From an optimization exercise on the open Yosys and OpenROAD flow, aimed at small area; shortcuts taken in it are not production practice. Only simulation tests tie the RTL to the original design; equivalence was not proved. The series may have gaps, and a smaller design here may also do less where the tests do not look. Power and IR drop assume default switching activity. The flow treats the clock pin as an ideal source, which a real chip does not have.

--- run.sh ---
#!/bin/bash
# synth_recipe.tcl (not shown) runs the flow's synth.tcl, then flattens the netlist and writes it again
# the make line also repeats each setting of config.mk as NAME=value (left out here)
make -C /OpenROAD-flow-scripts/flow DESIGN_CONFIG=/design/flow/config.mk WORK_HOME=/design/flow/orfs CLKGATE_MAP_FILE= SYNTH_SCRIPT=/design/flow/synth_recipe.tcl finish
--- constraint.sdc ---
create_clock -name core_clock -period 10.0 [get_ports {clk}]
set_input_delay 2.0000 -clock core_clock [delete_from_list [all_inputs] [get_ports {clk}]]
set_output_delay 2.0000 -clock core_clock [all_outputs]
set_load 0.01 [all_outputs]
--- design.v ---
`timescale 1ns/1ps
module LedMatrix (
  output reg [34:0]   io_col,
  output     [5:0]    io_row,
  input               bus_write,
  input      [6:0]    bus_address,
  input      [31:0]   bus_writeData,
  input               clk,
  input               reset
);
  wire       [7:0]    _zz_pwm_pwmCnt_valueNext;
  wire       [0:0]    _zz_pwm_pwmCnt_valueNext_1;
  wire                _zz_ledSta;
  wire       [0:0]    _zz_ledSta_1;
  wire       [64:0]   _zz_ledSta_2;
  wire                _zz_ledSta_3;
  wire       [0:0]    _zz_ledSta_4;
  wire       [56:0]   _zz_ledSta_5;
  wire                _zz_ledSta_6;
  wire       [0:0]    _zz_ledSta_7;
  wire       [48:0]   _zz_ledSta_8;
  wire                _zz_ledSta_9;
  wire       [0:0]    _zz_ledSta_10;
  wire       [40:0]   _zz_ledSta_11;
  wire                _zz_ledSta_12;
  wire       [0:0]    _zz_ledSta_13;
  wire       [32:0]   _zz_ledSta_14;
  wire                _zz_ledSta_15;
  wire       [0:0]    _zz_ledSta_16;
  wire       [24:0]   _zz_ledSta_17;
  wire                _zz_ledSta_18;
  wire       [0:0]    _zz_ledSta_19;
  wire       [16:0]   _zz_ledSta_20;
  wire                _zz_ledSta_21;
  wire       [0:0]    _zz_ledSta_22;
  wire       [8:0]    _zz_ledSta_23;
  wire                _zz_ledSta_24;
  wire       [0:0]    _zz_ledSta_25;
  wire       [0:0]    _zz_ledSta_26;
  wire       [2:0]    _zz_scanner_rowCnt_valueNext;
  wire       [0:0]    _zz_scanner_rowCnt_valueNext_1;
  wire       [5:0]    _zz_io_row;
  wire       [7:0]    regs_ice_0;
  wire       [7:0]    regs_ice_1;
  wire       [7:0]    regs_ice_2;
  wire       [7:0]    regs_ice_3;
  wire       [7:0]    regs_ice_4;
  wire       [7:0]    regs_ice_5;
  wire       [7:0]    regs_ice_6;
  wire       [7:0]    regs_ice_7;
  wire       [7:0]    regs_ice_8;
  wire       [7:0]    regs_ice_9;
  wire       [7:0]    regs_ice_10;
  wire       [7:0]    regs_ice_11;
  wire       [7:0]    regs_ice_12;
  wire       [7:0]    regs_ice_13;
  wire       [7:0]    regs_ice_14;
  wire       [7:0]    regs_ice_15;
  wire       [7:0]    regs_ice_16;
  wire       [7:0]    regs_ice_17;
  wire       [7:0]    regs_ice_18;
  wire       [7:0]    regs_ice_19;
  wire       [7:0]    regs_ice_20;
  wire       [7:0]    regs_ice_21;
  wire       [7:0]    regs_ice_22;
  wire       [7:0]    regs_ice_23;
  wire       [7:0]    regs_ice_24;
  wire       [7:0]    regs_ice_25;
  wire       [7:0]    regs_ice_26;
  wire       [7:0]    regs_ice_27;
  wire       [7:0]    regs_ice_28;
  wire       [7:0]    regs_ice_29;
  wire       [7:0]    regs_ice_30;
  wire       [7:0]    regs_ice_31;
  wire       [7:0]    regs_ice_32;
  wire       [7:0]    regs_ice_33;
  wire       [7:0]    regs_ice_34;
  wire       [7:0]    regs_ice_35;
  wire       [7:0]    regs_ice_36;
  wire       [7:0]    regs_ice_37;
  wire       [7:0]    regs_ice_38;
  wire       [7:0]    regs_ice_39;
  wire       [7:0]    regs_ice_40;
  wire       [7:0]    regs_ice_41;
  wire       [7:0]    regs_ice_42;
  wire       [7:0]    regs_ice_43;
  wire       [7:0]    regs_ice_44;
  wire       [7:0]    regs_ice_45;
  wire       [7:0]    regs_ice_46;
  wire       [7:0]    regs_ice_47;
  wire       [7:0]    regs_ice_48;
  wire       [7:0]    regs_ice_49;
  wire       [7:0]    regs_ice_50;
  wire       [7:0]    regs_ice_51;
  wire       [7:0]    regs_ice_52;
  wire       [7:0]    regs_ice_53;
  wire       [7:0]    regs_ice_54;
  wire       [7:0]    regs_ice_55;
  wire       [7:0]    regs_ice_56;
  wire       [7:0]    regs_ice_57;
  wire       [7:0]    regs_ice_58;
  wire       [7:0]    regs_ice_59;
  wire       [7:0]    regs_ice_60;
  wire       [7:0]    regs_ice_61;
  wire       [7:0]    regs_ice_62;
  wire       [7:0]    regs_ice_63;
  wire       [7:0]    regs_ice_64;
  wire       [7:0]    regs_ice_65;
  wire       [7:0]    regs_ice_66;
  wire       [7:0]    regs_ice_67;
  wire       [7:0]    regs_ice_68;
  wire       [7:0]    regs_ice_69;
  wire       [7:0]    regs_ice_70;
  wire       [7:0]    regs_ice_71;
  wire       [7:0]    regs_ice_72;
  wire       [15:0]   regs_fn;
  wire       [7:0]    regs_locks_0;
  wire       [7:0]    regs_locks_1;
  wire       [7:0]    regs_locks_2;
  wire       [23:0]   regs_rgb_0;
  wire       [23:0]   regs_rgb_1;
  wire       [23:0]   regs_rgb_2;
  wire       [23:0]   regs_rgb_3;
  wire       [23:0]   regs_rgb_4;
  wire       [23:0]   regs_rgb_5;
  wire       [23:0]   regs_rgb_6;
  wire       [23:0]   regs_rgb_7;
  wire       [23:0]   regs_rgb_8;
  wire       [23:0]   regs_rgb_9;
  wire       [23:0]   regs_rgb_10;
  wire       [23:0]   regs_rgb_11;
  wire       [23:0]   regs_rgb_12;
  wire       [23:0]   regs_rgb_13;
  wire       [23:0]   regs_rgb_14;
  wire       [23:0]   regs_rgb_15;
  wire       [23:0]   regs_rgb_16;
  wire       [23:0]   regs_rgb_17;
  wire       [23:0]   regs_rgb_18;
  wire       [23:0]   regs_rgb_19;
  wire       [23:0]   regs_rgb_20;
  wire       [23:0]   regs_rgb_21;
  wire       [23:0]   regs_rgb_22;
  wire       [23:0]   regs_rgb_23;
  wire       [23:0]   regs_rgb_24;
  wire       [23:0]   regs_rgb_25;
  wire       [23:0]   regs_rgb_26;
  wire       [23:0]   regs_rgb_27;
  wire       [23:0]   regs_rgb_28;
  wire       [23:0]   regs_rgb_29;
  wire                when_LedMatrix_l21;
  reg        [7:0]   _zz_regs_ice_0;
  wire                when_LedMatrix_l21_1;
  reg        [7:0]   _zz_regs_ice_1;
  wire                when_LedMatrix_l21_2;
  reg        [7:0]   _zz_regs_ice_2;
  wire                when_LedMatrix_l21_3;
  reg        [7:0]   _zz_regs_ice_3;
  wire                when_LedMatrix_l21_4;
  reg        [7:0]   _zz_regs_ice_4;
  wire                when_LedMatrix_l21_5;
  reg        [7:0]   _zz_regs_ice_5;
  wire                when_LedMatrix_l21_6;
  reg        [7:0]   _zz_regs_ice_6;
  wire                when_LedMatrix_l21_7;
  reg        [7:0]   _zz_regs_ice_7;
  wire                when_LedMatrix_l21_8;
  reg        [7:0]   _zz_regs_ice_8;
  wire                when_LedMatrix_l21_9;
  reg        [7:0]   _zz_regs_ice_9;
  wire                when_LedMatrix_l21_10;
  reg        [7:0]   _zz_regs_ice_10;
  wire                when_LedMatrix_l21_11;
  reg        [7:0]   _zz_regs_ice_11;
  wire                when_LedMatrix_l21_12;
  reg        [7:0]   _zz_regs_ice_12;
  wire                when_LedMatrix_l21_13;
  reg        [7:0]   _zz_regs_ice_13;
  wire                when_LedMatrix_l21_14;
  reg        [7:0]   _zz_regs_ice_14;
  wire                when_LedMatrix_l21_15;
  reg        [7:0]   _zz_regs_ice_15;
  wire                when_LedMatrix_l21_16;
  reg        [7:0]   _zz_regs_ice_16;
  wire                when_LedMatrix_l21_17;
  reg        [7:0]   _zz_regs_ice_17;
  wire                when_LedMatrix_l21_18;
  reg        [7:0]   _zz_regs_ice_18;
  wire                when_LedMatrix_l21_19;
  reg        [7:0]   _zz_regs_ice_19;
  wire                when_LedMatrix_l21_20;
  reg        [7:0]   _zz_regs_ice_20;
  wire                when_LedMatrix_l21_21;
  reg        [7:0]   _zz_regs_ice_21;
  wire                when_LedMatrix_l21_22;
  reg        [7:0]   _zz_regs_ice_22;
  wire                when_LedMatrix_l21_23;
  reg        [7:0]   _zz_regs_ice_23;
  wire                when_LedMatrix_l21_24;
  reg        [7:0]   _zz_regs_ice_24;
  wire                when_LedMatrix_l21_25;
  reg        [7:0]   _zz_regs_ice_25;
  wire                when_LedMatrix_l21_26;
  reg        [7:0]   _zz_regs_ice_26;
  wire                when_LedMatrix_l21_27;
  reg        [7:0]   _zz_regs_ice_27;
  wire                when_LedMatrix_l21_28;
  reg        [7:0]   _zz_regs_ice_28;
  wire                when_LedMatrix_l21_29;
  reg        [7:0]   _zz_regs_ice_29;
  wire                when_LedMatrix_l21_30;
  reg        [7:0]   _zz_regs_ice_30;
  wire                when_LedMatrix_l21_31;
  reg        [7:0]   _zz_regs_ice_31;
  wire                when_LedMatrix_l21_32;
  reg        [7:0]   _zz_regs_ice_32;
  wire                when_LedMatrix_l21_33;
  reg        [7:0]   _zz_regs_ice_33;
  wire                when_LedMatrix_l21_34;
  reg        [7:0]   _zz_regs_ice_34;
  wire                when_LedMatrix_l21_35;
  reg        [7:0]   _zz_regs_ice_35;
  wire                when_LedMatrix_l21_36;
  reg        [7:0]   _zz_regs_ice_36;
  wire                when_LedMatrix_l21_37;
  reg        [7:0]   _zz_regs_ice_37;
  wire                when_LedMatrix_l21_38;
  reg        [7:0]   _zz_regs_ice_38;
  wire                when_LedMatrix_l21_39;
  reg        [7:0]   _zz_regs_ice_39;
  wire                when_LedMatrix_l21_40;
  reg        [7:0]   _zz_regs_ice_40;
  wire                when_LedMatrix_l21_41;
  reg        [7:0]   _zz_regs_ice_41;
  wire                when_LedMatrix_l21_42;
  reg        [7:0]   _zz_regs_ice_42;
  wire                when_LedMatrix_l21_43;
  reg        [7:0]   _zz_regs_ice_43;
  wire                when_LedMatrix_l21_44;
  reg        [7:0]   _zz_regs_ice_44;
  wire                when_LedMatrix_l21_45;
  reg        [7:0]   _zz_regs_ice_45;
  wire                when_LedMatrix_l21_46;
  reg        [7:0]   _zz_regs_ice_46;
  wire                when_LedMatrix_l21_47;
  reg        [7:0]   _zz_regs_ice_47;
  wire                when_LedMatrix_l21_48;
  reg        [7:0]   _zz_regs_ice_48;
  wire                when_LedMatrix_l21_49;
  reg        [7:0]   _zz_regs_ice_49;
  wire                when_LedMatrix_l21_50;
  reg        [7:0]   _zz_regs_ice_50;
  wire                when_LedMatrix_l21_51;
  reg        [7:0]   _zz_regs_ice_51;
  wire                when_LedMatrix_l21_52;
  reg        [7:0]   _zz_regs_ice_52;
  wire                when_LedMatrix_l21_53;
  reg        [7:0]   _zz_regs_ice_53;
  wire                when_LedMatrix_l21_54;
  reg        [7:0]   _zz_regs_ice_54;
  wire                when_LedMatrix_l21_55;
  reg        [7:0]   _zz_regs_ice_55;
  wire                when_LedMatrix_l21_56;
  reg        [7:0]   _zz_regs_ice_56;
  wire                when_LedMatrix_l21_57;
  reg        [7:0]   _zz_regs_ice_57;
  wire                when_LedMatrix_l21_58;
  reg        [7:0]   _zz_regs_ice_58;
  wire                when_LedMatrix_l21_59;
  reg        [7:0]   _zz_regs_ice_59;
  wire                when_LedMatrix_l21_60;
  reg        [7:0]   _zz_regs_ice_60;
  wire                when_LedMatrix_l21_61;
  reg        [7:0]   _zz_regs_ice_61;
  wire                when_LedMatrix_l21_62;
  reg        [7:0]   _zz_regs_ice_62;
  wire                when_LedMatrix_l21_63;
  reg        [7:0]   _zz_regs_ice_63;
  wire                when_LedMatrix_l21_64;
  reg        [7:0]   _zz_regs_ice_64;
  wire                when_LedMatrix_l21_65;
  reg        [7:0]   _zz_regs_ice_65;
  wire                when_LedMatrix_l21_66;
  reg        [7:0]   _zz_regs_ice_66;
  wire                when_LedMatrix_l21_67;
  reg        [7:0]   _zz_regs_ice_67;
  wire                when_LedMatrix_l21_68;
  reg        [7:0]   _zz_regs_ice_68;
  wire                when_LedMatrix_l21_69;
  reg        [7:0]   _zz_regs_ice_69;
  wire                when_LedMatrix_l21_70;
  reg        [7:0]   _zz_regs_ice_70;
  wire                when_LedMatrix_l21_71;
  reg        [7:0]   _zz_regs_ice_71;
  wire                when_LedMatrix_l21_72;
  reg        [7:0]   _zz_regs_ice_72;
  wire                when_LedMatrix_l21_73;
  reg        [15:0]  _zz_regs_fn;
  wire                when_LedMatrix_l21_74;
  reg        [23:0]  _zz_regs_rgb_0;
  wire                when_LedMatrix_l21_75;
  reg        [23:0]  _zz_regs_rgb_1;
  wire                when_LedMatrix_l21_76;
  reg        [23:0]  _zz_regs_rgb_2;
  wire                when_LedMatrix_l21_77;
  reg        [23:0]  _zz_regs_rgb_3;
  wire                when_LedMatrix_l21_78;
  reg        [23:0]  _zz_regs_rgb_4;
  wire                when_LedMatrix_l21_79;
  reg        [23:0]  _zz_regs_rgb_5;
  wire                when_LedMatrix_l21_80;
  reg        [23:0]  _zz_regs_rgb_6;
  wire                when_LedMatrix_l21_81;
  reg        [23:0]  _zz_regs_rgb_7;
  wire                when_LedMatrix_l21_82;
  reg        [23:0]  _zz_regs_rgb_8;
  wire                when_LedMatrix_l21_83;
  reg        [23:0]  _zz_regs_rgb_9;
  wire                when_LedMatrix_l21_84;
  reg        [23:0]  _zz_regs_rgb_10;
  wire                when_LedMatrix_l21_85;
  reg        [23:0]  _zz_regs_rgb_11;
  wire                when_LedMatrix_l21_86;
  reg        [23:0]  _zz_regs_rgb_12;
  wire                when_LedMatrix_l21_87;
  reg        [23:0]  _zz_regs_rgb_13;
  wire                when_LedMatrix_l21_88;
  reg        [23:0]  _zz_regs_rgb_14;
  wire                when_LedMatrix_l21_89;
  reg        [23:0]  _zz_regs_rgb_15;
  wire                when_LedMatrix_l21_90;
  reg        [23:0]  _zz_regs_rgb_16;
  wire                when_LedMatrix_l21_91;
  reg        [23:0]  _zz_regs_rgb_17;
  wire                when_LedMatrix_l21_92;
  reg        [23:0]  _zz_regs_rgb_18;
  wire                when_LedMatrix_l21_93;
  reg        [23:0]  _zz_regs_rgb_19;
  wire                when_LedMatrix_l21_94;
  reg        [23:0]  _zz_regs_rgb_20;
  wire                when_LedMatrix_l21_95;
  reg        [23:0]  _zz_regs_rgb_21;
  wire                when_LedMatrix_l21_96;
  reg        [23:0]  _zz_regs_rgb_22;
  wire                when_LedMatrix_l21_97;
  reg        [23:0]  _zz_regs_rgb_23;
  wire                when_LedMatrix_l21_98;
  reg        [23:0]  _zz_regs_rgb_24;
  wire                when_LedMatrix_l21_99;
  reg        [23:0]  _zz_regs_rgb_25;
  wire                when_LedMatrix_l21_100;
  reg        [23:0]  _zz_regs_rgb_26;
  wire                when_LedMatrix_l21_101;
  reg        [23:0]  _zz_regs_rgb_27;
  wire                when_LedMatrix_l21_102;
  reg        [23:0]  _zz_regs_rgb_28;
  wire                when_LedMatrix_l21_103;
  reg        [23:0]  _zz_regs_rgb_29;
  wire                when_LedMatrix_l21_104;
  reg        [7:0]   _zz_regs_locks_0;
  wire                when_LedMatrix_l21_105;
  reg        [7:0]   _zz_regs_locks_1;
  wire                when_LedMatrix_l21_106;
  reg        [7:0]   _zz_regs_locks_2;
  reg        [167:0]  ledSta;
  reg        [12:0]   _zz_when_ClockDomain_l369;
  wire                when_ClockDomain_l369;
  reg                 when_ClockDomain_l369_regNext;
  wire                pwm_pwmCnt_willIncrement;
  wire                pwm_pwmCnt_willClear;
  reg        [7:0]    pwm_pwmCnt_valueNext;
  reg        [7:0]    pwm_pwmCnt_value;
  wire                pwm_pwmCnt_willOverflowIfInc;
  wire                pwm_pwmCnt_willOverflow;
  reg        [9:0]    _zz_when_ClockDomain_l369_1;
  wire                when_ClockDomain_l369_1;
  reg                 when_ClockDomain_l369_1_regNext;
  wire                scanner_rowCnt_willIncrement;
  wire                scanner_rowCnt_willClear;
  reg        [2:0]    scanner_rowCnt_valueNext;
  reg        [2:0]    scanner_rowCnt_value;
  wire                scanner_rowCnt_willOverflowIfInc;
  wire                scanner_rowCnt_willOverflow;
  assign _zz_pwm_pwmCnt_valueNext_1 = pwm_pwmCnt_willIncrement;
  assign _zz_pwm_pwmCnt_valueNext = {7'd0, _zz_pwm_pwmCnt_valueNext_1};
  assign _zz_scanner_rowCnt_valueNext_1 = scanner_rowCnt_willIncrement;
  assign _zz_scanner_rowCnt_valueNext = {2'd0, _zz_scanner_rowCnt_valueNext_1};
  assign _zz_io_row = (6'h01 <<< scanner_rowCnt_value);
  assign _zz_ledSta = (regs_ice_66 < pwm_pwmCnt_value);
  assign _zz_ledSta_1 = (regs_ice_65 < pwm_pwmCnt_value);
  assign _zz_ledSta_2 = {(regs_ice_64 < pwm_pwmCnt_value),{(regs_ice_63 < pwm_pwmCnt_value),{(regs_ice_62 < pwm_pwmCnt_value),{(regs_ice_61 < pwm_pwmCnt_value),{(regs_ice_60 < pwm_pwmCnt_value),{(regs_ice_59 < pwm_pwmCnt_value),{_zz_ledSta_3,{_zz_ledSta_4,_zz_ledSta_5}}}}}}}};
  assign _zz_ledSta_3 = (regs_ice_58 < pwm_pwmCnt_value);
  assign _zz_ledSta_4 = (regs_ice_57 < pwm_pwmCnt_value);
  assign _zz_ledSta_5 = {(regs_ice_56 < pwm_pwmCnt_value),{(regs_ice_55 < pwm_pwmCnt_value),{(regs_ice_54 < pwm_pwmCnt_value),{(regs_ice_53 < pwm_pwmCnt_value),{(regs_ice_52 < pwm_pwmCnt_value),{(regs_ice_51 < pwm_pwmCnt_value),{_zz_ledSta_6,{_zz_ledSta_7,_zz_ledSta_8}}}}}}}};
  assign _zz_ledSta_6 = (regs_ice_50 < pwm_pwmCnt_value);
  assign _zz_ledSta_7 = (regs_ice_49 < pwm_pwmCnt_value);
  assign _zz_ledSta_8 = {(regs_ice_48 < pwm_pwmCnt_value),{(regs_ice_47 < pwm_pwmCnt_value),{(regs_ice_46 < pwm_pwmCnt_value),{(regs_ice_45 < pwm_pwmCnt_value),{(regs_ice_44 < pwm_pwmCnt_value),{(regs_ice_43 < pwm_pwmCnt_value),{_zz_ledSta_9,{_zz_ledSta_10,_zz_ledSta_11}}}}}}}};
  assign _zz_ledSta_9 = (regs_ice_42 < pwm_pwmCnt_value);
  assign _zz_ledSta_10 = (regs_ice_41 < pwm_pwmCnt_value);
  assign _zz_ledSta_11 = {(regs_ice_40 < pwm_pwmCnt_value),{(regs_ice_39 < pwm_pwmCnt_value),{(regs_ice_38 < pwm_pwmCnt_value),{(regs_ice_37 < pwm_pwmCnt_value),{(regs_ice_36 < pwm_pwmCnt_value),{(regs_ice_35 < pwm_pwmCnt_value),{_zz_ledSta_12,{_zz_ledSta_13,_zz_ledSta_14}}}}}}}};
  assign _zz_ledSta_12 = (regs_ice_34 < pwm_pwmCnt_value);
  assign _zz_ledSta_13 = (regs_ice_33 < pwm_pwmCnt_value);
  assign _zz_ledSta_14 = {(regs_ice_32 < pwm_pwmCnt_value),{(regs_ice_31 < pwm_pwmCnt_value),{(regs_ice_30 < pwm_pwmCnt_value),{(regs_ice_29 < pwm_pwmCnt_value),{(regs_ice_28 < pwm_pwmCnt_value),{(regs_ice_27 < pwm_pwmCnt_value),{_zz_ledSta_15,{_zz_ledSta_16,_zz_ledSta_17}}}}}}}};
  assign _zz_ledSta_15 = (regs_ice_26 < pwm_pwmCnt_value);
  assign _zz_ledSta_16 = (regs_ice_25 < pwm_pwmCnt_value);
  assign _zz_ledSta_17 = {(regs_ice_24 < pwm_pwmCnt_value),{(regs_ice_23 < pwm_pwmCnt_value),{(regs_ice_22 < pwm_pwmCnt_value),{(regs_ice_21 < pwm_pwmCnt_value),{(regs_ice_20 < pwm_pwmCnt_value),{(regs_ice_19 < pwm_pwmCnt_value),{_zz_ledSta_18,{_zz_ledSta_19,_zz_ledSta_20}}}}}}}};
  assign _zz_ledSta_18 = (regs_ice_18 < pwm_pwmCnt_value);
  assign _zz_ledSta_19 = (regs_ice_17 < pwm_pwmCnt_value);
  assign _zz_ledSta_20 = {(regs_ice_16 < pwm_pwmCnt_value),{(regs_ice_15 < pwm_pwmCnt_value),{(regs_ice_14 < pwm_pwmCnt_value),{(regs_ice_13 < pwm_pwmCnt_value),{(regs_ice_12 < pwm_pwmCnt_value),{(regs_ice_11 < pwm_pwmCnt_value),{_zz_ledSta_21,{_zz_ledSta_22,_zz_ledSta_23}}}}}}}};
  assign _zz_ledSta_21 = (regs_ice_10 < pwm_pwmCnt_value);
  assign _zz_ledSta_22 = (regs_ice_9 < pwm_pwmCnt_value);
  assign _zz_ledSta_23 = {(regs_ice_8 < pwm_pwmCnt_value),{(regs_ice_7 < pwm_pwmCnt_value),{(regs_ice_6 < pwm_pwmCnt_value),{(regs_ice_5 < pwm_pwmCnt_value),{(regs_ice_4 < pwm_pwmCnt_value),{(regs_ice_3 < pwm_pwmCnt_value),{_zz_ledSta_24,{_zz_ledSta_25,_zz_ledSta_26}}}}}}}};
  assign _zz_ledSta_24 = (regs_ice_2 < pwm_pwmCnt_value);
  assign _zz_ledSta_25 = (regs_ice_1 < pwm_pwmCnt_value);
  assign _zz_ledSta_26 = (regs_ice_0 < pwm_pwmCnt_value);
  assign when_LedMatrix_l21 = (bus_write && (bus_address == 7'h0));
  assign regs_ice_0 = _zz_regs_ice_0[7:0];
  assign when_LedMatrix_l21_1 = (bus_write && (bus_address == 7'h01));
  assign regs_ice_1 = _zz_regs_ice_1[7:0];
  assign when_LedMatrix_l21_2 = (bus_write && (bus_address == 7'h02));
  assign regs_ice_2 = _zz_regs_ice_2[7:0];
  assign when_LedMatrix_l21_3 = (bus_write && (bus_address == 7'h03));
  assign regs_ice_3 = _zz_regs_ice_3[7:0];
  assign when_LedMatrix_l21_4 = (bus_write && (bus_address == 7'h04));
  assign regs_ice_4 = _zz_regs_ice_4[7:0];
  assign when_LedMatrix_l21_5 = (bus_write && (bus_address == 7'h05));
  assign regs_ice_5 = _zz_regs_ice_5[7:0];
  assign when_LedMatrix_l21_6 = (bus_write && (bus_address == 7'h06));
  assign regs_ice_6 = _zz_regs_ice_6[7:0];
  assign when_LedMatrix_l21_7 = (bus_write && (bus_address == 7'h07));
  assign regs_ice_7 = _zz_regs_ice_7[7:0];
  assign when_LedMatrix_l21_8 = (bus_write && (bus_address == 7'h08));
  assign regs_ice_8 = _zz_regs_ice_8[7:0];
  assign when_LedMatrix_l21_9 = (bus_write && (bus_address == 7'h09));
  assign regs_ice_9 = _zz_regs_ice_9[7:0];
  assign when_LedMatrix_l21_10 = (bus_write && (bus_address == 7'h0a));
  assign regs_ice_10 = _zz_regs_ice_10[7:0];
  assign when_LedMatrix_l21_11 = (bus_write && (bus_address == 7'h0b));
  assign regs_ice_11 = _zz_regs_ice_11[7:0];
  assign when_LedMatrix_l21_12 = (bus_write && (bus_address == 7'h0c));
  assign regs_ice_12 = _zz_regs_ice_12[7:0];
  assign when_LedMatrix_l21_13 = (bus_write && (bus_address == 7'h0d));
  assign regs_ice_13 = _zz_regs_ice_13[7:0];
  assign when_LedMatrix_l21_14 = (bus_write && (bus_address == 7'h0e));
  assign regs_ice_14 = _zz_regs_ice_14[7:0];
  assign when_LedMatrix_l21_15 = (bus_write && (bus_address == 7'h0f));
  assign regs_ice_15 = _zz_regs_ice_15[7:0];
  assign when_LedMatrix_l21_16 = (bus_write && (bus_address == 7'h10));
  assign regs_ice_16 = _zz_regs_ice_16[7:0];
  assign when_LedMatrix_l21_17 = (bus_write && (bus_address == 7'h11));
  assign regs_ice_17 = _zz_regs_ice_17[7:0];
  assign when_LedMatrix_l21_18 = (bus_write && (bus_address == 7'h12));
  assign regs_ice_18 = _zz_regs_ice_18[7:0];
  assign when_LedMatrix_l21_19 = (bus_write && (bus_address == 7'h13));
  assign regs_ice_19 = _zz_regs_ice_19[7:0];
  assign when_LedMatrix_l21_20 = (bus_write && (bus_address == 7'h14));
  assign regs_ice_20 = _zz_regs_ice_20[7:0];
  assign when_LedMatrix_l21_21 = (bus_write && (bus_address == 7'h15));
  assign regs_ice_21 = _zz_regs_ice_21[7:0];
  assign when_LedMatrix_l21_22 = (bus_write && (bus_address == 7'h16));
  assign regs_ice_22 = _zz_regs_ice_22[7:0];
  assign when_LedMatrix_l21_23 = (bus_write && (bus_address == 7'h17));
  assign regs_ice_23 = _zz_regs_ice_23[7:0];
  assign when_LedMatrix_l21_24 = (bus_write && (bus_address == 7'h18));
  assign regs_ice_24 = _zz_regs_ice_24[7:0];
  assign when_LedMatrix_l21_25 = (bus_write && (bus_address == 7'h19));
  assign regs_ice_25 = _zz_regs_ice_25[7:0];
  assign when_LedMatrix_l21_26 = (bus_write && (bus_address == 7'h1a));
  assign regs_ice_26 = _zz_regs_ice_26[7:0];
  assign when_LedMatrix_l21_27 = (bus_write && (bus_address == 7'h1b));
  assign regs_ice_27 = _zz_regs_ice_27[7:0];
  assign when_LedMatrix_l21_28 = (bus_write && (bus_address == 7'h1c));
  assign regs_ice_28 = _zz_regs_ice_28[7:0];
  assign when_LedMatrix_l21_29 = (bus_write && (bus_address == 7'h1d));
  assign regs_ice_29 = _zz_regs_ice_29[7:0];
  assign when_LedMatrix_l21_30 = (bus_write && (bus_address == 7'h1e));
  assign regs_ice_30 = _zz_regs_ice_30[7:0];
  assign when_LedMatrix_l21_31 = (bus_write && (bus_address == 7'h1f));
  assign regs_ice_31 = _zz_regs_ice_31[7:0];
  assign when_LedMatrix_l21_32 = (bus_write && (bus_address == 7'h20));
  assign regs_ice_32 = _zz_regs_ice_32[7:0];
  assign when_LedMatrix_l21_33 = (bus_write && (bus_address == 7'h21));
  assign regs_ice_33 = _zz_regs_ice_33[7:0];
  assign when_LedMatrix_l21_34 = (bus_write && (bus_address == 7'h22));
  assign regs_ice_34 = _zz_regs_ice_34[7:0];
  assign when_LedMatrix_l21_35 = (bus_write && (bus_address == 7'h23));
  assign regs_ice_35 = _zz_regs_ice_35[7:0];
  assign when_LedMatrix_l21_36 = (bus_write && (bus_address == 7'h24));
  assign regs_ice_36 = _zz_regs_ice_36[7:0];
  assign when_LedMatrix_l21_37 = (bus_write && (bus_address == 7'h25));
  assign regs_ice_37 = _zz_regs_ice_37[7:0];
  assign when_LedMatrix_l21_38 = (bus_write && (bus_address == 7'h26));
  assign regs_ice_38 = _zz_regs_ice_38[7:0];
  assign when_LedMatrix_l21_39 = (bus_write && (bus_address == 7'h27));
  assign regs_ice_39 = _zz_regs_ice_39[7:0];
  assign when_LedMatrix_l21_40 = (bus_write && (bus_address == 7'h28));
  assign regs_ice_40 = _zz_regs_ice_40[7:0];
  assign when_LedMatrix_l21_41 = (bus_write && (bus_address == 7'h29));
  assign regs_ice_41 = _zz_regs_ice_41[7:0];
  assign when_LedMatrix_l21_42 = (bus_write && (bus_address == 7'h2a));
  assign regs_ice_42 = _zz_regs_ice_42[7:0];
  assign when_LedMatrix_l21_43 = (bus_write && (bus_address == 7'h2b));
  assign regs_ice_43 = _zz_regs_ice_43[7:0];
  assign when_LedMatrix_l21_44 = (bus_write && (bus_address == 7'h2c));
  assign regs_ice_44 = _zz_regs_ice_44[7:0];
  assign when_LedMatrix_l21_45 = (bus_write && (bus_address == 7'h2d));
  assign regs_ice_45 = _zz_regs_ice_45[7:0];
  assign when_LedMatrix_l21_46 = (bus_write && (bus_address == 7'h2e));
  assign regs_ice_46 = _zz_regs_ice_46[7:0];
  assign when_LedMatrix_l21_47 = (bus_write && (bus_address == 7'h2f));
  assign regs_ice_47 = _zz_regs_ice_47[7:0];
  assign when_LedMatrix_l21_48 = (bus_write && (bus_address == 7'h30));
  assign regs_ice_48 = _zz_regs_ice_48[7:0];
  assign when_LedMatrix_l21_49 = (bus_write && (bus_address == 7'h31));
  assign regs_ice_49 = _zz_regs_ice_49[7:0];
  assign when_LedMatrix_l21_50 = (bus_write && (bus_address == 7'h32));
  assign regs_ice_50 = _zz_regs_ice_50[7:0];
  assign when_LedMatrix_l21_51 = (bus_write && (bus_address == 7'h33));
  assign regs_ice_51 = _zz_regs_ice_51[7:0];
  assign when_LedMatrix_l21_52 = (bus_write && (bus_address == 7'h34));
  assign regs_ice_52 = _zz_regs_ice_52[7:0];
  assign when_LedMatrix_l21_53 = (bus_write && (bus_address == 7'h35));
  assign regs_ice_53 = _zz_regs_ice_53[7:0];
  assign when_LedMatrix_l21_54 = (bus_write && (bus_address == 7'h36));
  assign regs_ice_54 = _zz_regs_ice_54[7:0];
  assign when_LedMatrix_l21_55 = (bus_write && (bus_address == 7'h37));
  assign regs_ice_55 = _zz_regs_ice_55[7:0];
  assign when_LedMatrix_l21_56 = (bus_write && (bus_address == 7'h38));
  assign regs_ice_56 = _zz_regs_ice_56[7:0];
  assign when_LedMatrix_l21_57 = (bus_write && (bus_address == 7'h39));
  assign regs_ice_57 = _zz_regs_ice_57[7:0];
  assign when_LedMatrix_l21_58 = (bus_write && (bus_address == 7'h3a));
  assign regs_ice_58 = _zz_regs_ice_58[7:0];
  assign when_LedMatrix_l21_59 = (bus_write && (bus_address == 7'h3b));
  assign regs_ice_59 = _zz_regs_ice_59[7:0];
  assign when_LedMatrix_l21_60 = (bus_write && (bus_address == 7'h3c));
  assign regs_ice_60 = _zz_regs_ice_60[7:0];
  assign when_LedMatrix_l21_61 = (bus_write && (bus_address == 7'h3d));
  assign regs_ice_61 = _zz_regs_ice_61[7:0];
  assign when_LedMatrix_l21_62 = (bus_write && (bus_address == 7'h3e));
  assign regs_ice_62 = _zz_regs_ice_62[7:0];
  assign when_LedMatrix_l21_63 = (bus_write && (bus_address == 7'h3f));
  assign regs_ice_63 = _zz_regs_ice_63[7:0];
  assign when_LedMatrix_l21_64 = (bus_write && (bus_address == 7'h40));
  assign regs_ice_64 = _zz_regs_ice_64[7:0];
  assign when_LedMatrix_l21_65 = (bus_write && (bus_address == 7'h41));
  assign regs_ice_65 = _zz_regs_ice_65[7:0];
  assign when_LedMatrix_l21_66 = (bus_write && (bus_address == 7'h42));
  assign regs_ice_66 = _zz_regs_ice_66[7:0];
  assign when_LedMatrix_l21_67 = (bus_write && (bus_address == 7'h43));
  assign regs_ice_67 = _zz_regs_ice_67[7:0];
  assign when_LedMatrix_l21_68 = (bus_write && (bus_address == 7'h44));
  assign regs_ice_68 = _zz_regs_ice_68[7:0];
  assign when_LedMatrix_l21_69 = (bus_write && (bus_address == 7'h45));
  assign regs_ice_69 = _zz_regs_ice_69[7:0];
  assign when_LedMatrix_l21_70 = (bus_write && (bus_address == 7'h46));
  assign regs_ice_70 = _zz_regs_ice_70[7:0];
  assign when_LedMatrix_l21_71 = (bus_write && (bus_address == 7'h47));
  assign regs_ice_71 = _zz_regs_ice_71[7:0];
  assign when_LedMatrix_l21_72 = (bus_write && (bus_address == 7'h48));
  assign regs_ice_72 = _zz_regs_ice_72[7:0];
  assign when_LedMatrix_l21_73 = (bus_write && (bus_address == 7'h49));
  assign regs_fn = _zz_regs_fn[15:0];
  assign when_LedMatrix_l21_74 = (bus_write && (bus_address == 7'h4a));
  assign regs_rgb_0 = _zz_regs_rgb_0[23:0];
  assign when_LedMatrix_l21_75 = (bus_write && (bus_address == 7'h4b));
  assign regs_rgb_1 = _zz_regs_rgb_1[23:0];
  assign when_LedMatrix_l21_76 = (bus_write && (bus_address == 7'h4c));
  assign regs_rgb_2 = _zz_regs_rgb_2[23:0];
  assign when_LedMatrix_l21_77 = (bus_write && (bus_address == 7'h4d));
  assign regs_rgb_3 = _zz_regs_rgb_3[23:0];
  assign when_LedMatrix_l21_78 = (bus_write && (bus_address == 7'h4e));
  assign regs_rgb_4 = _zz_regs_rgb_4[23:0];
  assign when_LedMatrix_l21_79 = (bus_write && (bus_address == 7'h4f));
  assign regs_rgb_5 = _zz_regs_rgb_5[23:0];
  assign when_LedMatrix_l21_80 = (bus_write && (bus_address == 7'h50));
  assign regs_rgb_6 = _zz_regs_rgb_6[23:0];
  assign when_LedMatrix_l21_81 = (bus_write && (bus_address == 7'h51));
  assign regs_rgb_7 = _zz_regs_rgb_7[23:0];
  assign when_LedMatrix_l21_82 = (bus_write && (bus_address == 7'h52));
  assign regs_rgb_8 = _zz_regs_rgb_8[23:0];
  assign when_LedMatrix_l21_83 = (bus_write && (bus_address == 7'h53));
  assign regs_rgb_9 = _zz_regs_rgb_9[23:0];
  assign when_LedMatrix_l21_84 = (bus_write && (bus_address == 7'h54));
  assign regs_rgb_10 = _zz_regs_rgb_10[23:0];
  assign when_LedMatrix_l21_85 = (bus_write && (bus_address == 7'h55));
  assign regs_rgb_11 = _zz_regs_rgb_11[23:0];
  assign when_LedMatrix_l21_86 = (bus_write && (bus_address == 7'h56));
  assign regs_rgb_12 = _zz_regs_rgb_12[23:0];
  assign when_LedMatrix_l21_87 = (bus_write && (bus_address == 7'h57));
  assign regs_rgb_13 = _zz_regs_rgb_13[23:0];
  assign when_LedMatrix_l21_88 = (bus_write && (bus_address == 7'h58));
  assign regs_rgb_14 = _zz_regs_rgb_14[23:0];
  assign when_LedMatrix_l21_89 = (bus_write && (bus_address == 7'h59));
  assign regs_rgb_15 = _zz_regs_rgb_15[23:0];
  assign when_LedMatrix_l21_90 = (bus_write && (bus_address == 7'h5a));
  assign regs_rgb_16 = _zz_regs_rgb_16[23:0];
  assign when_LedMatrix_l21_91 = (bus_write && (bus_address == 7'h5b));
  assign regs_rgb_17 = _zz_regs_rgb_17[23:0];
  assign when_LedMatrix_l21_92 = (bus_write && (bus_address == 7'h5c));
  assign regs_rgb_18 = _zz_regs_rgb_18[23:0];
  assign when_LedMatrix_l21_93 = (bus_write && (bus_address == 7'h5d));
  assign regs_rgb_19 = _zz_regs_rgb_19[23:0];
  assign when_LedMatrix_l21_94 = (bus_write && (bus_address == 7'h5e));
  assign regs_rgb_20 = _zz_regs_rgb_20[23:0];
  assign when_LedMatrix_l21_95 = (bus_write && (bus_address == 7'h5f));
  assign regs_rgb_21 = _zz_regs_rgb_21[23:0];
  assign when_LedMatrix_l21_96 = (bus_write && (bus_address == 7'h60));
  assign regs_rgb_22 = _zz_regs_rgb_22[23:0];
  assign when_LedMatrix_l21_97 = (bus_write && (bus_address == 7'h61));
  assign regs_rgb_23 = _zz_regs_rgb_23[23:0];
  assign when_LedMatrix_l21_98 = (bus_write && (bus_address == 7'h62));
  assign regs_rgb_24 = _zz_regs_rgb_24[23:0];
  assign when_LedMatrix_l21_99 = (bus_write && (bus_address == 7'h63));
  assign regs_rgb_25 = _zz_regs_rgb_25[23:0];
  assign when_LedMatrix_l21_100 = (bus_write && (bus_address == 7'h64));
  assign regs_rgb_26 = _zz_regs_rgb_26[23:0];
  assign when_LedMatrix_l21_101 = (bus_write && (bus_address == 7'h65));
  assign regs_rgb_27 = _zz_regs_rgb_27[23:0];
  assign when_LedMatrix_l21_102 = (bus_write && (bus_address == 7'h66));
  assign regs_rgb_28 = _zz_regs_rgb_28[23:0];
  assign when_LedMatrix_l21_103 = (bus_write && (bus_address == 7'h67));
  assign regs_rgb_29 = _zz_regs_rgb_29[23:0];
  assign when_LedMatrix_l21_104 = (bus_write && (bus_address == 7'h68));
  assign when_LedMatrix_l21_105 = (bus_write && (bus_address == 7'h69));
  assign when_LedMatrix_l21_106 = (bus_write && (bus_address == 7'h6a));
  assign regs_locks_0 = _zz_regs_locks_0[7:0];
  assign regs_locks_1 = _zz_regs_locks_1[7:0];
  assign regs_locks_2 = _zz_regs_locks_2[7:0];
  assign when_ClockDomain_l369 = (_zz_when_ClockDomain_l369 == 13'h1387);
  assign pwm_pwmCnt_willClear = 1'b0;
  assign pwm_pwmCnt_willOverflowIfInc = (pwm_pwmCnt_value == 8'hff);
  assign pwm_pwmCnt_willOverflow = (pwm_pwmCnt_willOverflowIfInc && pwm_pwmCnt_willIncrement);
  always @(*) begin
    pwm_pwmCnt_valueNext = (pwm_pwmCnt_value + _zz_pwm_pwmCnt_valueNext);
    if(pwm_pwmCnt_willClear) begin
      pwm_pwmCnt_valueNext = 8'h0;
    end
  end
  assign pwm_pwmCnt_willIncrement = 1'b1;
  always @(*) begin
    ledSta[72 : 0] = {(regs_ice_72 < pwm_pwmCnt_value),{(regs_ice_71 < pwm_pwmCnt_value),{(regs_ice_70 < pwm_pwmCnt_value),{(regs_ice_69 < pwm_pwmCnt_value),{(regs_ice_68 < pwm_pwmCnt_value),{(regs_ice_67 < pwm_pwmCnt_value),{_zz_ledSta,{_zz_ledSta_1,_zz_ledSta_2}}}}}}}};
    ledSta[74 : 73] = {(regs_fn[7 : 0] < pwm_pwmCnt_value),(regs_fn[15 : 8] < pwm_pwmCnt_value)};
    ledSta[77 : 75] = {(regs_rgb_0[7 : 0] < pwm_pwmCnt_value),{(regs_rgb_0[15 : 8] < pwm_pwmCnt_value),(regs_rgb_0[23 : 16] < pwm_pwmCnt_value)}};
    ledSta[80 : 78] = {(regs_rgb_1[7 : 0] < pwm_pwmCnt_value),{(regs_rgb_1[15 : 8] < pwm_pwmCnt_value),(regs_rgb_1[23 : 16] < pwm_pwmCnt_value)}};
    ledSta[83 : 81] = {(regs_rgb_2[7 : 0] < pwm_pwmCnt_value),{(regs_rgb_2[15 : 8] < pwm_pwmCnt_value),(regs_rgb_2[23 : 16] < pwm_pwmCnt_value)}};
    ledSta[86 : 84] = {(regs_rgb_3[7 : 0] < pwm_pwmCnt_value),{(regs_rgb_3[15 : 8] < pwm_pwmCnt_value),(regs_rgb_3[23 : 16] < pwm_pwmCnt_value)}};
    ledSta[89 : 87] = {(regs_rgb_4[7 : 0] < pwm_pwmCnt_value),{(regs_rgb_4[15 : 8] < pwm_pwmCnt_value),(regs_rgb_4[23 : 16] < pwm_pwmCnt_value)}};
    ledSta[92 : 90] = {(regs_rgb_5[7 : 0] < pwm_pwmCnt_value),{(regs_rgb_5[15 : 8] < pwm_pwmCnt_value),(regs_rgb_5[23 : 16] < pwm_pwmCnt_value)}};
    ledSta[95 : 93] = {(regs_rgb_6[7 : 0] < pwm_pwmCnt_value),{(regs_rgb_6[15 : 8] < pwm_pwmCnt_value),(regs_rgb_6[23 : 16] < pwm_pwmCnt_value)}};
    ledSta[98 : 96] = {(regs_rgb_7[7 : 0] < pwm_pwmCnt_value),{(regs_rgb_7[15 : 8] < pwm_pwmCnt_value),(regs_rgb_7[23 : 16] < pwm_pwmCnt_value)}};
    ledSta[101 : 99] = {(regs_rgb_8[7 : 0] < pwm_pwmCnt_value),{(regs_rgb_8[15 : 8] < pwm_pwmCnt_value),(regs_rgb_8[23 : 16] < pwm_pwmCnt_value)}};
    ledSta[104 : 102] = {(regs_rgb_9[7 : 0] < pwm_pwmCnt_value),{(regs_rgb_9[15 : 8] < pwm_pwmCnt_value),(regs_rgb_9[23 : 16] < pwm_pwmCnt_value)}};
    ledSta[107 : 105] = {(regs_rgb_10[7 : 0] < pwm_pwmCnt_value),{(regs_rgb_10[15 : 8] < pwm_pwmCnt_value),(regs_rgb_10[23 : 16] < pwm_pwmCnt_value)}};
    ledSta[110 : 108] = {(regs_rgb_11[7 : 0] < pwm_pwmCnt_value),{(regs_rgb_11[15 : 8] < pwm_pwmCnt_value),(regs_rgb_11[23 : 16] < pwm_pwmCnt_value)}};
    ledSta[113 : 111] = {(regs_rgb_12[7 : 0] < pwm_pwmCnt_value),{(regs_rgb_12[15 : 8] < pwm_pwmCnt_value),(regs_rgb_12[23 : 16] < pwm_pwmCnt_value)}};
    ledSta[116 : 114] = {(regs_rgb_13[7 : 0] < pwm_pwmCnt_value),{(regs_rgb_13[15 : 8] < pwm_pwmCnt_value),(regs_rgb_13[23 : 16] < pwm_pwmCnt_value)}};
    ledSta[119 : 117] = {(regs_rgb_14[7 : 0] < pwm_pwmCnt_value),{(regs_rgb_14[15 : 8] < pwm_pwmCnt_value),(regs_rgb_14[23 : 16] < pwm_pwmCnt_value)}};
    ledSta[122 : 120] = {(regs_rgb_15[7 : 0] < pwm_pwmCnt_value),{(regs_rgb_15[15 : 8] < pwm_pwmCnt_value),(regs_rgb_15[23 : 16] < pwm_pwmCnt_value)}};
    ledSta[125 : 123] = {(regs_rgb_16[7 : 0] < pwm_pwmCnt_value),{(regs_rgb_16[15 : 8] < pwm_pwmCnt_value),(regs_rgb_16[23 : 16] < pwm_pwmCnt_value)}};
    ledSta[128 : 126] = {(regs_rgb_17[7 : 0] < pwm_pwmCnt_value),{(regs_rgb_17[15 : 8] < pwm_pwmCnt_value),(regs_rgb_17[23 : 16] < pwm_pwmCnt_value)}};
    ledSta[131 : 129] = {(regs_rgb_18[7 : 0] < pwm_pwmCnt_value),{(regs_rgb_18[15 : 8] < pwm_pwmCnt_value),(regs_rgb_18[23 : 16] < pwm_pwmCnt_value)}};
    ledSta[134 : 132] = {(regs_rgb_19[7 : 0] < pwm_pwmCnt_value),{(regs_rgb_19[15 : 8] < pwm_pwmCnt_value),(regs_rgb_19[23 : 16] < pwm_pwmCnt_value)}};
    ledSta[137 : 135] = {(regs_rgb_20[7 : 0] < pwm_pwmCnt_value),{(regs_rgb_20[15 : 8] < pwm_pwmCnt_value),(regs_rgb_20[23 : 16] < pwm_pwmCnt_value)}};
    ledSta[140 : 138] = {(regs_rgb_21[7 : 0] < pwm_pwmCnt_value),{(regs_rgb_21[15 : 8] < pwm_pwmCnt_value),(regs_rgb_21[23 : 16] < pwm_pwmCnt_value)}};
    ledSta[143 : 141] = {(regs_rgb_22[7 : 0] < pwm_pwmCnt_value),{(regs_rgb_22[15 : 8] < pwm_pwmCnt_value),(regs_rgb_22[23 : 16] < pwm_pwmCnt_value)}};
    ledSta[146 : 144] = {(regs_rgb_23[7 : 0] < pwm_pwmCnt_value),{(regs_rgb_23[15 : 8] < pwm_pwmCnt_value),(regs_rgb_23[23 : 16] < pwm_pwmCnt_value)}};
    ledSta[149 : 147] = {(regs_rgb_24[7 : 0] < pwm_pwmCnt_value),{(regs_rgb_24[15 : 8] < pwm_pwmCnt_value),(regs_rgb_24[23 : 16] < pwm_pwmCnt_value)}};
    ledSta[152 : 150] = {(regs_rgb_25[7 : 0] < pwm_pwmCnt_value),{(regs_rgb_25[15 : 8] < pwm_pwmCnt_value),(regs_rgb_25[23 : 16] < pwm_pwmCnt_value)}};
    ledSta[155 : 153] = {(regs_rgb_26[7 : 0] < pwm_pwmCnt_value),{(regs_rgb_26[15 : 8] < pwm_pwmCnt_value),(regs_rgb_26[23 : 16] < pwm_pwmCnt_value)}};
    ledSta[158 : 156] = {(regs_rgb_27[7 : 0] < pwm_pwmCnt_value),{(regs_rgb_27[15 : 8] < pwm_pwmCnt_value),(regs_rgb_27[23 : 16] < pwm_pwmCnt_value)}};
    ledSta[161 : 159] = {(regs_rgb_28[7 : 0] < pwm_pwmCnt_value),{(regs_rgb_28[15 : 8] < pwm_pwmCnt_value),(regs_rgb_28[23 : 16] < pwm_pwmCnt_value)}};
    ledSta[164 : 162] = {(regs_rgb_29[7 : 0] < pwm_pwmCnt_value),{(regs_rgb_29[15 : 8] < pwm_pwmCnt_value),(regs_rgb_29[23 : 16] < pwm_pwmCnt_value)}};
    ledSta[167 : 165] = {(regs_locks_2 < pwm_pwmCnt_value),{(regs_locks_1 < pwm_pwmCnt_value),(regs_locks_0 < pwm_pwmCnt_value)}};
  end
  assign when_ClockDomain_l369_1 = (_zz_when_ClockDomain_l369_1 == 10'h340);
  assign scanner_rowCnt_willClear = 1'b0;
  assign scanner_rowCnt_willOverflowIfInc = (scanner_rowCnt_value == 3'b101);
  assign scanner_rowCnt_willOverflow = (scanner_rowCnt_willOverflowIfInc && scanner_rowCnt_willIncrement);
  always @(*) begin
    if(scanner_rowCnt_willOverflow) begin
      scanner_rowCnt_valueNext = 3'b000;
    end else begin
      scanner_rowCnt_valueNext = (scanner_rowCnt_value + _zz_scanner_rowCnt_valueNext);
    end
    if(scanner_rowCnt_willClear) begin
      scanner_rowCnt_valueNext = 3'b000;
    end
  end
  assign scanner_rowCnt_willIncrement = 1'b1;
  assign io_row = (~ _zz_io_row);
  always @(*) begin
    io_col = (~ 35'h0);
    case(scanner_rowCnt_value)
      3'b000 : begin
        io_col[0] = ledSta[0];
        io_col[13 : 2] = ledSta[12 : 1];
        io_col[22 : 14] = ledSta[83 : 75];
        io_col[28] = ledSta[165];
        io_col[31] = ledSta[166];
        io_col[34] = ledSta[167];
      end
      3'b001 : begin
        io_col[13 : 0] = ledSta[26 : 13];
        io_col[34 : 14] = ledSta[104 : 84];
      end
      3'b010 : begin
        io_col[13 : 0] = ledSta[40 : 27];
        io_col[34 : 14] = ledSta[125 : 105];
      end
      3'b011 : begin
        io_col[11 : 0] = ledSta[52 : 41];
        io_col[13] = ledSta[53];
        io_col[31 : 23] = ledSta[134 : 126];
      end
      3'b100 : begin
        io_col[10 : 0] = ledSta[64 : 54];
        io_col[13] = ledSta[65];
        io_col[19 : 17] = ledSta[137 : 135];
        io_col[31 : 23] = ledSta[146 : 138];
      end
      3'b101 : begin
        io_col[2 : 0] = ledSta[68 : 66];
        io_col[5] = ledSta[69];
        io_col[10 : 9] = ledSta[71 : 70];
        io_col[12 : 11] = ledSta[74 : 73];
        io_col[25 : 13] = {ledSta[158 : 147],ledSta[72]};
        io_col[34 : 29] = ledSta[164 : 159];
      end
      default : begin
      end
    endcase
  end
  always @(posedge clk or posedge reset) begin
    if(reset) begin
      _zz_regs_ice_0 <= 8'h0;
      _zz_regs_ice_1 <= 8'h0;
      _zz_regs_ice_2 <= 8'h0;
      _zz_regs_ice_3 <= 8'h0;
      _zz_regs_ice_4 <= 8'h0;
      _zz_regs_ice_5 <= 8'h0;
      _zz_regs_ice_6 <= 8'h0;
      _zz_regs_ice_7 <= 8'h0;
      _zz_regs_ice_8 <= 8'h0;
      _zz_regs_ice_9 <= 8'h0;
      _zz_regs_ice_10 <= 8'h0;
      _zz_regs_ice_11 <= 8'h0;
      _zz_regs_ice_12 <= 8'h0;
      _zz_regs_ice_13 <= 8'h0;
      _zz_regs_ice_14 <= 8'h0;
      _zz_regs_ice_15 <= 8'h0;
      _zz_regs_ice_16 <= 8'h0;
      _zz_regs_ice_17 <= 8'h0;
      _zz_regs_ice_18 <= 8'h0;
      _zz_regs_ice_19 <= 8'h0;
      _zz_regs_ice_20 <= 8'h0;
      _zz_regs_ice_21 <= 8'h0;
      _zz_regs_ice_22 <= 8'h0;
      _zz_regs_ice_23 <= 8'h0;
      _zz_regs_ice_24 <= 8'h0;
      _zz_regs_ice_25 <= 8'h0;
      _zz_regs_ice_26 <= 8'h0;
      _zz_regs_ice_27 <= 8'h0;
      _zz_regs_ice_28 <= 8'h0;
      _zz_regs_ice_29 <= 8'h0;
      _zz_regs_ice_30 <= 8'h0;
      _zz_regs_ice_31 <= 8'h0;
      _zz_regs_ice_32 <= 8'h0;
      _zz_regs_ice_33 <= 8'h0;
      _zz_regs_ice_34 <= 8'h0;
      _zz_regs_ice_35 <= 8'h0;
      _zz_regs_ice_36 <= 8'h0;
      _zz_regs_ice_37 <= 8'h0;
      _zz_regs_ice_38 <= 8'h0;
      _zz_regs_ice_39 <= 8'h0;
      _zz_regs_ice_40 <= 8'h0;
      _zz_regs_ice_41 <= 8'h0;
      _zz_regs_ice_42 <= 8'h0;
      _zz_regs_ice_43 <= 8'h0;
      _zz_regs_ice_44 <= 8'h0;
      _zz_regs_ice_45 <= 8'h0;
      _zz_regs_ice_46 <= 8'h0;
      _zz_regs_ice_47 <= 8'h0;
      _zz_regs_ice_48 <= 8'h0;
      _zz_regs_ice_49 <= 8'h0;
      _zz_regs_ice_50 <= 8'h0;
      _zz_regs_ice_51 <= 8'h0;
      _zz_regs_ice_52 <= 8'h0;
      _zz_regs_ice_53 <= 8'h0;
      _zz_regs_ice_54 <= 8'h0;
      _zz_regs_ice_55 <= 8'h0;
      _zz_regs_ice_56 <= 8'h0;
      _zz_regs_ice_57 <= 8'h0;
      _zz_regs_ice_58 <= 8'h0;
      _zz_regs_ice_59 <= 8'h0;
      _zz_regs_ice_60 <= 8'h0;
      _zz_regs_ice_61 <= 8'h0;
      _zz_regs_ice_62 <= 8'h0;
      _zz_regs_ice_63 <= 8'h0;
      _zz_regs_ice_64 <= 8'h0;
      _zz_regs_ice_65 <= 8'h0;
      _zz_regs_ice_66 <= 8'h0;
      _zz_regs_ice_67 <= 8'h0;
      _zz_regs_ice_68 <= 8'h0;
      _zz_regs_ice_69 <= 8'h0;
      _zz_regs_ice_70 <= 8'h0;
      _zz_regs_ice_71 <= 8'h0;
      _zz_regs_ice_72 <= 8'h0;
      _zz_regs_fn <= 16'h0;
      _zz_regs_rgb_0 <= 24'h0;
      _zz_regs_rgb_1 <= 24'h0;
      _zz_regs_rgb_2 <= 24'h0;
      _zz_regs_rgb_3 <= 24'h0;
      _zz_regs_rgb_4 <= 24'h0;
      _zz_regs_rgb_5 <= 24'h0;
      _zz_regs_rgb_6 <= 24'h0;
      _zz_regs_rgb_7 <= 24'h0;
      _zz_regs_rgb_8 <= 24'h0;
      _zz_regs_rgb_9 <= 24'h0;
      _zz_regs_rgb_10 <= 24'h0;
      _zz_regs_rgb_11 <= 24'h0;
      _zz_regs_rgb_12 <= 24'h0;
      _zz_regs_rgb_13 <= 24'h0;
      _zz_regs_rgb_14 <= 24'h0;
      _zz_regs_rgb_15 <= 24'h0;
      _zz_regs_rgb_16 <= 24'h0;
      _zz_regs_rgb_17 <= 24'h0;
      _zz_regs_rgb_18 <= 24'h0;
      _zz_regs_rgb_19 <= 24'h0;
      _zz_regs_rgb_20 <= 24'h0;
      _zz_regs_rgb_21 <= 24'h0;
      _zz_regs_rgb_22 <= 24'h0;
      _zz_regs_rgb_23 <= 24'h0;
      _zz_regs_rgb_24 <= 24'h0;
      _zz_regs_rgb_25 <= 24'h0;
      _zz_regs_rgb_26 <= 24'h0;
      _zz_regs_rgb_27 <= 24'h0;
      _zz_regs_rgb_28 <= 24'h0;
      _zz_regs_rgb_29 <= 24'h0;
      _zz_regs_locks_0 <= 8'h0;
      _zz_regs_locks_1 <= 8'h0;
      _zz_regs_locks_2 <= 8'h0;
      _zz_when_ClockDomain_l369 <= 13'h0;
      when_ClockDomain_l369_regNext <= 1'b0;
      _zz_when_ClockDomain_l369_1 <= 10'h0;
      when_ClockDomain_l369_1_regNext <= 1'b0;
    end else begin
      if(when_LedMatrix_l21) begin
        _zz_regs_ice_0 <= bus_writeData[7:0];
      end
      if(when_LedMatrix_l21_1) begin
        _zz_regs_ice_1 <= bus_writeData[7:0];
      end
      if(when_LedMatrix_l21_2) begin
        _zz_regs_ice_2 <= bus_writeData[7:0];
      end
      if(when_LedMatrix_l21_3) begin
        _zz_regs_ice_3 <= bus_writeData[7:0];
      end
      if(when_LedMatrix_l21_4) begin
        _zz_regs_ice_4 <= bus_writeData[7:0];
      end
      if(when_LedMatrix_l21_5) begin
        _zz_regs_ice_5 <= bus_writeData[7:0];
      end
      if(when_LedMatrix_l21_6) begin
        _zz_regs_ice_6 <= bus_writeData[7:0];
      end
      if(when_LedMatrix_l21_7) begin
        _zz_regs_ice_7 <= bus_writeData[7:0];
      end
      if(when_LedMatrix_l21_8) begin
        _zz_regs_ice_8 <= bus_writeData[7:0];
      end
      if(when_LedMatrix_l21_9) begin
        _zz_regs_ice_9 <= bus_writeData[7:0];
      end
      if(when_LedMatrix_l21_10) begin
        _zz_regs_ice_10 <= bus_writeData[7:0];
      end
      if(when_LedMatrix_l21_11) begin
        _zz_regs_ice_11 <= bus_writeData[7:0];
      end
      if(when_LedMatrix_l21_12) begin
        _zz_regs_ice_12 <= bus_writeData[7:0];
      end
      if(when_LedMatrix_l21_13) begin
        _zz_regs_ice_13 <= bus_writeData[7:0];
      end
      if(when_LedMatrix_l21_14) begin
        _zz_regs_ice_14 <= bus_writeData[7:0];
      end
      if(when_LedMatrix_l21_15) begin
        _zz_regs_ice_15 <= bus_writeData[7:0];
      end
      if(when_LedMatrix_l21_16) begin
        _zz_regs_ice_16 <= bus_writeData[7:0];
      end
      if(when_LedMatrix_l21_17) begin
        _zz_regs_ice_17 <= bus_writeData[7:0];
      end
      if(when_LedMatrix_l21_18) begin
        _zz_regs_ice_18 <= bus_writeData[7:0];
      end
      if(when_LedMatrix_l21_19) begin
        _zz_regs_ice_19 <= bus_writeData[7:0];
      end
      if(when_LedMatrix_l21_20) begin
        _zz_regs_ice_20 <= bus_writeData[7:0];
      end
      if(when_LedMatrix_l21_21) begin
        _zz_regs_ice_21 <= bus_writeData[7:0];
      end
      if(when_LedMatrix_l21_22) begin
        _zz_regs_ice_22 <= bus_writeData[7:0];
      end
      if(when_LedMatrix_l21_23) begin
        _zz_regs_ice_23 <= bus_writeData[7:0];
      end
      if(when_LedMatrix_l21_24) begin
        _zz_regs_ice_24 <= bus_writeData[7:0];
      end
      if(when_LedMatrix_l21_25) begin
        _zz_regs_ice_25 <= bus_writeData[7:0];
      end
      if(when_LedMatrix_l21_26) begin
        _zz_regs_ice_26 <= bus_writeData[7:0];
      end
      if(when_LedMatrix_l21_27) begin
        _zz_regs_ice_27 <= bus_writeData[7:0];
      end
      if(when_LedMatrix_l21_28) begin
        _zz_regs_ice_28 <= bus_writeData[7:0];
      end
      if(when_LedMatrix_l21_29) begin
        _zz_regs_ice_29 <= bus_writeData[7:0];
      end
      if(when_LedMatrix_l21_30) begin
        _zz_regs_ice_30 <= bus_writeData[7:0];
      end
      if(when_LedMatrix_l21_31) begin
        _zz_regs_ice_31 <= bus_writeData[7:0];
      end
      if(when_LedMatrix_l21_32) begin
        _zz_regs_ice_32 <= bus_writeData[7:0];
      end
      if(when_LedMatrix_l21_33) begin
        _zz_regs_ice_33 <= bus_writeData[7:0];
      end
      if(when_LedMatrix_l21_34) begin
        _zz_regs_ice_34 <= bus_writeData[7:0];
      end
      if(when_LedMatrix_l21_35) begin
        _zz_regs_ice_35 <= bus_writeData[7:0];
      end
      if(when_LedMatrix_l21_36) begin
        _zz_regs_ice_36 <= bus_writeData[7:0];
      end
      if(when_LedMatrix_l21_37) begin
        _zz_regs_ice_37 <= bus_writeData[7:0];
      end
      if(when_LedMatrix_l21_38) begin
        _zz_regs_ice_38 <= bus_writeData[7:0];
      end
      if(when_LedMatrix_l21_39) begin
        _zz_regs_ice_39 <= bus_writeData[7:0];
      end
      if(when_LedMatrix_l21_40) begin
        _zz_regs_ice_40 <= bus_writeData[7:0];
      end
      if(when_LedMatrix_l21_41) begin
        _zz_regs_ice_41 <= bus_writeData[7:0];
      end
      if(when_LedMatrix_l21_42) begin
        _zz_regs_ice_42 <= bus_writeData[7:0];
      end
      if(when_LedMatrix_l21_43) begin
        _zz_regs_ice_43 <= bus_writeData[7:0];
      end
      if(when_LedMatrix_l21_44) begin
        _zz_regs_ice_44 <= bus_writeData[7:0];
      end
      if(when_LedMatrix_l21_45) begin
        _zz_regs_ice_45 <= bus_writeData[7:0];
      end
      if(when_LedMatrix_l21_46) begin
        _zz_regs_ice_46 <= bus_writeData[7:0];
      end
      if(when_LedMatrix_l21_47) begin
        _zz_regs_ice_47 <= bus_writeData[7:0];
      end
      if(when_LedMatrix_l21_48) begin
        _zz_regs_ice_48 <= bus_writeData[7:0];
      end
      if(when_LedMatrix_l21_49) begin
        _zz_regs_ice_49 <= bus_writeData[7:0];
      end
      if(when_LedMatrix_l21_50) begin
        _zz_regs_ice_50 <= bus_writeData[7:0];
      end
      if(when_LedMatrix_l21_51) begin
        _zz_regs_ice_51 <= bus_writeData[7:0];
      end
      if(when_LedMatrix_l21_52) begin
        _zz_regs_ice_52 <= bus_writeData[7:0];
      end
      if(when_LedMatrix_l21_53) begin
        _zz_regs_ice_53 <= bus_writeData[7:0];
      end
      if(when_LedMatrix_l21_54) begin
        _zz_regs_ice_54 <= bus_writeData[7:0];
      end
      if(when_LedMatrix_l21_55) begin
        _zz_regs_ice_55 <= bus_writeData[7:0];
      end
      if(when_LedMatrix_l21_56) begin
        _zz_regs_ice_56 <= bus_writeData[7:0];
      end
      if(when_LedMatrix_l21_57) begin
        _zz_regs_ice_57 <= bus_writeData[7:0];
      end
      if(when_LedMatrix_l21_58) begin
        _zz_regs_ice_58 <= bus_writeData[7:0];
      end
      if(when_LedMatrix_l21_59) begin
        _zz_regs_ice_59 <= bus_writeData[7:0];
      end
      if(when_LedMatrix_l21_60) begin
        _zz_regs_ice_60 <= bus_writeData[7:0];
      end
      if(when_LedMatrix_l21_61) begin
        _zz_regs_ice_61 <= bus_writeData[7:0];
      end
      if(when_LedMatrix_l21_62) begin
        _zz_regs_ice_62 <= bus_writeData[7:0];
      end
      if(when_LedMatrix_l21_63) begin
        _zz_regs_ice_63 <= bus_writeData[7:0];
      end
      if(when_LedMatrix_l21_64) begin
        _zz_regs_ice_64 <= bus_writeData[7:0];
      end
      if(when_LedMatrix_l21_65) begin
        _zz_regs_ice_65 <= bus_writeData[7:0];
      end
      if(when_LedMatrix_l21_66) begin
        _zz_regs_ice_66 <= bus_writeData[7:0];
      end
      if(when_LedMatrix_l21_67) begin
        _zz_regs_ice_67 <= bus_writeData[7:0];
      end
      if(when_LedMatrix_l21_68) begin
        _zz_regs_ice_68 <= bus_writeData[7:0];
      end
      if(when_LedMatrix_l21_69) begin
        _zz_regs_ice_69 <= bus_writeData[7:0];
      end
      if(when_LedMatrix_l21_70) begin
        _zz_regs_ice_70 <= bus_writeData[7:0];
      end
      if(when_LedMatrix_l21_71) begin
        _zz_regs_ice_71 <= bus_writeData[7:0];
      end
      if(when_LedMatrix_l21_72) begin
        _zz_regs_ice_72 <= bus_writeData[7:0];
      end
      if(when_LedMatrix_l21_73) begin
        _zz_regs_fn <= bus_writeData[15:0];
      end
      if(when_LedMatrix_l21_74) begin
        _zz_regs_rgb_0 <= bus_writeData[23:0];
      end
      if(when_LedMatrix_l21_75) begin
        _zz_regs_rgb_1 <= bus_writeData[23:0];
      end
      if(when_LedMatrix_l21_76) begin
        _zz_regs_rgb_2 <= bus_writeData[23:0];
      end
      if(when_LedMatrix_l21_77) begin
        _zz_regs_rgb_3 <= bus_writeData[23:0];
      end
      if(when_LedMatrix_l21_78) begin
        _zz_regs_rgb_4 <= bus_writeData[23:0];
      end
      if(when_LedMatrix_l21_79) begin
        _zz_regs_rgb_5 <= bus_writeData[23:0];
      end
      if(when_LedMatrix_l21_80) begin
        _zz_regs_rgb_6 <= bus_writeData[23:0];
      end
      if(when_LedMatrix_l21_81) begin
        _zz_regs_rgb_7 <= bus_writeData[23:0];
      end
      if(when_LedMatrix_l21_82) begin
        _zz_regs_rgb_8 <= bus_writeData[23:0];
      end
      if(when_LedMatrix_l21_83) begin
        _zz_regs_rgb_9 <= bus_writeData[23:0];
      end
      if(when_LedMatrix_l21_84) begin
        _zz_regs_rgb_10 <= bus_writeData[23:0];
      end
      if(when_LedMatrix_l21_85) begin
        _zz_regs_rgb_11 <= bus_writeData[23:0];
      end
      if(when_LedMatrix_l21_86) begin
        _zz_regs_rgb_12 <= bus_writeData[23:0];
      end
      if(when_LedMatrix_l21_87) begin
        _zz_regs_rgb_13 <= bus_writeData[23:0];
      end
      if(when_LedMatrix_l21_88) begin
        _zz_regs_rgb_14 <= bus_writeData[23:0];
      end
      if(when_LedMatrix_l21_89) begin
        _zz_regs_rgb_15 <= bus_writeData[23:0];
      end
      if(when_LedMatrix_l21_90) begin
        _zz_regs_rgb_16 <= bus_writeData[23:0];
      end
      if(when_LedMatrix_l21_91) begin
        _zz_regs_rgb_17 <= bus_writeData[23:0];
      end
      if(when_LedMatrix_l21_92) begin
        _zz_regs_rgb_18 <= bus_writeData[23:0];
      end
      if(when_LedMatrix_l21_93) begin
        _zz_regs_rgb_19 <= bus_writeData[23:0];
      end
      if(when_LedMatrix_l21_94) begin
        _zz_regs_rgb_20 <= bus_writeData[23:0];
      end
      if(when_LedMatrix_l21_95) begin
        _zz_regs_rgb_21 <= bus_writeData[23:0];
      end
      if(when_LedMatrix_l21_96) begin
        _zz_regs_rgb_22 <= bus_writeData[23:0];
      end
      if(when_LedMatrix_l21_97) begin
        _zz_regs_rgb_23 <= bus_writeData[23:0];
      end
      if(when_LedMatrix_l21_98) begin
        _zz_regs_rgb_24 <= bus_writeData[23:0];
      end
      if(when_LedMatrix_l21_99) begin
        _zz_regs_rgb_25 <= bus_writeData[23:0];
      end
      if(when_LedMatrix_l21_100) begin
        _zz_regs_rgb_26 <= bus_writeData[23:0];
      end
      if(when_LedMatrix_l21_101) begin
        _zz_regs_rgb_27 <= bus_writeData[23:0];
      end
      if(when_LedMatrix_l21_102) begin
        _zz_regs_rgb_28 <= bus_writeData[23:0];
      end
      if(when_LedMatrix_l21_103) begin
        _zz_regs_rgb_29 <= bus_writeData[23:0];
      end
      if(when_LedMatrix_l21_104) begin
        _zz_regs_locks_0 <= bus_writeData[7:0];
      end
      if(when_LedMatrix_l21_105) begin
        _zz_regs_locks_1 <= bus_writeData[7:0];
      end
      if(when_LedMatrix_l21_106) begin
        _zz_regs_locks_2 <= bus_writeData[7:0];
      end
      _zz_when_ClockDomain_l369 <= (_zz_when_ClockDomain_l369 + 13'h0001);
      if(when_ClockDomain_l369) begin
        _zz_when_ClockDomain_l369 <= 13'h0;
      end
      when_ClockDomain_l369_regNext <= when_ClockDomain_l369;
      _zz_when_ClockDomain_l369_1 <= (_zz_when_ClockDomain_l369_1 + 10'h001);
      if(when_ClockDomain_l369_1) begin
        _zz_when_ClockDomain_l369_1 <= 10'h0;
      end
      when_ClockDomain_l369_1_regNext <= when_ClockDomain_l369_1;
    end
  end
  always @(posedge clk or posedge reset) begin
    if(reset) begin
      pwm_pwmCnt_value <= 8'h0;
    end else begin
      if(when_ClockDomain_l369_regNext) begin
        pwm_pwmCnt_value <= pwm_pwmCnt_valueNext;
      end
    end
  end
  always @(posedge clk or posedge reset) begin
    if(reset) begin
      scanner_rowCnt_value <= 3'b000;
    end else begin
      if(when_ClockDomain_l369_1_regNext) begin
        scanner_rowCnt_value <= scanner_rowCnt_valueNext;
      end
    end
  end
endmodule
--- config.mk ---
export PLATFORM = sky130hd
export DESIGN_NAME = LedMatrix
export DESIGN_NICKNAME = LedMatrix
export VERILOG_FILES = /design/flow/design.v
export SDC_FILE = /design/flow/constraint.sdc
export NUM_CORES = 4
export LEC_CHECK = 0
export CAP_MARGIN = 20
export CORE_MARGIN = 2
export CORE_UTILIZATION = 40
export SLEW_MARGIN = 20
==> flow_summary.yaml, run 1 <==
sta:
  whs_ps: 462
  max_freq_mhz: 141
  min_period_ps: 7080
  timing.final.hold_violations: 0
  relSlewSlack_pct: 20.9
  fin_crit_sh_pct: 70.8
  tightestPinTransition_ps: 1190
  finalMaxSlewViolations: 0
  worst_slack_ps: 2920
  finalSetupViolations: 0
  rsz0062_at_grt: "no"
global_route:
  grt_max_degree: 165
  grt_usage_pct: 21.9
  grt_use_met1_pct: 29.2
  globalRouteMet2Util_pct: 36.9
  antenna_found_initial: 17
  busiest_layer: "met2"
  met3_usage_pct: 2.87
  grt_pass1_vias: 53100
  grt_pass1_wl_mm: 331
critical_path:
  path_common_cell: "o21ai_0"
  critPathLaunch: "pwm_pwmCnt_value[2]$_DFFE_PP0P_"
  critPathMaxStageDelay_ps: 720
  reg2reg_setup_slack_ps: 7270
  rr_endpoint: "pwm_pwmCnt_value[7]$_DFFE_PP0P_"
  ff2ff_path_depth: 6
  arrival_ps: 5080
  path_cells: "inv_8 -> buf_4 -> ha_1 -> nand2_1 -> o21ai_0 -> a21o_1 -> a21oi_1 -> o21ai_0 -> nand4_1 -> clkdlybuf4s50_1"
  critPathMaxFanout: 73
  crit_required_ps: 8000
  r2r-start: "pwm_pwmCnt_value[0]$_DFFE_PP0P_"
  critPathSlowestCell: "buf_4"
  worst-path-buf-inv: 3
  startpoint_type: "flip-flop"
  cp_top_family: "buffers and inverters"
  endpoint_kind: "primary output"
final_layout:
  antenna_cells: 7
  nets: 7417
  fill_cells: 17600
  sh_seq_area_pct: 40.0
  drive_gt1_share_pct: 27.5
  final_util_pct: 44.8
  multi_input_area_share_pct: 48.4
  buf_share_pct: 1.66
  layout_commonest_cell: "dfrtp_1"
  num-nonclk-inverters: 29
  clkCellAreaFrac_pct: 6.07
  stdcell_count: 8849
  final_cell_area_mm2: 0.0863
  final_cell_mix: "1379 x dfrtp_1, 1287 x mux2_2, 1183 x ha_1"
  register_area_mm2: 0.0345
  flops_and_latches: 1380
  syn_to_final_growth_pct: 11.2
  multi_input_area_mm2: 0.0418
  largest_class: "multi-input combinational cells"
  signal_buffers: 159
placed_design:
  hpwlAfterDp_mm: 122
  gp_congestion: 0.795
  placed_cells: 8564
  numPortBuffers: 74
  place_area_mm2: 0.0810
  dp_slack_ps: 3760
synthesis:
  ys_ff_latch: 1380
  synth-main-ff-cell: "dfrtp_1"
  synth_edf_count: 0
  syn_inst: 6146
  ys_seq_area_share_pct: 44.5
  synthTopCellsByArea: "dfrtp_1 44%, ha_1 19%, mux2_2 19%"
  synthArstFlopShare_pct: 100
  yosysMostFrequentCell: "dfrtp_1"
  syn_avg_cell_area_um2: 12.6
  syn_nets: 7371
  synth_area_leader_cell: "dfrtp_1"
  yosys-top-cells-count: "1380 x dfrtp_1, 1287 x mux2_2, 1183 x ha_1"
  synth.distinct_cells: 80
  yosys_warnings: 1
  synthesis.area_mm2: 0.0776
power_and_ir_drop:
  pwr-share-clk_pct: 41.5
  p_total_mw: 14.2
  power_leader: "registers"
  powerDensity_mw_per_mm2: 165
  combinationalPower_mw: 2.05
  p_clk_mw: 5.89
  seq_cell_power_mw: 6.27
  switchingPower_mw: 3.71
  ir_worst_vdd_mv: 0.109
  power_frac_comb_pct: 14.4
  p_leak_nw: 42.6
  internal-power_mw: 10.5
  p_seq_share_pct: 44.1
  p_sw_share_pct: 26.1
route:
  drt-pass1-iter-count: 5
  wl_met1_mm: 97.6
  drc: 0
  highest_layer: "met4"
  antenna_left: 0
  avgViaCountPerCell: 5.76
  met3_length_mm: 8.08
  wl_mm: 214
  dr.first_iter.drc_count: 2977
  wl_per_cell_um: 24.2
job:
  maxCapViolCount: 0
clocking:
  cts_tree: "yes"
  clk_pin_slew_ps: 60
  ctsLongestPathBuffers: 3
  h-tree-depth: 4
  cts_hold_buf: 0
  postCtsResizedCells: 0
  cts_sinks: 1380
  cts_buffers: 152
  root_buffer: "clkbuf_16"
worst_hold_path:
  min_path_type: "reg -> reg"
floorplanning:
  start_util_pct: 40.3
  dieHeight_um: 444
  dieArea_mm2: 0.198
  io_pins: 83
  num_rows: 161
  core_region_area_mm2: 0.193
  n_tap_cell: 2526
status:
  run_status: "timing/DRC/antenna clean"
==> run 1: cells by family after synthesis <==
group	share of synthesized area, %
AOI/OAI and AO/OA	9.54
xor gates and xnor gates	0.282
adders and majority gates	19.1
buffers and inverters	1.76
DFF	44.5
muxes	19.6
and+or+nand+nor	5.26
==> run 1: how the worst min path moves through the flow <==
stage                                                       from                                     end  slack [ps]  cells past startpoint
after CTS                 _zz_when_ClockDomain_l369[0]$_DFF_PP0_  _zz_when_ClockDomain_l369[0]$_DFF_PP0_         460                      1
after global placement    _zz_when_ClockDomain_l369[0]$_DFF_PP0_  _zz_when_ClockDomain_l369[0]$_DFF_PP0_         440                      1
after global routing      _zz_when_ClockDomain_l369[0]$_DFF_PP0_  _zz_when_ClockDomain_l369[0]$_DFF_PP0_         480                      1
final                     _zz_when_ClockDomain_l369[0]$_DFF_PP0_  _zz_when_ClockDomain_l369[0]$_DFF_PP0_         460                      1
after detailed placement  _zz_when_ClockDomain_l369[0]$_DFF_PP0_  _zz_when_ClockDomain_l369[0]$_DFF_PP0_         460                      1
after floorplan           _zz_when_ClockDomain_l369[0]$_DFF_PP0_  _zz_when_ClockDomain_l369[0]$_DFF_PP0_         430                      1
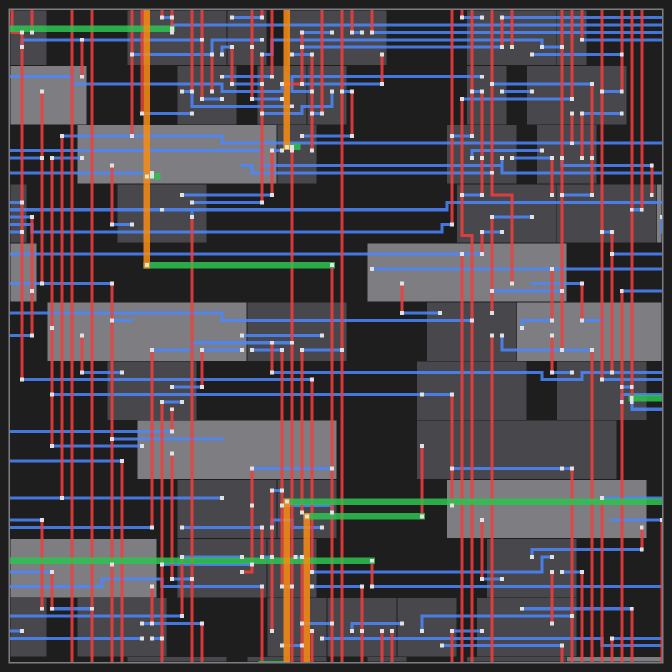
run_1/zoom.png
Window x 318 to 348, y 318 to 348 µm. Cells in gray, sequential cells in the stronger gray; small squares are vias.
- orange: met4
- blue: met1
- green: met3
- red: met2
- netlist names of flops here include: _zz_regs_rgb_1 (4), _zz_regs_rgb_27 (2)
- most frequent: mux2_2 (8), ha_1 (8), dfrtp_1 (7)
- cells with their middle in the window: 39
- sequential cells in the window: 7

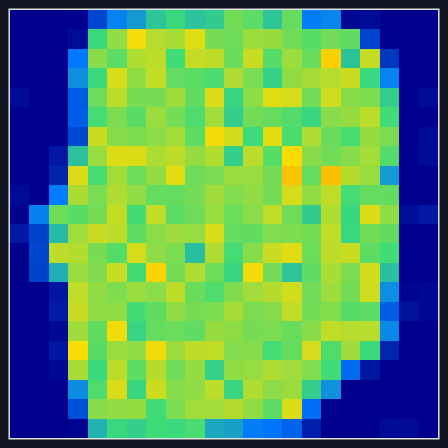
run_1/density.png
22 x 22 tiles, from dark blue (low) to red (high), 0 to 100% covered.
- tiles over 75% full: 0.80%
- nearly empty tiles: 21%
- emptiest ninth of the die: lower right
- mean over tiles: 42%
- fullest tile: 78%

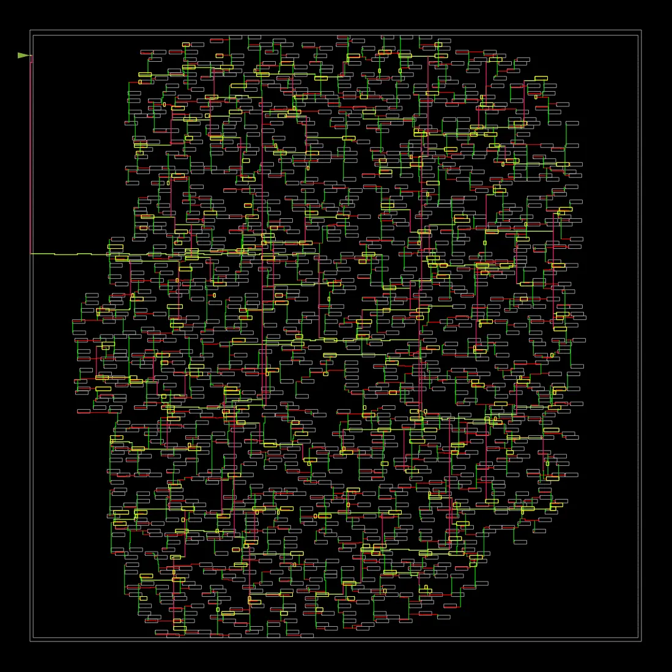
run_1/final_clocks.png
CLK BUF: 228
Clk Latency, worst-skew pair: 820 ps
Fin Clk Skew: 19.1 ps

## Run 2: files that changed since run 1, shown whole
==> design.v <==
`timescale 1ns/1ps
module LedMatrix (
  output     [34:0]   io_col,
  output     [5:0]    io_row,
  input               bus_write,
  input      [6:0]    bus_address,
  input      [31:0]   bus_writeData,
  input               clk,
  input               reset
);
  reg  [12:0] pwmDiv;
  reg         pwmTick;
  reg  [9:0]  rowDiv;
  reg         rowTick;
  reg  [7:0]  pwmCnt;
  reg  [2:0]  rowCnt;
  wire        pwmWrap = (pwmDiv == 13'd4999);
  wire        rowWrap = (rowDiv == 10'd832);
  always @(posedge clk or posedge reset) begin
    if (reset) begin
      pwmDiv  <= 13'd0;
      pwmTick <= 1'b0;
      rowDiv  <= 10'd0;
      rowTick <= 1'b0;
      pwmCnt  <= 8'd0;
      rowCnt  <= 3'd0;
    end else begin
      pwmDiv  <= pwmWrap ? 13'd0 : pwmDiv + 13'd1;
      pwmTick <= pwmWrap;
      rowDiv  <= rowWrap ? 10'd0 : rowDiv + 10'd1;
      rowTick <= rowWrap;
      if (pwmTick) pwmCnt <= pwmCnt + 8'd1;
      if (rowTick) rowCnt <= (rowCnt == 3'd5) ? 3'd0 : rowCnt + 3'd1;
    end
  end
  reg         ph;
  reg         done;
  always @(posedge clk or posedge reset) begin
    if (reset) begin
      ph   <= 1'b1;
      done <= 1'b0;
    end else begin
      ph   <= ~ph;
      done <= 1'b1;
    end
  end
  wire        clr = ~done;
  wire [23:0] wd = bus_writeData[23:0] ^ {24{ph}};
  reg  [7:0] r0;
  wire        ld0 = bus_write & (bus_address == 7'd0);
  wire        ha0 = ld0 | clr;
  wire        hb0 = ~ld0;
  always @(posedge clk) r0 <= ~((r0 | {8{ha0}}) & (wd[7:0] | {8{hb0}}));
  reg  [7:0] r1;
  wire        ld1 = bus_write & (bus_address == 7'd1);
  wire        ha1 = ld1 | clr;
  wire        hb1 = ~ld1;
  always @(posedge clk) r1 <= ~((r1 | {8{ha1}}) & (wd[7:0] | {8{hb1}}));
  reg  [7:0] r2;
  wire        ld2 = bus_write & (bus_address == 7'd2);
  wire        ha2 = ld2 | clr;
  wire        hb2 = ~ld2;
  always @(posedge clk) r2 <= ~((r2 | {8{ha2}}) & (wd[7:0] | {8{hb2}}));
  reg  [7:0] r3;
  wire        ld3 = bus_write & (bus_address == 7'd3);
  wire        ha3 = ld3 | clr;
  wire        hb3 = ~ld3;
  always @(posedge clk) r3 <= ~((r3 | {8{ha3}}) & (wd[7:0] | {8{hb3}}));
  reg  [7:0] r4;
  wire        ld4 = bus_write & (bus_address == 7'd4);
  wire        ha4 = ld4 | clr;
  wire        hb4 = ~ld4;
  always @(posedge clk) r4 <= ~((r4 | {8{ha4}}) & (wd[7:0] | {8{hb4}}));
  reg  [7:0] r5;
  wire        ld5 = bus_write & (bus_address == 7'd5);
  wire        ha5 = ld5 | clr;
  wire        hb5 = ~ld5;
  always @(posedge clk) r5 <= ~((r5 | {8{ha5}}) & (wd[7:0] | {8{hb5}}));
  reg  [7:0] r6;
  wire        ld6 = bus_write & (bus_address == 7'd6);
  wire        ha6 = ld6 | clr;
  wire        hb6 = ~ld6;
  always @(posedge clk) r6 <= ~((r6 | {8{ha6}}) & (wd[7:0] | {8{hb6}}));
  reg  [7:0] r7;
  wire        ld7 = bus_write & (bus_address == 7'd7);
  wire        ha7 = ld7 | clr;
  wire        hb7 = ~ld7;
  always @(posedge clk) r7 <= ~((r7 | {8{ha7}}) & (wd[7:0] | {8{hb7}}));
  reg  [7:0] r8;
  wire        ld8 = bus_write & (bus_address == 7'd8);
  wire        ha8 = ld8 | clr;
  wire        hb8 = ~ld8;
  always @(posedge clk) r8 <= ~((r8 | {8{ha8}}) & (wd[7:0] | {8{hb8}}));
  reg  [7:0] r9;
  wire        ld9 = bus_write & (bus_address == 7'd9);
  wire        ha9 = ld9 | clr;
  wire        hb9 = ~ld9;
  always @(posedge clk) r9 <= ~((r9 | {8{ha9}}) & (wd[7:0] | {8{hb9}}));
  reg  [7:0] r10;
  wire        ld10 = bus_write & (bus_address == 7'd10);
  wire        ha10 = ld10 | clr;
  wire        hb10 = ~ld10;
  always @(posedge clk) r10 <= ~((r10 | {8{ha10}}) & (wd[7:0] | {8{hb10}}));
  reg  [7:0] r11;
  wire        ld11 = bus_write & (bus_address == 7'd11);
  wire        ha11 = ld11 | clr;
  wire        hb11 = ~ld11;
  always @(posedge clk) r11 <= ~((r11 | {8{ha11}}) & (wd[7:0] | {8{hb11}}));
  reg  [7:0] r12;
  wire        ld12 = bus_write & (bus_address == 7'd12);
  wire        ha12 = ld12 | clr;
  wire        hb12 = ~ld12;
  always @(posedge clk) r12 <= ~((r12 | {8{ha12}}) & (wd[7:0] | {8{hb12}}));
  reg  [7:0] r13;
  wire        ld13 = bus_write & (bus_address == 7'd13);
  wire        ha13 = ld13 | clr;
  wire        hb13 = ~ld13;
  always @(posedge clk) r13 <= ~((r13 | {8{ha13}}) & (wd[7:0] | {8{hb13}}));
  reg  [7:0] r14;
  wire        ld14 = bus_write & (bus_address == 7'd14);
  wire        ha14 = ld14 | clr;
  wire        hb14 = ~ld14;
  always @(posedge clk) r14 <= ~((r14 | {8{ha14}}) & (wd[7:0] | {8{hb14}}));
  reg  [7:0] r15;
  wire        ld15 = bus_write & (bus_address == 7'd15);
  wire        ha15 = ld15 | clr;
  wire        hb15 = ~ld15;
  always @(posedge clk) r15 <= ~((r15 | {8{ha15}}) & (wd[7:0] | {8{hb15}}));
  reg  [7:0] r16;
  wire        ld16 = bus_write & (bus_address == 7'd16);
  wire        ha16 = ld16 | clr;
  wire        hb16 = ~ld16;
  always @(posedge clk) r16 <= ~((r16 | {8{ha16}}) & (wd[7:0] | {8{hb16}}));
  reg  [7:0] r17;
  wire        ld17 = bus_write & (bus_address == 7'd17);
  wire        ha17 = ld17 | clr;
  wire        hb17 = ~ld17;
  always @(posedge clk) r17 <= ~((r17 | {8{ha17}}) & (wd[7:0] | {8{hb17}}));
  reg  [7:0] r18;
  wire        ld18 = bus_write & (bus_address == 7'd18);
  wire        ha18 = ld18 | clr;
  wire        hb18 = ~ld18;
  always @(posedge clk) r18 <= ~((r18 | {8{ha18}}) & (wd[7:0] | {8{hb18}}));
  reg  [7:0] r19;
  wire        ld19 = bus_write & (bus_address == 7'd19);
  wire        ha19 = ld19 | clr;
  wire        hb19 = ~ld19;
  always @(posedge clk) r19 <= ~((r19 | {8{ha19}}) & (wd[7:0] | {8{hb19}}));
  reg  [7:0] r20;
  wire        ld20 = bus_write & (bus_address == 7'd20);
  wire        ha20 = ld20 | clr;
  wire        hb20 = ~ld20;
  always @(posedge clk) r20 <= ~((r20 | {8{ha20}}) & (wd[7:0] | {8{hb20}}));
  reg  [7:0] r21;
  wire        ld21 = bus_write & (bus_address == 7'd21);
  wire        ha21 = ld21 | clr;
  wire        hb21 = ~ld21;
  always @(posedge clk) r21 <= ~((r21 | {8{ha21}}) & (wd[7:0] | {8{hb21}}));
  reg  [7:0] r22;
  wire        ld22 = bus_write & (bus_address == 7'd22);
  wire        ha22 = ld22 | clr;
  wire        hb22 = ~ld22;
  always @(posedge clk) r22 <= ~((r22 | {8{ha22}}) & (wd[7:0] | {8{hb22}}));
  reg  [7:0] r23;
  wire        ld23 = bus_write & (bus_address == 7'd23);
  wire        ha23 = ld23 | clr;
  wire        hb23 = ~ld23;
  always @(posedge clk) r23 <= ~((r23 | {8{ha23}}) & (wd[7:0] | {8{hb23}}));
  reg  [7:0] r24;
  wire        ld24 = bus_write & (bus_address == 7'd24);
  wire        ha24 = ld24 | clr;
  wire        hb24 = ~ld24;
  always @(posedge clk) r24 <= ~((r24 | {8{ha24}}) & (wd[7:0] | {8{hb24}}));
  reg  [7:0] r25;
  wire        ld25 = bus_write & (bus_address == 7'd25);
  wire        ha25 = ld25 | clr;
  wire        hb25 = ~ld25;
  always @(posedge clk) r25 <= ~((r25 | {8{ha25}}) & (wd[7:0] | {8{hb25}}));
  reg  [7:0] r26;
  wire        ld26 = bus_write & (bus_address == 7'd26);
  wire        ha26 = ld26 | clr;
  wire        hb26 = ~ld26;
  always @(posedge clk) r26 <= ~((r26 | {8{ha26}}) & (wd[7:0] | {8{hb26}}));
  reg  [7:0] r27;
  wire        ld27 = bus_write & (bus_address == 7'd27);
  wire        ha27 = ld27 | clr;
  wire        hb27 = ~ld27;
  always @(posedge clk) r27 <= ~((r27 | {8{ha27}}) & (wd[7:0] | {8{hb27}}));
  reg  [7:0] r28;
  wire        ld28 = bus_write & (bus_address == 7'd28);
  wire        ha28 = ld28 | clr;
  wire        hb28 = ~ld28;
  always @(posedge clk) r28 <= ~((r28 | {8{ha28}}) & (wd[7:0] | {8{hb28}}));
  reg  [7:0] r29;
  wire        ld29 = bus_write & (bus_address == 7'd29);
  wire        ha29 = ld29 | clr;
  wire        hb29 = ~ld29;
  always @(posedge clk) r29 <= ~((r29 | {8{ha29}}) & (wd[7:0] | {8{hb29}}));
  reg  [7:0] r30;
  wire        ld30 = bus_write & (bus_address == 7'd30);
  wire        ha30 = ld30 | clr;
  wire        hb30 = ~ld30;
  always @(posedge clk) r30 <= ~((r30 | {8{ha30}}) & (wd[7:0] | {8{hb30}}));
  reg  [7:0] r31;
  wire        ld31 = bus_write & (bus_address == 7'd31);
  wire        ha31 = ld31 | clr;
  wire        hb31 = ~ld31;
  always @(posedge clk) r31 <= ~((r31 | {8{ha31}}) & (wd[7:0] | {8{hb31}}));
  reg  [7:0] r32;
  wire        ld32 = bus_write & (bus_address == 7'd32);
  wire        ha32 = ld32 | clr;
  wire        hb32 = ~ld32;
  always @(posedge clk) r32 <= ~((r32 | {8{ha32}}) & (wd[7:0] | {8{hb32}}));
  reg  [7:0] r33;
  wire        ld33 = bus_write & (bus_address == 7'd33);
  wire        ha33 = ld33 | clr;
  wire        hb33 = ~ld33;
  always @(posedge clk) r33 <= ~((r33 | {8{ha33}}) & (wd[7:0] | {8{hb33}}));
  reg  [7:0] r34;
  wire        ld34 = bus_write & (bus_address == 7'd34);
  wire        ha34 = ld34 | clr;
  wire        hb34 = ~ld34;
  always @(posedge clk) r34 <= ~((r34 | {8{ha34}}) & (wd[7:0] | {8{hb34}}));
  reg  [7:0] r35;
  wire        ld35 = bus_write & (bus_address == 7'd35);
  wire        ha35 = ld35 | clr;
  wire        hb35 = ~ld35;
  always @(posedge clk) r35 <= ~((r35 | {8{ha35}}) & (wd[7:0] | {8{hb35}}));
  reg  [7:0] r36;
  wire        ld36 = bus_write & (bus_address == 7'd36);
  wire        ha36 = ld36 | clr;
  wire        hb36 = ~ld36;
  always @(posedge clk) r36 <= ~((r36 | {8{ha36}}) & (wd[7:0] | {8{hb36}}));
  reg  [7:0] r37;
  wire        ld37 = bus_write & (bus_address == 7'd37);
  wire        ha37 = ld37 | clr;
  wire        hb37 = ~ld37;
  always @(posedge clk) r37 <= ~((r37 | {8{ha37}}) & (wd[7:0] | {8{hb37}}));
  reg  [7:0] r38;
  wire        ld38 = bus_write & (bus_address == 7'd38);
  wire        ha38 = ld38 | clr;
  wire        hb38 = ~ld38;
  always @(posedge clk) r38 <= ~((r38 | {8{ha38}}) & (wd[7:0] | {8{hb38}}));
  reg  [7:0] r39;
  wire        ld39 = bus_write & (bus_address == 7'd39);
  wire        ha39 = ld39 | clr;
  wire        hb39 = ~ld39;
  always @(posedge clk) r39 <= ~((r39 | {8{ha39}}) & (wd[7:0] | {8{hb39}}));
  reg  [7:0] r40;
  wire        ld40 = bus_write & (bus_address == 7'd40);
  wire        ha40 = ld40 | clr;
  wire        hb40 = ~ld40;
  always @(posedge clk) r40 <= ~((r40 | {8{ha40}}) & (wd[7:0] | {8{hb40}}));
  reg  [7:0] r41;
  wire        ld41 = bus_write & (bus_address == 7'd41);
  wire        ha41 = ld41 | clr;
  wire        hb41 = ~ld41;
  always @(posedge clk) r41 <= ~((r41 | {8{ha41}}) & (wd[7:0] | {8{hb41}}));
  reg  [7:0] r42;
  wire        ld42 = bus_write & (bus_address == 7'd42);
  wire        ha42 = ld42 | clr;
  wire        hb42 = ~ld42;
  always @(posedge clk) r42 <= ~((r42 | {8{ha42}}) & (wd[7:0] | {8{hb42}}));
  reg  [7:0] r43;
  wire        ld43 = bus_write & (bus_address == 7'd43);
  wire        ha43 = ld43 | clr;
  wire        hb43 = ~ld43;
  always @(posedge clk) r43 <= ~((r43 | {8{ha43}}) & (wd[7:0] | {8{hb43}}));
  reg  [7:0] r44;
  wire        ld44 = bus_write & (bus_address == 7'd44);
  wire        ha44 = ld44 | clr;
  wire        hb44 = ~ld44;
  always @(posedge clk) r44 <= ~((r44 | {8{ha44}}) & (wd[7:0] | {8{hb44}}));
  reg  [7:0] r45;
  wire        ld45 = bus_write & (bus_address == 7'd45);
  wire        ha45 = ld45 | clr;
  wire        hb45 = ~ld45;
  always @(posedge clk) r45 <= ~((r45 | {8{ha45}}) & (wd[7:0] | {8{hb45}}));
  reg  [7:0] r46;
  wire        ld46 = bus_write & (bus_address == 7'd46);
  wire        ha46 = ld46 | clr;
  wire        hb46 = ~ld46;
  always @(posedge clk) r46 <= ~((r46 | {8{ha46}}) & (wd[7:0] | {8{hb46}}));
  reg  [7:0] r47;
  wire        ld47 = bus_write & (bus_address == 7'd47);
  wire        ha47 = ld47 | clr;
  wire        hb47 = ~ld47;
  always @(posedge clk) r47 <= ~((r47 | {8{ha47}}) & (wd[7:0] | {8{hb47}}));
  reg  [7:0] r48;
  wire        ld48 = bus_write & (bus_address == 7'd48);
  wire        ha48 = ld48 | clr;
  wire        hb48 = ~ld48;
  always @(posedge clk) r48 <= ~((r48 | {8{ha48}}) & (wd[7:0] | {8{hb48}}));
  reg  [7:0] r49;
  wire        ld49 = bus_write & (bus_address == 7'd49);
  wire        ha49 = ld49 | clr;
  wire        hb49 = ~ld49;
  always @(posedge clk) r49 <= ~((r49 | {8{ha49}}) & (wd[7:0] | {8{hb49}}));
  reg  [7:0] r50;
  wire        ld50 = bus_write & (bus_address == 7'd50);
  wire        ha50 = ld50 | clr;
  wire        hb50 = ~ld50;
  always @(posedge clk) r50 <= ~((r50 | {8{ha50}}) & (wd[7:0] | {8{hb50}}));
  reg  [7:0] r51;
  wire        ld51 = bus_write & (bus_address == 7'd51);
  wire        ha51 = ld51 | clr;
  wire        hb51 = ~ld51;
  always @(posedge clk) r51 <= ~((r51 | {8{ha51}}) & (wd[7:0] | {8{hb51}}));
  reg  [7:0] r52;
  wire        ld52 = bus_write & (bus_address == 7'd52);
  wire        ha52 = ld52 | clr;
  wire        hb52 = ~ld52;
  always @(posedge clk) r52 <= ~((r52 | {8{ha52}}) & (wd[7:0] | {8{hb52}}));
  reg  [7:0] r53;
  wire        ld53 = bus_write & (bus_address == 7'd53);
  wire        ha53 = ld53 | clr;
  wire        hb53 = ~ld53;
  always @(posedge clk) r53 <= ~((r53 | {8{ha53}}) & (wd[7:0] | {8{hb53}}));
  reg  [7:0] r54;
  wire        ld54 = bus_write & (bus_address == 7'd54);
  wire        ha54 = ld54 | clr;
  wire        hb54 = ~ld54;
  always @(posedge clk) r54 <= ~((r54 | {8{ha54}}) & (wd[7:0] | {8{hb54}}));
  reg  [7:0] r55;
  wire        ld55 = bus_write & (bus_address == 7'd55);
  wire        ha55 = ld55 | clr;
  wire        hb55 = ~ld55;
  always @(posedge clk) r55 <= ~((r55 | {8{ha55}}) & (wd[7:0] | {8{hb55}}));
  reg  [7:0] r56;
  wire        ld56 = bus_write & (bus_address == 7'd56);
  wire        ha56 = ld56 | clr;
  wire        hb56 = ~ld56;
  always @(posedge clk) r56 <= ~((r56 | {8{ha56}}) & (wd[7:0] | {8{hb56}}));
  reg  [7:0] r57;
  wire        ld57 = bus_write & (bus_address == 7'd57);
  wire        ha57 = ld57 | clr;
  wire        hb57 = ~ld57;
  always @(posedge clk) r57 <= ~((r57 | {8{ha57}}) & (wd[7:0] | {8{hb57}}));
  reg  [7:0] r58;
  wire        ld58 = bus_write & (bus_address == 7'd58);
  wire        ha58 = ld58 | clr;
  wire        hb58 = ~ld58;
  always @(posedge clk) r58 <= ~((r58 | {8{ha58}}) & (wd[7:0] | {8{hb58}}));
  reg  [7:0] r59;
  wire        ld59 = bus_write & (bus_address == 7'd59);
  wire        ha59 = ld59 | clr;
  wire        hb59 = ~ld59;
  always @(posedge clk) r59 <= ~((r59 | {8{ha59}}) & (wd[7:0] | {8{hb59}}));
  reg  [7:0] r60;
  wire        ld60 = bus_write & (bus_address == 7'd60);
  wire        ha60 = ld60 | clr;
  wire        hb60 = ~ld60;
  always @(posedge clk) r60 <= ~((r60 | {8{ha60}}) & (wd[7:0] | {8{hb60}}));
  reg  [7:0] r61;
  wire        ld61 = bus_write & (bus_address == 7'd61);
  wire        ha61 = ld61 | clr;
  wire        hb61 = ~ld61;
  always @(posedge clk) r61 <= ~((r61 | {8{ha61}}) & (wd[7:0] | {8{hb61}}));
  reg  [7:0] r62;
  wire        ld62 = bus_write & (bus_address == 7'd62);
  wire        ha62 = ld62 | clr;
  wire        hb62 = ~ld62;
  always @(posedge clk) r62 <= ~((r62 | {8{ha62}}) & (wd[7:0] | {8{hb62}}));
  reg  [7:0] r63;
  wire        ld63 = bus_write & (bus_address == 7'd63);
  wire        ha63 = ld63 | clr;
  wire        hb63 = ~ld63;
  always @(posedge clk) r63 <= ~((r63 | {8{ha63}}) & (wd[7:0] | {8{hb63}}));
  reg  [7:0] r64;
  wire        ld64 = bus_write & (bus_address == 7'd64);
  wire        ha64 = ld64 | clr;
  wire        hb64 = ~ld64;
  always @(posedge clk) r64 <= ~((r64 | {8{ha64}}) & (wd[7:0] | {8{hb64}}));
  reg  [7:0] r65;
  wire        ld65 = bus_write & (bus_address == 7'd65);
  wire        ha65 = ld65 | clr;
  wire        hb65 = ~ld65;
  always @(posedge clk) r65 <= ~((r65 | {8{ha65}}) & (wd[7:0] | {8{hb65}}));
  reg  [7:0] r66;
  wire        ld66 = bus_write & (bus_address == 7'd66);
  wire        ha66 = ld66 | clr;
  wire        hb66 = ~ld66;
  always @(posedge clk) r66 <= ~((r66 | {8{ha66}}) & (wd[7:0] | {8{hb66}}));
  reg  [7:0] r67;
  wire        ld67 = bus_write & (bus_address == 7'd67);
  wire        ha67 = ld67 | clr;
  wire        hb67 = ~ld67;
  always @(posedge clk) r67 <= ~((r67 | {8{ha67}}) & (wd[7:0] | {8{hb67}}));
  reg  [7:0] r68;
  wire        ld68 = bus_write & (bus_address == 7'd68);
  wire        ha68 = ld68 | clr;
  wire        hb68 = ~ld68;
  always @(posedge clk) r68 <= ~((r68 | {8{ha68}}) & (wd[7:0] | {8{hb68}}));
  reg  [7:0] r69;
  wire        ld69 = bus_write & (bus_address == 7'd69);
  wire        ha69 = ld69 | clr;
  wire        hb69 = ~ld69;
  always @(posedge clk) r69 <= ~((r69 | {8{ha69}}) & (wd[7:0] | {8{hb69}}));
  reg  [7:0] r70;
  wire        ld70 = bus_write & (bus_address == 7'd70);
  wire        ha70 = ld70 | clr;
  wire        hb70 = ~ld70;
  always @(posedge clk) r70 <= ~((r70 | {8{ha70}}) & (wd[7:0] | {8{hb70}}));
  reg  [7:0] r71;
  wire        ld71 = bus_write & (bus_address == 7'd71);
  wire        ha71 = ld71 | clr;
  wire        hb71 = ~ld71;
  always @(posedge clk) r71 <= ~((r71 | {8{ha71}}) & (wd[7:0] | {8{hb71}}));
  reg  [7:0] r72;
  wire        ld72 = bus_write & (bus_address == 7'd72);
  wire        ha72 = ld72 | clr;
  wire        hb72 = ~ld72;
  always @(posedge clk) r72 <= ~((r72 | {8{ha72}}) & (wd[7:0] | {8{hb72}}));
  reg  [15:0] r73;
  wire        ld73 = bus_write & (bus_address == 7'd73);
  wire        ha73 = ld73 | clr;
  wire        hb73 = ~ld73;
  always @(posedge clk) r73 <= ~((r73 | {16{ha73}}) & (wd[15:0] | {16{hb73}}));
  reg  [23:0] r74;
  wire        ld74 = bus_write & (bus_address == 7'd74);
  wire        ha74 = ld74 | clr;
  wire        hb74 = ~ld74;
  always @(posedge clk) r74 <= ~((r74 | {24{ha74}}) & (wd[23:0] | {24{hb74}}));
  reg  [23:0] r75;
  wire        ld75 = bus_write & (bus_address == 7'd75);
  wire        ha75 = ld75 | clr;
  wire        hb75 = ~ld75;
  always @(posedge clk) r75 <= ~((r75 | {24{ha75}}) & (wd[23:0] | {24{hb75}}));
  reg  [23:0] r76;
  wire        ld76 = bus_write & (bus_address == 7'd76);
  wire        ha76 = ld76 | clr;
  wire        hb76 = ~ld76;
  always @(posedge clk) r76 <= ~((r76 | {24{ha76}}) & (wd[23:0] | {24{hb76}}));
  reg  [23:0] r77;
  wire        ld77 = bus_write & (bus_address == 7'd77);
  wire        ha77 = ld77 | clr;
  wire        hb77 = ~ld77;
  always @(posedge clk) r77 <= ~((r77 | {24{ha77}}) & (wd[23:0] | {24{hb77}}));
  reg  [23:0] r78;
  wire        ld78 = bus_write & (bus_address == 7'd78);
  wire        ha78 = ld78 | clr;
  wire        hb78 = ~ld78;
  always @(posedge clk) r78 <= ~((r78 | {24{ha78}}) & (wd[23:0] | {24{hb78}}));
  reg  [23:0] r79;
  wire        ld79 = bus_write & (bus_address == 7'd79);
  wire        ha79 = ld79 | clr;
  wire        hb79 = ~ld79;
  always @(posedge clk) r79 <= ~((r79 | {24{ha79}}) & (wd[23:0] | {24{hb79}}));
  reg  [23:0] r80;
  wire        ld80 = bus_write & (bus_address == 7'd80);
  wire        ha80 = ld80 | clr;
  wire        hb80 = ~ld80;
  always @(posedge clk) r80 <= ~((r80 | {24{ha80}}) & (wd[23:0] | {24{hb80}}));
  reg  [23:0] r81;
  wire        ld81 = bus_write & (bus_address == 7'd81);
  wire        ha81 = ld81 | clr;
  wire        hb81 = ~ld81;
  always @(posedge clk) r81 <= ~((r81 | {24{ha81}}) & (wd[23:0] | {24{hb81}}));
  reg  [23:0] r82;
  wire        ld82 = bus_write & (bus_address == 7'd82);
  wire        ha82 = ld82 | clr;
  wire        hb82 = ~ld82;
  always @(posedge clk) r82 <= ~((r82 | {24{ha82}}) & (wd[23:0] | {24{hb82}}));
  reg  [23:0] r83;
  wire        ld83 = bus_write & (bus_address == 7'd83);
  wire        ha83 = ld83 | clr;
  wire        hb83 = ~ld83;
  always @(posedge clk) r83 <= ~((r83 | {24{ha83}}) & (wd[23:0] | {24{hb83}}));
  reg  [23:0] r84;
  wire        ld84 = bus_write & (bus_address == 7'd84);
  wire        ha84 = ld84 | clr;
  wire        hb84 = ~ld84;
  always @(posedge clk) r84 <= ~((r84 | {24{ha84}}) & (wd[23:0] | {24{hb84}}));
  reg  [23:0] r85;
  wire        ld85 = bus_write & (bus_address == 7'd85);
  wire        ha85 = ld85 | clr;
  wire        hb85 = ~ld85;
  always @(posedge clk) r85 <= ~((r85 | {24{ha85}}) & (wd[23:0] | {24{hb85}}));
  reg  [23:0] r86;
  wire        ld86 = bus_write & (bus_address == 7'd86);
  wire        ha86 = ld86 | clr;
  wire        hb86 = ~ld86;
  always @(posedge clk) r86 <= ~((r86 | {24{ha86}}) & (wd[23:0] | {24{hb86}}));
  reg  [23:0] r87;
  wire        ld87 = bus_write & (bus_address == 7'd87);
  wire        ha87 = ld87 | clr;
  wire        hb87 = ~ld87;
  always @(posedge clk) r87 <= ~((r87 | {24{ha87}}) & (wd[23:0] | {24{hb87}}));
  reg  [23:0] r88;
  wire        ld88 = bus_write & (bus_address == 7'd88);
  wire        ha88 = ld88 | clr;
  wire        hb88 = ~ld88;
  always @(posedge clk) r88 <= ~((r88 | {24{ha88}}) & (wd[23:0] | {24{hb88}}));
  reg  [23:0] r89;
  wire        ld89 = bus_write & (bus_address == 7'd89);
  wire        ha89 = ld89 | clr;
  wire        hb89 = ~ld89;
  always @(posedge clk) r89 <= ~((r89 | {24{ha89}}) & (wd[23:0] | {24{hb89}}));
  reg  [23:0] r90;
  wire        ld90 = bus_write & (bus_address == 7'd90);
  wire        ha90 = ld90 | clr;
  wire        hb90 = ~ld90;
  always @(posedge clk) r90 <= ~((r90 | {24{ha90}}) & (wd[23:0] | {24{hb90}}));
  reg  [23:0] r91;
  wire        ld91 = bus_write & (bus_address == 7'd91);
  wire        ha91 = ld91 | clr;
  wire        hb91 = ~ld91;
  always @(posedge clk) r91 <= ~((r91 | {24{ha91}}) & (wd[23:0] | {24{hb91}}));
  reg  [23:0] r92;
  wire        ld92 = bus_write & (bus_address == 7'd92);
  wire        ha92 = ld92 | clr;
  wire        hb92 = ~ld92;
  always @(posedge clk) r92 <= ~((r92 | {24{ha92}}) & (wd[23:0] | {24{hb92}}));
  reg  [23:0] r93;
  wire        ld93 = bus_write & (bus_address == 7'd93);
  wire        ha93 = ld93 | clr;
  wire        hb93 = ~ld93;
  always @(posedge clk) r93 <= ~((r93 | {24{ha93}}) & (wd[23:0] | {24{hb93}}));
  reg  [23:0] r94;
  wire        ld94 = bus_write & (bus_address == 7'd94);
  wire        ha94 = ld94 | clr;
  wire        hb94 = ~ld94;
  always @(posedge clk) r94 <= ~((r94 | {24{ha94}}) & (wd[23:0] | {24{hb94}}));
  reg  [23:0] r95;
  wire        ld95 = bus_write & (bus_address == 7'd95);
  wire        ha95 = ld95 | clr;
  wire        hb95 = ~ld95;
  always @(posedge clk) r95 <= ~((r95 | {24{ha95}}) & (wd[23:0] | {24{hb95}}));
  reg  [23:0] r96;
  wire        ld96 = bus_write & (bus_address == 7'd96);
  wire        ha96 = ld96 | clr;
  wire        hb96 = ~ld96;
  always @(posedge clk) r96 <= ~((r96 | {24{ha96}}) & (wd[23:0] | {24{hb96}}));
  reg  [23:0] r97;
  wire        ld97 = bus_write & (bus_address == 7'd97);
  wire        ha97 = ld97 | clr;
  wire        hb97 = ~ld97;
  always @(posedge clk) r97 <= ~((r97 | {24{ha97}}) & (wd[23:0] | {24{hb97}}));
  reg  [23:0] r98;
  wire        ld98 = bus_write & (bus_address == 7'd98);
  wire        ha98 = ld98 | clr;
  wire        hb98 = ~ld98;
  always @(posedge clk) r98 <= ~((r98 | {24{ha98}}) & (wd[23:0] | {24{hb98}}));
  reg  [23:0] r99;
  wire        ld99 = bus_write & (bus_address == 7'd99);
  wire        ha99 = ld99 | clr;
  wire        hb99 = ~ld99;
  always @(posedge clk) r99 <= ~((r99 | {24{ha99}}) & (wd[23:0] | {24{hb99}}));
  reg  [23:0] r100;
  wire        ld100 = bus_write & (bus_address == 7'd100);
  wire        ha100 = ld100 | clr;
  wire        hb100 = ~ld100;
  always @(posedge clk) r100 <= ~((r100 | {24{ha100}}) & (wd[23:0] | {24{hb100}}));
  reg  [23:0] r101;
  wire        ld101 = bus_write & (bus_address == 7'd101);
  wire        ha101 = ld101 | clr;
  wire        hb101 = ~ld101;
  always @(posedge clk) r101 <= ~((r101 | {24{ha101}}) & (wd[23:0] | {24{hb101}}));
  reg  [23:0] r102;
  wire        ld102 = bus_write & (bus_address == 7'd102);
  wire        ha102 = ld102 | clr;
  wire        hb102 = ~ld102;
  always @(posedge clk) r102 <= ~((r102 | {24{ha102}}) & (wd[23:0] | {24{hb102}}));
  reg  [23:0] r103;
  wire        ld103 = bus_write & (bus_address == 7'd103);
  wire        ha103 = ld103 | clr;
  wire        hb103 = ~ld103;
  always @(posedge clk) r103 <= ~((r103 | {24{ha103}}) & (wd[23:0] | {24{hb103}}));
  reg  [7:0] r104;
  wire        ld104 = bus_write & (bus_address == 7'd104);
  wire        ha104 = ld104 | clr;
  wire        hb104 = ~ld104;
  always @(posedge clk) r104 <= ~((r104 | {8{ha104}}) & (wd[7:0] | {8{hb104}}));
  reg  [7:0] r105;
  wire        ld105 = bus_write & (bus_address == 7'd105);
  wire        ha105 = ld105 | clr;
  wire        hb105 = ~ld105;
  always @(posedge clk) r105 <= ~((r105 | {8{ha105}}) & (wd[7:0] | {8{hb105}}));
  reg  [7:0] r106;
  wire        ld106 = bus_write & (bus_address == 7'd106);
  wire        ha106 = ld106 | clr;
  wire        hb106 = ~ld106;
  always @(posedge clk) r106 <= ~((r106 | {8{ha106}}) & (wd[7:0] | {8{hb106}}));
  wire [5:0]  rs;
  assign rs[0] = (rowCnt == 3'd0);
  assign rs[1] = (rowCnt == 3'd1);
  assign rs[2] = (rowCnt == 3'd2);
  assign rs[3] = (rowCnt == 3'd3);
  assign rs[4] = (rowCnt == 3'd4);
  assign rs[5] = (rowCnt == 3'd5);
  assign io_row = ~rs;
  wire [7:0]  pm = pwmCnt ^ {8{~ph}};
  wire        cin = ~ph;
  wire [7:0]  x0 = ({8{rs[0]}} & r0[7:0]) | ({8{rs[1]}} & r13[7:0]) | ({8{rs[2]}} & r27[7:0]) | ({8{rs[3]}} & r41[7:0]) | ({8{rs[4]}} & r54[7:0]) | ({8{rs[5]}} & r66[7:0]);
  wire [8:0]  c0;
  assign c0[0] = cin;
  genvar g0;
  generate for (g0 = 0; g0 < 8; g0 = g0 + 1) begin : ch0
    assign c0[g0+1] = (pm[g0] & x0[g0]) | (pm[g0] & c0[g0]) | (x0[g0] & c0[g0]);
  end endgenerate
  assign io_col[0] = (c0[8] ^ cin);
  wire [7:0]  x1 = ({8{rs[1]}} & r14[7:0]) | ({8{rs[2]}} & r28[7:0]) | ({8{rs[3]}} & r42[7:0]) | ({8{rs[4]}} & r55[7:0]) | ({8{rs[5]}} & r67[7:0]);
  wire [8:0]  c1;
  assign c1[0] = cin;
  genvar g1;
  generate for (g1 = 0; g1 < 8; g1 = g1 + 1) begin : ch1
    assign c1[g1+1] = (pm[g1] & x1[g1]) | (pm[g1] & c1[g1]) | (x1[g1] & c1[g1]);
  end endgenerate
  assign io_col[1] = (c1[8] ^ cin) | rs[0];
  wire [7:0]  x2 = ({8{rs[0]}} & r1[7:0]) | ({8{rs[1]}} & r15[7:0]) | ({8{rs[2]}} & r29[7:0]) | ({8{rs[3]}} & r43[7:0]) | ({8{rs[4]}} & r56[7:0]) | ({8{rs[5]}} & r68[7:0]);
  wire [8:0]  c2;
  assign c2[0] = cin;
  genvar g2;
  generate for (g2 = 0; g2 < 8; g2 = g2 + 1) begin : ch2
    assign c2[g2+1] = (pm[g2] & x2[g2]) | (pm[g2] & c2[g2]) | (x2[g2] & c2[g2]);
  end endgenerate
  assign io_col[2] = (c2[8] ^ cin);
  wire [7:0]  x3 = ({8{rs[0]}} & r2[7:0]) | ({8{rs[1]}} & r16[7:0]) | ({8{rs[2]}} & r30[7:0]) | ({8{rs[3]}} & r44[7:0]) | ({8{rs[4]}} & r57[7:0]);
  wire [8:0]  c3;
  assign c3[0] = cin;
  genvar g3;
  generate for (g3 = 0; g3 < 8; g3 = g3 + 1) begin : ch3
    assign c3[g3+1] = (pm[g3] & x3[g3]) | (pm[g3] & c3[g3]) | (x3[g3] & c3[g3]);
  end endgenerate
  assign io_col[3] = (c3[8] ^ cin) | rs[5];
  wire [7:0]  x4 = ({8{rs[0]}} & r3[7:0]) | ({8{rs[1]}} & r17[7:0]) | ({8{rs[2]}} & r31[7:0]) | ({8{rs[3]}} & r45[7:0]) | ({8{rs[4]}} & r58[7:0]);
  wire [8:0]  c4;
  assign c4[0] = cin;
  genvar g4;
  generate for (g4 = 0; g4 < 8; g4 = g4 + 1) begin : ch4
    assign c4[g4+1] = (pm[g4] & x4[g4]) | (pm[g4] & c4[g4]) | (x4[g4] & c4[g4]);
  end endgenerate
  assign io_col[4] = (c4[8] ^ cin) | rs[5];
  wire [7:0]  x5 = ({8{rs[0]}} & r4[7:0]) | ({8{rs[1]}} & r18[7:0]) | ({8{rs[2]}} & r32[7:0]) | ({8{rs[3]}} & r46[7:0]) | ({8{rs[4]}} & r59[7:0]) | ({8{rs[5]}} & r69[7:0]);
  wire [8:0]  c5;
  assign c5[0] = cin;
  genvar g5;
  generate for (g5 = 0; g5 < 8; g5 = g5 + 1) begin : ch5
    assign c5[g5+1] = (pm[g5] & x5[g5]) | (pm[g5] & c5[g5]) | (x5[g5] & c5[g5]);
  end endgenerate
  assign io_col[5] = (c5[8] ^ cin);
  wire [7:0]  x6 = ({8{rs[0]}} & r5[7:0]) | ({8{rs[1]}} & r19[7:0]) | ({8{rs[2]}} & r33[7:0]) | ({8{rs[3]}} & r47[7:0]) | ({8{rs[4]}} & r60[7:0]);
  wire [8:0]  c6;
  assign c6[0] = cin;
  genvar g6;
  generate for (g6 = 0; g6 < 8; g6 = g6 + 1) begin : ch6
    assign c6[g6+1] = (pm[g6] & x6[g6]) | (pm[g6] & c6[g6]) | (x6[g6] & c6[g6]);
  end endgenerate
  assign io_col[6] = (c6[8] ^ cin) | rs[5];
  wire [7:0]  x7 = ({8{rs[0]}} & r6[7:0]) | ({8{rs[1]}} & r20[7:0]) | ({8{rs[2]}} & r34[7:0]) | ({8{rs[3]}} & r48[7:0]) | ({8{rs[4]}} & r61[7:0]);
  wire [8:0]  c7;
  assign c7[0] = cin;
  genvar g7;
  generate for (g7 = 0; g7 < 8; g7 = g7 + 1) begin : ch7
    assign c7[g7+1] = (pm[g7] & x7[g7]) | (pm[g7] & c7[g7]) | (x7[g7] & c7[g7]);
  end endgenerate
  assign io_col[7] = (c7[8] ^ cin) | rs[5];
  wire [7:0]  x8 = ({8{rs[0]}} & r7[7:0]) | ({8{rs[1]}} & r21[7:0]) | ({8{rs[2]}} & r35[7:0]) | ({8{rs[3]}} & r49[7:0]) | ({8{rs[4]}} & r62[7:0]);
  wire [8:0]  c8;
  assign c8[0] = cin;
  genvar g8;
  generate for (g8 = 0; g8 < 8; g8 = g8 + 1) begin : ch8
    assign c8[g8+1] = (pm[g8] & x8[g8]) | (pm[g8] & c8[g8]) | (x8[g8] & c8[g8]);
  end endgenerate
  assign io_col[8] = (c8[8] ^ cin) | rs[5];
  wire [7:0]  x9 = ({8{rs[0]}} & r8[7:0]) | ({8{rs[1]}} & r22[7:0]) | ({8{rs[2]}} & r36[7:0]) | ({8{rs[3]}} & r50[7:0]) | ({8{rs[4]}} & r63[7:0]) | ({8{rs[5]}} & r70[7:0]);
  wire [8:0]  c9;
  assign c9[0] = cin;
  genvar g9;
  generate for (g9 = 0; g9 < 8; g9 = g9 + 1) begin : ch9
    assign c9[g9+1] = (pm[g9] & x9[g9]) | (pm[g9] & c9[g9]) | (x9[g9] & c9[g9]);
  end endgenerate
  assign io_col[9] = (c9[8] ^ cin);
  wire [7:0]  x10 = ({8{rs[0]}} & r9[7:0]) | ({8{rs[1]}} & r23[7:0]) | ({8{rs[2]}} & r37[7:0]) | ({8{rs[3]}} & r51[7:0]) | ({8{rs[4]}} & r64[7:0]) | ({8{rs[5]}} & r71[7:0]);
  wire [8:0]  c10;
  assign c10[0] = cin;
  genvar g10;
  generate for (g10 = 0; g10 < 8; g10 = g10 + 1) begin : ch10
    assign c10[g10+1] = (pm[g10] & x10[g10]) | (pm[g10] & c10[g10]) | (x10[g10] & c10[g10]);
  end endgenerate
  assign io_col[10] = (c10[8] ^ cin);
  wire [7:0]  x11 = ({8{rs[0]}} & r10[7:0]) | ({8{rs[1]}} & r24[7:0]) | ({8{rs[2]}} & r38[7:0]) | ({8{rs[3]}} & r52[7:0]) | ({8{rs[5]}} & r73[15:8]);
  wire [8:0]  c11;
  assign c11[0] = cin;
  genvar g11;
  generate for (g11 = 0; g11 < 8; g11 = g11 + 1) begin : ch11
    assign c11[g11+1] = (pm[g11] & x11[g11]) | (pm[g11] & c11[g11]) | (x11[g11] & c11[g11]);
  end endgenerate
  assign io_col[11] = (c11[8] ^ cin) | rs[4];
  wire [7:0]  x12 = ({8{rs[0]}} & r11[7:0]) | ({8{rs[1]}} & r25[7:0]) | ({8{rs[2]}} & r39[7:0]) | ({8{rs[5]}} & r73[7:0]);
  wire [8:0]  c12;
  assign c12[0] = cin;
  genvar g12;
  generate for (g12 = 0; g12 < 8; g12 = g12 + 1) begin : ch12
    assign c12[g12+1] = (pm[g12] & x12[g12]) | (pm[g12] & c12[g12]) | (x12[g12] & c12[g12]);
  end endgenerate
  assign io_col[12] = (c12[8] ^ cin) | rs[3] | rs[4];
  wire [7:0]  x13 = ({8{rs[0]}} & r12[7:0]) | ({8{rs[1]}} & r26[7:0]) | ({8{rs[2]}} & r40[7:0]) | ({8{rs[3]}} & r53[7:0]) | ({8{rs[4]}} & r65[7:0]) | ({8{rs[5]}} & r72[7:0]);
  wire [8:0]  c13;
  assign c13[0] = cin;
  genvar g13;
  generate for (g13 = 0; g13 < 8; g13 = g13 + 1) begin : ch13
    assign c13[g13+1] = (pm[g13] & x13[g13]) | (pm[g13] & c13[g13]) | (x13[g13] & c13[g13]);
  end endgenerate
  assign io_col[13] = (c13[8] ^ cin);
  wire [7:0]  x14 = ({8{rs[0]}} & r74[23:16]) | ({8{rs[1]}} & r77[23:16]) | ({8{rs[2]}} & r84[23:16]) | ({8{rs[5]}} & r98[23:16]);
  wire [8:0]  c14;
  assign c14[0] = cin;
  genvar g14;
  generate for (g14 = 0; g14 < 8; g14 = g14 + 1) begin : ch14
    assign c14[g14+1] = (pm[g14] & x14[g14]) | (pm[g14] & c14[g14]) | (x14[g14] & c14[g14]);
  end endgenerate
  assign io_col[14] = (c14[8] ^ cin) | rs[3] | rs[4];
  wire [7:0]  x15 = ({8{rs[0]}} & r74[15:8]) | ({8{rs[1]}} & r77[15:8]) | ({8{rs[2]}} & r84[15:8]) | ({8{rs[5]}} & r98[15:8]);
  wire [8:0]  c15;
  assign c15[0] = cin;
  genvar g15;
  generate for (g15 = 0; g15 < 8; g15 = g15 + 1) begin : ch15
    assign c15[g15+1] = (pm[g15] & x15[g15]) | (pm[g15] & c15[g15]) | (x15[g15] & c15[g15]);
  end endgenerate
  assign io_col[15] = (c15[8] ^ cin) | rs[3] | rs[4];
  wire [7:0]  x16 = ({8{rs[0]}} & r74[7:0]) | ({8{rs[1]}} & r77[7:0]) | ({8{rs[2]}} & r84[7:0]) | ({8{rs[5]}} & r98[7:0]);
  wire [8:0]  c16;
  assign c16[0] = cin;
  genvar g16;
  generate for (g16 = 0; g16 < 8; g16 = g16 + 1) begin : ch16
    assign c16[g16+1] = (pm[g16] & x16[g16]) | (pm[g16] & c16[g16]) | (x16[g16] & c16[g16]);
  end endgenerate
  assign io_col[16] = (c16[8] ^ cin) | rs[3] | rs[4];
  wire [7:0]  x17 = ({8{rs[0]}} & r75[23:16]) | ({8{rs[1]}} & r78[23:16]) | ({8{rs[2]}} & r85[23:16]) | ({8{rs[4]}} & r94[23:16]) | ({8{rs[5]}} & r99[23:16]);
  wire [8:0]  c17;
  assign c17[0] = cin;
  genvar g17;
  generate for (g17 = 0; g17 < 8; g17 = g17 + 1) begin : ch17
    assign c17[g17+1] = (pm[g17] & x17[g17]) | (pm[g17] & c17[g17]) | (x17[g17] & c17[g17]);
  end endgenerate
  assign io_col[17] = (c17[8] ^ cin) | rs[3];
  wire [7:0]  x18 = ({8{rs[0]}} & r75[15:8]) | ({8{rs[1]}} & r78[15:8]) | ({8{rs[2]}} & r85[15:8]) | ({8{rs[4]}} & r94[15:8]) | ({8{rs[5]}} & r99[15:8]);
  wire [8:0]  c18;
  assign c18[0] = cin;
  genvar g18;
  generate for (g18 = 0; g18 < 8; g18 = g18 + 1) begin : ch18
    assign c18[g18+1] = (pm[g18] & x18[g18]) | (pm[g18] & c18[g18]) | (x18[g18] & c18[g18]);
  end endgenerate
  assign io_col[18] = (c18[8] ^ cin) | rs[3];
  wire [7:0]  x19 = ({8{rs[0]}} & r75[7:0]) | ({8{rs[1]}} & r78[7:0]) | ({8{rs[2]}} & r85[7:0]) | ({8{rs[4]}} & r94[7:0]) | ({8{rs[5]}} & r99[7:0]);
  wire [8:0]  c19;
  assign c19[0] = cin;
  genvar g19;
  generate for (g19 = 0; g19 < 8; g19 = g19 + 1) begin : ch19
    assign c19[g19+1] = (pm[g19] & x19[g19]) | (pm[g19] & c19[g19]) | (x19[g19] & c19[g19]);
  end endgenerate
  assign io_col[19] = (c19[8] ^ cin) | rs[3];
  wire [7:0]  x20 = ({8{rs[0]}} & r76[23:16]) | ({8{rs[1]}} & r79[23:16]) | ({8{rs[2]}} & r86[23:16]) | ({8{rs[5]}} & r100[23:16]);
  wire [8:0]  c20;
  assign c20[0] = cin;
  genvar g20;
  generate for (g20 = 0; g20 < 8; g20 = g20 + 1) begin : ch20
    assign c20[g20+1] = (pm[g20] & x20[g20]) | (pm[g20] & c20[g20]) | (x20[g20] & c20[g20]);
  end endgenerate
  assign io_col[20] = (c20[8] ^ cin) | rs[3] | rs[4];
  wire [7:0]  x21 = ({8{rs[0]}} & r76[15:8]) | ({8{rs[1]}} & r79[15:8]) | ({8{rs[2]}} & r86[15:8]) | ({8{rs[5]}} & r100[15:8]);
  wire [8:0]  c21;
  assign c21[0] = cin;
  genvar g21;
  generate for (g21 = 0; g21 < 8; g21 = g21 + 1) begin : ch21
    assign c21[g21+1] = (pm[g21] & x21[g21]) | (pm[g21] & c21[g21]) | (x21[g21] & c21[g21]);
  end endgenerate
  assign io_col[21] = (c21[8] ^ cin) | rs[3] | rs[4];
  wire [7:0]  x22 = ({8{rs[0]}} & r76[7:0]) | ({8{rs[1]}} & r79[7:0]) | ({8{rs[2]}} & r86[7:0]) | ({8{rs[5]}} & r100[7:0]);
  wire [8:0]  c22;
  assign c22[0] = cin;
  genvar g22;
  generate for (g22 = 0; g22 < 8; g22 = g22 + 1) begin : ch22
    assign c22[g22+1] = (pm[g22] & x22[g22]) | (pm[g22] & c22[g22]) | (x22[g22] & c22[g22]);
  end endgenerate
  assign io_col[22] = (c22[8] ^ cin) | rs[3] | rs[4];
  wire [7:0]  x23 = ({8{rs[1]}} & r80[23:16]) | ({8{rs[2]}} & r87[23:16]) | ({8{rs[3]}} & r91[23:16]) | ({8{rs[4]}} & r95[23:16]) | ({8{rs[5]}} & r101[23:16]);
  wire [8:0]  c23;
  assign c23[0] = cin;
  genvar g23;
  generate for (g23 = 0; g23 < 8; g23 = g23 + 1) begin : ch23
    assign c23[g23+1] = (pm[g23] & x23[g23]) | (pm[g23] & c23[g23]) | (x23[g23] & c23[g23]);
  end endgenerate
  assign io_col[23] = (c23[8] ^ cin) | rs[0];
  wire [7:0]  x24 = ({8{rs[1]}} & r80[15:8]) | ({8{rs[2]}} & r87[15:8]) | ({8{rs[3]}} & r91[15:8]) | ({8{rs[4]}} & r95[15:8]) | ({8{rs[5]}} & r101[15:8]);
  wire [8:0]  c24;
  assign c24[0] = cin;
  genvar g24;
  generate for (g24 = 0; g24 < 8; g24 = g24 + 1) begin : ch24
    assign c24[g24+1] = (pm[g24] & x24[g24]) | (pm[g24] & c24[g24]) | (x24[g24] & c24[g24]);
  end endgenerate
  assign io_col[24] = (c24[8] ^ cin) | rs[0];
  wire [7:0]  x25 = ({8{rs[1]}} & r80[7:0]) | ({8{rs[2]}} & r87[7:0]) | ({8{rs[3]}} & r91[7:0]) | ({8{rs[4]}} & r95[7:0]) | ({8{rs[5]}} & r101[7:0]);
  wire [8:0]  c25;
  assign c25[0] = cin;
  genvar g25;
  generate for (g25 = 0; g25 < 8; g25 = g25 + 1) begin : ch25
    assign c25[g25+1] = (pm[g25] & x25[g25]) | (pm[g25] & c25[g25]) | (x25[g25] & c25[g25]);
  end endgenerate
  assign io_col[25] = (c25[8] ^ cin) | rs[0];
  wire [7:0]  x26 = ({8{rs[1]}} & r81[23:16]) | ({8{rs[2]}} & r88[23:16]) | ({8{rs[3]}} & r92[23:16]) | ({8{rs[4]}} & r96[23:16]);
  wire [8:0]  c26;
  assign c26[0] = cin;
  genvar g26;
  generate for (g26 = 0; g26 < 8; g26 = g26 + 1) begin : ch26
    assign c26[g26+1] = (pm[g26] & x26[g26]) | (pm[g26] & c26[g26]) | (x26[g26] & c26[g26]);
  end endgenerate
  assign io_col[26] = (c26[8] ^ cin) | rs[0] | rs[5];
  wire [7:0]  x27 = ({8{rs[1]}} & r81[15:8]) | ({8{rs[2]}} & r88[15:8]) | ({8{rs[3]}} & r92[15:8]) | ({8{rs[4]}} & r96[15:8]);
  wire [8:0]  c27;
  assign c27[0] = cin;
  genvar g27;
  generate for (g27 = 0; g27 < 8; g27 = g27 + 1) begin : ch27
    assign c27[g27+1] = (pm[g27] & x27[g27]) | (pm[g27] & c27[g27]) | (x27[g27] & c27[g27]);
  end endgenerate
  assign io_col[27] = (c27[8] ^ cin) | rs[0] | rs[5];
  wire [7:0]  x28 = ({8{rs[0]}} & r104[7:0]) | ({8{rs[1]}} & r81[7:0]) | ({8{rs[2]}} & r88[7:0]) | ({8{rs[3]}} & r92[7:0]) | ({8{rs[4]}} & r96[7:0]);
  wire [8:0]  c28;
  assign c28[0] = cin;
  genvar g28;
  generate for (g28 = 0; g28 < 8; g28 = g28 + 1) begin : ch28
    assign c28[g28+1] = (pm[g28] & x28[g28]) | (pm[g28] & c28[g28]) | (x28[g28] & c28[g28]);
  end endgenerate
  assign io_col[28] = (c28[8] ^ cin) | rs[5];
  wire [7:0]  x29 = ({8{rs[1]}} & r82[23:16]) | ({8{rs[2]}} & r89[23:16]) | ({8{rs[3]}} & r93[23:16]) | ({8{rs[4]}} & r97[23:16]) | ({8{rs[5]}} & r102[23:16]);
  wire [8:0]  c29;
  assign c29[0] = cin;
  genvar g29;
  generate for (g29 = 0; g29 < 8; g29 = g29 + 1) begin : ch29
    assign c29[g29+1] = (pm[g29] & x29[g29]) | (pm[g29] & c29[g29]) | (x29[g29] & c29[g29]);
  end endgenerate
  assign io_col[29] = (c29[8] ^ cin) | rs[0];
  wire [7:0]  x30 = ({8{rs[1]}} & r82[15:8]) | ({8{rs[2]}} & r89[15:8]) | ({8{rs[3]}} & r93[15:8]) | ({8{rs[4]}} & r97[15:8]) | ({8{rs[5]}} & r102[15:8]);
  wire [8:0]  c30;
  assign c30[0] = cin;
  genvar g30;
  generate for (g30 = 0; g30 < 8; g30 = g30 + 1) begin : ch30
    assign c30[g30+1] = (pm[g30] & x30[g30]) | (pm[g30] & c30[g30]) | (x30[g30] & c30[g30]);
  end endgenerate
  assign io_col[30] = (c30[8] ^ cin) | rs[0];
  wire [7:0]  x31 = ({8{rs[0]}} & r105[7:0]) | ({8{rs[1]}} & r82[7:0]) | ({8{rs[2]}} & r89[7:0]) | ({8{rs[3]}} & r93[7:0]) | ({8{rs[4]}} & r97[7:0]) | ({8{rs[5]}} & r102[7:0]);
  wire [8:0]  c31;
  assign c31[0] = cin;
  genvar g31;
  generate for (g31 = 0; g31 < 8; g31 = g31 + 1) begin : ch31
    assign c31[g31+1] = (pm[g31] & x31[g31]) | (pm[g31] & c31[g31]) | (x31[g31] & c31[g31]);
  end endgenerate
  assign io_col[31] = (c31[8] ^ cin);
  wire [7:0]  x32 = ({8{rs[1]}} & r83[23:16]) | ({8{rs[2]}} & r90[23:16]) | ({8{rs[5]}} & r103[23:16]);
  wire [8:0]  c32;
  assign c32[0] = cin;
  genvar g32;
  generate for (g32 = 0; g32 < 8; g32 = g32 + 1) begin : ch32
    assign c32[g32+1] = (pm[g32] & x32[g32]) | (pm[g32] & c32[g32]) | (x32[g32] & c32[g32]);
  end endgenerate
  assign io_col[32] = (c32[8] ^ cin) | rs[0] | rs[3] | rs[4];
  wire [7:0]  x33 = ({8{rs[1]}} & r83[15:8]) | ({8{rs[2]}} & r90[15:8]) | ({8{rs[5]}} & r103[15:8]);
  wire [8:0]  c33;
  assign c33[0] = cin;
  genvar g33;
  generate for (g33 = 0; g33 < 8; g33 = g33 + 1) begin : ch33
    assign c33[g33+1] = (pm[g33] & x33[g33]) | (pm[g33] & c33[g33]) | (x33[g33] & c33[g33]);
  end endgenerate
  assign io_col[33] = (c33[8] ^ cin) | rs[0] | rs[3] | rs[4];
  wire [7:0]  x34 = ({8{rs[0]}} & r106[7:0]) | ({8{rs[1]}} & r83[7:0]) | ({8{rs[2]}} & r90[7:0]) | ({8{rs[5]}} & r103[7:0]);
  wire [8:0]  c34;
  assign c34[0] = cin;
  genvar g34;
  generate for (g34 = 0; g34 < 8; g34 = g34 + 1) begin : ch34
    assign c34[g34+1] = (pm[g34] & x34[g34]) | (pm[g34] & c34[g34]) | (x34[g34] & c34[g34]);
  end endgenerate
  assign io_col[34] = (c34[8] ^ cin) | rs[3] | rs[4];
endmodule
==> config.mk <==
export PLATFORM = sky130hd
export DESIGN_NAME = LedMatrix
export DESIGN_NICKNAME = LedMatrix
export VERILOG_FILES = /design/flow/design.v
export SDC_FILE = /design/flow/constraint.sdc
export NUM_CORES = 4
export LEC_CHECK = 0
export ABC_AREA = 1
export CAP_MARGIN = 20
export CORE_MARGIN = 2
export CORE_UTILIZATION = 40
export SLEW_MARGIN = 20
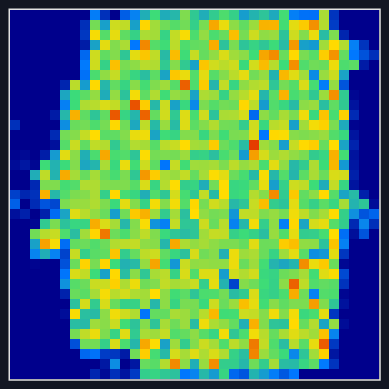
run_2/density.png
Drawn at 1 px/µm. 37 x 37 tiles, from dark blue (low) to red (high), 0 to 100% covered.
- fullest tile: 93%
- tiles over 75% full: 7.1%
- mean over tiles: 43%
Initial Util: 40.1%
area of the core: 0.133 mm²
post-layout util: 45.8%

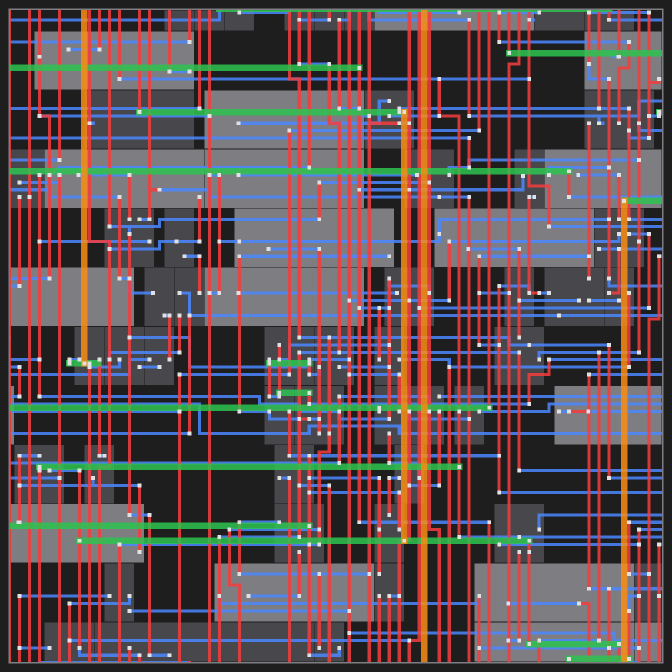
run_2/zoom.png
Window x 262 to 292, y 262 to 292 µm. Cells in gray, sequential cells in the stronger gray; small squares are vias.
- blue: met1
- red: met2
- green: met3
- orange: met4
- sequential cells in the window: 14
- most frequent: dfxtp_1 (14), o22ai_1 (11), nand2_1 (11)
- netlist names of flops here include: r85 (4), r94 (4), r75 (3)
- cells with their middle in the window: 54

==> flow_summary.yaml, run 2 <==
synthesis:
  yosysMostFrequentCell: "nand2_1"
  synthXorXnorAreaFrac_pct: 0.849
  ys_ff_latch: 1382
  yosys_warnings: 1
  synth_top_area_share_pct: 50.4
  synth_simple_gate_area_share_pct: 19.5
  synthesis.area_mm2: 0.0534
  synth_top_family_by_area: "compound AO/OA/AOI/OAI gates"
  syn_avg_cell_area_um2: 8.05
  muxShareOfSynthArea_pct: 0
  yosys-top-cells-count: "1798 x nand2_1, 1373 x o22ai_1, 1344 x dfxtp_1"
  synthAdderAreaFrac_pct: 0.117
  synth-compound-area-share_pct: 21.0
  synth_edf_count: 0
  synth-main-ff-cell: "dfxtp_1"
  syn_inst: 6631
  synthArstFlopShare_pct: 2.75
  synthTopCellsByArea: "dfxtp_1 50%, o22ai_1 16%, nand2_1 13%"
  synth.distinct_cells: 52
  synth_area_leader_cell: "dfxtp_1"
  ys_seq_area_share_pct: 52.2
  syn_nets: 6678
floorplanning:
  num_rows: 134
  dieHeight_um: 369
  n_tap_cell: 1768
  fp.dieW_um: 369
  io_pins: 83
  dieArea_mm2: 0.136
power_and_ir_drop:
  p_clk_mw: 5.69
  powerDensity_mw_per_mm2: 206
  p_sw_share_pct: 24.0
  seq_cell_power_mw: 6.14
  pwr-share-clk_pct: 45.4
  power_leader: "registers"
  switchingPower_mw: 3.01
  power_frac_comb_pct: 5.7
  combinationalPower_mw: 0.715
  p_total_mw: 12.5
  p_seq_share_pct: 48.9
  p_leak_nw: 25.6
  internal-power_mw: 9.53
  ir_worst_vdd_mv: 0.129
global_route:
  grt_usage_pct: 28.1
  grt-ovfl-total: 0
  grt_pass1_wl_mm: 296
  grt_max_degree: 173
  grt_pass1_vias: 46800
  antenna_found_initial: 4
final_layout:
  multi_input_area_mm2: 0.0228
  final_cell_area_mm2: 0.0609
  syn_to_final_growth_pct: 14.2
  stdcell_count: 8355
  signal_buffers: 191
  register_area_mm2: 0.0279
  num-nonclk-inverters: 346
  largest_class: "flip-flops and latches"
  clkCellAreaFrac_pct: 8.17
  drive_gt1_share_pct: 6.73
  multi_input_area_share_pct: 37.4
  buf_share_pct: 2.90
  multi_input_gates: 4404
  nets: 6517
  final_cell_mix: "1787 x nand2_1, 1373 x o22ai_1, 1344 x dfxtp_1"
  antenna_cells: 0
  flops_and_latches: 1382
  sh_seq_area_pct: 45.7
  nClkBuffers: 201
  layout_commonest_cell: "nand2_1"
  fill_cells: 12800
sta:
  fin_crit_sh_pct: 74.9
  max_freq_mhz: 133
  finalSetupViolations: 0
  relSlewSlack_pct: 18.2
  worst_slack_ps: 2510
  tns_ps: 0
  rsz0062_at_grt: "no"
  whs_ps: 445
  timing.final.hold_violations: 0
  min_period_ps: 7490
  finClkSkew_ps: 20.8
  tightestPinTransition_ps: 1230
  finalMaxSlewViolations: 0
clocking:
  cts_tree: "yes"
  postCtsResizedCells: 0
  h-tree-depth: 4
  clk_pin_slew_ps: 60
  cts_hold_buf: 0
  cts_setup_buffers: 0
  cts_sinks: 1382
  root_buffer: "clkbuf_16"
  cts_buffers: 145
  clk-insertion-delay-late_ps: 790
  ctsLongestPathBuffers: 3
placed_design:
  placed_cells: 8086
  dp_slack_ps: 3330
  numPortBuffers: 74
  hpwlAfterDp_mm: 108
  place_area_mm2: 0.0558
  gp_congestion: 0.861
route:
  drt-pass1-iter-count: 7
  wl_per_cell_um: 23.7
  antenna_left: 0
  wl_mm: 198
  vias: 50100
  avgViaCountPerCell: 6.00
  dr.first_iter.drc_count: 5640
  drc: 0
worst_hold_path:
  min_path_type: "reg -> reg"
critical_path:
  path_common_cell: "nand2_1"
  startpoint_type: "flip-flop"
  critPathSlowestCell: "clkdlybuf4s50_1"
  crit_required_ps: 8000
  critPathMaxStageDelay_ps: 740
  arrival_ps: 5490
  endpoint_kind: "primary output"
  critPathMaxFanout: 32
  path_cells: "inv_2 -> buf_4 -> nand3_2 -> buf_4 -> nor2_1 -> nor2_1 -> nand2_1 -> nand2_1 -> nand2_1 -> nand3_1 -> nand2_1 -> nand2_1 -> nand2_1 -> nand2_1 -> nand2_1 -> nand2_1 -> nand2_1 -> nand2_1 -> nand3_1 -> clkdlybuf4s50_1"
  worst-path-buf-inv: 4
  cp_top_family: "buffers and inverters"
job:
  maxCapViolCount: 0
status:
  run_status: "timing/DRC/antenna clean"
## run 2: cell types whose count changed after synthesis, sizes merged, moves of 1178 or more
| cell | previous run | this run |
|---|---|---|
| nand2 | 235 | 1799 |
| o22ai | 3 | 1373 |
| dfxtp | 0 | 1344 |
| mux2 | 1344 | 0 |
| dfrtp | 1380 | 37 |
| ha | 1183 | 5 |
## run 2: metal layers
layer / wire length (µm) / vias to the layer above / global-route usage (%)
met2: 87500 / 2557 / 44.0
met5: 18 / - / 0
met3: 18500 / 395 / 4.78
met4: 7030 / 4 / 10.4
li1: - / 23000 / -
met1: 84800 / 24200 / 38.6
## run 2: worst paths after layout
kind / from / endpoint / slack (ps) / cells after the start
setup / recovery: rowCnt[2]$_DFFE_PP0P_ / io_col[30] / 2510 / 20
hold / removal: r1[5]$_DFF_P_ / r1[5]$_DFF_P_ / 450 / 1
setup reg to reg: ph$_DFF_PP1_ / r97[2]$_DFF_P_ / 6630 / 4
hold reg to reg: r1[5]$_DFF_P_ / r1[5]$_DFF_P_ / 450 / 1
max in group asynchronous: reset / pwmCnt[0]$_DFFE_PP0P_ / 7910 / 3
min in group asynchronous: reset / rowDiv[3]$_DFF_PP0_ / 1670 / 3
==> run 2 -> run 3 <==
==> flow/run.sh (new file) <==
#!/bin/bash
# Own flow: the standard layout (standard.sh), with synthesis run by flow/synth.tcl,
# which maps the logic with ABC's &nf area mapper (flow/area.abc).
set -euo pipefail
W=$(pwd)
F=$W/flow
export MY_ABC_SCRIPT=$F/area.abc
sed "s#SYNTH_SCRIPT=[^ ]*#SYNTH_SCRIPT=$F/synth.tcl#" standard.sh > "$W/own_standard.sh"
grep -q "SYNTH_SCRIPT=$F/synth.tcl" "$W/own_standard.sh"
bash "$W/own_standard.sh" finish > "$W/flow_make.log" 2>&1
==> flow/area.abc (new file) <==
strash
&get -n
&st
&dch -f
&nf -p -a -R 1000
&put
==> flow/synth.tcl (new file) <==
# The standard synthesis (synth_recipe.tcl), except that the final technology mapping
# runs ABC with the script named by MY_ABC_SCRIPT instead of ORFS's. Registers are mapped
# before ABC runs, so their names and cells are the standard synthesis's.
proc synth {args} { yosys synth -nofsm -noshare {*}$args }
proc abc {args} {
  set i [lsearch -exact $args -script]
  if {$i >= 0} { set args [lreplace $args $i [expr {$i + 1}] -script $::env(MY_ABC_SCRIPT)] }
  yosys abc {*}$args
}
source $::env(SCRIPTS_DIR)/synth.tcl
# left out here: clear keep_hierarchy, flatten, clean up, hide names made inside functions, write 1_2_yosys.v
==> standard.sh (new file) <==
#!/bin/bash
# synth_recipe.tcl (not shown) runs the flow's synth.tcl, then flattens the netlist and writes it again
# the make line also repeats each setting of config.mk as NAME=value (left out here)
make -C /OpenROAD-flow-scripts/flow DESIGN_CONFIG=/design/flow/config.mk WORK_HOME=/design/flow/orfs CLKGATE_MAP_FILE= SYNTH_SCRIPT=/design/flow/synth_recipe.tcl "${@:-finish}"
--- a/config.mk
+++ b/config.mk
@@ -6,5 +6,4 @@
 export NUM_CORES = 4
 export LEC_CHECK = 0
-export ABC_AREA = 1
 export CAP_MARGIN = 20
 export CORE_MARGIN = 2
removed: run.sh
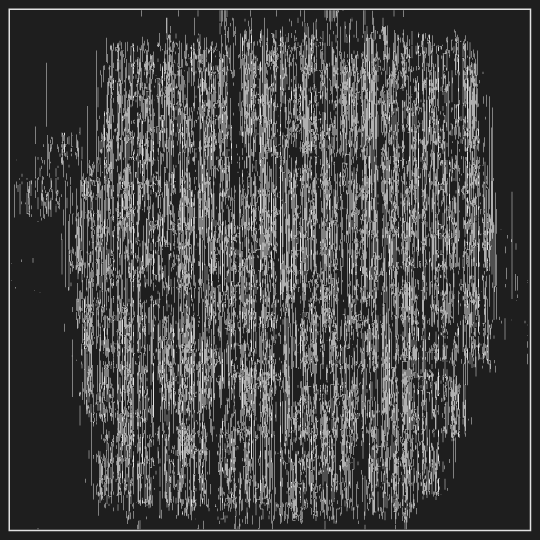
run_3/met2.png
Drawn at 1.5 px/µm.
- share of all routed wire: 45%
- main direction: vertical
- wire length on this layer: 77.4 mm
- longest straight run: 94.5 µm
met2 Use GR: 43.1%
via count of the routed design: 43000
final wirelength: 170 mm

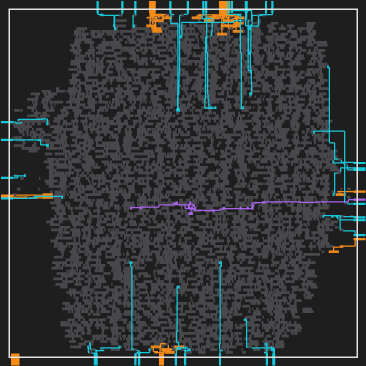
run_3/port_nets.png
Drawn at 1 px/µm.
- purple: bus_write (bits 1; direction input; edge right; end cells 17; wire 273 µm)
- cyan: io_col (bits 35; direction output; edge 13 top, 11 bottom, 7 right, 4 left; end cells 35; wire 2020 µm)
- orange: bus_writeData (bits 32; direction input; edge 16 top, 12 bottom, 2 right, 2 left; end cells 24; wire 522 µm)

==> flow_summary.yaml, run 3 <==
synthesis:
  ys_seq_area_share_pct: 59.4
  syn_inst: 4408
  syn_avg_cell_area_um2: 10.6
  yosys_warnings: 1
  syn_nets: 4455
  synth-main-ff-cell: "dfxtp_1"
  yosysMostFrequentCell: "o22ai_1"
  synthArstFlopShare_pct: 2.75
  synth_top_area_share_pct: 57.4
  synthesis.area_mm2: 0.0469
  yosys-top-cells-count: "1413 x o22ai_1, 1344 x dfxtp_1, 628 x nand2_1"
  synth_area_leader_cell: "dfxtp_1"
  ys_ff_latch: 1382
  synthTopCellsByArea: "dfxtp_1 57%, o22ai_1 19%, a222oi_1 7.0%"
  synth.distinct_cells: 36
final_layout:
  multi_input_area_mm2: 0.0196
  clkCellAreaFrac_pct: 8.91
  multi_input_gates: 3015
  final_cell_area_mm2: 0.0563
  drive_gt1_share_pct: 8.00
  final_cell_mix: "1413 x o22ai_1, 1344 x dfxtp_1, 627 x nand2_1"
  nets: 4783
  buf_share_pct: 3.29
  largest_class: "flip-flops and latches"
  antenna_cells: 2
  num-nonclk-inverters: 11
  fill_cells: 10600
  layout_commonest_cell: "o22ai_1"
  signal_buffers: 182
  syn_to_final_growth_pct: 20.0
  nClkBuffers: 209
  register_area_mm2: 0.0279
  multi_input_area_share_pct: 34.8
  flops_and_latches: 1382
clocking:
  cts_setup_buffers: 0
  ctsLongestPathBuffers: 3
  cts_hold_buf: 0
  cts_buffers: 144
  clk_pin_slew_ps: 60
  clk-insertion-delay-late_ps: 770
  root_buffer: "clkbuf_16"
  cts_tree: "yes"
  postCtsResizedCells: 0
floorplanning:
  num_rows: 125
  fp.dieW_um: 346
  n_tap_cell: 1524
  dieHeight_um: 346
  core_region_area_mm2: 0.116
  dieArea_mm2: 0.120
  io_pins: 83
  start_util_pct: 40.4
critical_path:
  ff2ff_path_depth: 5
  reg2reg_setup_slack_ps: 6170
  path_cells: "inv_2 -> nor2_4 -> buf_4 -> a21oi_1 -> a21oi_1 -> o21ai_0 -> maj3_1 -> maj3_1 -> maj3_1 -> maj3_1 -> maj3_1 -> xnor2_1 -> clkdlybuf4s50_1"
  critPathMaxStageDelay_ps: 990
  r2r-start: "ph$_DFF_PP1_"
  startpoint_type: "flip-flop"
  endpoint_kind: "primary output"
  rr_endpoint: "r35[4]$_DFF_P_"
  cp_top_family: "adder cells"
  crit_required_ps: 8000
  endpoint: "io_col[13]"
  crit_cells: 13
  critPathSlowestCell: "dfstp_4"
  critPathLaunch: "ph$_DFF_PP1_"
  critPathMaxFanout: 21
  arrival_ps: 5860
power_and_ir_drop:
  p_total_mw: 12.4
  p_leak_nw: 21.0
  ir_worst_vdd_mv: 0.170
  powerDensity_mw_per_mm2: 221
worst_hold_path:
  hold_start: "r92[15]$_DFF_P_"
  min_path_type: "reg -> reg"
  holdPathStages: 1
  holdPathEnd: "r92[15]$_DFF_P_"
sta:
  finClkSkew_ps: 30.7
  min_period_ps: 7860
  timing.final.hold_violations: 0
  max_freq_mhz: 127
  relSlewSlack_pct: 22.8
  tns_ps: 0
  tightestPinTransition_ps: 1160
  finalMaxSlewViolations: 0
  fin_crit_sh_pct: 78.6
  rsz0062_at_grt: "no"
  finalSetupViolations: 0
status:
  run_status: "timing/DRC/antenna clean"
route:
  avgViaCountPerCell: 6.75
  dr.first_iter.drc_count: 6504
  drt-pass1-iter-count: 13
  drc: 0
  antenna_left: 0
global_route:
  grt_usage_pct: 27.1
  grt_pass1_wl_mm: 256
  grt-ovfl-total: 0
  grt_max_degree: 114
  antenna_found_initial: 5
  grt_pass1_vias: 41200
placed_design:
  gp_congestion: 0.810
  numPortBuffers: 74
  hpwlAfterDp_mm: 91.9
  place_area_mm2: 0.0511
job:
  maxCapViolCount: 0
-- run 3: layer usage --
layer	up-vias	part of all wire [%]	GRT usage, %
li1	19100	-	-
met1	21300	42	36.7
met2	2236	45	43.1
met3	320	8.8	4.63
met4	8	3.3	10.5
met5	-	0.027	0
-- run 3: through the flow --
stage / utilization (%) / setup WS [ps] / instances
2_1_floorplan: - / -32.2 / 4408
3_3_place_gp: 43.9 / 2950 / 6104
3_5_place_dp: 44.0 / 2970 / 6107
4_1_cts: 48.3 / 2130 / 6367
5_1_grt: 48.5 / 1870 / 6374
6_report: 48.5 / 2140 / 6376
-- run 3: cells by family (layout without fill, tap and decap cells) --
family,Yosys count,after routing,synth area share (%)
AOI/OAI and AO/OA,2095,2095,30.8
xor gates and xnor gates,81,81,1.51
adders and majority gates,83,83,1.80
buffers and inverters,11,453,0.0880
DFF,1382,1382,59.4
muxes,1,1,0.0240
other,1,3,0.00799
and+or+nand+nor,754,754,6.37
-- run 3: where the power goes --
part	leakage (nW)	total, mW	internal [mW]	switching (mW)
registers	11.8	6.14	5.92	0.222
logic	6.72	0.649	0.244	0.404
clock network	2.48	5.65	3.38	2.26
total	21.0	12.4	9.55	2.89
==> run 3 -> run 4 <==
--- a/design.v
+++ b/design.v
@@ -10,24 +10,18 @@
 );
   reg  [12:0] pwmDiv;
-  reg         pwmTick;
   reg  [9:0]  rowDiv;
-  reg         rowTick;
   reg  [7:0]  pwmCnt;
   reg  [2:0]  rowCnt;
-  wire        pwmWrap = (pwmDiv == 13'd4999);
-  wire        rowWrap = (rowDiv == 10'd832);
+  wire        pwmTick = (pwmDiv == 13'd5000);
+  wire        rowTick = (rowDiv == 10'd833);
   always @(posedge clk or posedge reset) begin
     if (reset) begin
       pwmDiv  <= 13'd0;
-      pwmTick <= 1'b0;
       rowDiv  <= 10'd0;
-      rowTick <= 1'b0;
       pwmCnt  <= 8'd0;
       rowCnt  <= 3'd0;
     end else begin
-      pwmDiv  <= pwmWrap ? 13'd0 : pwmDiv + 13'd1;
-      pwmTick <= pwmWrap;
-      rowDiv  <= rowWrap ? 10'd0 : rowDiv + 10'd1;
-      rowTick <= rowWrap;
+      pwmDiv  <= pwmTick ? 13'd1 : pwmDiv + 13'd1;
+      rowDiv  <= rowTick ? 10'd1 : rowDiv + 10'd1;
       if (pwmTick) pwmCnt <= pwmCnt + 8'd1;
       if (rowTick) rowCnt <= (rowCnt == 3'd5) ? 3'd0 : rowCnt + 3'd1;
@@ -35,15 +29,9 @@
   end
   reg         ph;
-  reg         done;
   always @(posedge clk or posedge reset) begin
-    if (reset) begin
-      ph   <= 1'b1;
-      done <= 1'b0;
-    end else begin
-      ph   <= ~ph;
-      done <= 1'b1;
-    end
+    if (reset) ph <= 1'b1;
+    else       ph <= ~ph;
   end
-  wire        clr = ~done;
+  wire        clr = (rowDiv == 10'd0);
   wire [23:0] wd = bus_writeData[23:0] ^ {24{ph}};
   reg  [7:0] r0;
--- a/config.mk
+++ b/config.mk
@@ -9,3 +9,6 @@
 export CORE_MARGIN = 2
 export CORE_UTILIZATION = 40
+export CTS_BUF_LIST = sky130_fd_sc_hd__clkbuf_16
+export CTS_CLUSTER_DIAMETER = 80
+export CTS_CLUSTER_SIZE = 30
 export SLEW_MARGIN = 20
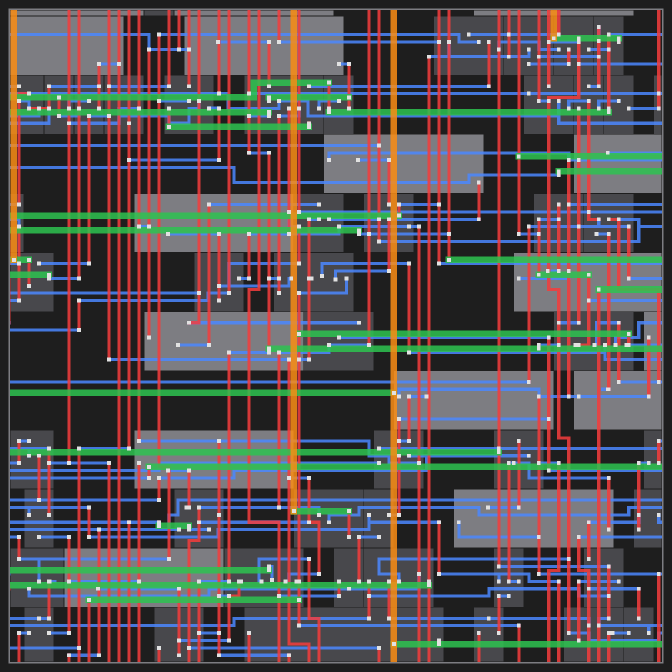
run_4/zoom.png
Window x 245 to 275, y 245 to 275 µm. Cells in gray, sequential cells in the stronger gray; small squares are vias.
- blue: met1
- green: met3
- red: met2
- orange: met4
- cells with their middle in the window: 56
- most frequent: o22ai_1 (15), nand2_1 (13), dfxtp_1 (12)
- sequential cells in the window: 12
- netlist names of flops here include: r100 (3), r76 (2), r79 (2)

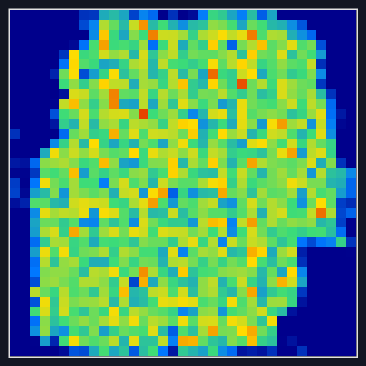
run_4/density.png
Drawn at 1 px/µm. 35 x 35 tiles, from dark blue (low) to red (high), 0 to 100% covered.
- mean over tiles: 42%
- nearly empty tiles: 19%
- tiles over 75% full: 4.7%
- fullest tile: 93%
Initial Util: 40.4%
post-layout util: 45.5%
area of the core: 0.116 mm²

==> flow_summary.yaml, run 4 <==
status:
  run_status: "timing/DRC/antenna clean"
final_layout:
  layout_commonest_cell: "o22ai_1"
  final_cell_mix: "1419 x o22ai_1, 1344 x dfxtp_1, 611 x nand2_1"
  register_area_mm2: 0.0278
  nets: 4712
  fill_cells: 10900
  multi_input_area_mm2: 0.0197
  final_cell_area_mm2: 0.0528
  stdcell_count: 6211
  drive_gt1_share_pct: 4.93
  syn_to_final_growth_pct: 12.7
worst_hold_path:
  min_path_type: "reg -> reg"
  hold_start: "r82[15]$_DFF_P_"
  holdPathStages: 1
  holdPathEnd: "r82[15]$_DFF_P_"
synthesis:
  synthesis.area_mm2: 0.0469
  synthAdderAreaFrac_pct: 1.51
  ys_seq_area_share_pct: 59.2
  synth_top_area_share_pct: 57.4
  synthArstFlopShare_pct: 2.54
  yosysMostFrequentCell: "o22ai_1"
  muxShareOfSynthArea_pct: 0
  synth_simple_gate_area_share_pct: 6.50
  yosys-top-cells-count: "1419 x o22ai_1, 1344 x dfxtp_1, 613 x nand2_1"
  synth_top_family_by_area: "compound AO/OA/AOI/OAI gates"
  ys_ff_latch: 1379
  syn_inst: 4417
  syn_nets: 4466
  synthXorXnorAreaFrac_pct: 1.38
  yosys_warnings: 1
  synthTopCellsByArea: "dfxtp_1 57%, o22ai_1 19%, a222oi_1 7.0%"
  syn_avg_cell_area_um2: 10.6
  synth-main-ff-cell: "dfxtp_1"
  synth.distinct_cells: 38
  synth-compound-area-share_pct: 31.3
  synth_area_leader_cell: "dfxtp_1"
critical_path:
  r2r-start: "ph$_DFF_PP1_"
  startpoint_type: "flip-flop"
  reg2reg_setup_slack_ps: 6120
  endpoint_kind: "primary output"
  rr_endpoint: "r89[5]$_DFF_P_"
  critPathMaxStageDelay_ps: 1180
  crit_cells: 13
  endpoint: "io_col[9]"
  critPathLaunch: "ph$_DFF_PP1_"
  critPathSlowestCell: "dfstp_4"
  cp_top_family: "buffers and inverters"
  arrival_ps: 6710
  critPathMaxFanout: 34
  crit_required_ps: 8000
  path_cells: "clkinv_1 -> nor2_4 -> buf_4 -> a21oi_1 -> maj3_1 -> maj3_1 -> maj3_1 -> a21oi_1 -> o21ai_0 -> maj3_1 -> maj3_1 -> xnor2_1 -> clkdlybuf4s50_1"
  ff2ff_path_depth: 5
route:
  avgViaCountPerCell: 6.86
  drt-pass1-iter-count: 11
  dr.first_iter.drc_count: 6613
  antenna_left: 0
  vias: 42600
  wl_mm: 167
  drc: 0
job:
  maxCapViolCount: 0
floorplanning:
  dieHeight_um: 346
  fp.dieW_um: 346
  num_rows: 125
  io_pins: 83
  dieArea_mm2: 0.120
clocking:
  cts_hold_buf: 0
  clk-insertion-delay-late_ps: 720
  cts_setup_buffers: 0
  clk_pin_slew_ps: 120
  root_buffer: "clkbuf_16"
  ctsLongestPathBuffers: 3
  cts_buffers: 55
  postCtsResizedCells: 0
  h-tree-depth: 2
power_and_ir_drop:
  p_seq_share_pct: 64.7
  p_total_mw: 9.92
  p_clk_mw: 2.85
  ir_worst_vdd_mv: 0.144
  p_sw_share_pct: 24.9
  seq_cell_power_mw: 6.42
  power_frac_comb_pct: 6.6
  combinationalPower_mw: 0.650
  power_leader: "registers"
  internal-power_mw: 7.45
  switchingPower_mw: 2.47
  pwr-share-clk_pct: 28.7
  p_leak_nw: 19.5
  powerDensity_mw_per_mm2: 188
sta:
  rsz0062_at_grt: "no"
  min_period_ps: 8710
  finalSetupViolations: 0
  finClkSkew_ps: 42.7
  tightestPinTransition_ps: 1160
  max_freq_mhz: 115
  timing.final.hold_violations: 0
  worst_slack_ps: 1290
  relSlewSlack_pct: 22.8
  fin_crit_sh_pct: 87.1
  tns_ps: 0
  finalMaxSlewViolations: 0
placed_design:
  place_area_mm2: 0.0511
  hpwlAfterDp_mm: 92.0
  placed_cells: 6124
  gp_congestion: 0.809
  dp_slack_ps: 2050
global_route:
  grt_max_degree: 126
  grt-ovfl-total: 0
  grt_pass1_vias: 40300
  grt_usage_pct: 26.5
  antenna_found_initial: 6
  grt_pass1_wl_mm: 252
-- run 4: cell count changes in the layout (fill, tap and decap cells not counted), sizes merged, moves of 10 or more --
cell    change
clkbuf    -152
maj3       -16
nand2      -15
xor2       -10
bufinv     -16
clkinv     -14
a221oi     +13
-- run 4: worst register-to-register path, delay by kind of cell, from the launching register on --
kind            cells  cell delay (ps)
compound gates      1              290
xor+xnor            1              190
buf+inv             3             2050
flops               1             1180
-- run 4: layout make-up --
cell class | instances | area share [%]
clock buffers | 57 | 2.70
multi-input cells | 3024 | 37.2
repair buffers | 189 | 3.43
well taps | 1524 | 3.61
clock inverters | 22 | 0.343
inverters | 14 | 0.0994
flip-flops and latches | 1379 | 52.6
diodes | 2 | 0.00947
-- run 4: metal layers --
metal,vias to the layer above,routed length (µm),GRT usage [%]
met3,284,13800,3.46
met4,4,5760,9.45
met1,21200,73000,37.0
met5,-,19,0
li1,19000,-,-
met2,2110,74600,41.9
-- run 4: logic make-up after synthesis --
group	count (synthesis)
and+or+nand+nor	759
AOI/OAI and AO/OA	2122
buffers and inverters	14
xor gates and xnor gates	74
DFF	1379
adders and majority gates	69
==> run 4 -> run 5 <==
--- a/config.mk
+++ b/config.mk
@@ -8,5 +8,5 @@
 export CAP_MARGIN = 20
 export CORE_MARGIN = 2
-export CORE_UTILIZATION = 40
+export CORE_UTILIZATION = 60
 export CTS_BUF_LIST = sky130_fd_sc_hd__clkbuf_16
 export CTS_CLUSTER_DIAMETER = 80
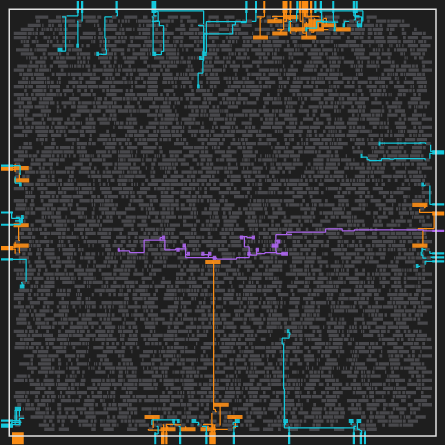
run_5/port_nets.png
Drawn at 1.5 px/µm.
- orange: bus_writeData (bits 32; direction input; edge 15 bottom, 11 top, 4 left, 2 right; end cells 24; wire 532 µm)
- cyan: io_col (bits 35; direction output; edge 14 top, 8 bottom, 7 left, 6 right; end cells 35; wire 1030 µm)
- purple: bus_write (bits 1; direction input; edge right; end cells 17; wire 315 µm)

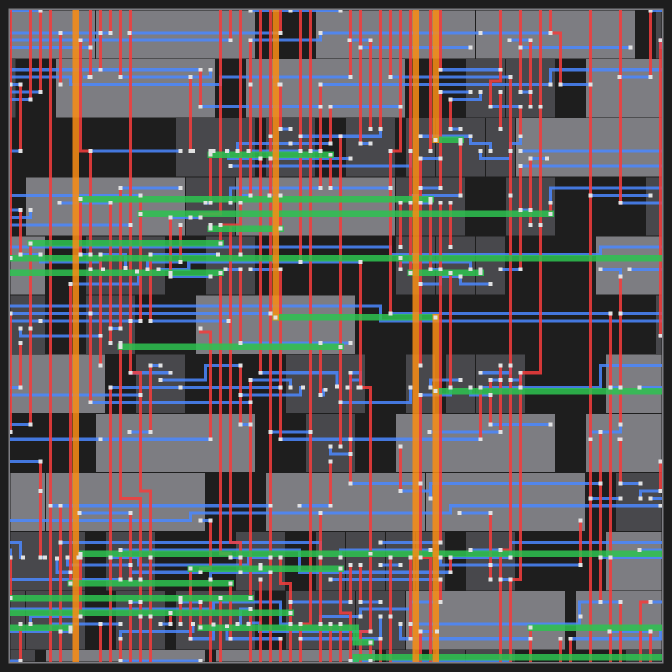
run_5/zoom.png
Window x 198 to 228, y 198 to 228 µm. Cells in gray, sequential cells in the stronger gray; small squares are vias.
- orange: met4
- red: met2
- blue: met1
- green: met3
- most frequent: o22ai_1 (18), dfxtp_1 (18), nand2_1 (8)
- cells with their middle in the window: 57
- sequential cells in the window: 18
- netlist names of flops here include: r100 (6), r86 (5), r79 (4)

==> flow_summary.yaml, run 5 <==
route:
  met3_length_mm: 17.4
  wl_met1_mm: 66.2
  vias: 43200
  wl_mm: 159
  drt-pass1-iter-count: 10
  wl_per_cell_um: 27.8
  drc: 0
  dr.first_iter.drc_count: 7337
  wl_met2_mm: 69.1
  highest_layer: "met5"
  avgViaCountPerCell: 7.54
  antenna_left: 0
clocking:
  cts_buffers: 54
  cts_hold_buf: 0
  clk_pin_slew_ps: 100
  clk-insertion-delay-late_ps: 700
  postCtsResizedCells: 0
  h-tree-depth: 2
  cts_setup_buffers: 0
  cts_sinks: 1379
  root_buffer: "clkbuf_16"
  ctsLongestPathBuffers: 3
  cts_tree: "yes"
synthesis:
  syn_nets: 4466
  synth-compound-area-share_pct: 31.3
  synthArstFlopShare_pct: 2.54
  synthAdderAreaFrac_pct: 1.51
  synthXorXnorAreaFrac_pct: 1.38
  synthesis.area_mm2: 0.0469
  synth_area_leader_cell: "dfxtp_1"
  yosys_warnings: 1
  yosysMostFrequentCell: "o22ai_1"
  synth_simple_gate_area_share_pct: 6.50
  synth.distinct_cells: 38
  synth-main-ff-cell: "dfxtp_1"
  synth_top_area_share_pct: 57.4
  synth_top_family_by_area: "compound AO/OA/AOI/OAI gates"
  syn_avg_cell_area_um2: 10.6
  synth_edf_count: 0
  yosys-top-cells-count: "1419 x o22ai_1, 1344 x dfxtp_1, 613 x nand2_1"
  ys_ff_latch: 1379
  muxShareOfSynthArea_pct: 0
  syn_inst: 4417
  ys_seq_area_share_pct: 59.2
  synthTopCellsByArea: "dfxtp_1 57%, o22ai_1 19%, a222oi_1 7.0%"
global_route:
  grt_max_degree: 133
  busiest_layer: "met2"
  globalRouteMet2Util_pct: 57.5
  met3_usage_pct: 6.27
  grt-ovfl-total: 0
  grt_pass1_vias: 40500
  grt_use_met1_pct: 53.5
  grt_usage_pct: 37.6
  grt_pass1_wl_mm: 242
  antenna_found_initial: 5
critical_path:
  crit_required_ps: 8000
  path_common_cell: "maj3_1"
  arrival_ps: 6860
  path_cells: "clkinv_1 -> nor2_4 -> buf_4 -> a21oi_1 -> a21oi_1 -> o21ai_0 -> maj3_1 -> maj3_1 -> maj3_1 -> maj3_1 -> maj3_1 -> xnor2_1 -> clkdlybuf4s50_1"
  crit_cells: 13
  critPathMaxFanout: 25
  critPathSlowestCell: "dfstp_4"
  cp_top_family: "adder cells"
  crit_type: "reg -> out"
  ff2ff_path_depth: 5
  startpoint_type: "flip-flop"
  critPathMaxStageDelay_ps: 1090
  worst-path-buf-inv: 3
  endpoint_kind: "primary output"
sta:
  timing.final.hold_violations: 0
  finalMaxSlewViolations: 0
  whs_ps: 439
  relSlewSlack_pct: 20.0
  tns_ps: 0
  tightestPinTransition_ps: 1200
  finalSetupViolations: 0
  fin_crit_sh_pct: 88.6
  min_period_ps: 8860
  finClkSkew_ps: 23.5
  worst_slack_ps: 1140
  max_freq_mhz: 113
  rsz0062_at_grt: "no"
power_and_ir_drop:
  p_leak_nw: 19.5
  powerDensity_mw_per_mm2: 189
  p_total_mw: 9.88
  ir_worst_vdd_mv: 0.178
worst_hold_path:
  min_path_type: "reg -> reg"
  holdPathStages: 1
placed_design:
  place_area_mm2: 0.0505
  numPortBuffers: 74
  placed_cells: 5637
  hpwlAfterDp_mm: 88.0
  gp_congestion: 0.820
  dp_slack_ps: 1950
floorplanning:
  core_region_area_mm2: 0.0775
  start_util_pct: 60.5
  dieArea_mm2: 0.0804
  dieHeight_um: 284
  num_rows: 102
  fp.dieW_um: 284
  io_pins: 83
final_layout:
  final_util_pct: 67.3
  multi_input_area_mm2: 0.0197
  stdcell_count: 5724
  final_cell_area_mm2: 0.0522
  final_cell_mix: "1419 x o22ai_1, 1344 x dfxtp_1, 611 x nand2_1"
  nets: 4705
  drive_gt1_share_pct: 4.79
  syn_to_final_growth_pct: 11.2
  layout_commonest_cell: "o22ai_1"
  fill_cells: 6106
  register_area_mm2: 0.0278
status:
  run_status: "timing/DRC/antenna clean"
job:
  maxCapViolCount: 0
[run 5: cell counts after synthesis]
No cell type changed its count.
[run 5: area by class of cell]
class / instances / area share [%]
Inverter: 14 / 0.101
Clock inverter: 21 / 0.271
Sequential cell: 1379 / 53.3
Antenna cell: 5 / 0.0240
Timing Repair Buffer: 183 / 3.32
Clock buffer: 58 / 2.78
Multi-Input combinational cell: 3024 / 37.7
Tap cell: 1040 / 2.50
[run 5: report_power, final]
group	leakage, nW	switching [mW]	internal [mW]
Clock	0.811	1.74	1.07
Sequential	12.4	0.324	6.10
Combinational	6.20	0.366	0.281
Total	19.5	2.43	7.45
[run 5: path summary, 6_finish.rpt]
| path | start | end | slack, ps |
|---|---|---|---|
| max | ph$_DFF_PP1_ | io_col[13] | 1140 |
| min | r20[7]$_DFF_P_ | r20[7]$_DFF_P_ | 440 |
| max reg2reg | ph$_DFF_PP1_ | r96[1]$_DFF_P_ | 6030 |
| min reg2reg | r20[7]$_DFF_P_ | r20[7]$_DFF_P_ | 440 |
| max in group asynchronous | reset | pwmCnt[0]$_DFFE_PP0N_ | 7870 |
| min in group asynchronous | reset | rowCnt[1]$_DFFE_PP0N_ | 1750 |
==> run 5 -> run 6 <==
--- a/config.mk
+++ b/config.mk
@@ -8,7 +8,7 @@
 export CAP_MARGIN = 20
 export CORE_MARGIN = 2
-export CORE_UTILIZATION = 60
-export CTS_BUF_LIST = sky130_fd_sc_hd__clkbuf_16
-export CTS_CLUSTER_DIAMETER = 80
-export CTS_CLUSTER_SIZE = 30
+export CORE_UTILIZATION = 40
+export CTS_BUF_LIST = sky130_fd_sc_hd__clkbuf_8
+export CTS_CLUSTER_DIAMETER = 60
+export CTS_CLUSTER_SIZE = 18
 export SLEW_MARGIN = 20
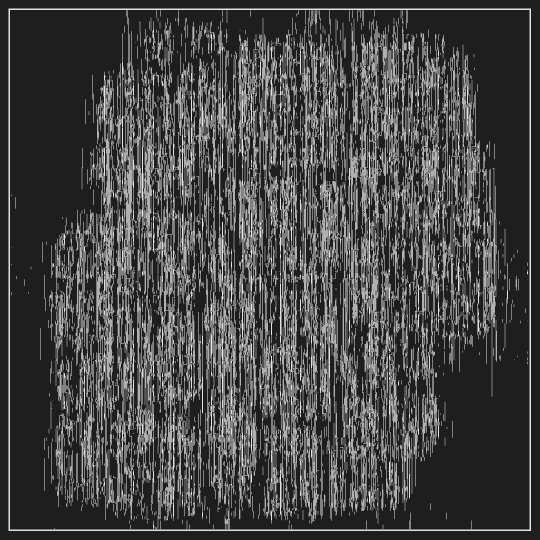
run_6/met2.png
Drawn at 1.5 px/µm.
- longest straight run: 131 µm
- main direction: vertical
via count of the routed design: 43000
met2 Use GR: 42.0%
final wirelength: 168 mm

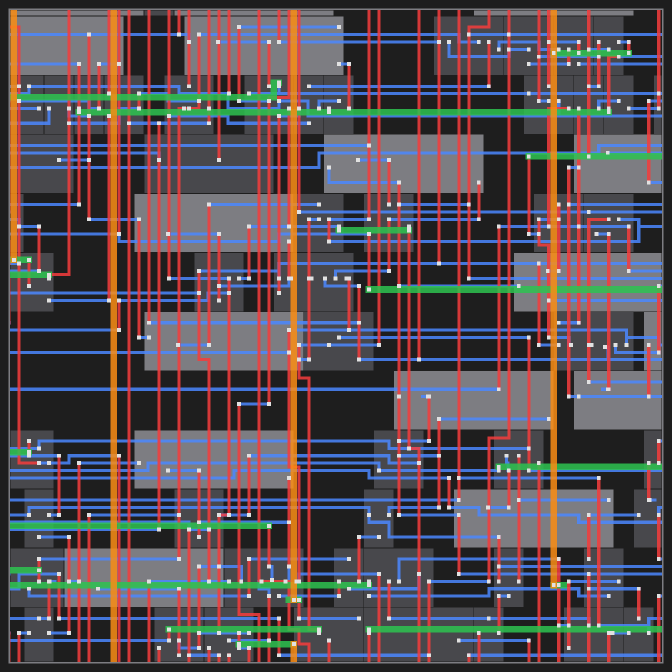
run_6/zoom.png
Window x 245 to 275, y 245 to 275 µm. Cells in gray, sequential cells in the stronger gray; small squares are vias.
- green: met3
- blue: met1
- red: met2
- orange: met4
- netlist names of flops here include: r100 (3), r76 (2), r79 (2)
- sequential cells in the window: 12
- cells with their middle in the window: 59
- most frequent: o22ai_1 (16), nand2_1 (13), dfxtp_1 (12)

==> flow_summary.yaml, run 6 <==
final_layout:
  signal_buffers: 190
  nClkBuffers: 110
  nets: 4763
  antenna_cells: 3
  drive_gt1_share_pct: 7.06
  final_cell_area_mm2: 0.0536
  flops_and_latches: 1379
  final_util_pct: 46.1
  clkCellAreaFrac_pct: 4.40
  largest_class: "flip-flops and latches"
  multi_input_area_mm2: 0.0197
  final_cell_mix: "1419 x o22ai_1, 1344 x dfxtp_1, 611 x nand2_1"
  fill_cells: 10900
  multi_input_area_share_pct: 36.7
  num-nonclk-inverters: 14
  syn_to_final_growth_pct: 14.3
  buf_share_pct: 3.41
  layout_commonest_cell: "o22ai_1"
  multi_input_gates: 3024
  sh_seq_area_pct: 51.8
  register_area_mm2: 0.0278
clocking:
  cts_hold_buf: 0
  cts_tree: "yes"
  ctsLongestPathBuffers: 3
  clk-insertion-delay-late_ps: 860
  postCtsResizedCells: 0
  root_buffer: "clkbuf_8"
  cts_buffers: 105
  clk_pin_slew_ps: 110
  cts_sinks: 1379
  cts_setup_buffers: 0
  h-tree-depth: 3
sta:
  fin_crit_sh_pct: 88.2
  finClkSkew_ps: 69.9
  tightestPinTransition_ps: 1150
  rsz0062_at_grt: "no"
  timing.final.hold_violations: 0
  whs_ps: 439
  min_period_ps: 8820
  finalSetupViolations: 0
  relSlewSlack_pct: 23.4
  finalMaxSlewViolations: 0
  tns_ps: 0
  max_freq_mhz: 113
synthesis:
  yosysMostFrequentCell: "o22ai_1"
  syn_nets: 4466
  yosys_warnings: 1
  synth-compound-area-share_pct: 31.3
  synth_simple_gate_area_share_pct: 6.50
  synth_top_area_share_pct: 57.4
  muxShareOfSynthArea_pct: 0
  synth_top_family_by_area: "compound AO/OA/AOI/OAI gates"
  synthArstFlopShare_pct: 2.54
  synth_area_leader_cell: "dfxtp_1"
  syn_inst: 4417
  synthesis.area_mm2: 0.0469
  yosys-top-cells-count: "1419 x o22ai_1, 1344 x dfxtp_1, 613 x nand2_1"
  ys_seq_area_share_pct: 59.2
  syn_avg_cell_area_um2: 10.6
  synth-main-ff-cell: "dfxtp_1"
  ys_ff_latch: 1379
  synthTopCellsByArea: "dfxtp_1 57%, o22ai_1 19%, a222oi_1 7.0%"
  synth_edf_count: 0
  synthXorXnorAreaFrac_pct: 1.38
  synth.distinct_cells: 38
  synthAdderAreaFrac_pct: 1.51
floorplanning:
  start_util_pct: 40.4
  dieArea_mm2: 0.120
  core_region_area_mm2: 0.116
  n_tap_cell: 1524
  num_rows: 125
  io_pins: 83
  dieHeight_um: 346
  fp.dieW_um: 346
power_and_ir_drop:
  p_total_mw: 10.5
  power_frac_comb_pct: 6.2
  p_sw_share_pct: 25.6
  internal-power_mw: 7.79
  seq_cell_power_mw: 6.42
  powerDensity_mw_per_mm2: 195
  switchingPower_mw: 2.69
  pwr-share-clk_pct: 32.5
  power_leader: "registers"
  combinationalPower_mw: 0.650
  p_leak_nw: 19.9
  p_clk_mw: 3.40
  p_seq_share_pct: 61.3
  ir_worst_vdd_mv: 0.109
global_route:
  grt_usage_pct: 26.7
  grt_pass1_vias: 40800
  grt-ovfl-total: 0
  grt_pass1_wl_mm: 254
  grt_max_degree: 126
  antenna_found_initial: 8
worst_hold_path:
  holdPathStages: 1
  holdPathEnd: "r86[22]$_DFF_P_"
  min_path_type: "reg -> reg"
  hold_start: "r86[22]$_DFF_P_"
route:
  antenna_left: 0
  avgViaCountPerCell: 6.81
  drc: 0
  drt-pass1-iter-count: 8
  dr.first_iter.drc_count: 6569
  wl_per_cell_um: 26.6
critical_path:
  endpoint_kind: "primary output"
  reg2reg_setup_slack_ps: 6120
  crit_required_ps: 8000
  r2r-start: "ph$_DFF_PP1_"
  arrival_ps: 6820
  ff2ff_path_depth: 4
  rr_endpoint: "r92[2]$_DFF_P_"
  critPathMaxFanout: 34
  startpoint_type: "flip-flop"
  crit_type: "reg -> out"
job:
  maxCapViolCount: 0
placed_design:
  gp_congestion: 0.809
  place_area_mm2: 0.0511
  numPortBuffers: 74
  hpwlAfterDp_mm: 92.0
status:
  run_status: "timing/DRC/antenna clean"
[run 6: critical path, stage by stage, from the launching register on]
cell and delay [ps]:
dfstp_4 1180, clkinv_1 800, nor2_4 670, buf_4 480, a21oi_1 90, maj3_1 380
maj3_1 370, maj3_1 360, a21oi_1 130, o21ai_0 100, maj3_1 330, maj3_1 380
xnor2_1 140, clkdlybuf4s50_1 550
[run 6: routing by layer]
layer / track usage, % / vias up / part of all wire (%)
li1: - / 19100 / -
met1: 37.1 / 21300 / 43
met2: 42.0 / 2251 / 45
met3: 3.96 / 315 / 8.6
met4: 9.75 / 6 / 3.4
met5: 0 / - / 0.021
[run 6: worst max-delay path by stage]
stage,cells after the start,to,from,slack [ps]
after global placement,13,io_col[13],ph$_DFF_PP1_,2070
after floorplan,14,io_col[9],rowCnt[0]$_DFFE_PP0N_,100
final,13,io_col[9],ph$_DFF_PP1_,1180
after global routing,13,io_col[9],ph$_DFF_PP1_,1020
after CTS,13,io_col[9],ph$_DFF_PP1_,1150
after detailed placement,13,io_col[9],ph$_DFF_PP1_,2050
[run 6: stage by stage]
step                instances  worst slack, ps
floorplan                4417             96.7
global placement         6122             2070
detailed placement       6124             2050
CTS                      6304             1150
global route             6312             1020
finish                   6314             1180
==> run 6 -> run 7 <==
==> flow/run.sh (replaced) <==
#!/bin/bash
# Own flow: the standard layout (standard.sh) with three changes:
#  - synthesis runs flow/synth.tcl, which maps the logic with ABC's &nf area mapper
#    (flow/area.abc); registers are mapped before ABC, exactly as in the standard synthesis;
#  - ports are buffered with sky130_fd_sc_hd__buf_1;
#  - clock tree synthesis runs without dummy loads.
set -euo pipefail
W=$(pwd)
F=$W/flow
export MY_ABC_SCRIPT=$F/area.abc
sed "s#SYNTH_SCRIPT=[^ ]*#SYNTH_SCRIPT=$F/synth.tcl#" standard.sh > "$W/own_standard.sh"
grep -q "SYNTH_SCRIPT=$F/synth.tcl" "$W/own_standard.sh"
CTS="-sink_clustering_enable -repair_clock_nets -sink_clustering_size 30 -sink_clustering_max_diameter 80 -buf_list sky130_fd_sc_hd__clkbuf_16 -dont_use_dummy_load"
bash "$W/own_standard.sh" "CTS_ARGS=$CTS" "BUFFER_PORTS_ARGS=-buffer_cell sky130_fd_sc_hd__buf_1" finish > "$W/flow_make.log" 2>&1
--- a/config.mk
+++ b/config.mk
@@ -8,7 +8,7 @@
 export CAP_MARGIN = 20
 export CORE_MARGIN = 2
-export CORE_UTILIZATION = 40
-export CTS_BUF_LIST = sky130_fd_sc_hd__clkbuf_8
-export CTS_CLUSTER_DIAMETER = 60
-export CTS_CLUSTER_SIZE = 18
+export CORE_UTILIZATION = 75
+export CTS_BUF_LIST = sky130_fd_sc_hd__clkbuf_16
+export CTS_CLUSTER_DIAMETER = 80
+export CTS_CLUSTER_SIZE = 30
 export SLEW_MARGIN = 20
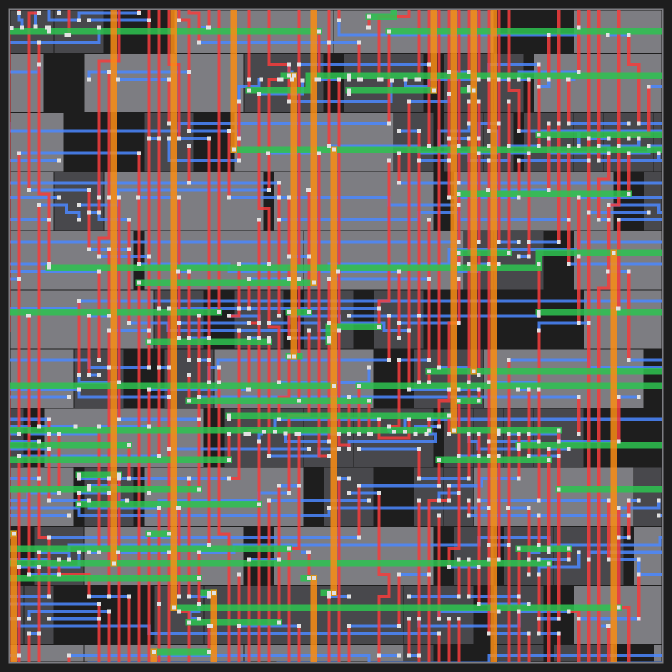
run_7/zoom.png
Window x 176 to 206, y 176 to 206 µm. Cells in gray, sequential cells in the stronger gray; small squares are vias.
- blue: met1
- orange: met4
- red: met2
- green: met3
- cells with their middle in the window: 66
- netlist names of flops here include: r86 (7), r76 (5), r100 (3)
- most frequent: dfxtp_1 (22), o22ai_1 (21), nand2_1 (11)
- sequential cells in the window: 22

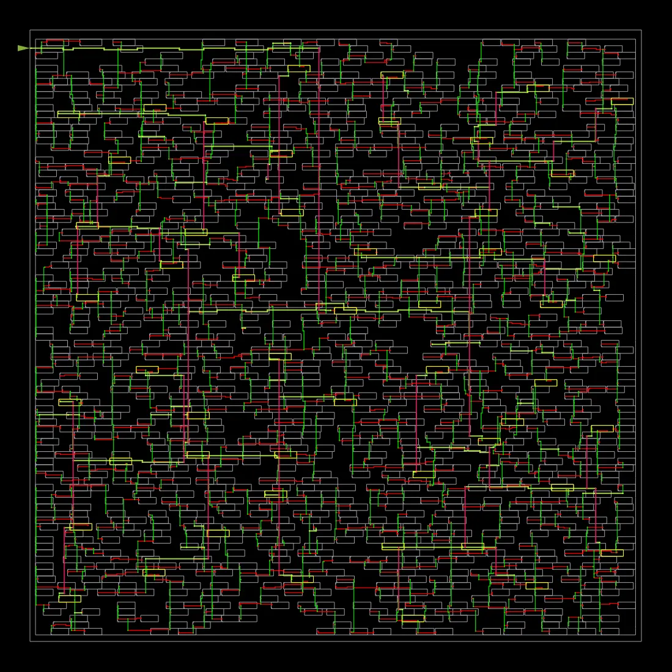
run_7/final_clocks.png
Clk Latency, worst-skew pair: 680 ps
Clock group: 2.55 mW
CLK BUF: 52
# clock sinks: 1379

==> flow_summary.yaml, run 7 <==
floorplanning:
  start_util_pct: 76.0
  n_tap_cell: 837
  core_region_area_mm2: 0.0617
  fp.dieW_um: 254
  dieArea_mm2: 0.0645
sta:
  relSlewSlack_pct: 15.6
  whs_ps: 437
  tns_ps: 0
  finalSetupViolations: 0
  min_period_ps: 8010
  max_freq_mhz: 125
  fin_crit_sh_pct: 80.1
  tightestPinTransition_ps: 1260
  rsz0062_at_grt: "no"
  worst_slack_ps: 1990
  timing.final.hold_violations: 0
  finalMaxSlewViolations: 0
  finClkSkew_ps: 41.7
worst_hold_path:
  min_path_type: "reg -> reg"
  hold_start: "r48[6]$_DFF_P_"
  holdPathStages: 1
final_layout:
  buf_share_pct: 2.55
  register_area_mm2: 0.0278
  syn_to_final_growth_pct: 9.11
  sh_seq_area_pct: 54.3
  stdcell_count: 5486
  antenna_cells: 2
  multi_input_area_mm2: 0.0197
  nets: 4698
  final_cell_mix: "1419 x o22ai_1, 1344 x dfxtp_1, 613 x nand2_1"
  drive_gt1_share_pct: 4.30
  multi_input_gates: 3024
  num-nonclk-inverters: 14
  clkCellAreaFrac_pct: 2.54
  fill_cells: 3754
  layout_commonest_cell: "o22ai_1"
  largest_class: "flip-flops and latches"
  final_util_pct: 82.9
synthesis:
  yosys-top-cells-count: "1419 x o22ai_1, 1344 x dfxtp_1, 613 x nand2_1"
  ys_seq_area_share_pct: 59.2
  synth_edf_count: 0
  synth_top_family_by_area: "compound AO/OA/AOI/OAI gates"
  synth_simple_gate_area_share_pct: 6.50
  ys_ff_latch: 1379
  syn_inst: 4417
  synth-main-ff-cell: "dfxtp_1"
  synthesis.area_mm2: 0.0469
  synth_area_leader_cell: "dfxtp_1"
  synthXorXnorAreaFrac_pct: 1.38
  synthArstFlopShare_pct: 2.54
  synthAdderAreaFrac_pct: 1.51
  synth_top_area_share_pct: 57.4
  yosysMostFrequentCell: "o22ai_1"
  synth.distinct_cells: 38
  synthTopCellsByArea: "dfxtp_1 57%, o22ai_1 19%, a222oi_1 7.0%"
clocking:
  cts_tree: "yes"
  root_buffer: "clkbuf_16"
  h-tree-depth: 2
  cts_hold_buf: 0
  ctsLongestPathBuffers: 3
  postCtsResizedCells: 0
  cts_setup_buffers: 0
route:
  antenna_left: 0
  avgViaCountPerCell: 8.22
  vias: 45100
  wl_met1_mm: 56.0
  wl_met2_mm: 66.8
  highest_layer: "met5"
  drc: 0
  wl_per_cell_um: 28.3
  dr.first_iter.drc_count: 9853
  wl_mm: 155
  drt-pass1-iter-count: 11
  met3_length_mm: 23.4
power_and_ir_drop:
  p_sw_share_pct: 24.3
  p_total_mw: 9.66
  internal-power_mw: 7.32
  p_seq_share_pct: 66.8
  ir_worst_vdd_mv: 0.187
  switchingPower_mw: 2.35
  pwr-share-clk_pct: 26.4
  p_leak_nw: 19.1
placed_design:
  numPortBuffers: 74
  placed_cells: 5427
  place_area_mm2: 0.0497
  hpwlAfterDp_mm: 86.2
  gp_congestion: 0.874
global_route:
  grt_max_degree: 134
  globalRouteMet2Util_pct: 70.0
  antenna_found_initial: 3
  busiest_layer: "met2"
  grt_use_met1_pct: 60.6
  grt_pass1_wl_mm: 236
critical_path:
  arrival_ps: 6010
  reg2reg_setup_slack_ps: 6170
  r2r-start: "rowDiv[0]$_DFF_PP0_"
  rr_endpoint: "r101[23]$_DFF_P_"
  critPathLaunch: "ph$_DFF_PP1_"
  startpoint_type: "flip-flop"
  crit_required_ps: 8000
  endpoint: "io_col[34]"
  critPathMaxFanout: 30
status:
  run_status: "timing/DRC/antenna clean"
job:
  maxCapViolCount: 0
run 7: cell count changes in the layout (fill, tap and decap cells not counted), moves of 4 or more:
cell             delta
clkdlybuf4s50_1    -74
bufinv_16          -12
buf_4              -12
inv_8               -5
clkinv_4            -9
clkbuf_16          +52
inv_1               -4
clkbuf_8          -110
inv_6              -12
clkinv_2           -12
clkinv_8            -5
clkinvlp_4          -9
buf_1              +74
run 7: power by group through the flow:
| stage | clock [mW] | combinational, mW | sequential, mW |
|---|---|---|---|
| 4_1_cts | 2.52 | 0.626 | 6.42 |
| 3_5_place_dp | 0 | 0.624 | 6.54 |
| 6_report | 2.55 | 0.658 | 6.45 |
| 2_1_floorplan | 0 | 0.446 | 6.45 |
| 3_3_place_gp | 0 | 0.573 | 6.51 |
| 5_1_grt | 2.69 | 0.713 | 6.50 |
run 7: worst max-delay path, cell delays in order, from the launching register on:
cell and delay (ps):
dfstp_4 660, buf_4 680, buf_4 880, xnor2_2 150
buf_4 370, maj3_1 430, maj3_1 380, maj3_1 370
maj3_1 370, maj3_1 370, xnor2_1 390, nand2_1 90
buf_1 160
==> run 7 -> run 8 <==
--- a/config.mk
+++ b/config.mk
@@ -6,5 +6,5 @@
 export NUM_CORES = 4
 export LEC_CHECK = 0
-export CAP_MARGIN = 20
+export CAP_MARGIN = 5
 export CORE_MARGIN = 2
 export CORE_UTILIZATION = 75
@@ -12,3 +12,3 @@
 export CTS_CLUSTER_DIAMETER = 80
 export CTS_CLUSTER_SIZE = 30
-export SLEW_MARGIN = 20
+export SLEW_MARGIN = 5
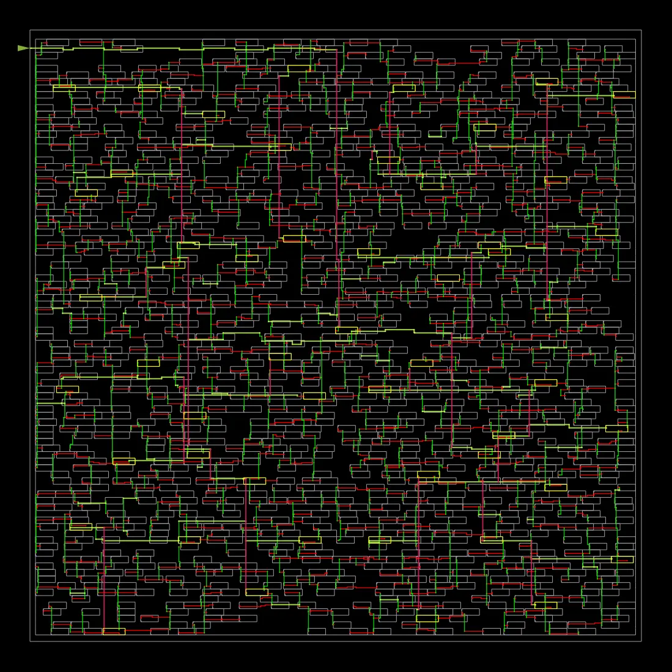
run_8/final_clocks.png
TritonCTS Buffers: 52
Clk Latency, worst-skew pair: 670 ps
Fin Clk Skew: 29.5 ps

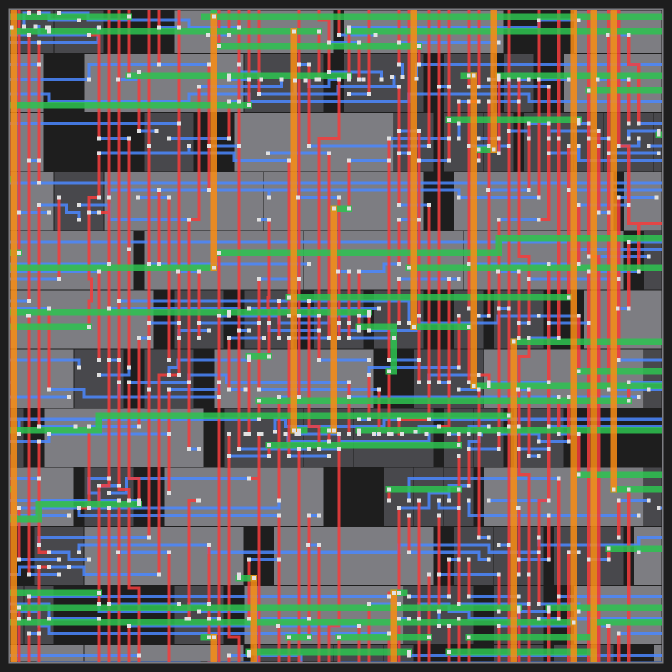
run_8/zoom.png
Window x 176 to 206, y 176 to 206 µm. Cells in gray, sequential cells in the stronger gray; small squares are vias.
- orange: met4
- red: met2
- blue: met1
- green: met3
- most frequent: dfxtp_1 (23), o22ai_1 (20), nand2_1 (11)
- netlist names of flops here include: r86 (7), r100 (5), r76 (5)
- sequential cells in the window: 23
- cells with their middle in the window: 65

==> flow_summary.yaml, run 8 <==
status:
  run_status: "timing/DRC/antenna clean"
final_layout:
  register_area_mm2: 0.0278
  largest_class: "flip-flops and latches"
  final_util_pct: 82.6
  multi_input_gates: 3024
  drive_gt1_share_pct: 4.12
  stdcell_count: 5479
  sh_seq_area_pct: 54.5
  antenna_cells: 3
  nets: 4690
  syn_to_final_growth_pct: 8.63
  clkCellAreaFrac_pct: 2.55
  num-nonclk-inverters: 14
  nClkBuffers: 52
  buf_share_pct: 2.13
  multi_input_area_mm2: 0.0197
  fill_cells: 3816
  layout_commonest_cell: "o22ai_1"
synthesis:
  ys_seq_area_share_pct: 59.2
  syn_inst: 4417
  synth-main-ff-cell: "dfxtp_1"
  synth_edf_count: 0
  synthTopCellsByArea: "dfxtp_1 57%, o22ai_1 19%, a222oi_1 7.0%"
  yosys-top-cells-count: "1419 x o22ai_1, 1344 x dfxtp_1, 613 x nand2_1"
  synthArstFlopShare_pct: 2.54
  synth_top_area_share_pct: 57.4
  synth.distinct_cells: 38
  synth_area_leader_cell: "dfxtp_1"
  yosysMostFrequentCell: "o22ai_1"
power_and_ir_drop:
  ir_worst_vdd_mv: 0.231
  p_leak_nw: 19.0
  p_total_mw: 9.65
sta:
  max_freq_mhz: 125
  finalSetupViolations: 0
  worst_slack_ps: 2030
  min_period_ps: 7970
  relSlewSlack_pct: 5.64
  tightestPinTransition_ps: 1410
  tns_ps: 0
  rsz0062_at_grt: "no"
  whs_ps: 439
  finalMaxSlewViolations: 0
  timing.final.hold_violations: 0
clocking:
  h-tree-depth: 2
  cts_hold_buf: 0
  cts_sinks: 1379
  ctsLongestPathBuffers: 3
  postCtsResizedCells: 0
  cts_tree: "yes"
  cts_setup_buffers: 0
job:
  maxCapViolCount: 0
global_route:
  antenna_found_initial: 7
  globalRouteMet2Util_pct: 69.4
  grt_pass1_wl_mm: 235
  grt_max_degree: 134
  busiest_layer: "met2"
  grt_use_met1_pct: 59.8
placed_design:
  numPortBuffers: 74
  place_area_mm2: 0.0496
  gp_congestion: 0.874
  placed_cells: 5424
critical_path:
  reg2reg_setup_slack_ps: 6130
  startpoint_type: "flip-flop"
  arrival_ps: 5970
  critPathLaunch: "ph$_DFF_PP1_"
  critPathMaxFanout: 30
  rr_endpoint: "r91[11]$_DFF_P_"
  r2r-start: "ph$_DFF_PP1_"
  crit_required_ps: 8000
  crit_type: "reg -> out"
route:
  drc: 0
  met3_length_mm: 23.9
  wl_mm: 154
  vias: 44700
  wl_per_cell_um: 28.1
  wl_met1_mm: 55.1
  antenna_left: 0
  avgViaCountPerCell: 8.16
  dr.first_iter.drc_count: 9094
  drt-pass1-iter-count: 11
  highest_layer: "met5"
  wl_met2_mm: 65.8
floorplanning:
  fp.dieW_um: 254
  core_region_area_mm2: 0.0617
  dieArea_mm2: 0.0645
  n_tap_cell: 837
  start_util_pct: 76.0
worst_hold_path:
  holdPathStages: 1
  hold_start: "r53[4]$_DFF_P_"
  min_path_type: "reg -> reg"
run 8: critical path: stages (launching register included):
cell and delay (ps):
dfstp_4 670, buf_4 710, buf_4 880, xnor2_2 150
buf_4 360, maj3_1 430, maj3_1 380, maj3_1 370
maj3_1 360, maj3_1 370, xnor2_1 360, nand2_1 90
buf_1 160
run 8: logic make-up after synthesis:
family / after synthesis / synth area share [%]
xor gates and xnor gates: 74 / 1.38
and+or+nand+nor: 759 / 6.50
AOI/OAI and AO/OA: 2122 / 31.3
DFF: 1379 / 59.2
buffers and inverters: 14 / 0.112
adders and majority gates: 69 / 1.51
run 8: power by group:
group          internal [mW]  switching (mW)
Combinational          0.267           0.377
Sequential              6.10           0.343
Clock                  0.939            1.62
Total                   7.31            2.34
run 8: worst max path at each step:
stage                            end  slack, ps  cells after the start
after floorplan            io_col[9]        100                     14
after global placement    io_col[34]       2900                     12
after detailed placement  io_col[34]       2860                     12
after CTS                 io_col[34]       2160                     12
after global routing      io_col[27]       1950                     12
final                     io_col[34]       2030                     12
==> run 8 -> run 9 <==
--- a/config.mk
+++ b/config.mk
@@ -6,9 +6,9 @@
 export NUM_CORES = 4
 export LEC_CHECK = 0
-export CAP_MARGIN = 5
+export CAP_MARGIN = 20
 export CORE_MARGIN = 2
-export CORE_UTILIZATION = 75
+export CORE_UTILIZATION = 60
 export CTS_BUF_LIST = sky130_fd_sc_hd__clkbuf_16
 export CTS_CLUSTER_DIAMETER = 80
 export CTS_CLUSTER_SIZE = 30
-export SLEW_MARGIN = 5
+export SLEW_MARGIN = 20
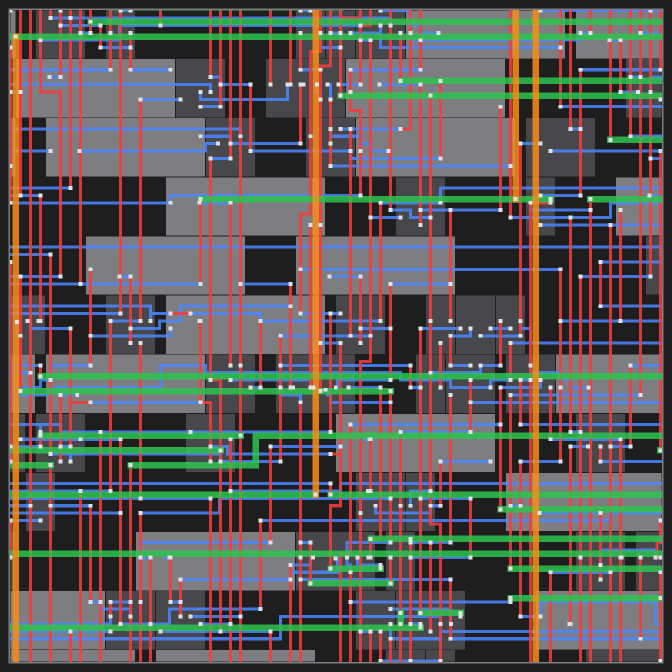
run_9/zoom.png
Window x 198 to 228, y 198 to 228 µm. Cells in gray, sequential cells in the stronger gray; small squares are vias.
- orange: met4
- red: met2
- blue: met1
- green: met3
- netlist names of flops here include: r100 (5), r86 (4), r79 (3)
- sequential cells in the window: 17
- most frequent: o22ai_1 (19), dfxtp_1 (17), nand2_1 (10)
- cells with their middle in the window: 53

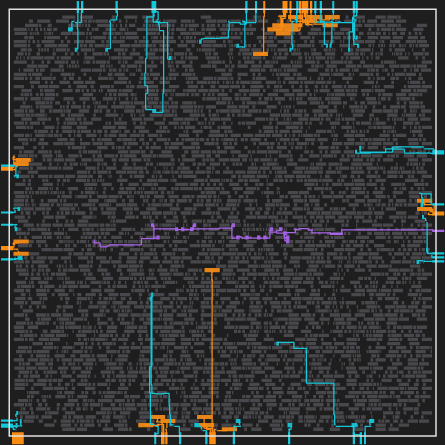
run_9/port_nets.png
Drawn at 1.5 px/µm.
- orange: bus_writeData (bits 32; direction input; edge 15 bottom, 11 top, 4 left, 2 right; end cells 24; wire 465 µm)
- purple: bus_write (bits 1; direction input; edge right; end cells 17; wire 295 µm)
- cyan: io_col (bits 35; direction output; edge 14 top, 8 bottom, 7 left, 6 right; end cells 35; wire 1190 µm)

==> flow_summary.yaml, run 9 <==
clocking:
  cts_buffers: 53
  clk_pin_slew_ps: 110
  cts_hold_buf: 0
  cts_tree: "yes"
  h-tree-depth: 2
  postCtsResizedCells: 0
  ctsLongestPathBuffers: 3
  clk-insertion-delay-late_ps: 700
  cts_setup_buffers: 0
  cts_sinks: 1379
  root_buffer: "clkbuf_16"
final_layout:
  multi_input_area_share_pct: 38.3
  drive_gt1_share_pct: 4.39
  signal_buffers: 181
  flops_and_latches: 1379
  sh_seq_area_pct: 54.1
  fill_cells: 6391
  final_util_pct: 66.3
  largest_class: "flip-flops and latches"
  multi_input_gates: 3024
  final_cell_area_mm2: 0.0514
  antenna_cells: 2
  nClkBuffers: 53
  num-nonclk-inverters: 14
  nets: 4702
  syn_to_final_growth_pct: 9.55
  stdcell_count: 5693
  register_area_mm2: 0.0278
  final_cell_mix: "1419 x o22ai_1, 1344 x dfxtp_1, 612 x nand2_1"
  multi_input_area_mm2: 0.0197
  buf_share_pct: 2.41
  clkCellAreaFrac_pct: 2.58
  layout_commonest_cell: "o22ai_1"
floorplanning:
  n_tap_cell: 1040
  dieHeight_um: 284
  num_rows: 102
  fp.dieW_um: 284
  start_util_pct: 60.5
  core_region_area_mm2: 0.0775
  dieArea_mm2: 0.0804
route:
  antenna_left: 0
  dr.first_iter.drc_count: 7365
  drt-pass1-iter-count: 10
  drc: 0
  wl_per_cell_um: 28.3
  vias: 43300
  wl_mm: 161
  avgViaCountPerCell: 7.60
sta:
  whs_ps: 433
  rsz0062_at_grt: "no"
  finalMaxSlewViolations: 0
  timing.final.hold_violations: 0
  finClkSkew_ps: 55.0
  tns_ps: 0
  finalSetupViolations: 0
  min_period_ps: 8170
  worst_slack_ps: 1830
  max_freq_mhz: 122
  tightestPinTransition_ps: 1230
  relSlewSlack_pct: 17.9
synthesis:
  synth.distinct_cells: 38
  ys_seq_area_share_pct: 59.2
  syn_avg_cell_area_um2: 10.6
  synthXorXnorAreaFrac_pct: 1.38
  syn_nets: 4466
  synth-compound-area-share_pct: 31.3
  synth_top_area_share_pct: 57.4
  synthesis.area_mm2: 0.0469
  yosysMostFrequentCell: "o22ai_1"
  synth_edf_count: 0
  syn_inst: 4417
  ys_ff_latch: 1379
  synthTopCellsByArea: "dfxtp_1 57%, o22ai_1 19%, a222oi_1 7.0%"
  yosys_warnings: 1
  muxShareOfSynthArea_pct: 0
  synth_area_leader_cell: "dfxtp_1"
  yosys-top-cells-count: "1419 x o22ai_1, 1344 x dfxtp_1, 613 x nand2_1"
  synth_top_family_by_area: "compound AO/OA/AOI/OAI gates"
  synthAdderAreaFrac_pct: 1.51
  synth-main-ff-cell: "dfxtp_1"
  synth_simple_gate_area_share_pct: 6.50
  synthArstFlopShare_pct: 2.54
placed_design:
  numPortBuffers: 74
  place_area_mm2: 0.0500
  placed_cells: 5634
  hpwlAfterDp_mm: 88.8
  gp_congestion: 0.848
  dp_slack_ps: 2660
power_and_ir_drop:
  p_sw_share_pct: 24.2
  power_leader: "registers"
  p_total_mw: 9.68
  combinationalPower_mw: 0.639
  seq_cell_power_mw: 6.43
  pwr-share-clk_pct: 27.0
  ir_worst_vdd_mv: 0.176
  p_seq_share_pct: 66.4
  powerDensity_mw_per_mm2: 188
  p_leak_nw: 19.1
  p_clk_mw: 2.61
  power_frac_comb_pct: 6.6
  switchingPower_mw: 2.34
  internal-power_mw: 7.33
global_route:
  grt_pass1_vias: 40100
  antenna_found_initial: 5
  grt_usage_pct: 38.1
  grt_pass1_wl_mm: 243
  grt-ovfl-total: 0
  grt_max_degree: 123
critical_path:
  crit_type: "reg -> out"
  reg2reg_setup_slack_ps: 5630
  critPathSlowestCell: "dfstp_4"
  path_common_cell: "maj3_1"
  path_cells: "clkinv_1 -> nor2_4 -> buf_4 -> a31oi_1 -> a21oi_1 -> o21ai_0 -> maj3_1 -> maj3_1 -> maj3_1 -> maj3_1 -> maj3_1 -> a211oi_1 -> o21ai_0 -> buf_1"
  startpoint_type: "flip-flop"
  ff2ff_path_depth: 4
  arrival_ps: 6170
  critPathMaxFanout: 35
  rr_endpoint: "r106[6]$_DFF_P_"
  endpoint: "io_col[27]"
  critPathLaunch: "ph$_DFF_PP1_"
  r2r-start: "ph$_DFF_PP1_"
  crit_required_ps: 8000
  critPathMaxStageDelay_ps: 1150
  endpoint_kind: "primary output"
worst_hold_path:
  min_path_type: "reg -> reg"
status:
  run_status: "timing/DRC/antenna clean"
job:
  maxCapViolCount: 0
run 9: how the worst min path moves through the flow:
stage	start	end	slack (ps)	depth (start not counted)
detailed placement	r100[12]$_DFF_P_	r100[12]$_DFF_P_	430	1
floorplan	r100[21]$_DFF_P_	r100[21]$_DFF_P_	410	1
finish	r61[2]$_DFF_P_	r61[2]$_DFF_P_	430	1
global route	r34[6]$_DFF_P_	r34[6]$_DFF_P_	440	1
CTS	r34[6]$_DFF_P_	r34[6]$_DFF_P_	440	1
global placement	r24[7]$_DFF_P_	r24[7]$_DFF_P_	420	1
run 9: routing by layer:
layer  part of all wire (%)  vias up  GRT usage (%)
met5                  0.017        -              0
met2                     43     2727           57.9
li1                       -    18900              -
met4                    3.7        6           14.0
met3                     11      328           6.34
met1                     42    21300           54.8
run 9: critical path: cells and delay by family (launching register included):
family	cells	cell delay [ps]
fa+ha+maj	5	1870
flops	1	1150
buf+inv	3	1400
simple gates	1	300
compound gates	5	770
run 9: kinds of logic after synthesis:
logic type,Yosys count
AO/OA/AOI/OAI,2122
buffers and inverters,14
adder cells (fa/ha/maj),69
AND/OR/NAND/NOR,759
XOR/XNOR,74
flip-flops,1379
==> run 9 -> run 10 <==
--- a/design.v
+++ b/design.v
@@ -13,6 +13,8 @@
   reg  [7:0]  pwmCnt;
   reg  [2:0]  rowCnt;
-  wire        pwmTick = (pwmDiv == 13'd5000);
-  wire        rowTick = (rowDiv == 10'd833);
+  wire        pwmTick = (pwmDiv == 13'd3458);
+  wire        rowTick = (rowDiv == 10'd473);
+  wire        pwmFb = ~(pwmDiv[12] ^ pwmDiv[3] ^ pwmDiv[2] ^ pwmDiv[0]);
+  wire        rowFb = ~(rowDiv[9] ^ rowDiv[6]);
   always @(posedge clk or posedge reset) begin
     if (reset) begin
@@ -22,6 +24,6 @@
       rowCnt  <= 3'd0;
     end else begin
-      pwmDiv  <= pwmTick ? 13'd1 : pwmDiv + 13'd1;
-      rowDiv  <= rowTick ? 10'd1 : rowDiv + 10'd1;
+      pwmDiv  <= pwmTick ? 13'd1 : {pwmDiv[11:0], pwmFb};
+      rowDiv  <= rowTick ? 10'd1 : {rowDiv[8:0], rowFb};
       if (pwmTick) pwmCnt <= pwmCnt + 8'd1;
       if (rowTick) rowCnt <= (rowCnt == 3'd5) ? 3'd0 : rowCnt + 3'd1;
--- a/config.mk
+++ b/config.mk
@@ -6,9 +6,9 @@
 export NUM_CORES = 4
 export LEC_CHECK = 0
-export CAP_MARGIN = 20
+export CAP_MARGIN = 5
 export CORE_MARGIN = 2
-export CORE_UTILIZATION = 60
+export CORE_UTILIZATION = 75
 export CTS_BUF_LIST = sky130_fd_sc_hd__clkbuf_16
 export CTS_CLUSTER_DIAMETER = 80
 export CTS_CLUSTER_SIZE = 30
-export SLEW_MARGIN = 20
+export SLEW_MARGIN = 5
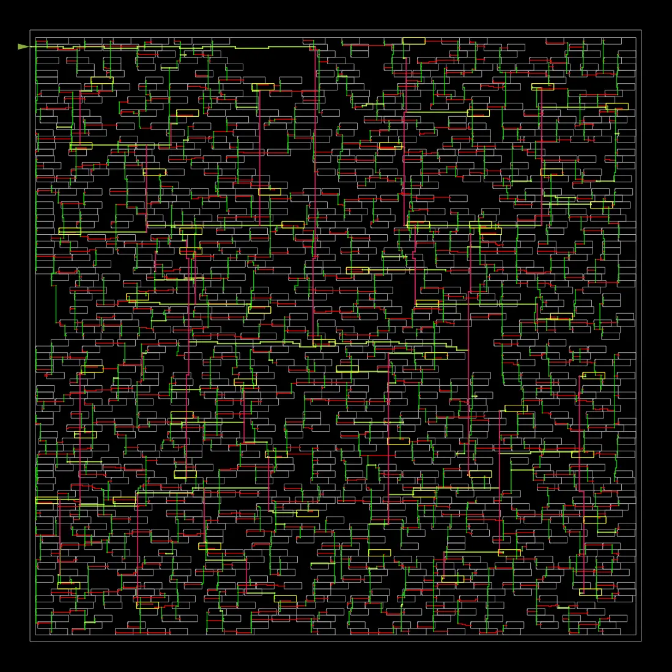
run_10/final_clocks.png
Clock group: 2.56 mW
sequential cell count: 1379
Fin Clk Skew: 38.6 ps

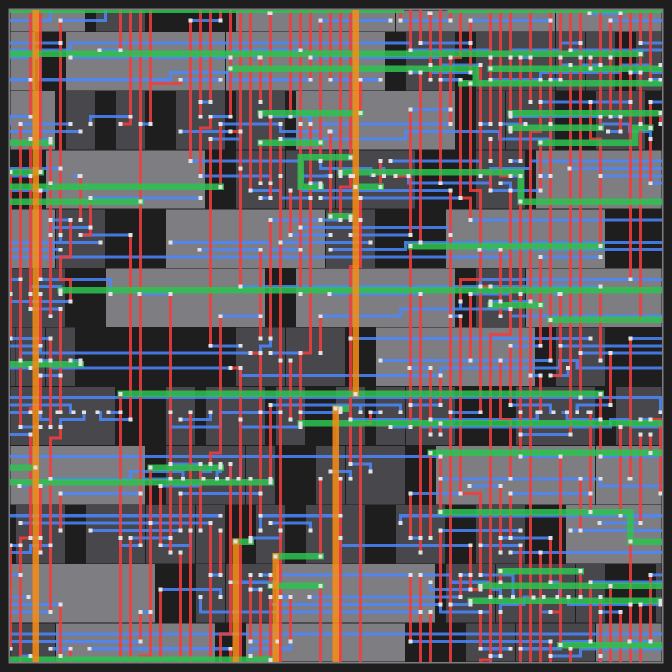
run_10/zoom.png
Window x 175 to 205, y 175 to 205 µm. Cells in gray, sequential cells in the stronger gray; small squares are vias.
- green: met3
- red: met2
- orange: met4
- blue: met1
- netlist names of flops here include: r81 (3), r82 (2), r92 (2)
- sequential cells in the window: 18
- most frequent: o22ai_1 (23), nand2_1 (19), dfxtp_1 (18)
- cells with their middle in the window: 73

==> flow_summary.yaml, run 10 <==
status:
  run_status: "timing/DRC/antenna clean"
floorplanning:
  start_util_pct: 75.7
  num_rows: 91
  dieHeight_um: 253
  io_pins: 83
  dieArea_mm2: 0.0642
  fp.dieW_um: 253
  core_region_area_mm2: 0.0616
critical_path:
  critPathMaxFanout: 37
  critPathSlowestCell: "dfstp_4"
  worst-path-buf-inv: 3
  cp_top_family: "adder cells"
  endpoint: "io_col[21]"
  critPathLaunch: "ph$_DFF_PP1_"
  crit_required_ps: 8000
  rr_endpoint: "r91[2]$_DFF_P_"
  reg2reg_setup_slack_ps: 5600
  path_common_cell: "maj3_1"
  startpoint_type: "flip-flop"
  endpoint_kind: "primary output"
  critPathMaxStageDelay_ps: 1050
  ff2ff_path_depth: 5
  path_cells: "clkinv_1 -> nor2_4 -> buf_4 -> a31oi_1 -> a21oi_1 -> o21ai_0 -> maj3_1 -> maj3_1 -> maj3_1 -> maj3_1 -> maj3_1 -> xnor2_1 -> nand2_1 -> buf_1"
  crit_type: "reg -> out"
  crit_cells: 14
  r2r-start: "ph$_DFF_PP1_"
  arrival_ps: 5890
synthesis:
  synthAdderAreaFrac_pct: 1.60
  synth_simple_gate_area_share_pct: 6.26
  synth_area_leader_cell: "dfxtp_1"
  synthTopCellsByArea: "dfxtp_1 58%, o22ai_1 19%, a222oi_1 7.1%"
  syn_avg_cell_area_um2: 10.7
  synth_top_family_by_area: "compound AO/OA/AOI/OAI gates"
  muxShareOfSynthArea_pct: 0.0241
  ys_ff_latch: 1379
  synth-compound-area-share_pct: 31.1
  synth.distinct_cells: 37
  ys_seq_area_share_pct: 59.6
  synth_top_area_share_pct: 57.7
  syn_nets: 4417
  synthArstFlopShare_pct: 2.54
  synth-main-ff-cell: "dfxtp_1"
  synthXorXnorAreaFrac_pct: 1.28
  syn_inst: 4373
  synthesis.area_mm2: 0.0467
  yosys_warnings: 1
  yosys-top-cells-count: "1411 x o22ai_1, 1344 x dfxtp_1, 602 x nand2_1"
  synth_edf_count: 0
  yosysMostFrequentCell: "o22ai_1"
clocking:
  clk-insertion-delay-late_ps: 680
  cts_setup_buffers: 0
  ctsLongestPathBuffers: 3
  root_buffer: "clkbuf_16"
  cts_hold_buf: 0
  cts_sinks: 1379
  h-tree-depth: 2
  cts_tree: "yes"
  clk_pin_slew_ps: 110
  cts_buffers: 52
  postCtsResizedCells: 0
final_layout:
  drive_gt1_share_pct: 4.34
  fill_cells: 3840
  final_util_pct: 82.3
  final_cell_mix: "1411 x o22ai_1, 1344 x dfxtp_1, 602 x nand2_1"
  register_area_mm2: 0.0278
  stdcell_count: 5427
  layout_commonest_cell: "o22ai_1"
  syn_to_final_growth_pct: 8.65
  nets: 4633
  final_cell_area_mm2: 0.0507
  multi_input_area_mm2: 0.0194
power_and_ir_drop:
  ir_worst_vdd_mv: 0.195
  p_leak_nw: 18.9
  p_total_mw: 9.65
  powerDensity_mw_per_mm2: 190
route:
  wl_met2_mm: 66.8
  dr.first_iter.drc_count: 9724
  wl_mm: 156
  highest_layer: "met5"
  antenna_left: 0
  wl_per_cell_um: 28.8
  wl_met1_mm: 56.9
  avgViaCountPerCell: 8.17
  vias: 44400
  met3_length_mm: 22.5
  drc: 0
  drt-pass1-iter-count: 11
sta:
  relSlewSlack_pct: 12.0
  tightestPinTransition_ps: 1320
  worst_slack_ps: 2110
  tns_ps: 0
  fin_crit_sh_pct: 78.9
  max_freq_mhz: 127
  timing.final.hold_violations: 0
  whs_ps: 405
  finalMaxSlewViolations: 0
  finalSetupViolations: 0
  min_period_ps: 7890
  rsz0062_at_grt: "no"
placed_design:
  numPortBuffers: 74
  dp_slack_ps: 3000
  hpwlAfterDp_mm: 84.8
  place_area_mm2: 0.0494
  placed_cells: 5372
  gp_congestion: 0.909
job:
  maxCapViolCount: 0
worst_hold_path:
  hold_start: "rowDiv[1]$_DFF_PP0_"
  holdPathEnd: "rowDiv[2]$_DFF_PP0_"
  min_path_type: "reg -> reg"
  holdPathStages: 0
global_route:
  grt_pass1_wl_mm: 236
  grt_usage_pct: 46.8
  globalRouteMet2Util_pct: 70.6
  antenna_found_initial: 2
  grt_use_met1_pct: 62.1
  grt_pass1_vias: 41400
  grt_max_degree: 131
  met3_usage_pct: 10.7
  grt-ovfl-total: 0
  busiest_layer: "met2"
==> run 10: cell count changes after synthesis, moves of 7 or more <==
cell	change
nor3_1	-9
o22ai_1	-8
nor2_1	-10
nor2b_1	+11
buf_1	+10
maj3_1	+10
a221oi_1	-7
a21oi_1	-7
nand2_1	-11
a22oi_1	+8
==> run 10: kinds of logic (layout without fill, tap and decap cells) <==
group | Yosys count | count (layout)
xor gates and xnor gates | 68 | 68
buffers and inverters | 19 | 233
other | 0 | 3
DFF | 1379 | 1379
muxes | 1 | 1
adders and majority gates | 74 | 74
and+or+nand+nor | 729 | 729
AOI/OAI and AO/OA | 2103 | 2103
==> run 10: power breakdown <==
group          leakage, nW  switching, mW  internal (mW)  total (mW)
clock network        0.641           1.62          0.938        2.56
logic                 5.82          0.379          0.267       0.646
registers             12.4          0.342           6.10        6.45
total                 18.9           2.34           7.31        9.65
==> run 10: cell type report <==
type                    instances  area share (%)
diodes                          3          0.0148
clock buffers                  52            2.57
inverters                       9          0.0666
multi-input cells            2975            38.3
flip-flops and latches       1379            54.8
well taps                     837            2.07
repair buffers                172            2.17
==> run 10 -> run 11 <==
--- a/config.mk
+++ b/config.mk
@@ -6,5 +6,5 @@
 export NUM_CORES = 4
 export LEC_CHECK = 0
-export CAP_MARGIN = 5
+export CAP_MARGIN = 0
 export CORE_MARGIN = 2
 export CORE_UTILIZATION = 75
@@ -12,3 +12,4 @@
 export CTS_CLUSTER_DIAMETER = 80
 export CTS_CLUSTER_SIZE = 30
-export SLEW_MARGIN = 5
+export GPL_TIMING_DRIVEN = 0
+export SLEW_MARGIN = 0
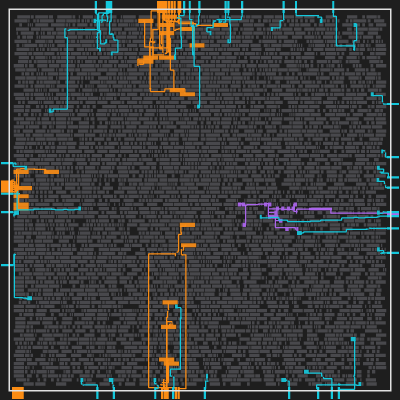
run_11/port_nets.png
Drawn at 1.5 px/µm.
- purple: bus_write (bits 1; direction input; edge right; end cells 17; wire 173 µm)
- orange: bus_writeData (bits 32; direction input; edge 14 bottom, 12 top, 6 left; end cells 24; wire 1120 µm)
- cyan: io_col (bits 35; direction output; edge 14 top, 9 bottom, 8 right, 4 left; end cells 35; wire 1140 µm)
# port buffers: 74
IO Pins: 83

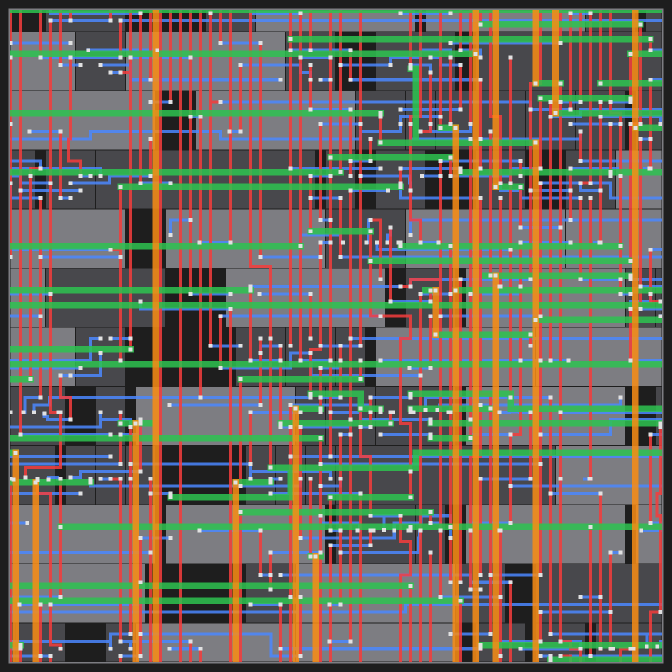
run_11/zoom.png
Window x 175 to 205, y 175 to 205 µm. Cells in gray, sequential cells in the stronger gray; small squares are vias.
- green: met3
- blue: met1
- red: met2
- orange: met4
- most frequent: dfxtp_1 (21), o22ai_1 (19), nand2_1 (15)
- netlist names of flops here include: r92 (4), r81 (3), r96 (3)
- sequential cells in the window: 21
- cells with their middle in the window: 69

==> flow_summary.yaml, run 11 <==
critical_path:
  rr_endpoint: "r79[15]$_DFF_P_"
  path_common_cell: "maj3_1"
  crit_required_ps: 8000
  critPathMaxStageDelay_ps: 1010
  cp_top_family: "adder cells"
  startpoint_type: "flip-flop"
  r2r-start: "rowDiv[1]$_DFF_PP0_"
  critPathLaunch: "ph$_DFF_PP1_"
  critPathSlowestCell: "dfstp_4"
  arrival_ps: 7160
  worst-path-buf-inv: 5
  crit_type: "reg -> out"
  endpoint_kind: "primary output"
  path_cells: "buf_16 -> buf_16 -> inv_2 -> nor2_4 -> buf_12 -> a41oi_1 -> a21oi_1 -> o21ai_0 -> maj3_1 -> maj3_1 -> maj3_1 -> maj3_1 -> maj3_1 -> o21ai_0 -> buf_1"
  ff2ff_path_depth: 5
  critPathMaxFanout: 37
  crit_cells: 15
  reg2reg_setup_slack_ps: 6690
  endpoint: "io_col[19]"
final_layout:
  final_cell_mix: "1411 x o22ai_1, 1344 x dfxtp_1, 602 x nand2_1"
  signal_buffers: 241
  register_area_mm2: 0.0278
  layout_commonest_cell: "o22ai_1"
  clkCellAreaFrac_pct: 2.45
  sh_seq_area_pct: 52.3
  multi_input_area_mm2: 0.0194
  stdcell_count: 5498
  nets: 4702
  antenna_cells: 5
  multi_input_gates: 2975
  final_util_pct: 86.3
  multi_input_area_share_pct: 36.6
  nClkBuffers: 52
  fill_cells: 3182
  buf_share_pct: 6.60
  drive_gt1_share_pct: 5.69
  syn_to_final_growth_pct: 13.9
  final_cell_area_mm2: 0.0531
  largest_class: "flip-flops and latches"
  flops_and_latches: 1379
  num-nonclk-inverters: 9
synthesis:
  synthesis.area_mm2: 0.0467
  synthArstFlopShare_pct: 2.54
  synth_top_family_by_area: "compound AO/OA/AOI/OAI gates"
  synth_simple_gate_area_share_pct: 6.26
  synthTopCellsByArea: "dfxtp_1 58%, o22ai_1 19%, a222oi_1 7.1%"
  synthXorXnorAreaFrac_pct: 1.28
  synth-compound-area-share_pct: 31.1
  ys_seq_area_share_pct: 59.6
  synth-main-ff-cell: "dfxtp_1"
  synth_area_leader_cell: "dfxtp_1"
  yosysMostFrequentCell: "o22ai_1"
  yosys_warnings: 1
  synthAdderAreaFrac_pct: 1.60
  ys_ff_latch: 1379
  synth.distinct_cells: 37
  yosys-top-cells-count: "1411 x o22ai_1, 1344 x dfxtp_1, 602 x nand2_1"
  muxShareOfSynthArea_pct: 0.0241
  syn_nets: 4417
  syn_inst: 4373
  synth_top_area_share_pct: 57.7
  synth_edf_count: 0
  syn_avg_cell_area_um2: 10.7
sta:
  finClkSkew_ps: 43.4
  max_freq_mhz: 109
  relSlewSlack_pct: -8.10
  worst_slack_ps: 845
  fin_crit_sh_pct: 91.6
  rsz0062_at_grt: "no"
  timing.final.hold_violations: 0
  tightestPinTransition_ps: 1620
  tns_ps: 0
  finalSetupViolations: 0
  finalMaxSlewViolations: 1
  min_period_ps: 9160
  whs_ps: 437
route:
  vias: 46500
  antenna_left: 0
  avgViaCountPerCell: 8.45
  wl_per_cell_um: 30.7
  dr.first_iter.drc_count: 11100
  wl_mm: 169
  drt-pass1-iter-count: 15
  drc: 0
job:
  maxCapViolCount: 0
status:
  check.faults: "slew limit"
  run_status: "failed layout checks"
floorplanning:
  core_region_area_mm2: 0.0616
  num_rows: 91
  start_util_pct: 75.7
  n_tap_cell: 837
  fp.dieW_um: 253
  dieArea_mm2: 0.0642
  dieHeight_um: 253
clocking:
  ctsLongestPathBuffers: 3
  h-tree-depth: 2
  root_buffer: "clkbuf_16"
  clk-insertion-delay-late_ps: 680
  cts_hold_buf: 0
  cts_setup_buffers: 0
  cts_sinks: 1379
  cts_buffers: 52
  postCtsResizedCells: 0
  clk_pin_slew_ps: 110
  cts_tree: "yes"
global_route:
  grt_pass1_wl_mm: 254
  grt_usage_pct: 50.7
  grt_max_degree: 75
  grt-ovfl-total: 0
  antenna_found_initial: 11
  grt_pass1_vias: 44000
power_and_ir_drop:
  powerDensity_mw_per_mm2: 184
  ir_worst_vdd_mv: 0.208
  p_total_mw: 9.77
  p_leak_nw: 19.9
worst_hold_path:
  min_path_type: "reg -> reg"
  hold_start: "r34[6]$_DFF_P_"
placed_design:
  dp_slack_ps: 806
  hpwlAfterDp_mm: 103
  placed_cells: 5440
  gp_congestion: 0.854
  place_area_mm2: 0.0518
## run 11: worst min-delay path by stage
stage	to	slack, ps	cells past startpoint
global placement	r49[1]$_DFF_P_	420	1
detailed placement	r96[22]$_DFF_P_	430	1
floorplan	r105[3]$_DFF_P_	410	1
CTS	r61[0]$_DFF_P_	440	1
global route	r34[5]$_DFF_P_	450	1
finish	r34[6]$_DFF_P_	440	1
## run 11: cell families (layout without fill, tap and decap cells)
logic type | count (synthesis) | count (layout)
XOR/XNOR | 68 | 68
other | 0 | 5
multiplexers | 1 | 1
buffers and inverters | 19 | 302
flip-flops | 1379 | 1379
AND/OR/NAND/NOR | 729 | 729
AO/OA/AOI/OAI | 2103 | 2103
adder cells (fa/ha/maj) | 74 | 74
## run 11: report_power, final
part / switching (mW) / internal [mW] / leakage [nW] / total [mW]
Clock: 1.64 / 0.939 / 0.641 / 2.58
Sequential: 0.368 / 6.11 / 12.4 / 6.47
Combinational: 0.412 / 0.303 / 6.83 / 0.715
## run 11: layer usage
layer	routed length, µm	track usage, %	up-vias
met2	70600	72.6	4602
met3	26800	17.2	1203
li1	-	-	18900
met5	110	0	-
met4	14000	35.3	16
met1	57200	64.4	21700
==> run 11 -> run 12 <==
--- a/config.mk
+++ b/config.mk
@@ -12,4 +12,3 @@
 export CTS_CLUSTER_DIAMETER = 80
 export CTS_CLUSTER_SIZE = 30
-export GPL_TIMING_DRIVEN = 0
 export SLEW_MARGIN = 0
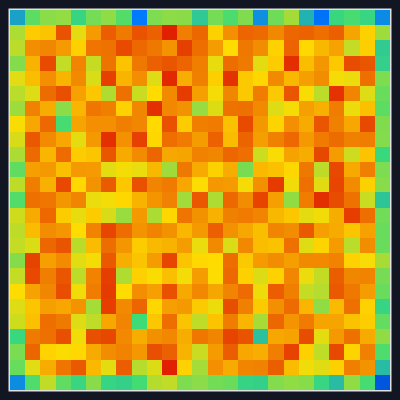
run_12/density.png
Drawn at 1.5 px/µm. 25 x 25 tiles, from dark blue (low) to red (high), 0 to 100% covered.
- tiles over 75% full: 69%
- fullest tile: 96%
- mean over tiles: 77%

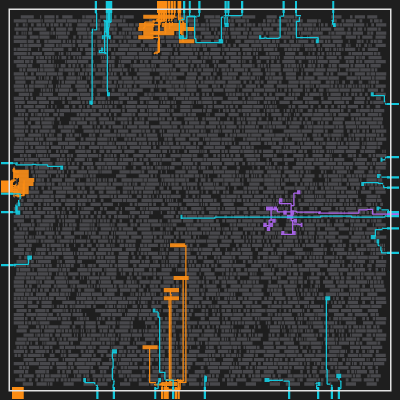
run_12/port_nets.png
Drawn at 1.5 px/µm.
- purple: bus_write (bits 1; direction input; edge right; end cells 17; wire 173 µm)
- cyan: io_col (bits 35; direction output; edge 14 top, 9 bottom, 8 right, 4 left; end cells 35; wire 985 µm)
- orange: bus_writeData (bits 32; direction input; edge 14 bottom, 12 top, 6 left; end cells 24; wire 725 µm)

==> flow_summary.yaml, run 12 <==
status:
  run_status: "timing/DRC/antenna clean"
placed_design:
  numPortBuffers: 74
  hpwlAfterDp_mm: 84.8
  dp_slack_ps: 3000
  place_area_mm2: 0.0494
  placed_cells: 5372
  gp_congestion: 0.909
final_layout:
  largest_class: "flip-flops and latches"
  nets: 4633
  multi_input_area_share_pct: 38.3
  stdcell_count: 5427
  register_area_mm2: 0.0278
  drive_gt1_share_pct: 4.34
  sh_seq_area_pct: 54.8
  signal_buffers: 172
  antenna_cells: 3
  multi_input_gates: 2975
  buf_share_pct: 2.17
  final_cell_area_mm2: 0.0507
  multi_input_area_mm2: 0.0194
  final_cell_mix: "1411 x o22ai_1, 1344 x dfxtp_1, 602 x nand2_1"
  layout_commonest_cell: "o22ai_1"
  num-nonclk-inverters: 9
  fill_cells: 3840
  clkCellAreaFrac_pct: 2.57
  flops_and_latches: 1379
  nClkBuffers: 52
  final_util_pct: 82.3
  syn_to_final_growth_pct: 8.65
synthesis:
  syn_avg_cell_area_um2: 10.7
  synth_top_area_share_pct: 57.7
  yosysMostFrequentCell: "o22ai_1"
  synthTopCellsByArea: "dfxtp_1 58%, o22ai_1 19%, a222oi_1 7.1%"
  ys_seq_area_share_pct: 59.6
  syn_inst: 4373
  syn_nets: 4417
  synth_area_leader_cell: "dfxtp_1"
  yosys-top-cells-count: "1411 x o22ai_1, 1344 x dfxtp_1, 602 x nand2_1"
  synth.distinct_cells: 37
  synthArstFlopShare_pct: 2.54
  synth-main-ff-cell: "dfxtp_1"
  yosys_warnings: 1
  synthesis.area_mm2: 0.0467
  synth_edf_count: 0
  ys_ff_latch: 1379
worst_hold_path:
  holdPathEnd: "rowDiv[2]$_DFF_PP0_"
  hold_start: "rowDiv[1]$_DFF_PP0_"
  min_path_type: "reg -> reg"
  holdPathStages: 0
clocking:
  cts_tree: "yes"
  cts_hold_buf: 0
  clk_pin_slew_ps: 110
  clk-insertion-delay-late_ps: 680
  cts_sinks: 1379
  h-tree-depth: 2
  root_buffer: "clkbuf_16"
  postCtsResizedCells: 0
  ctsLongestPathBuffers: 3
  cts_buffers: 52
  cts_setup_buffers: 0
critical_path:
  critPathMaxFanout: 37
  arrival_ps: 5890
  critPathLaunch: "ph$_DFF_PP1_"
  path_cells: "clkinv_1 -> nor2_4 -> buf_4 -> a31oi_1 -> a21oi_1 -> o21ai_0 -> maj3_1 -> maj3_1 -> maj3_1 -> maj3_1 -> maj3_1 -> xnor2_1 -> nand2_1 -> buf_1"
  critPathMaxStageDelay_ps: 1050
  worst-path-buf-inv: 3
  crit_required_ps: 8000
  ff2ff_path_depth: 5
  crit_type: "reg -> out"
  cp_top_family: "adder cells"
  path_common_cell: "maj3_1"
  endpoint_kind: "primary output"
  rr_endpoint: "r91[2]$_DFF_P_"
  r2r-start: "ph$_DFF_PP1_"
  critPathSlowestCell: "dfstp_4"
  startpoint_type: "flip-flop"
  reg2reg_setup_slack_ps: 5600
route:
  wl_mm: 156
  dr.first_iter.drc_count: 9724
  wl_per_cell_um: 28.8
  avgViaCountPerCell: 8.17
  drc: 0
  antenna_left: 0
  drt-pass1-iter-count: 11
  vias: 44400
global_route:
  antenna_found_initial: 2
  grt-ovfl-total: 0
  grt_pass1_vias: 41400
  grt_max_degree: 131
  grt_pass1_wl_mm: 236
  grt_usage_pct: 46.8
sta:
  rsz0062_at_grt: "no"
  min_period_ps: 7890
  max_freq_mhz: 127
  tns_ps: 0
  relSlewSlack_pct: 12.0
  fin_crit_sh_pct: 78.9
  finalSetupViolations: 0
  finalMaxSlewViolations: 0
  whs_ps: 405
  worst_slack_ps: 2110
  tightestPinTransition_ps: 1320
  finClkSkew_ps: 38.6
  timing.final.hold_violations: 0
floorplanning:
  io_pins: 83
  dieHeight_um: 253
  dieArea_mm2: 0.0642
  core_region_area_mm2: 0.0616
  n_tap_cell: 837
  fp.dieW_um: 253
  start_util_pct: 75.7
  num_rows: 91
power_and_ir_drop:
  p_leak_nw: 18.9
  powerDensity_mw_per_mm2: 190
  p_total_mw: 9.65
  ir_worst_vdd_mv: 0.195
job:
  maxCapViolCount: 0
run 12: cell counts after synthesis:
Identical to the previous run, type by type.
run 12: cells by family (layout without fill, tap and decap cells):
group / Yosys count / after routing / share of synthesized area [%]
AOI/OAI and AO/OA: 2103 / 2103 / 31.1
DFF: 1379 / 1379 / 59.6
and+or+nand+nor: 729 / 729 / 6.26
adders and majority gates: 74 / 74 / 1.60
xor gates and xnor gates: 68 / 68 / 1.28
buffers and inverters: 19 / 233 / 0.153
muxes: 1 / 1 / 0.0241
other: 0 / 3 / 0
run 12: worst max path at each step:
stage	to	slack (ps)	cells past startpoint
CTS	io_col[21]	2290	14
floorplan	io_col[8]	-180	12
global route	io_col[21]	1990	14
detailed placement	io_col[21]	3000	14
finish	io_col[21]	2110	14
global placement	io_col[21]	3020	14
run 12: power by group:
part	leakage, nW	internal (mW)	total, mW	switching, mW
Sequential	12.4	6.10	6.45	0.342
Clock	0.641	0.938	2.56	1.62
Combinational	5.82	0.267	0.646	0.379
run 12: layer usage:
metal  track usage (%)  vias up  share of wire [%]
met1              62.1    21100                 36
met2              70.6     3900                 43
met4              26.8        2                6.3
met5                 0        -             0.0090
li1                  -    18700                  -
met3              10.7      683                 14

==> layout pictures side by side <==
The metal 2 layer.
picture 1
Drawn at 2 px/µm.
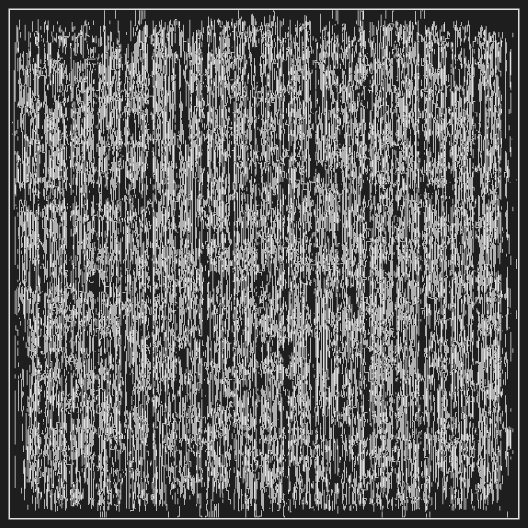
picture 2
Drawn at 1.5 px/µm.
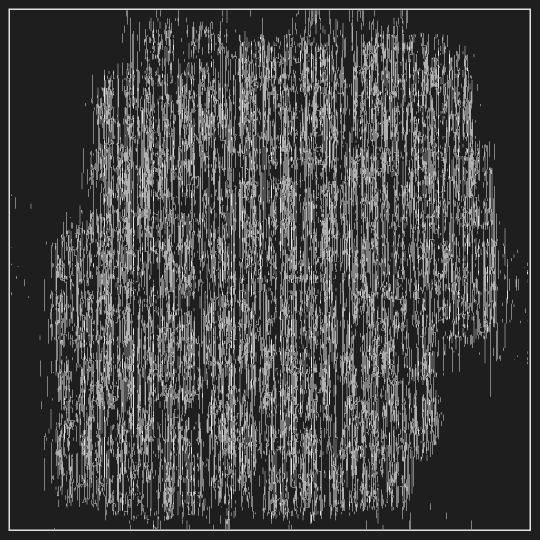
picture 3
Drawn at 2 px/µm.
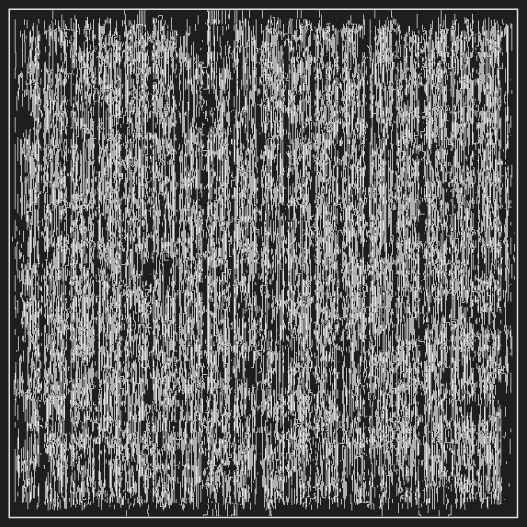
picture 4
Drawn at 2 px/µm.
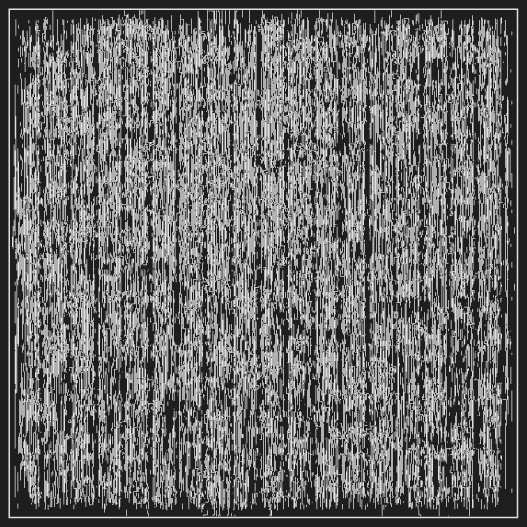
The one with the largest die is picture 2.
picture 1 -> run 7
picture 4 -> run 11
picture 3 -> run 12
picture 2 -> run 4

Key to picture 2:
- longest straight run: 122 µm
- nets with wire on the layer: 4095
- main direction: vertical

what the ideal ports hide:
The flow's constraints put no driver on any port. The routed layouts listed below were extracted and timed again, unchanged, in two steps. Step 1 (the two cells are an assumption about what drives the block):
set clk [get_ports {clk}]
set_driving_cell -lib_cell sky130_fd_sc_hd__clkbuf_16 $clk
set_driving_cell -lib_cell sky130_fd_sc_hd__buf_2 [delete_from_list [all_inputs] $clk]
Step 2 also shifts input and output timing later by t, the mid clock arrival at the registers, as if the neighbouring blocks saw the same clock. a / b / c = ideal ports / drivers / drivers and shift; a / b = the first two.
| run | shift t [ns] | setup WS [ns] | cell pins on the clock port's net |
|---|---|---|---|
| run 1 | 0.882 | 2.920 / 2.839 / 3.721 | 1 |
| run 2 | 0.849 | 2.509 / 2.435 / 3.285 | 1 |
| run 3 | 0.824 | 2.139 / 2.067 / 2.891 | 1 |
| run 4 | 0.770 | 1.294 / 1.227 / 1.997 | 1 |
| run 5 | 0.754 | 1.143 / 1.071 / 1.825 | 1 |
| run 6 | 0.891 | 1.184 / 1.117 / 2.009 | 1 |
| run 7 | 0.724 | 1.991 / 1.926 / 2.650 | 1 |
| run 8 | 0.728 | 2.031 / 1.961 / 2.689 | 1 |
| run 9 | 0.738 | 1.827 / 1.758 / 2.496 | 1 |
| run 10 | 0.716 | 2.107 / 2.039 / 2.755 | 1 |
| run 11 | 0.738 | 0.845 / 0.774 / 1.512 | 1 |
| run 12 | 0.716 | 2.107 / 2.039 / 2.755 | 1 |
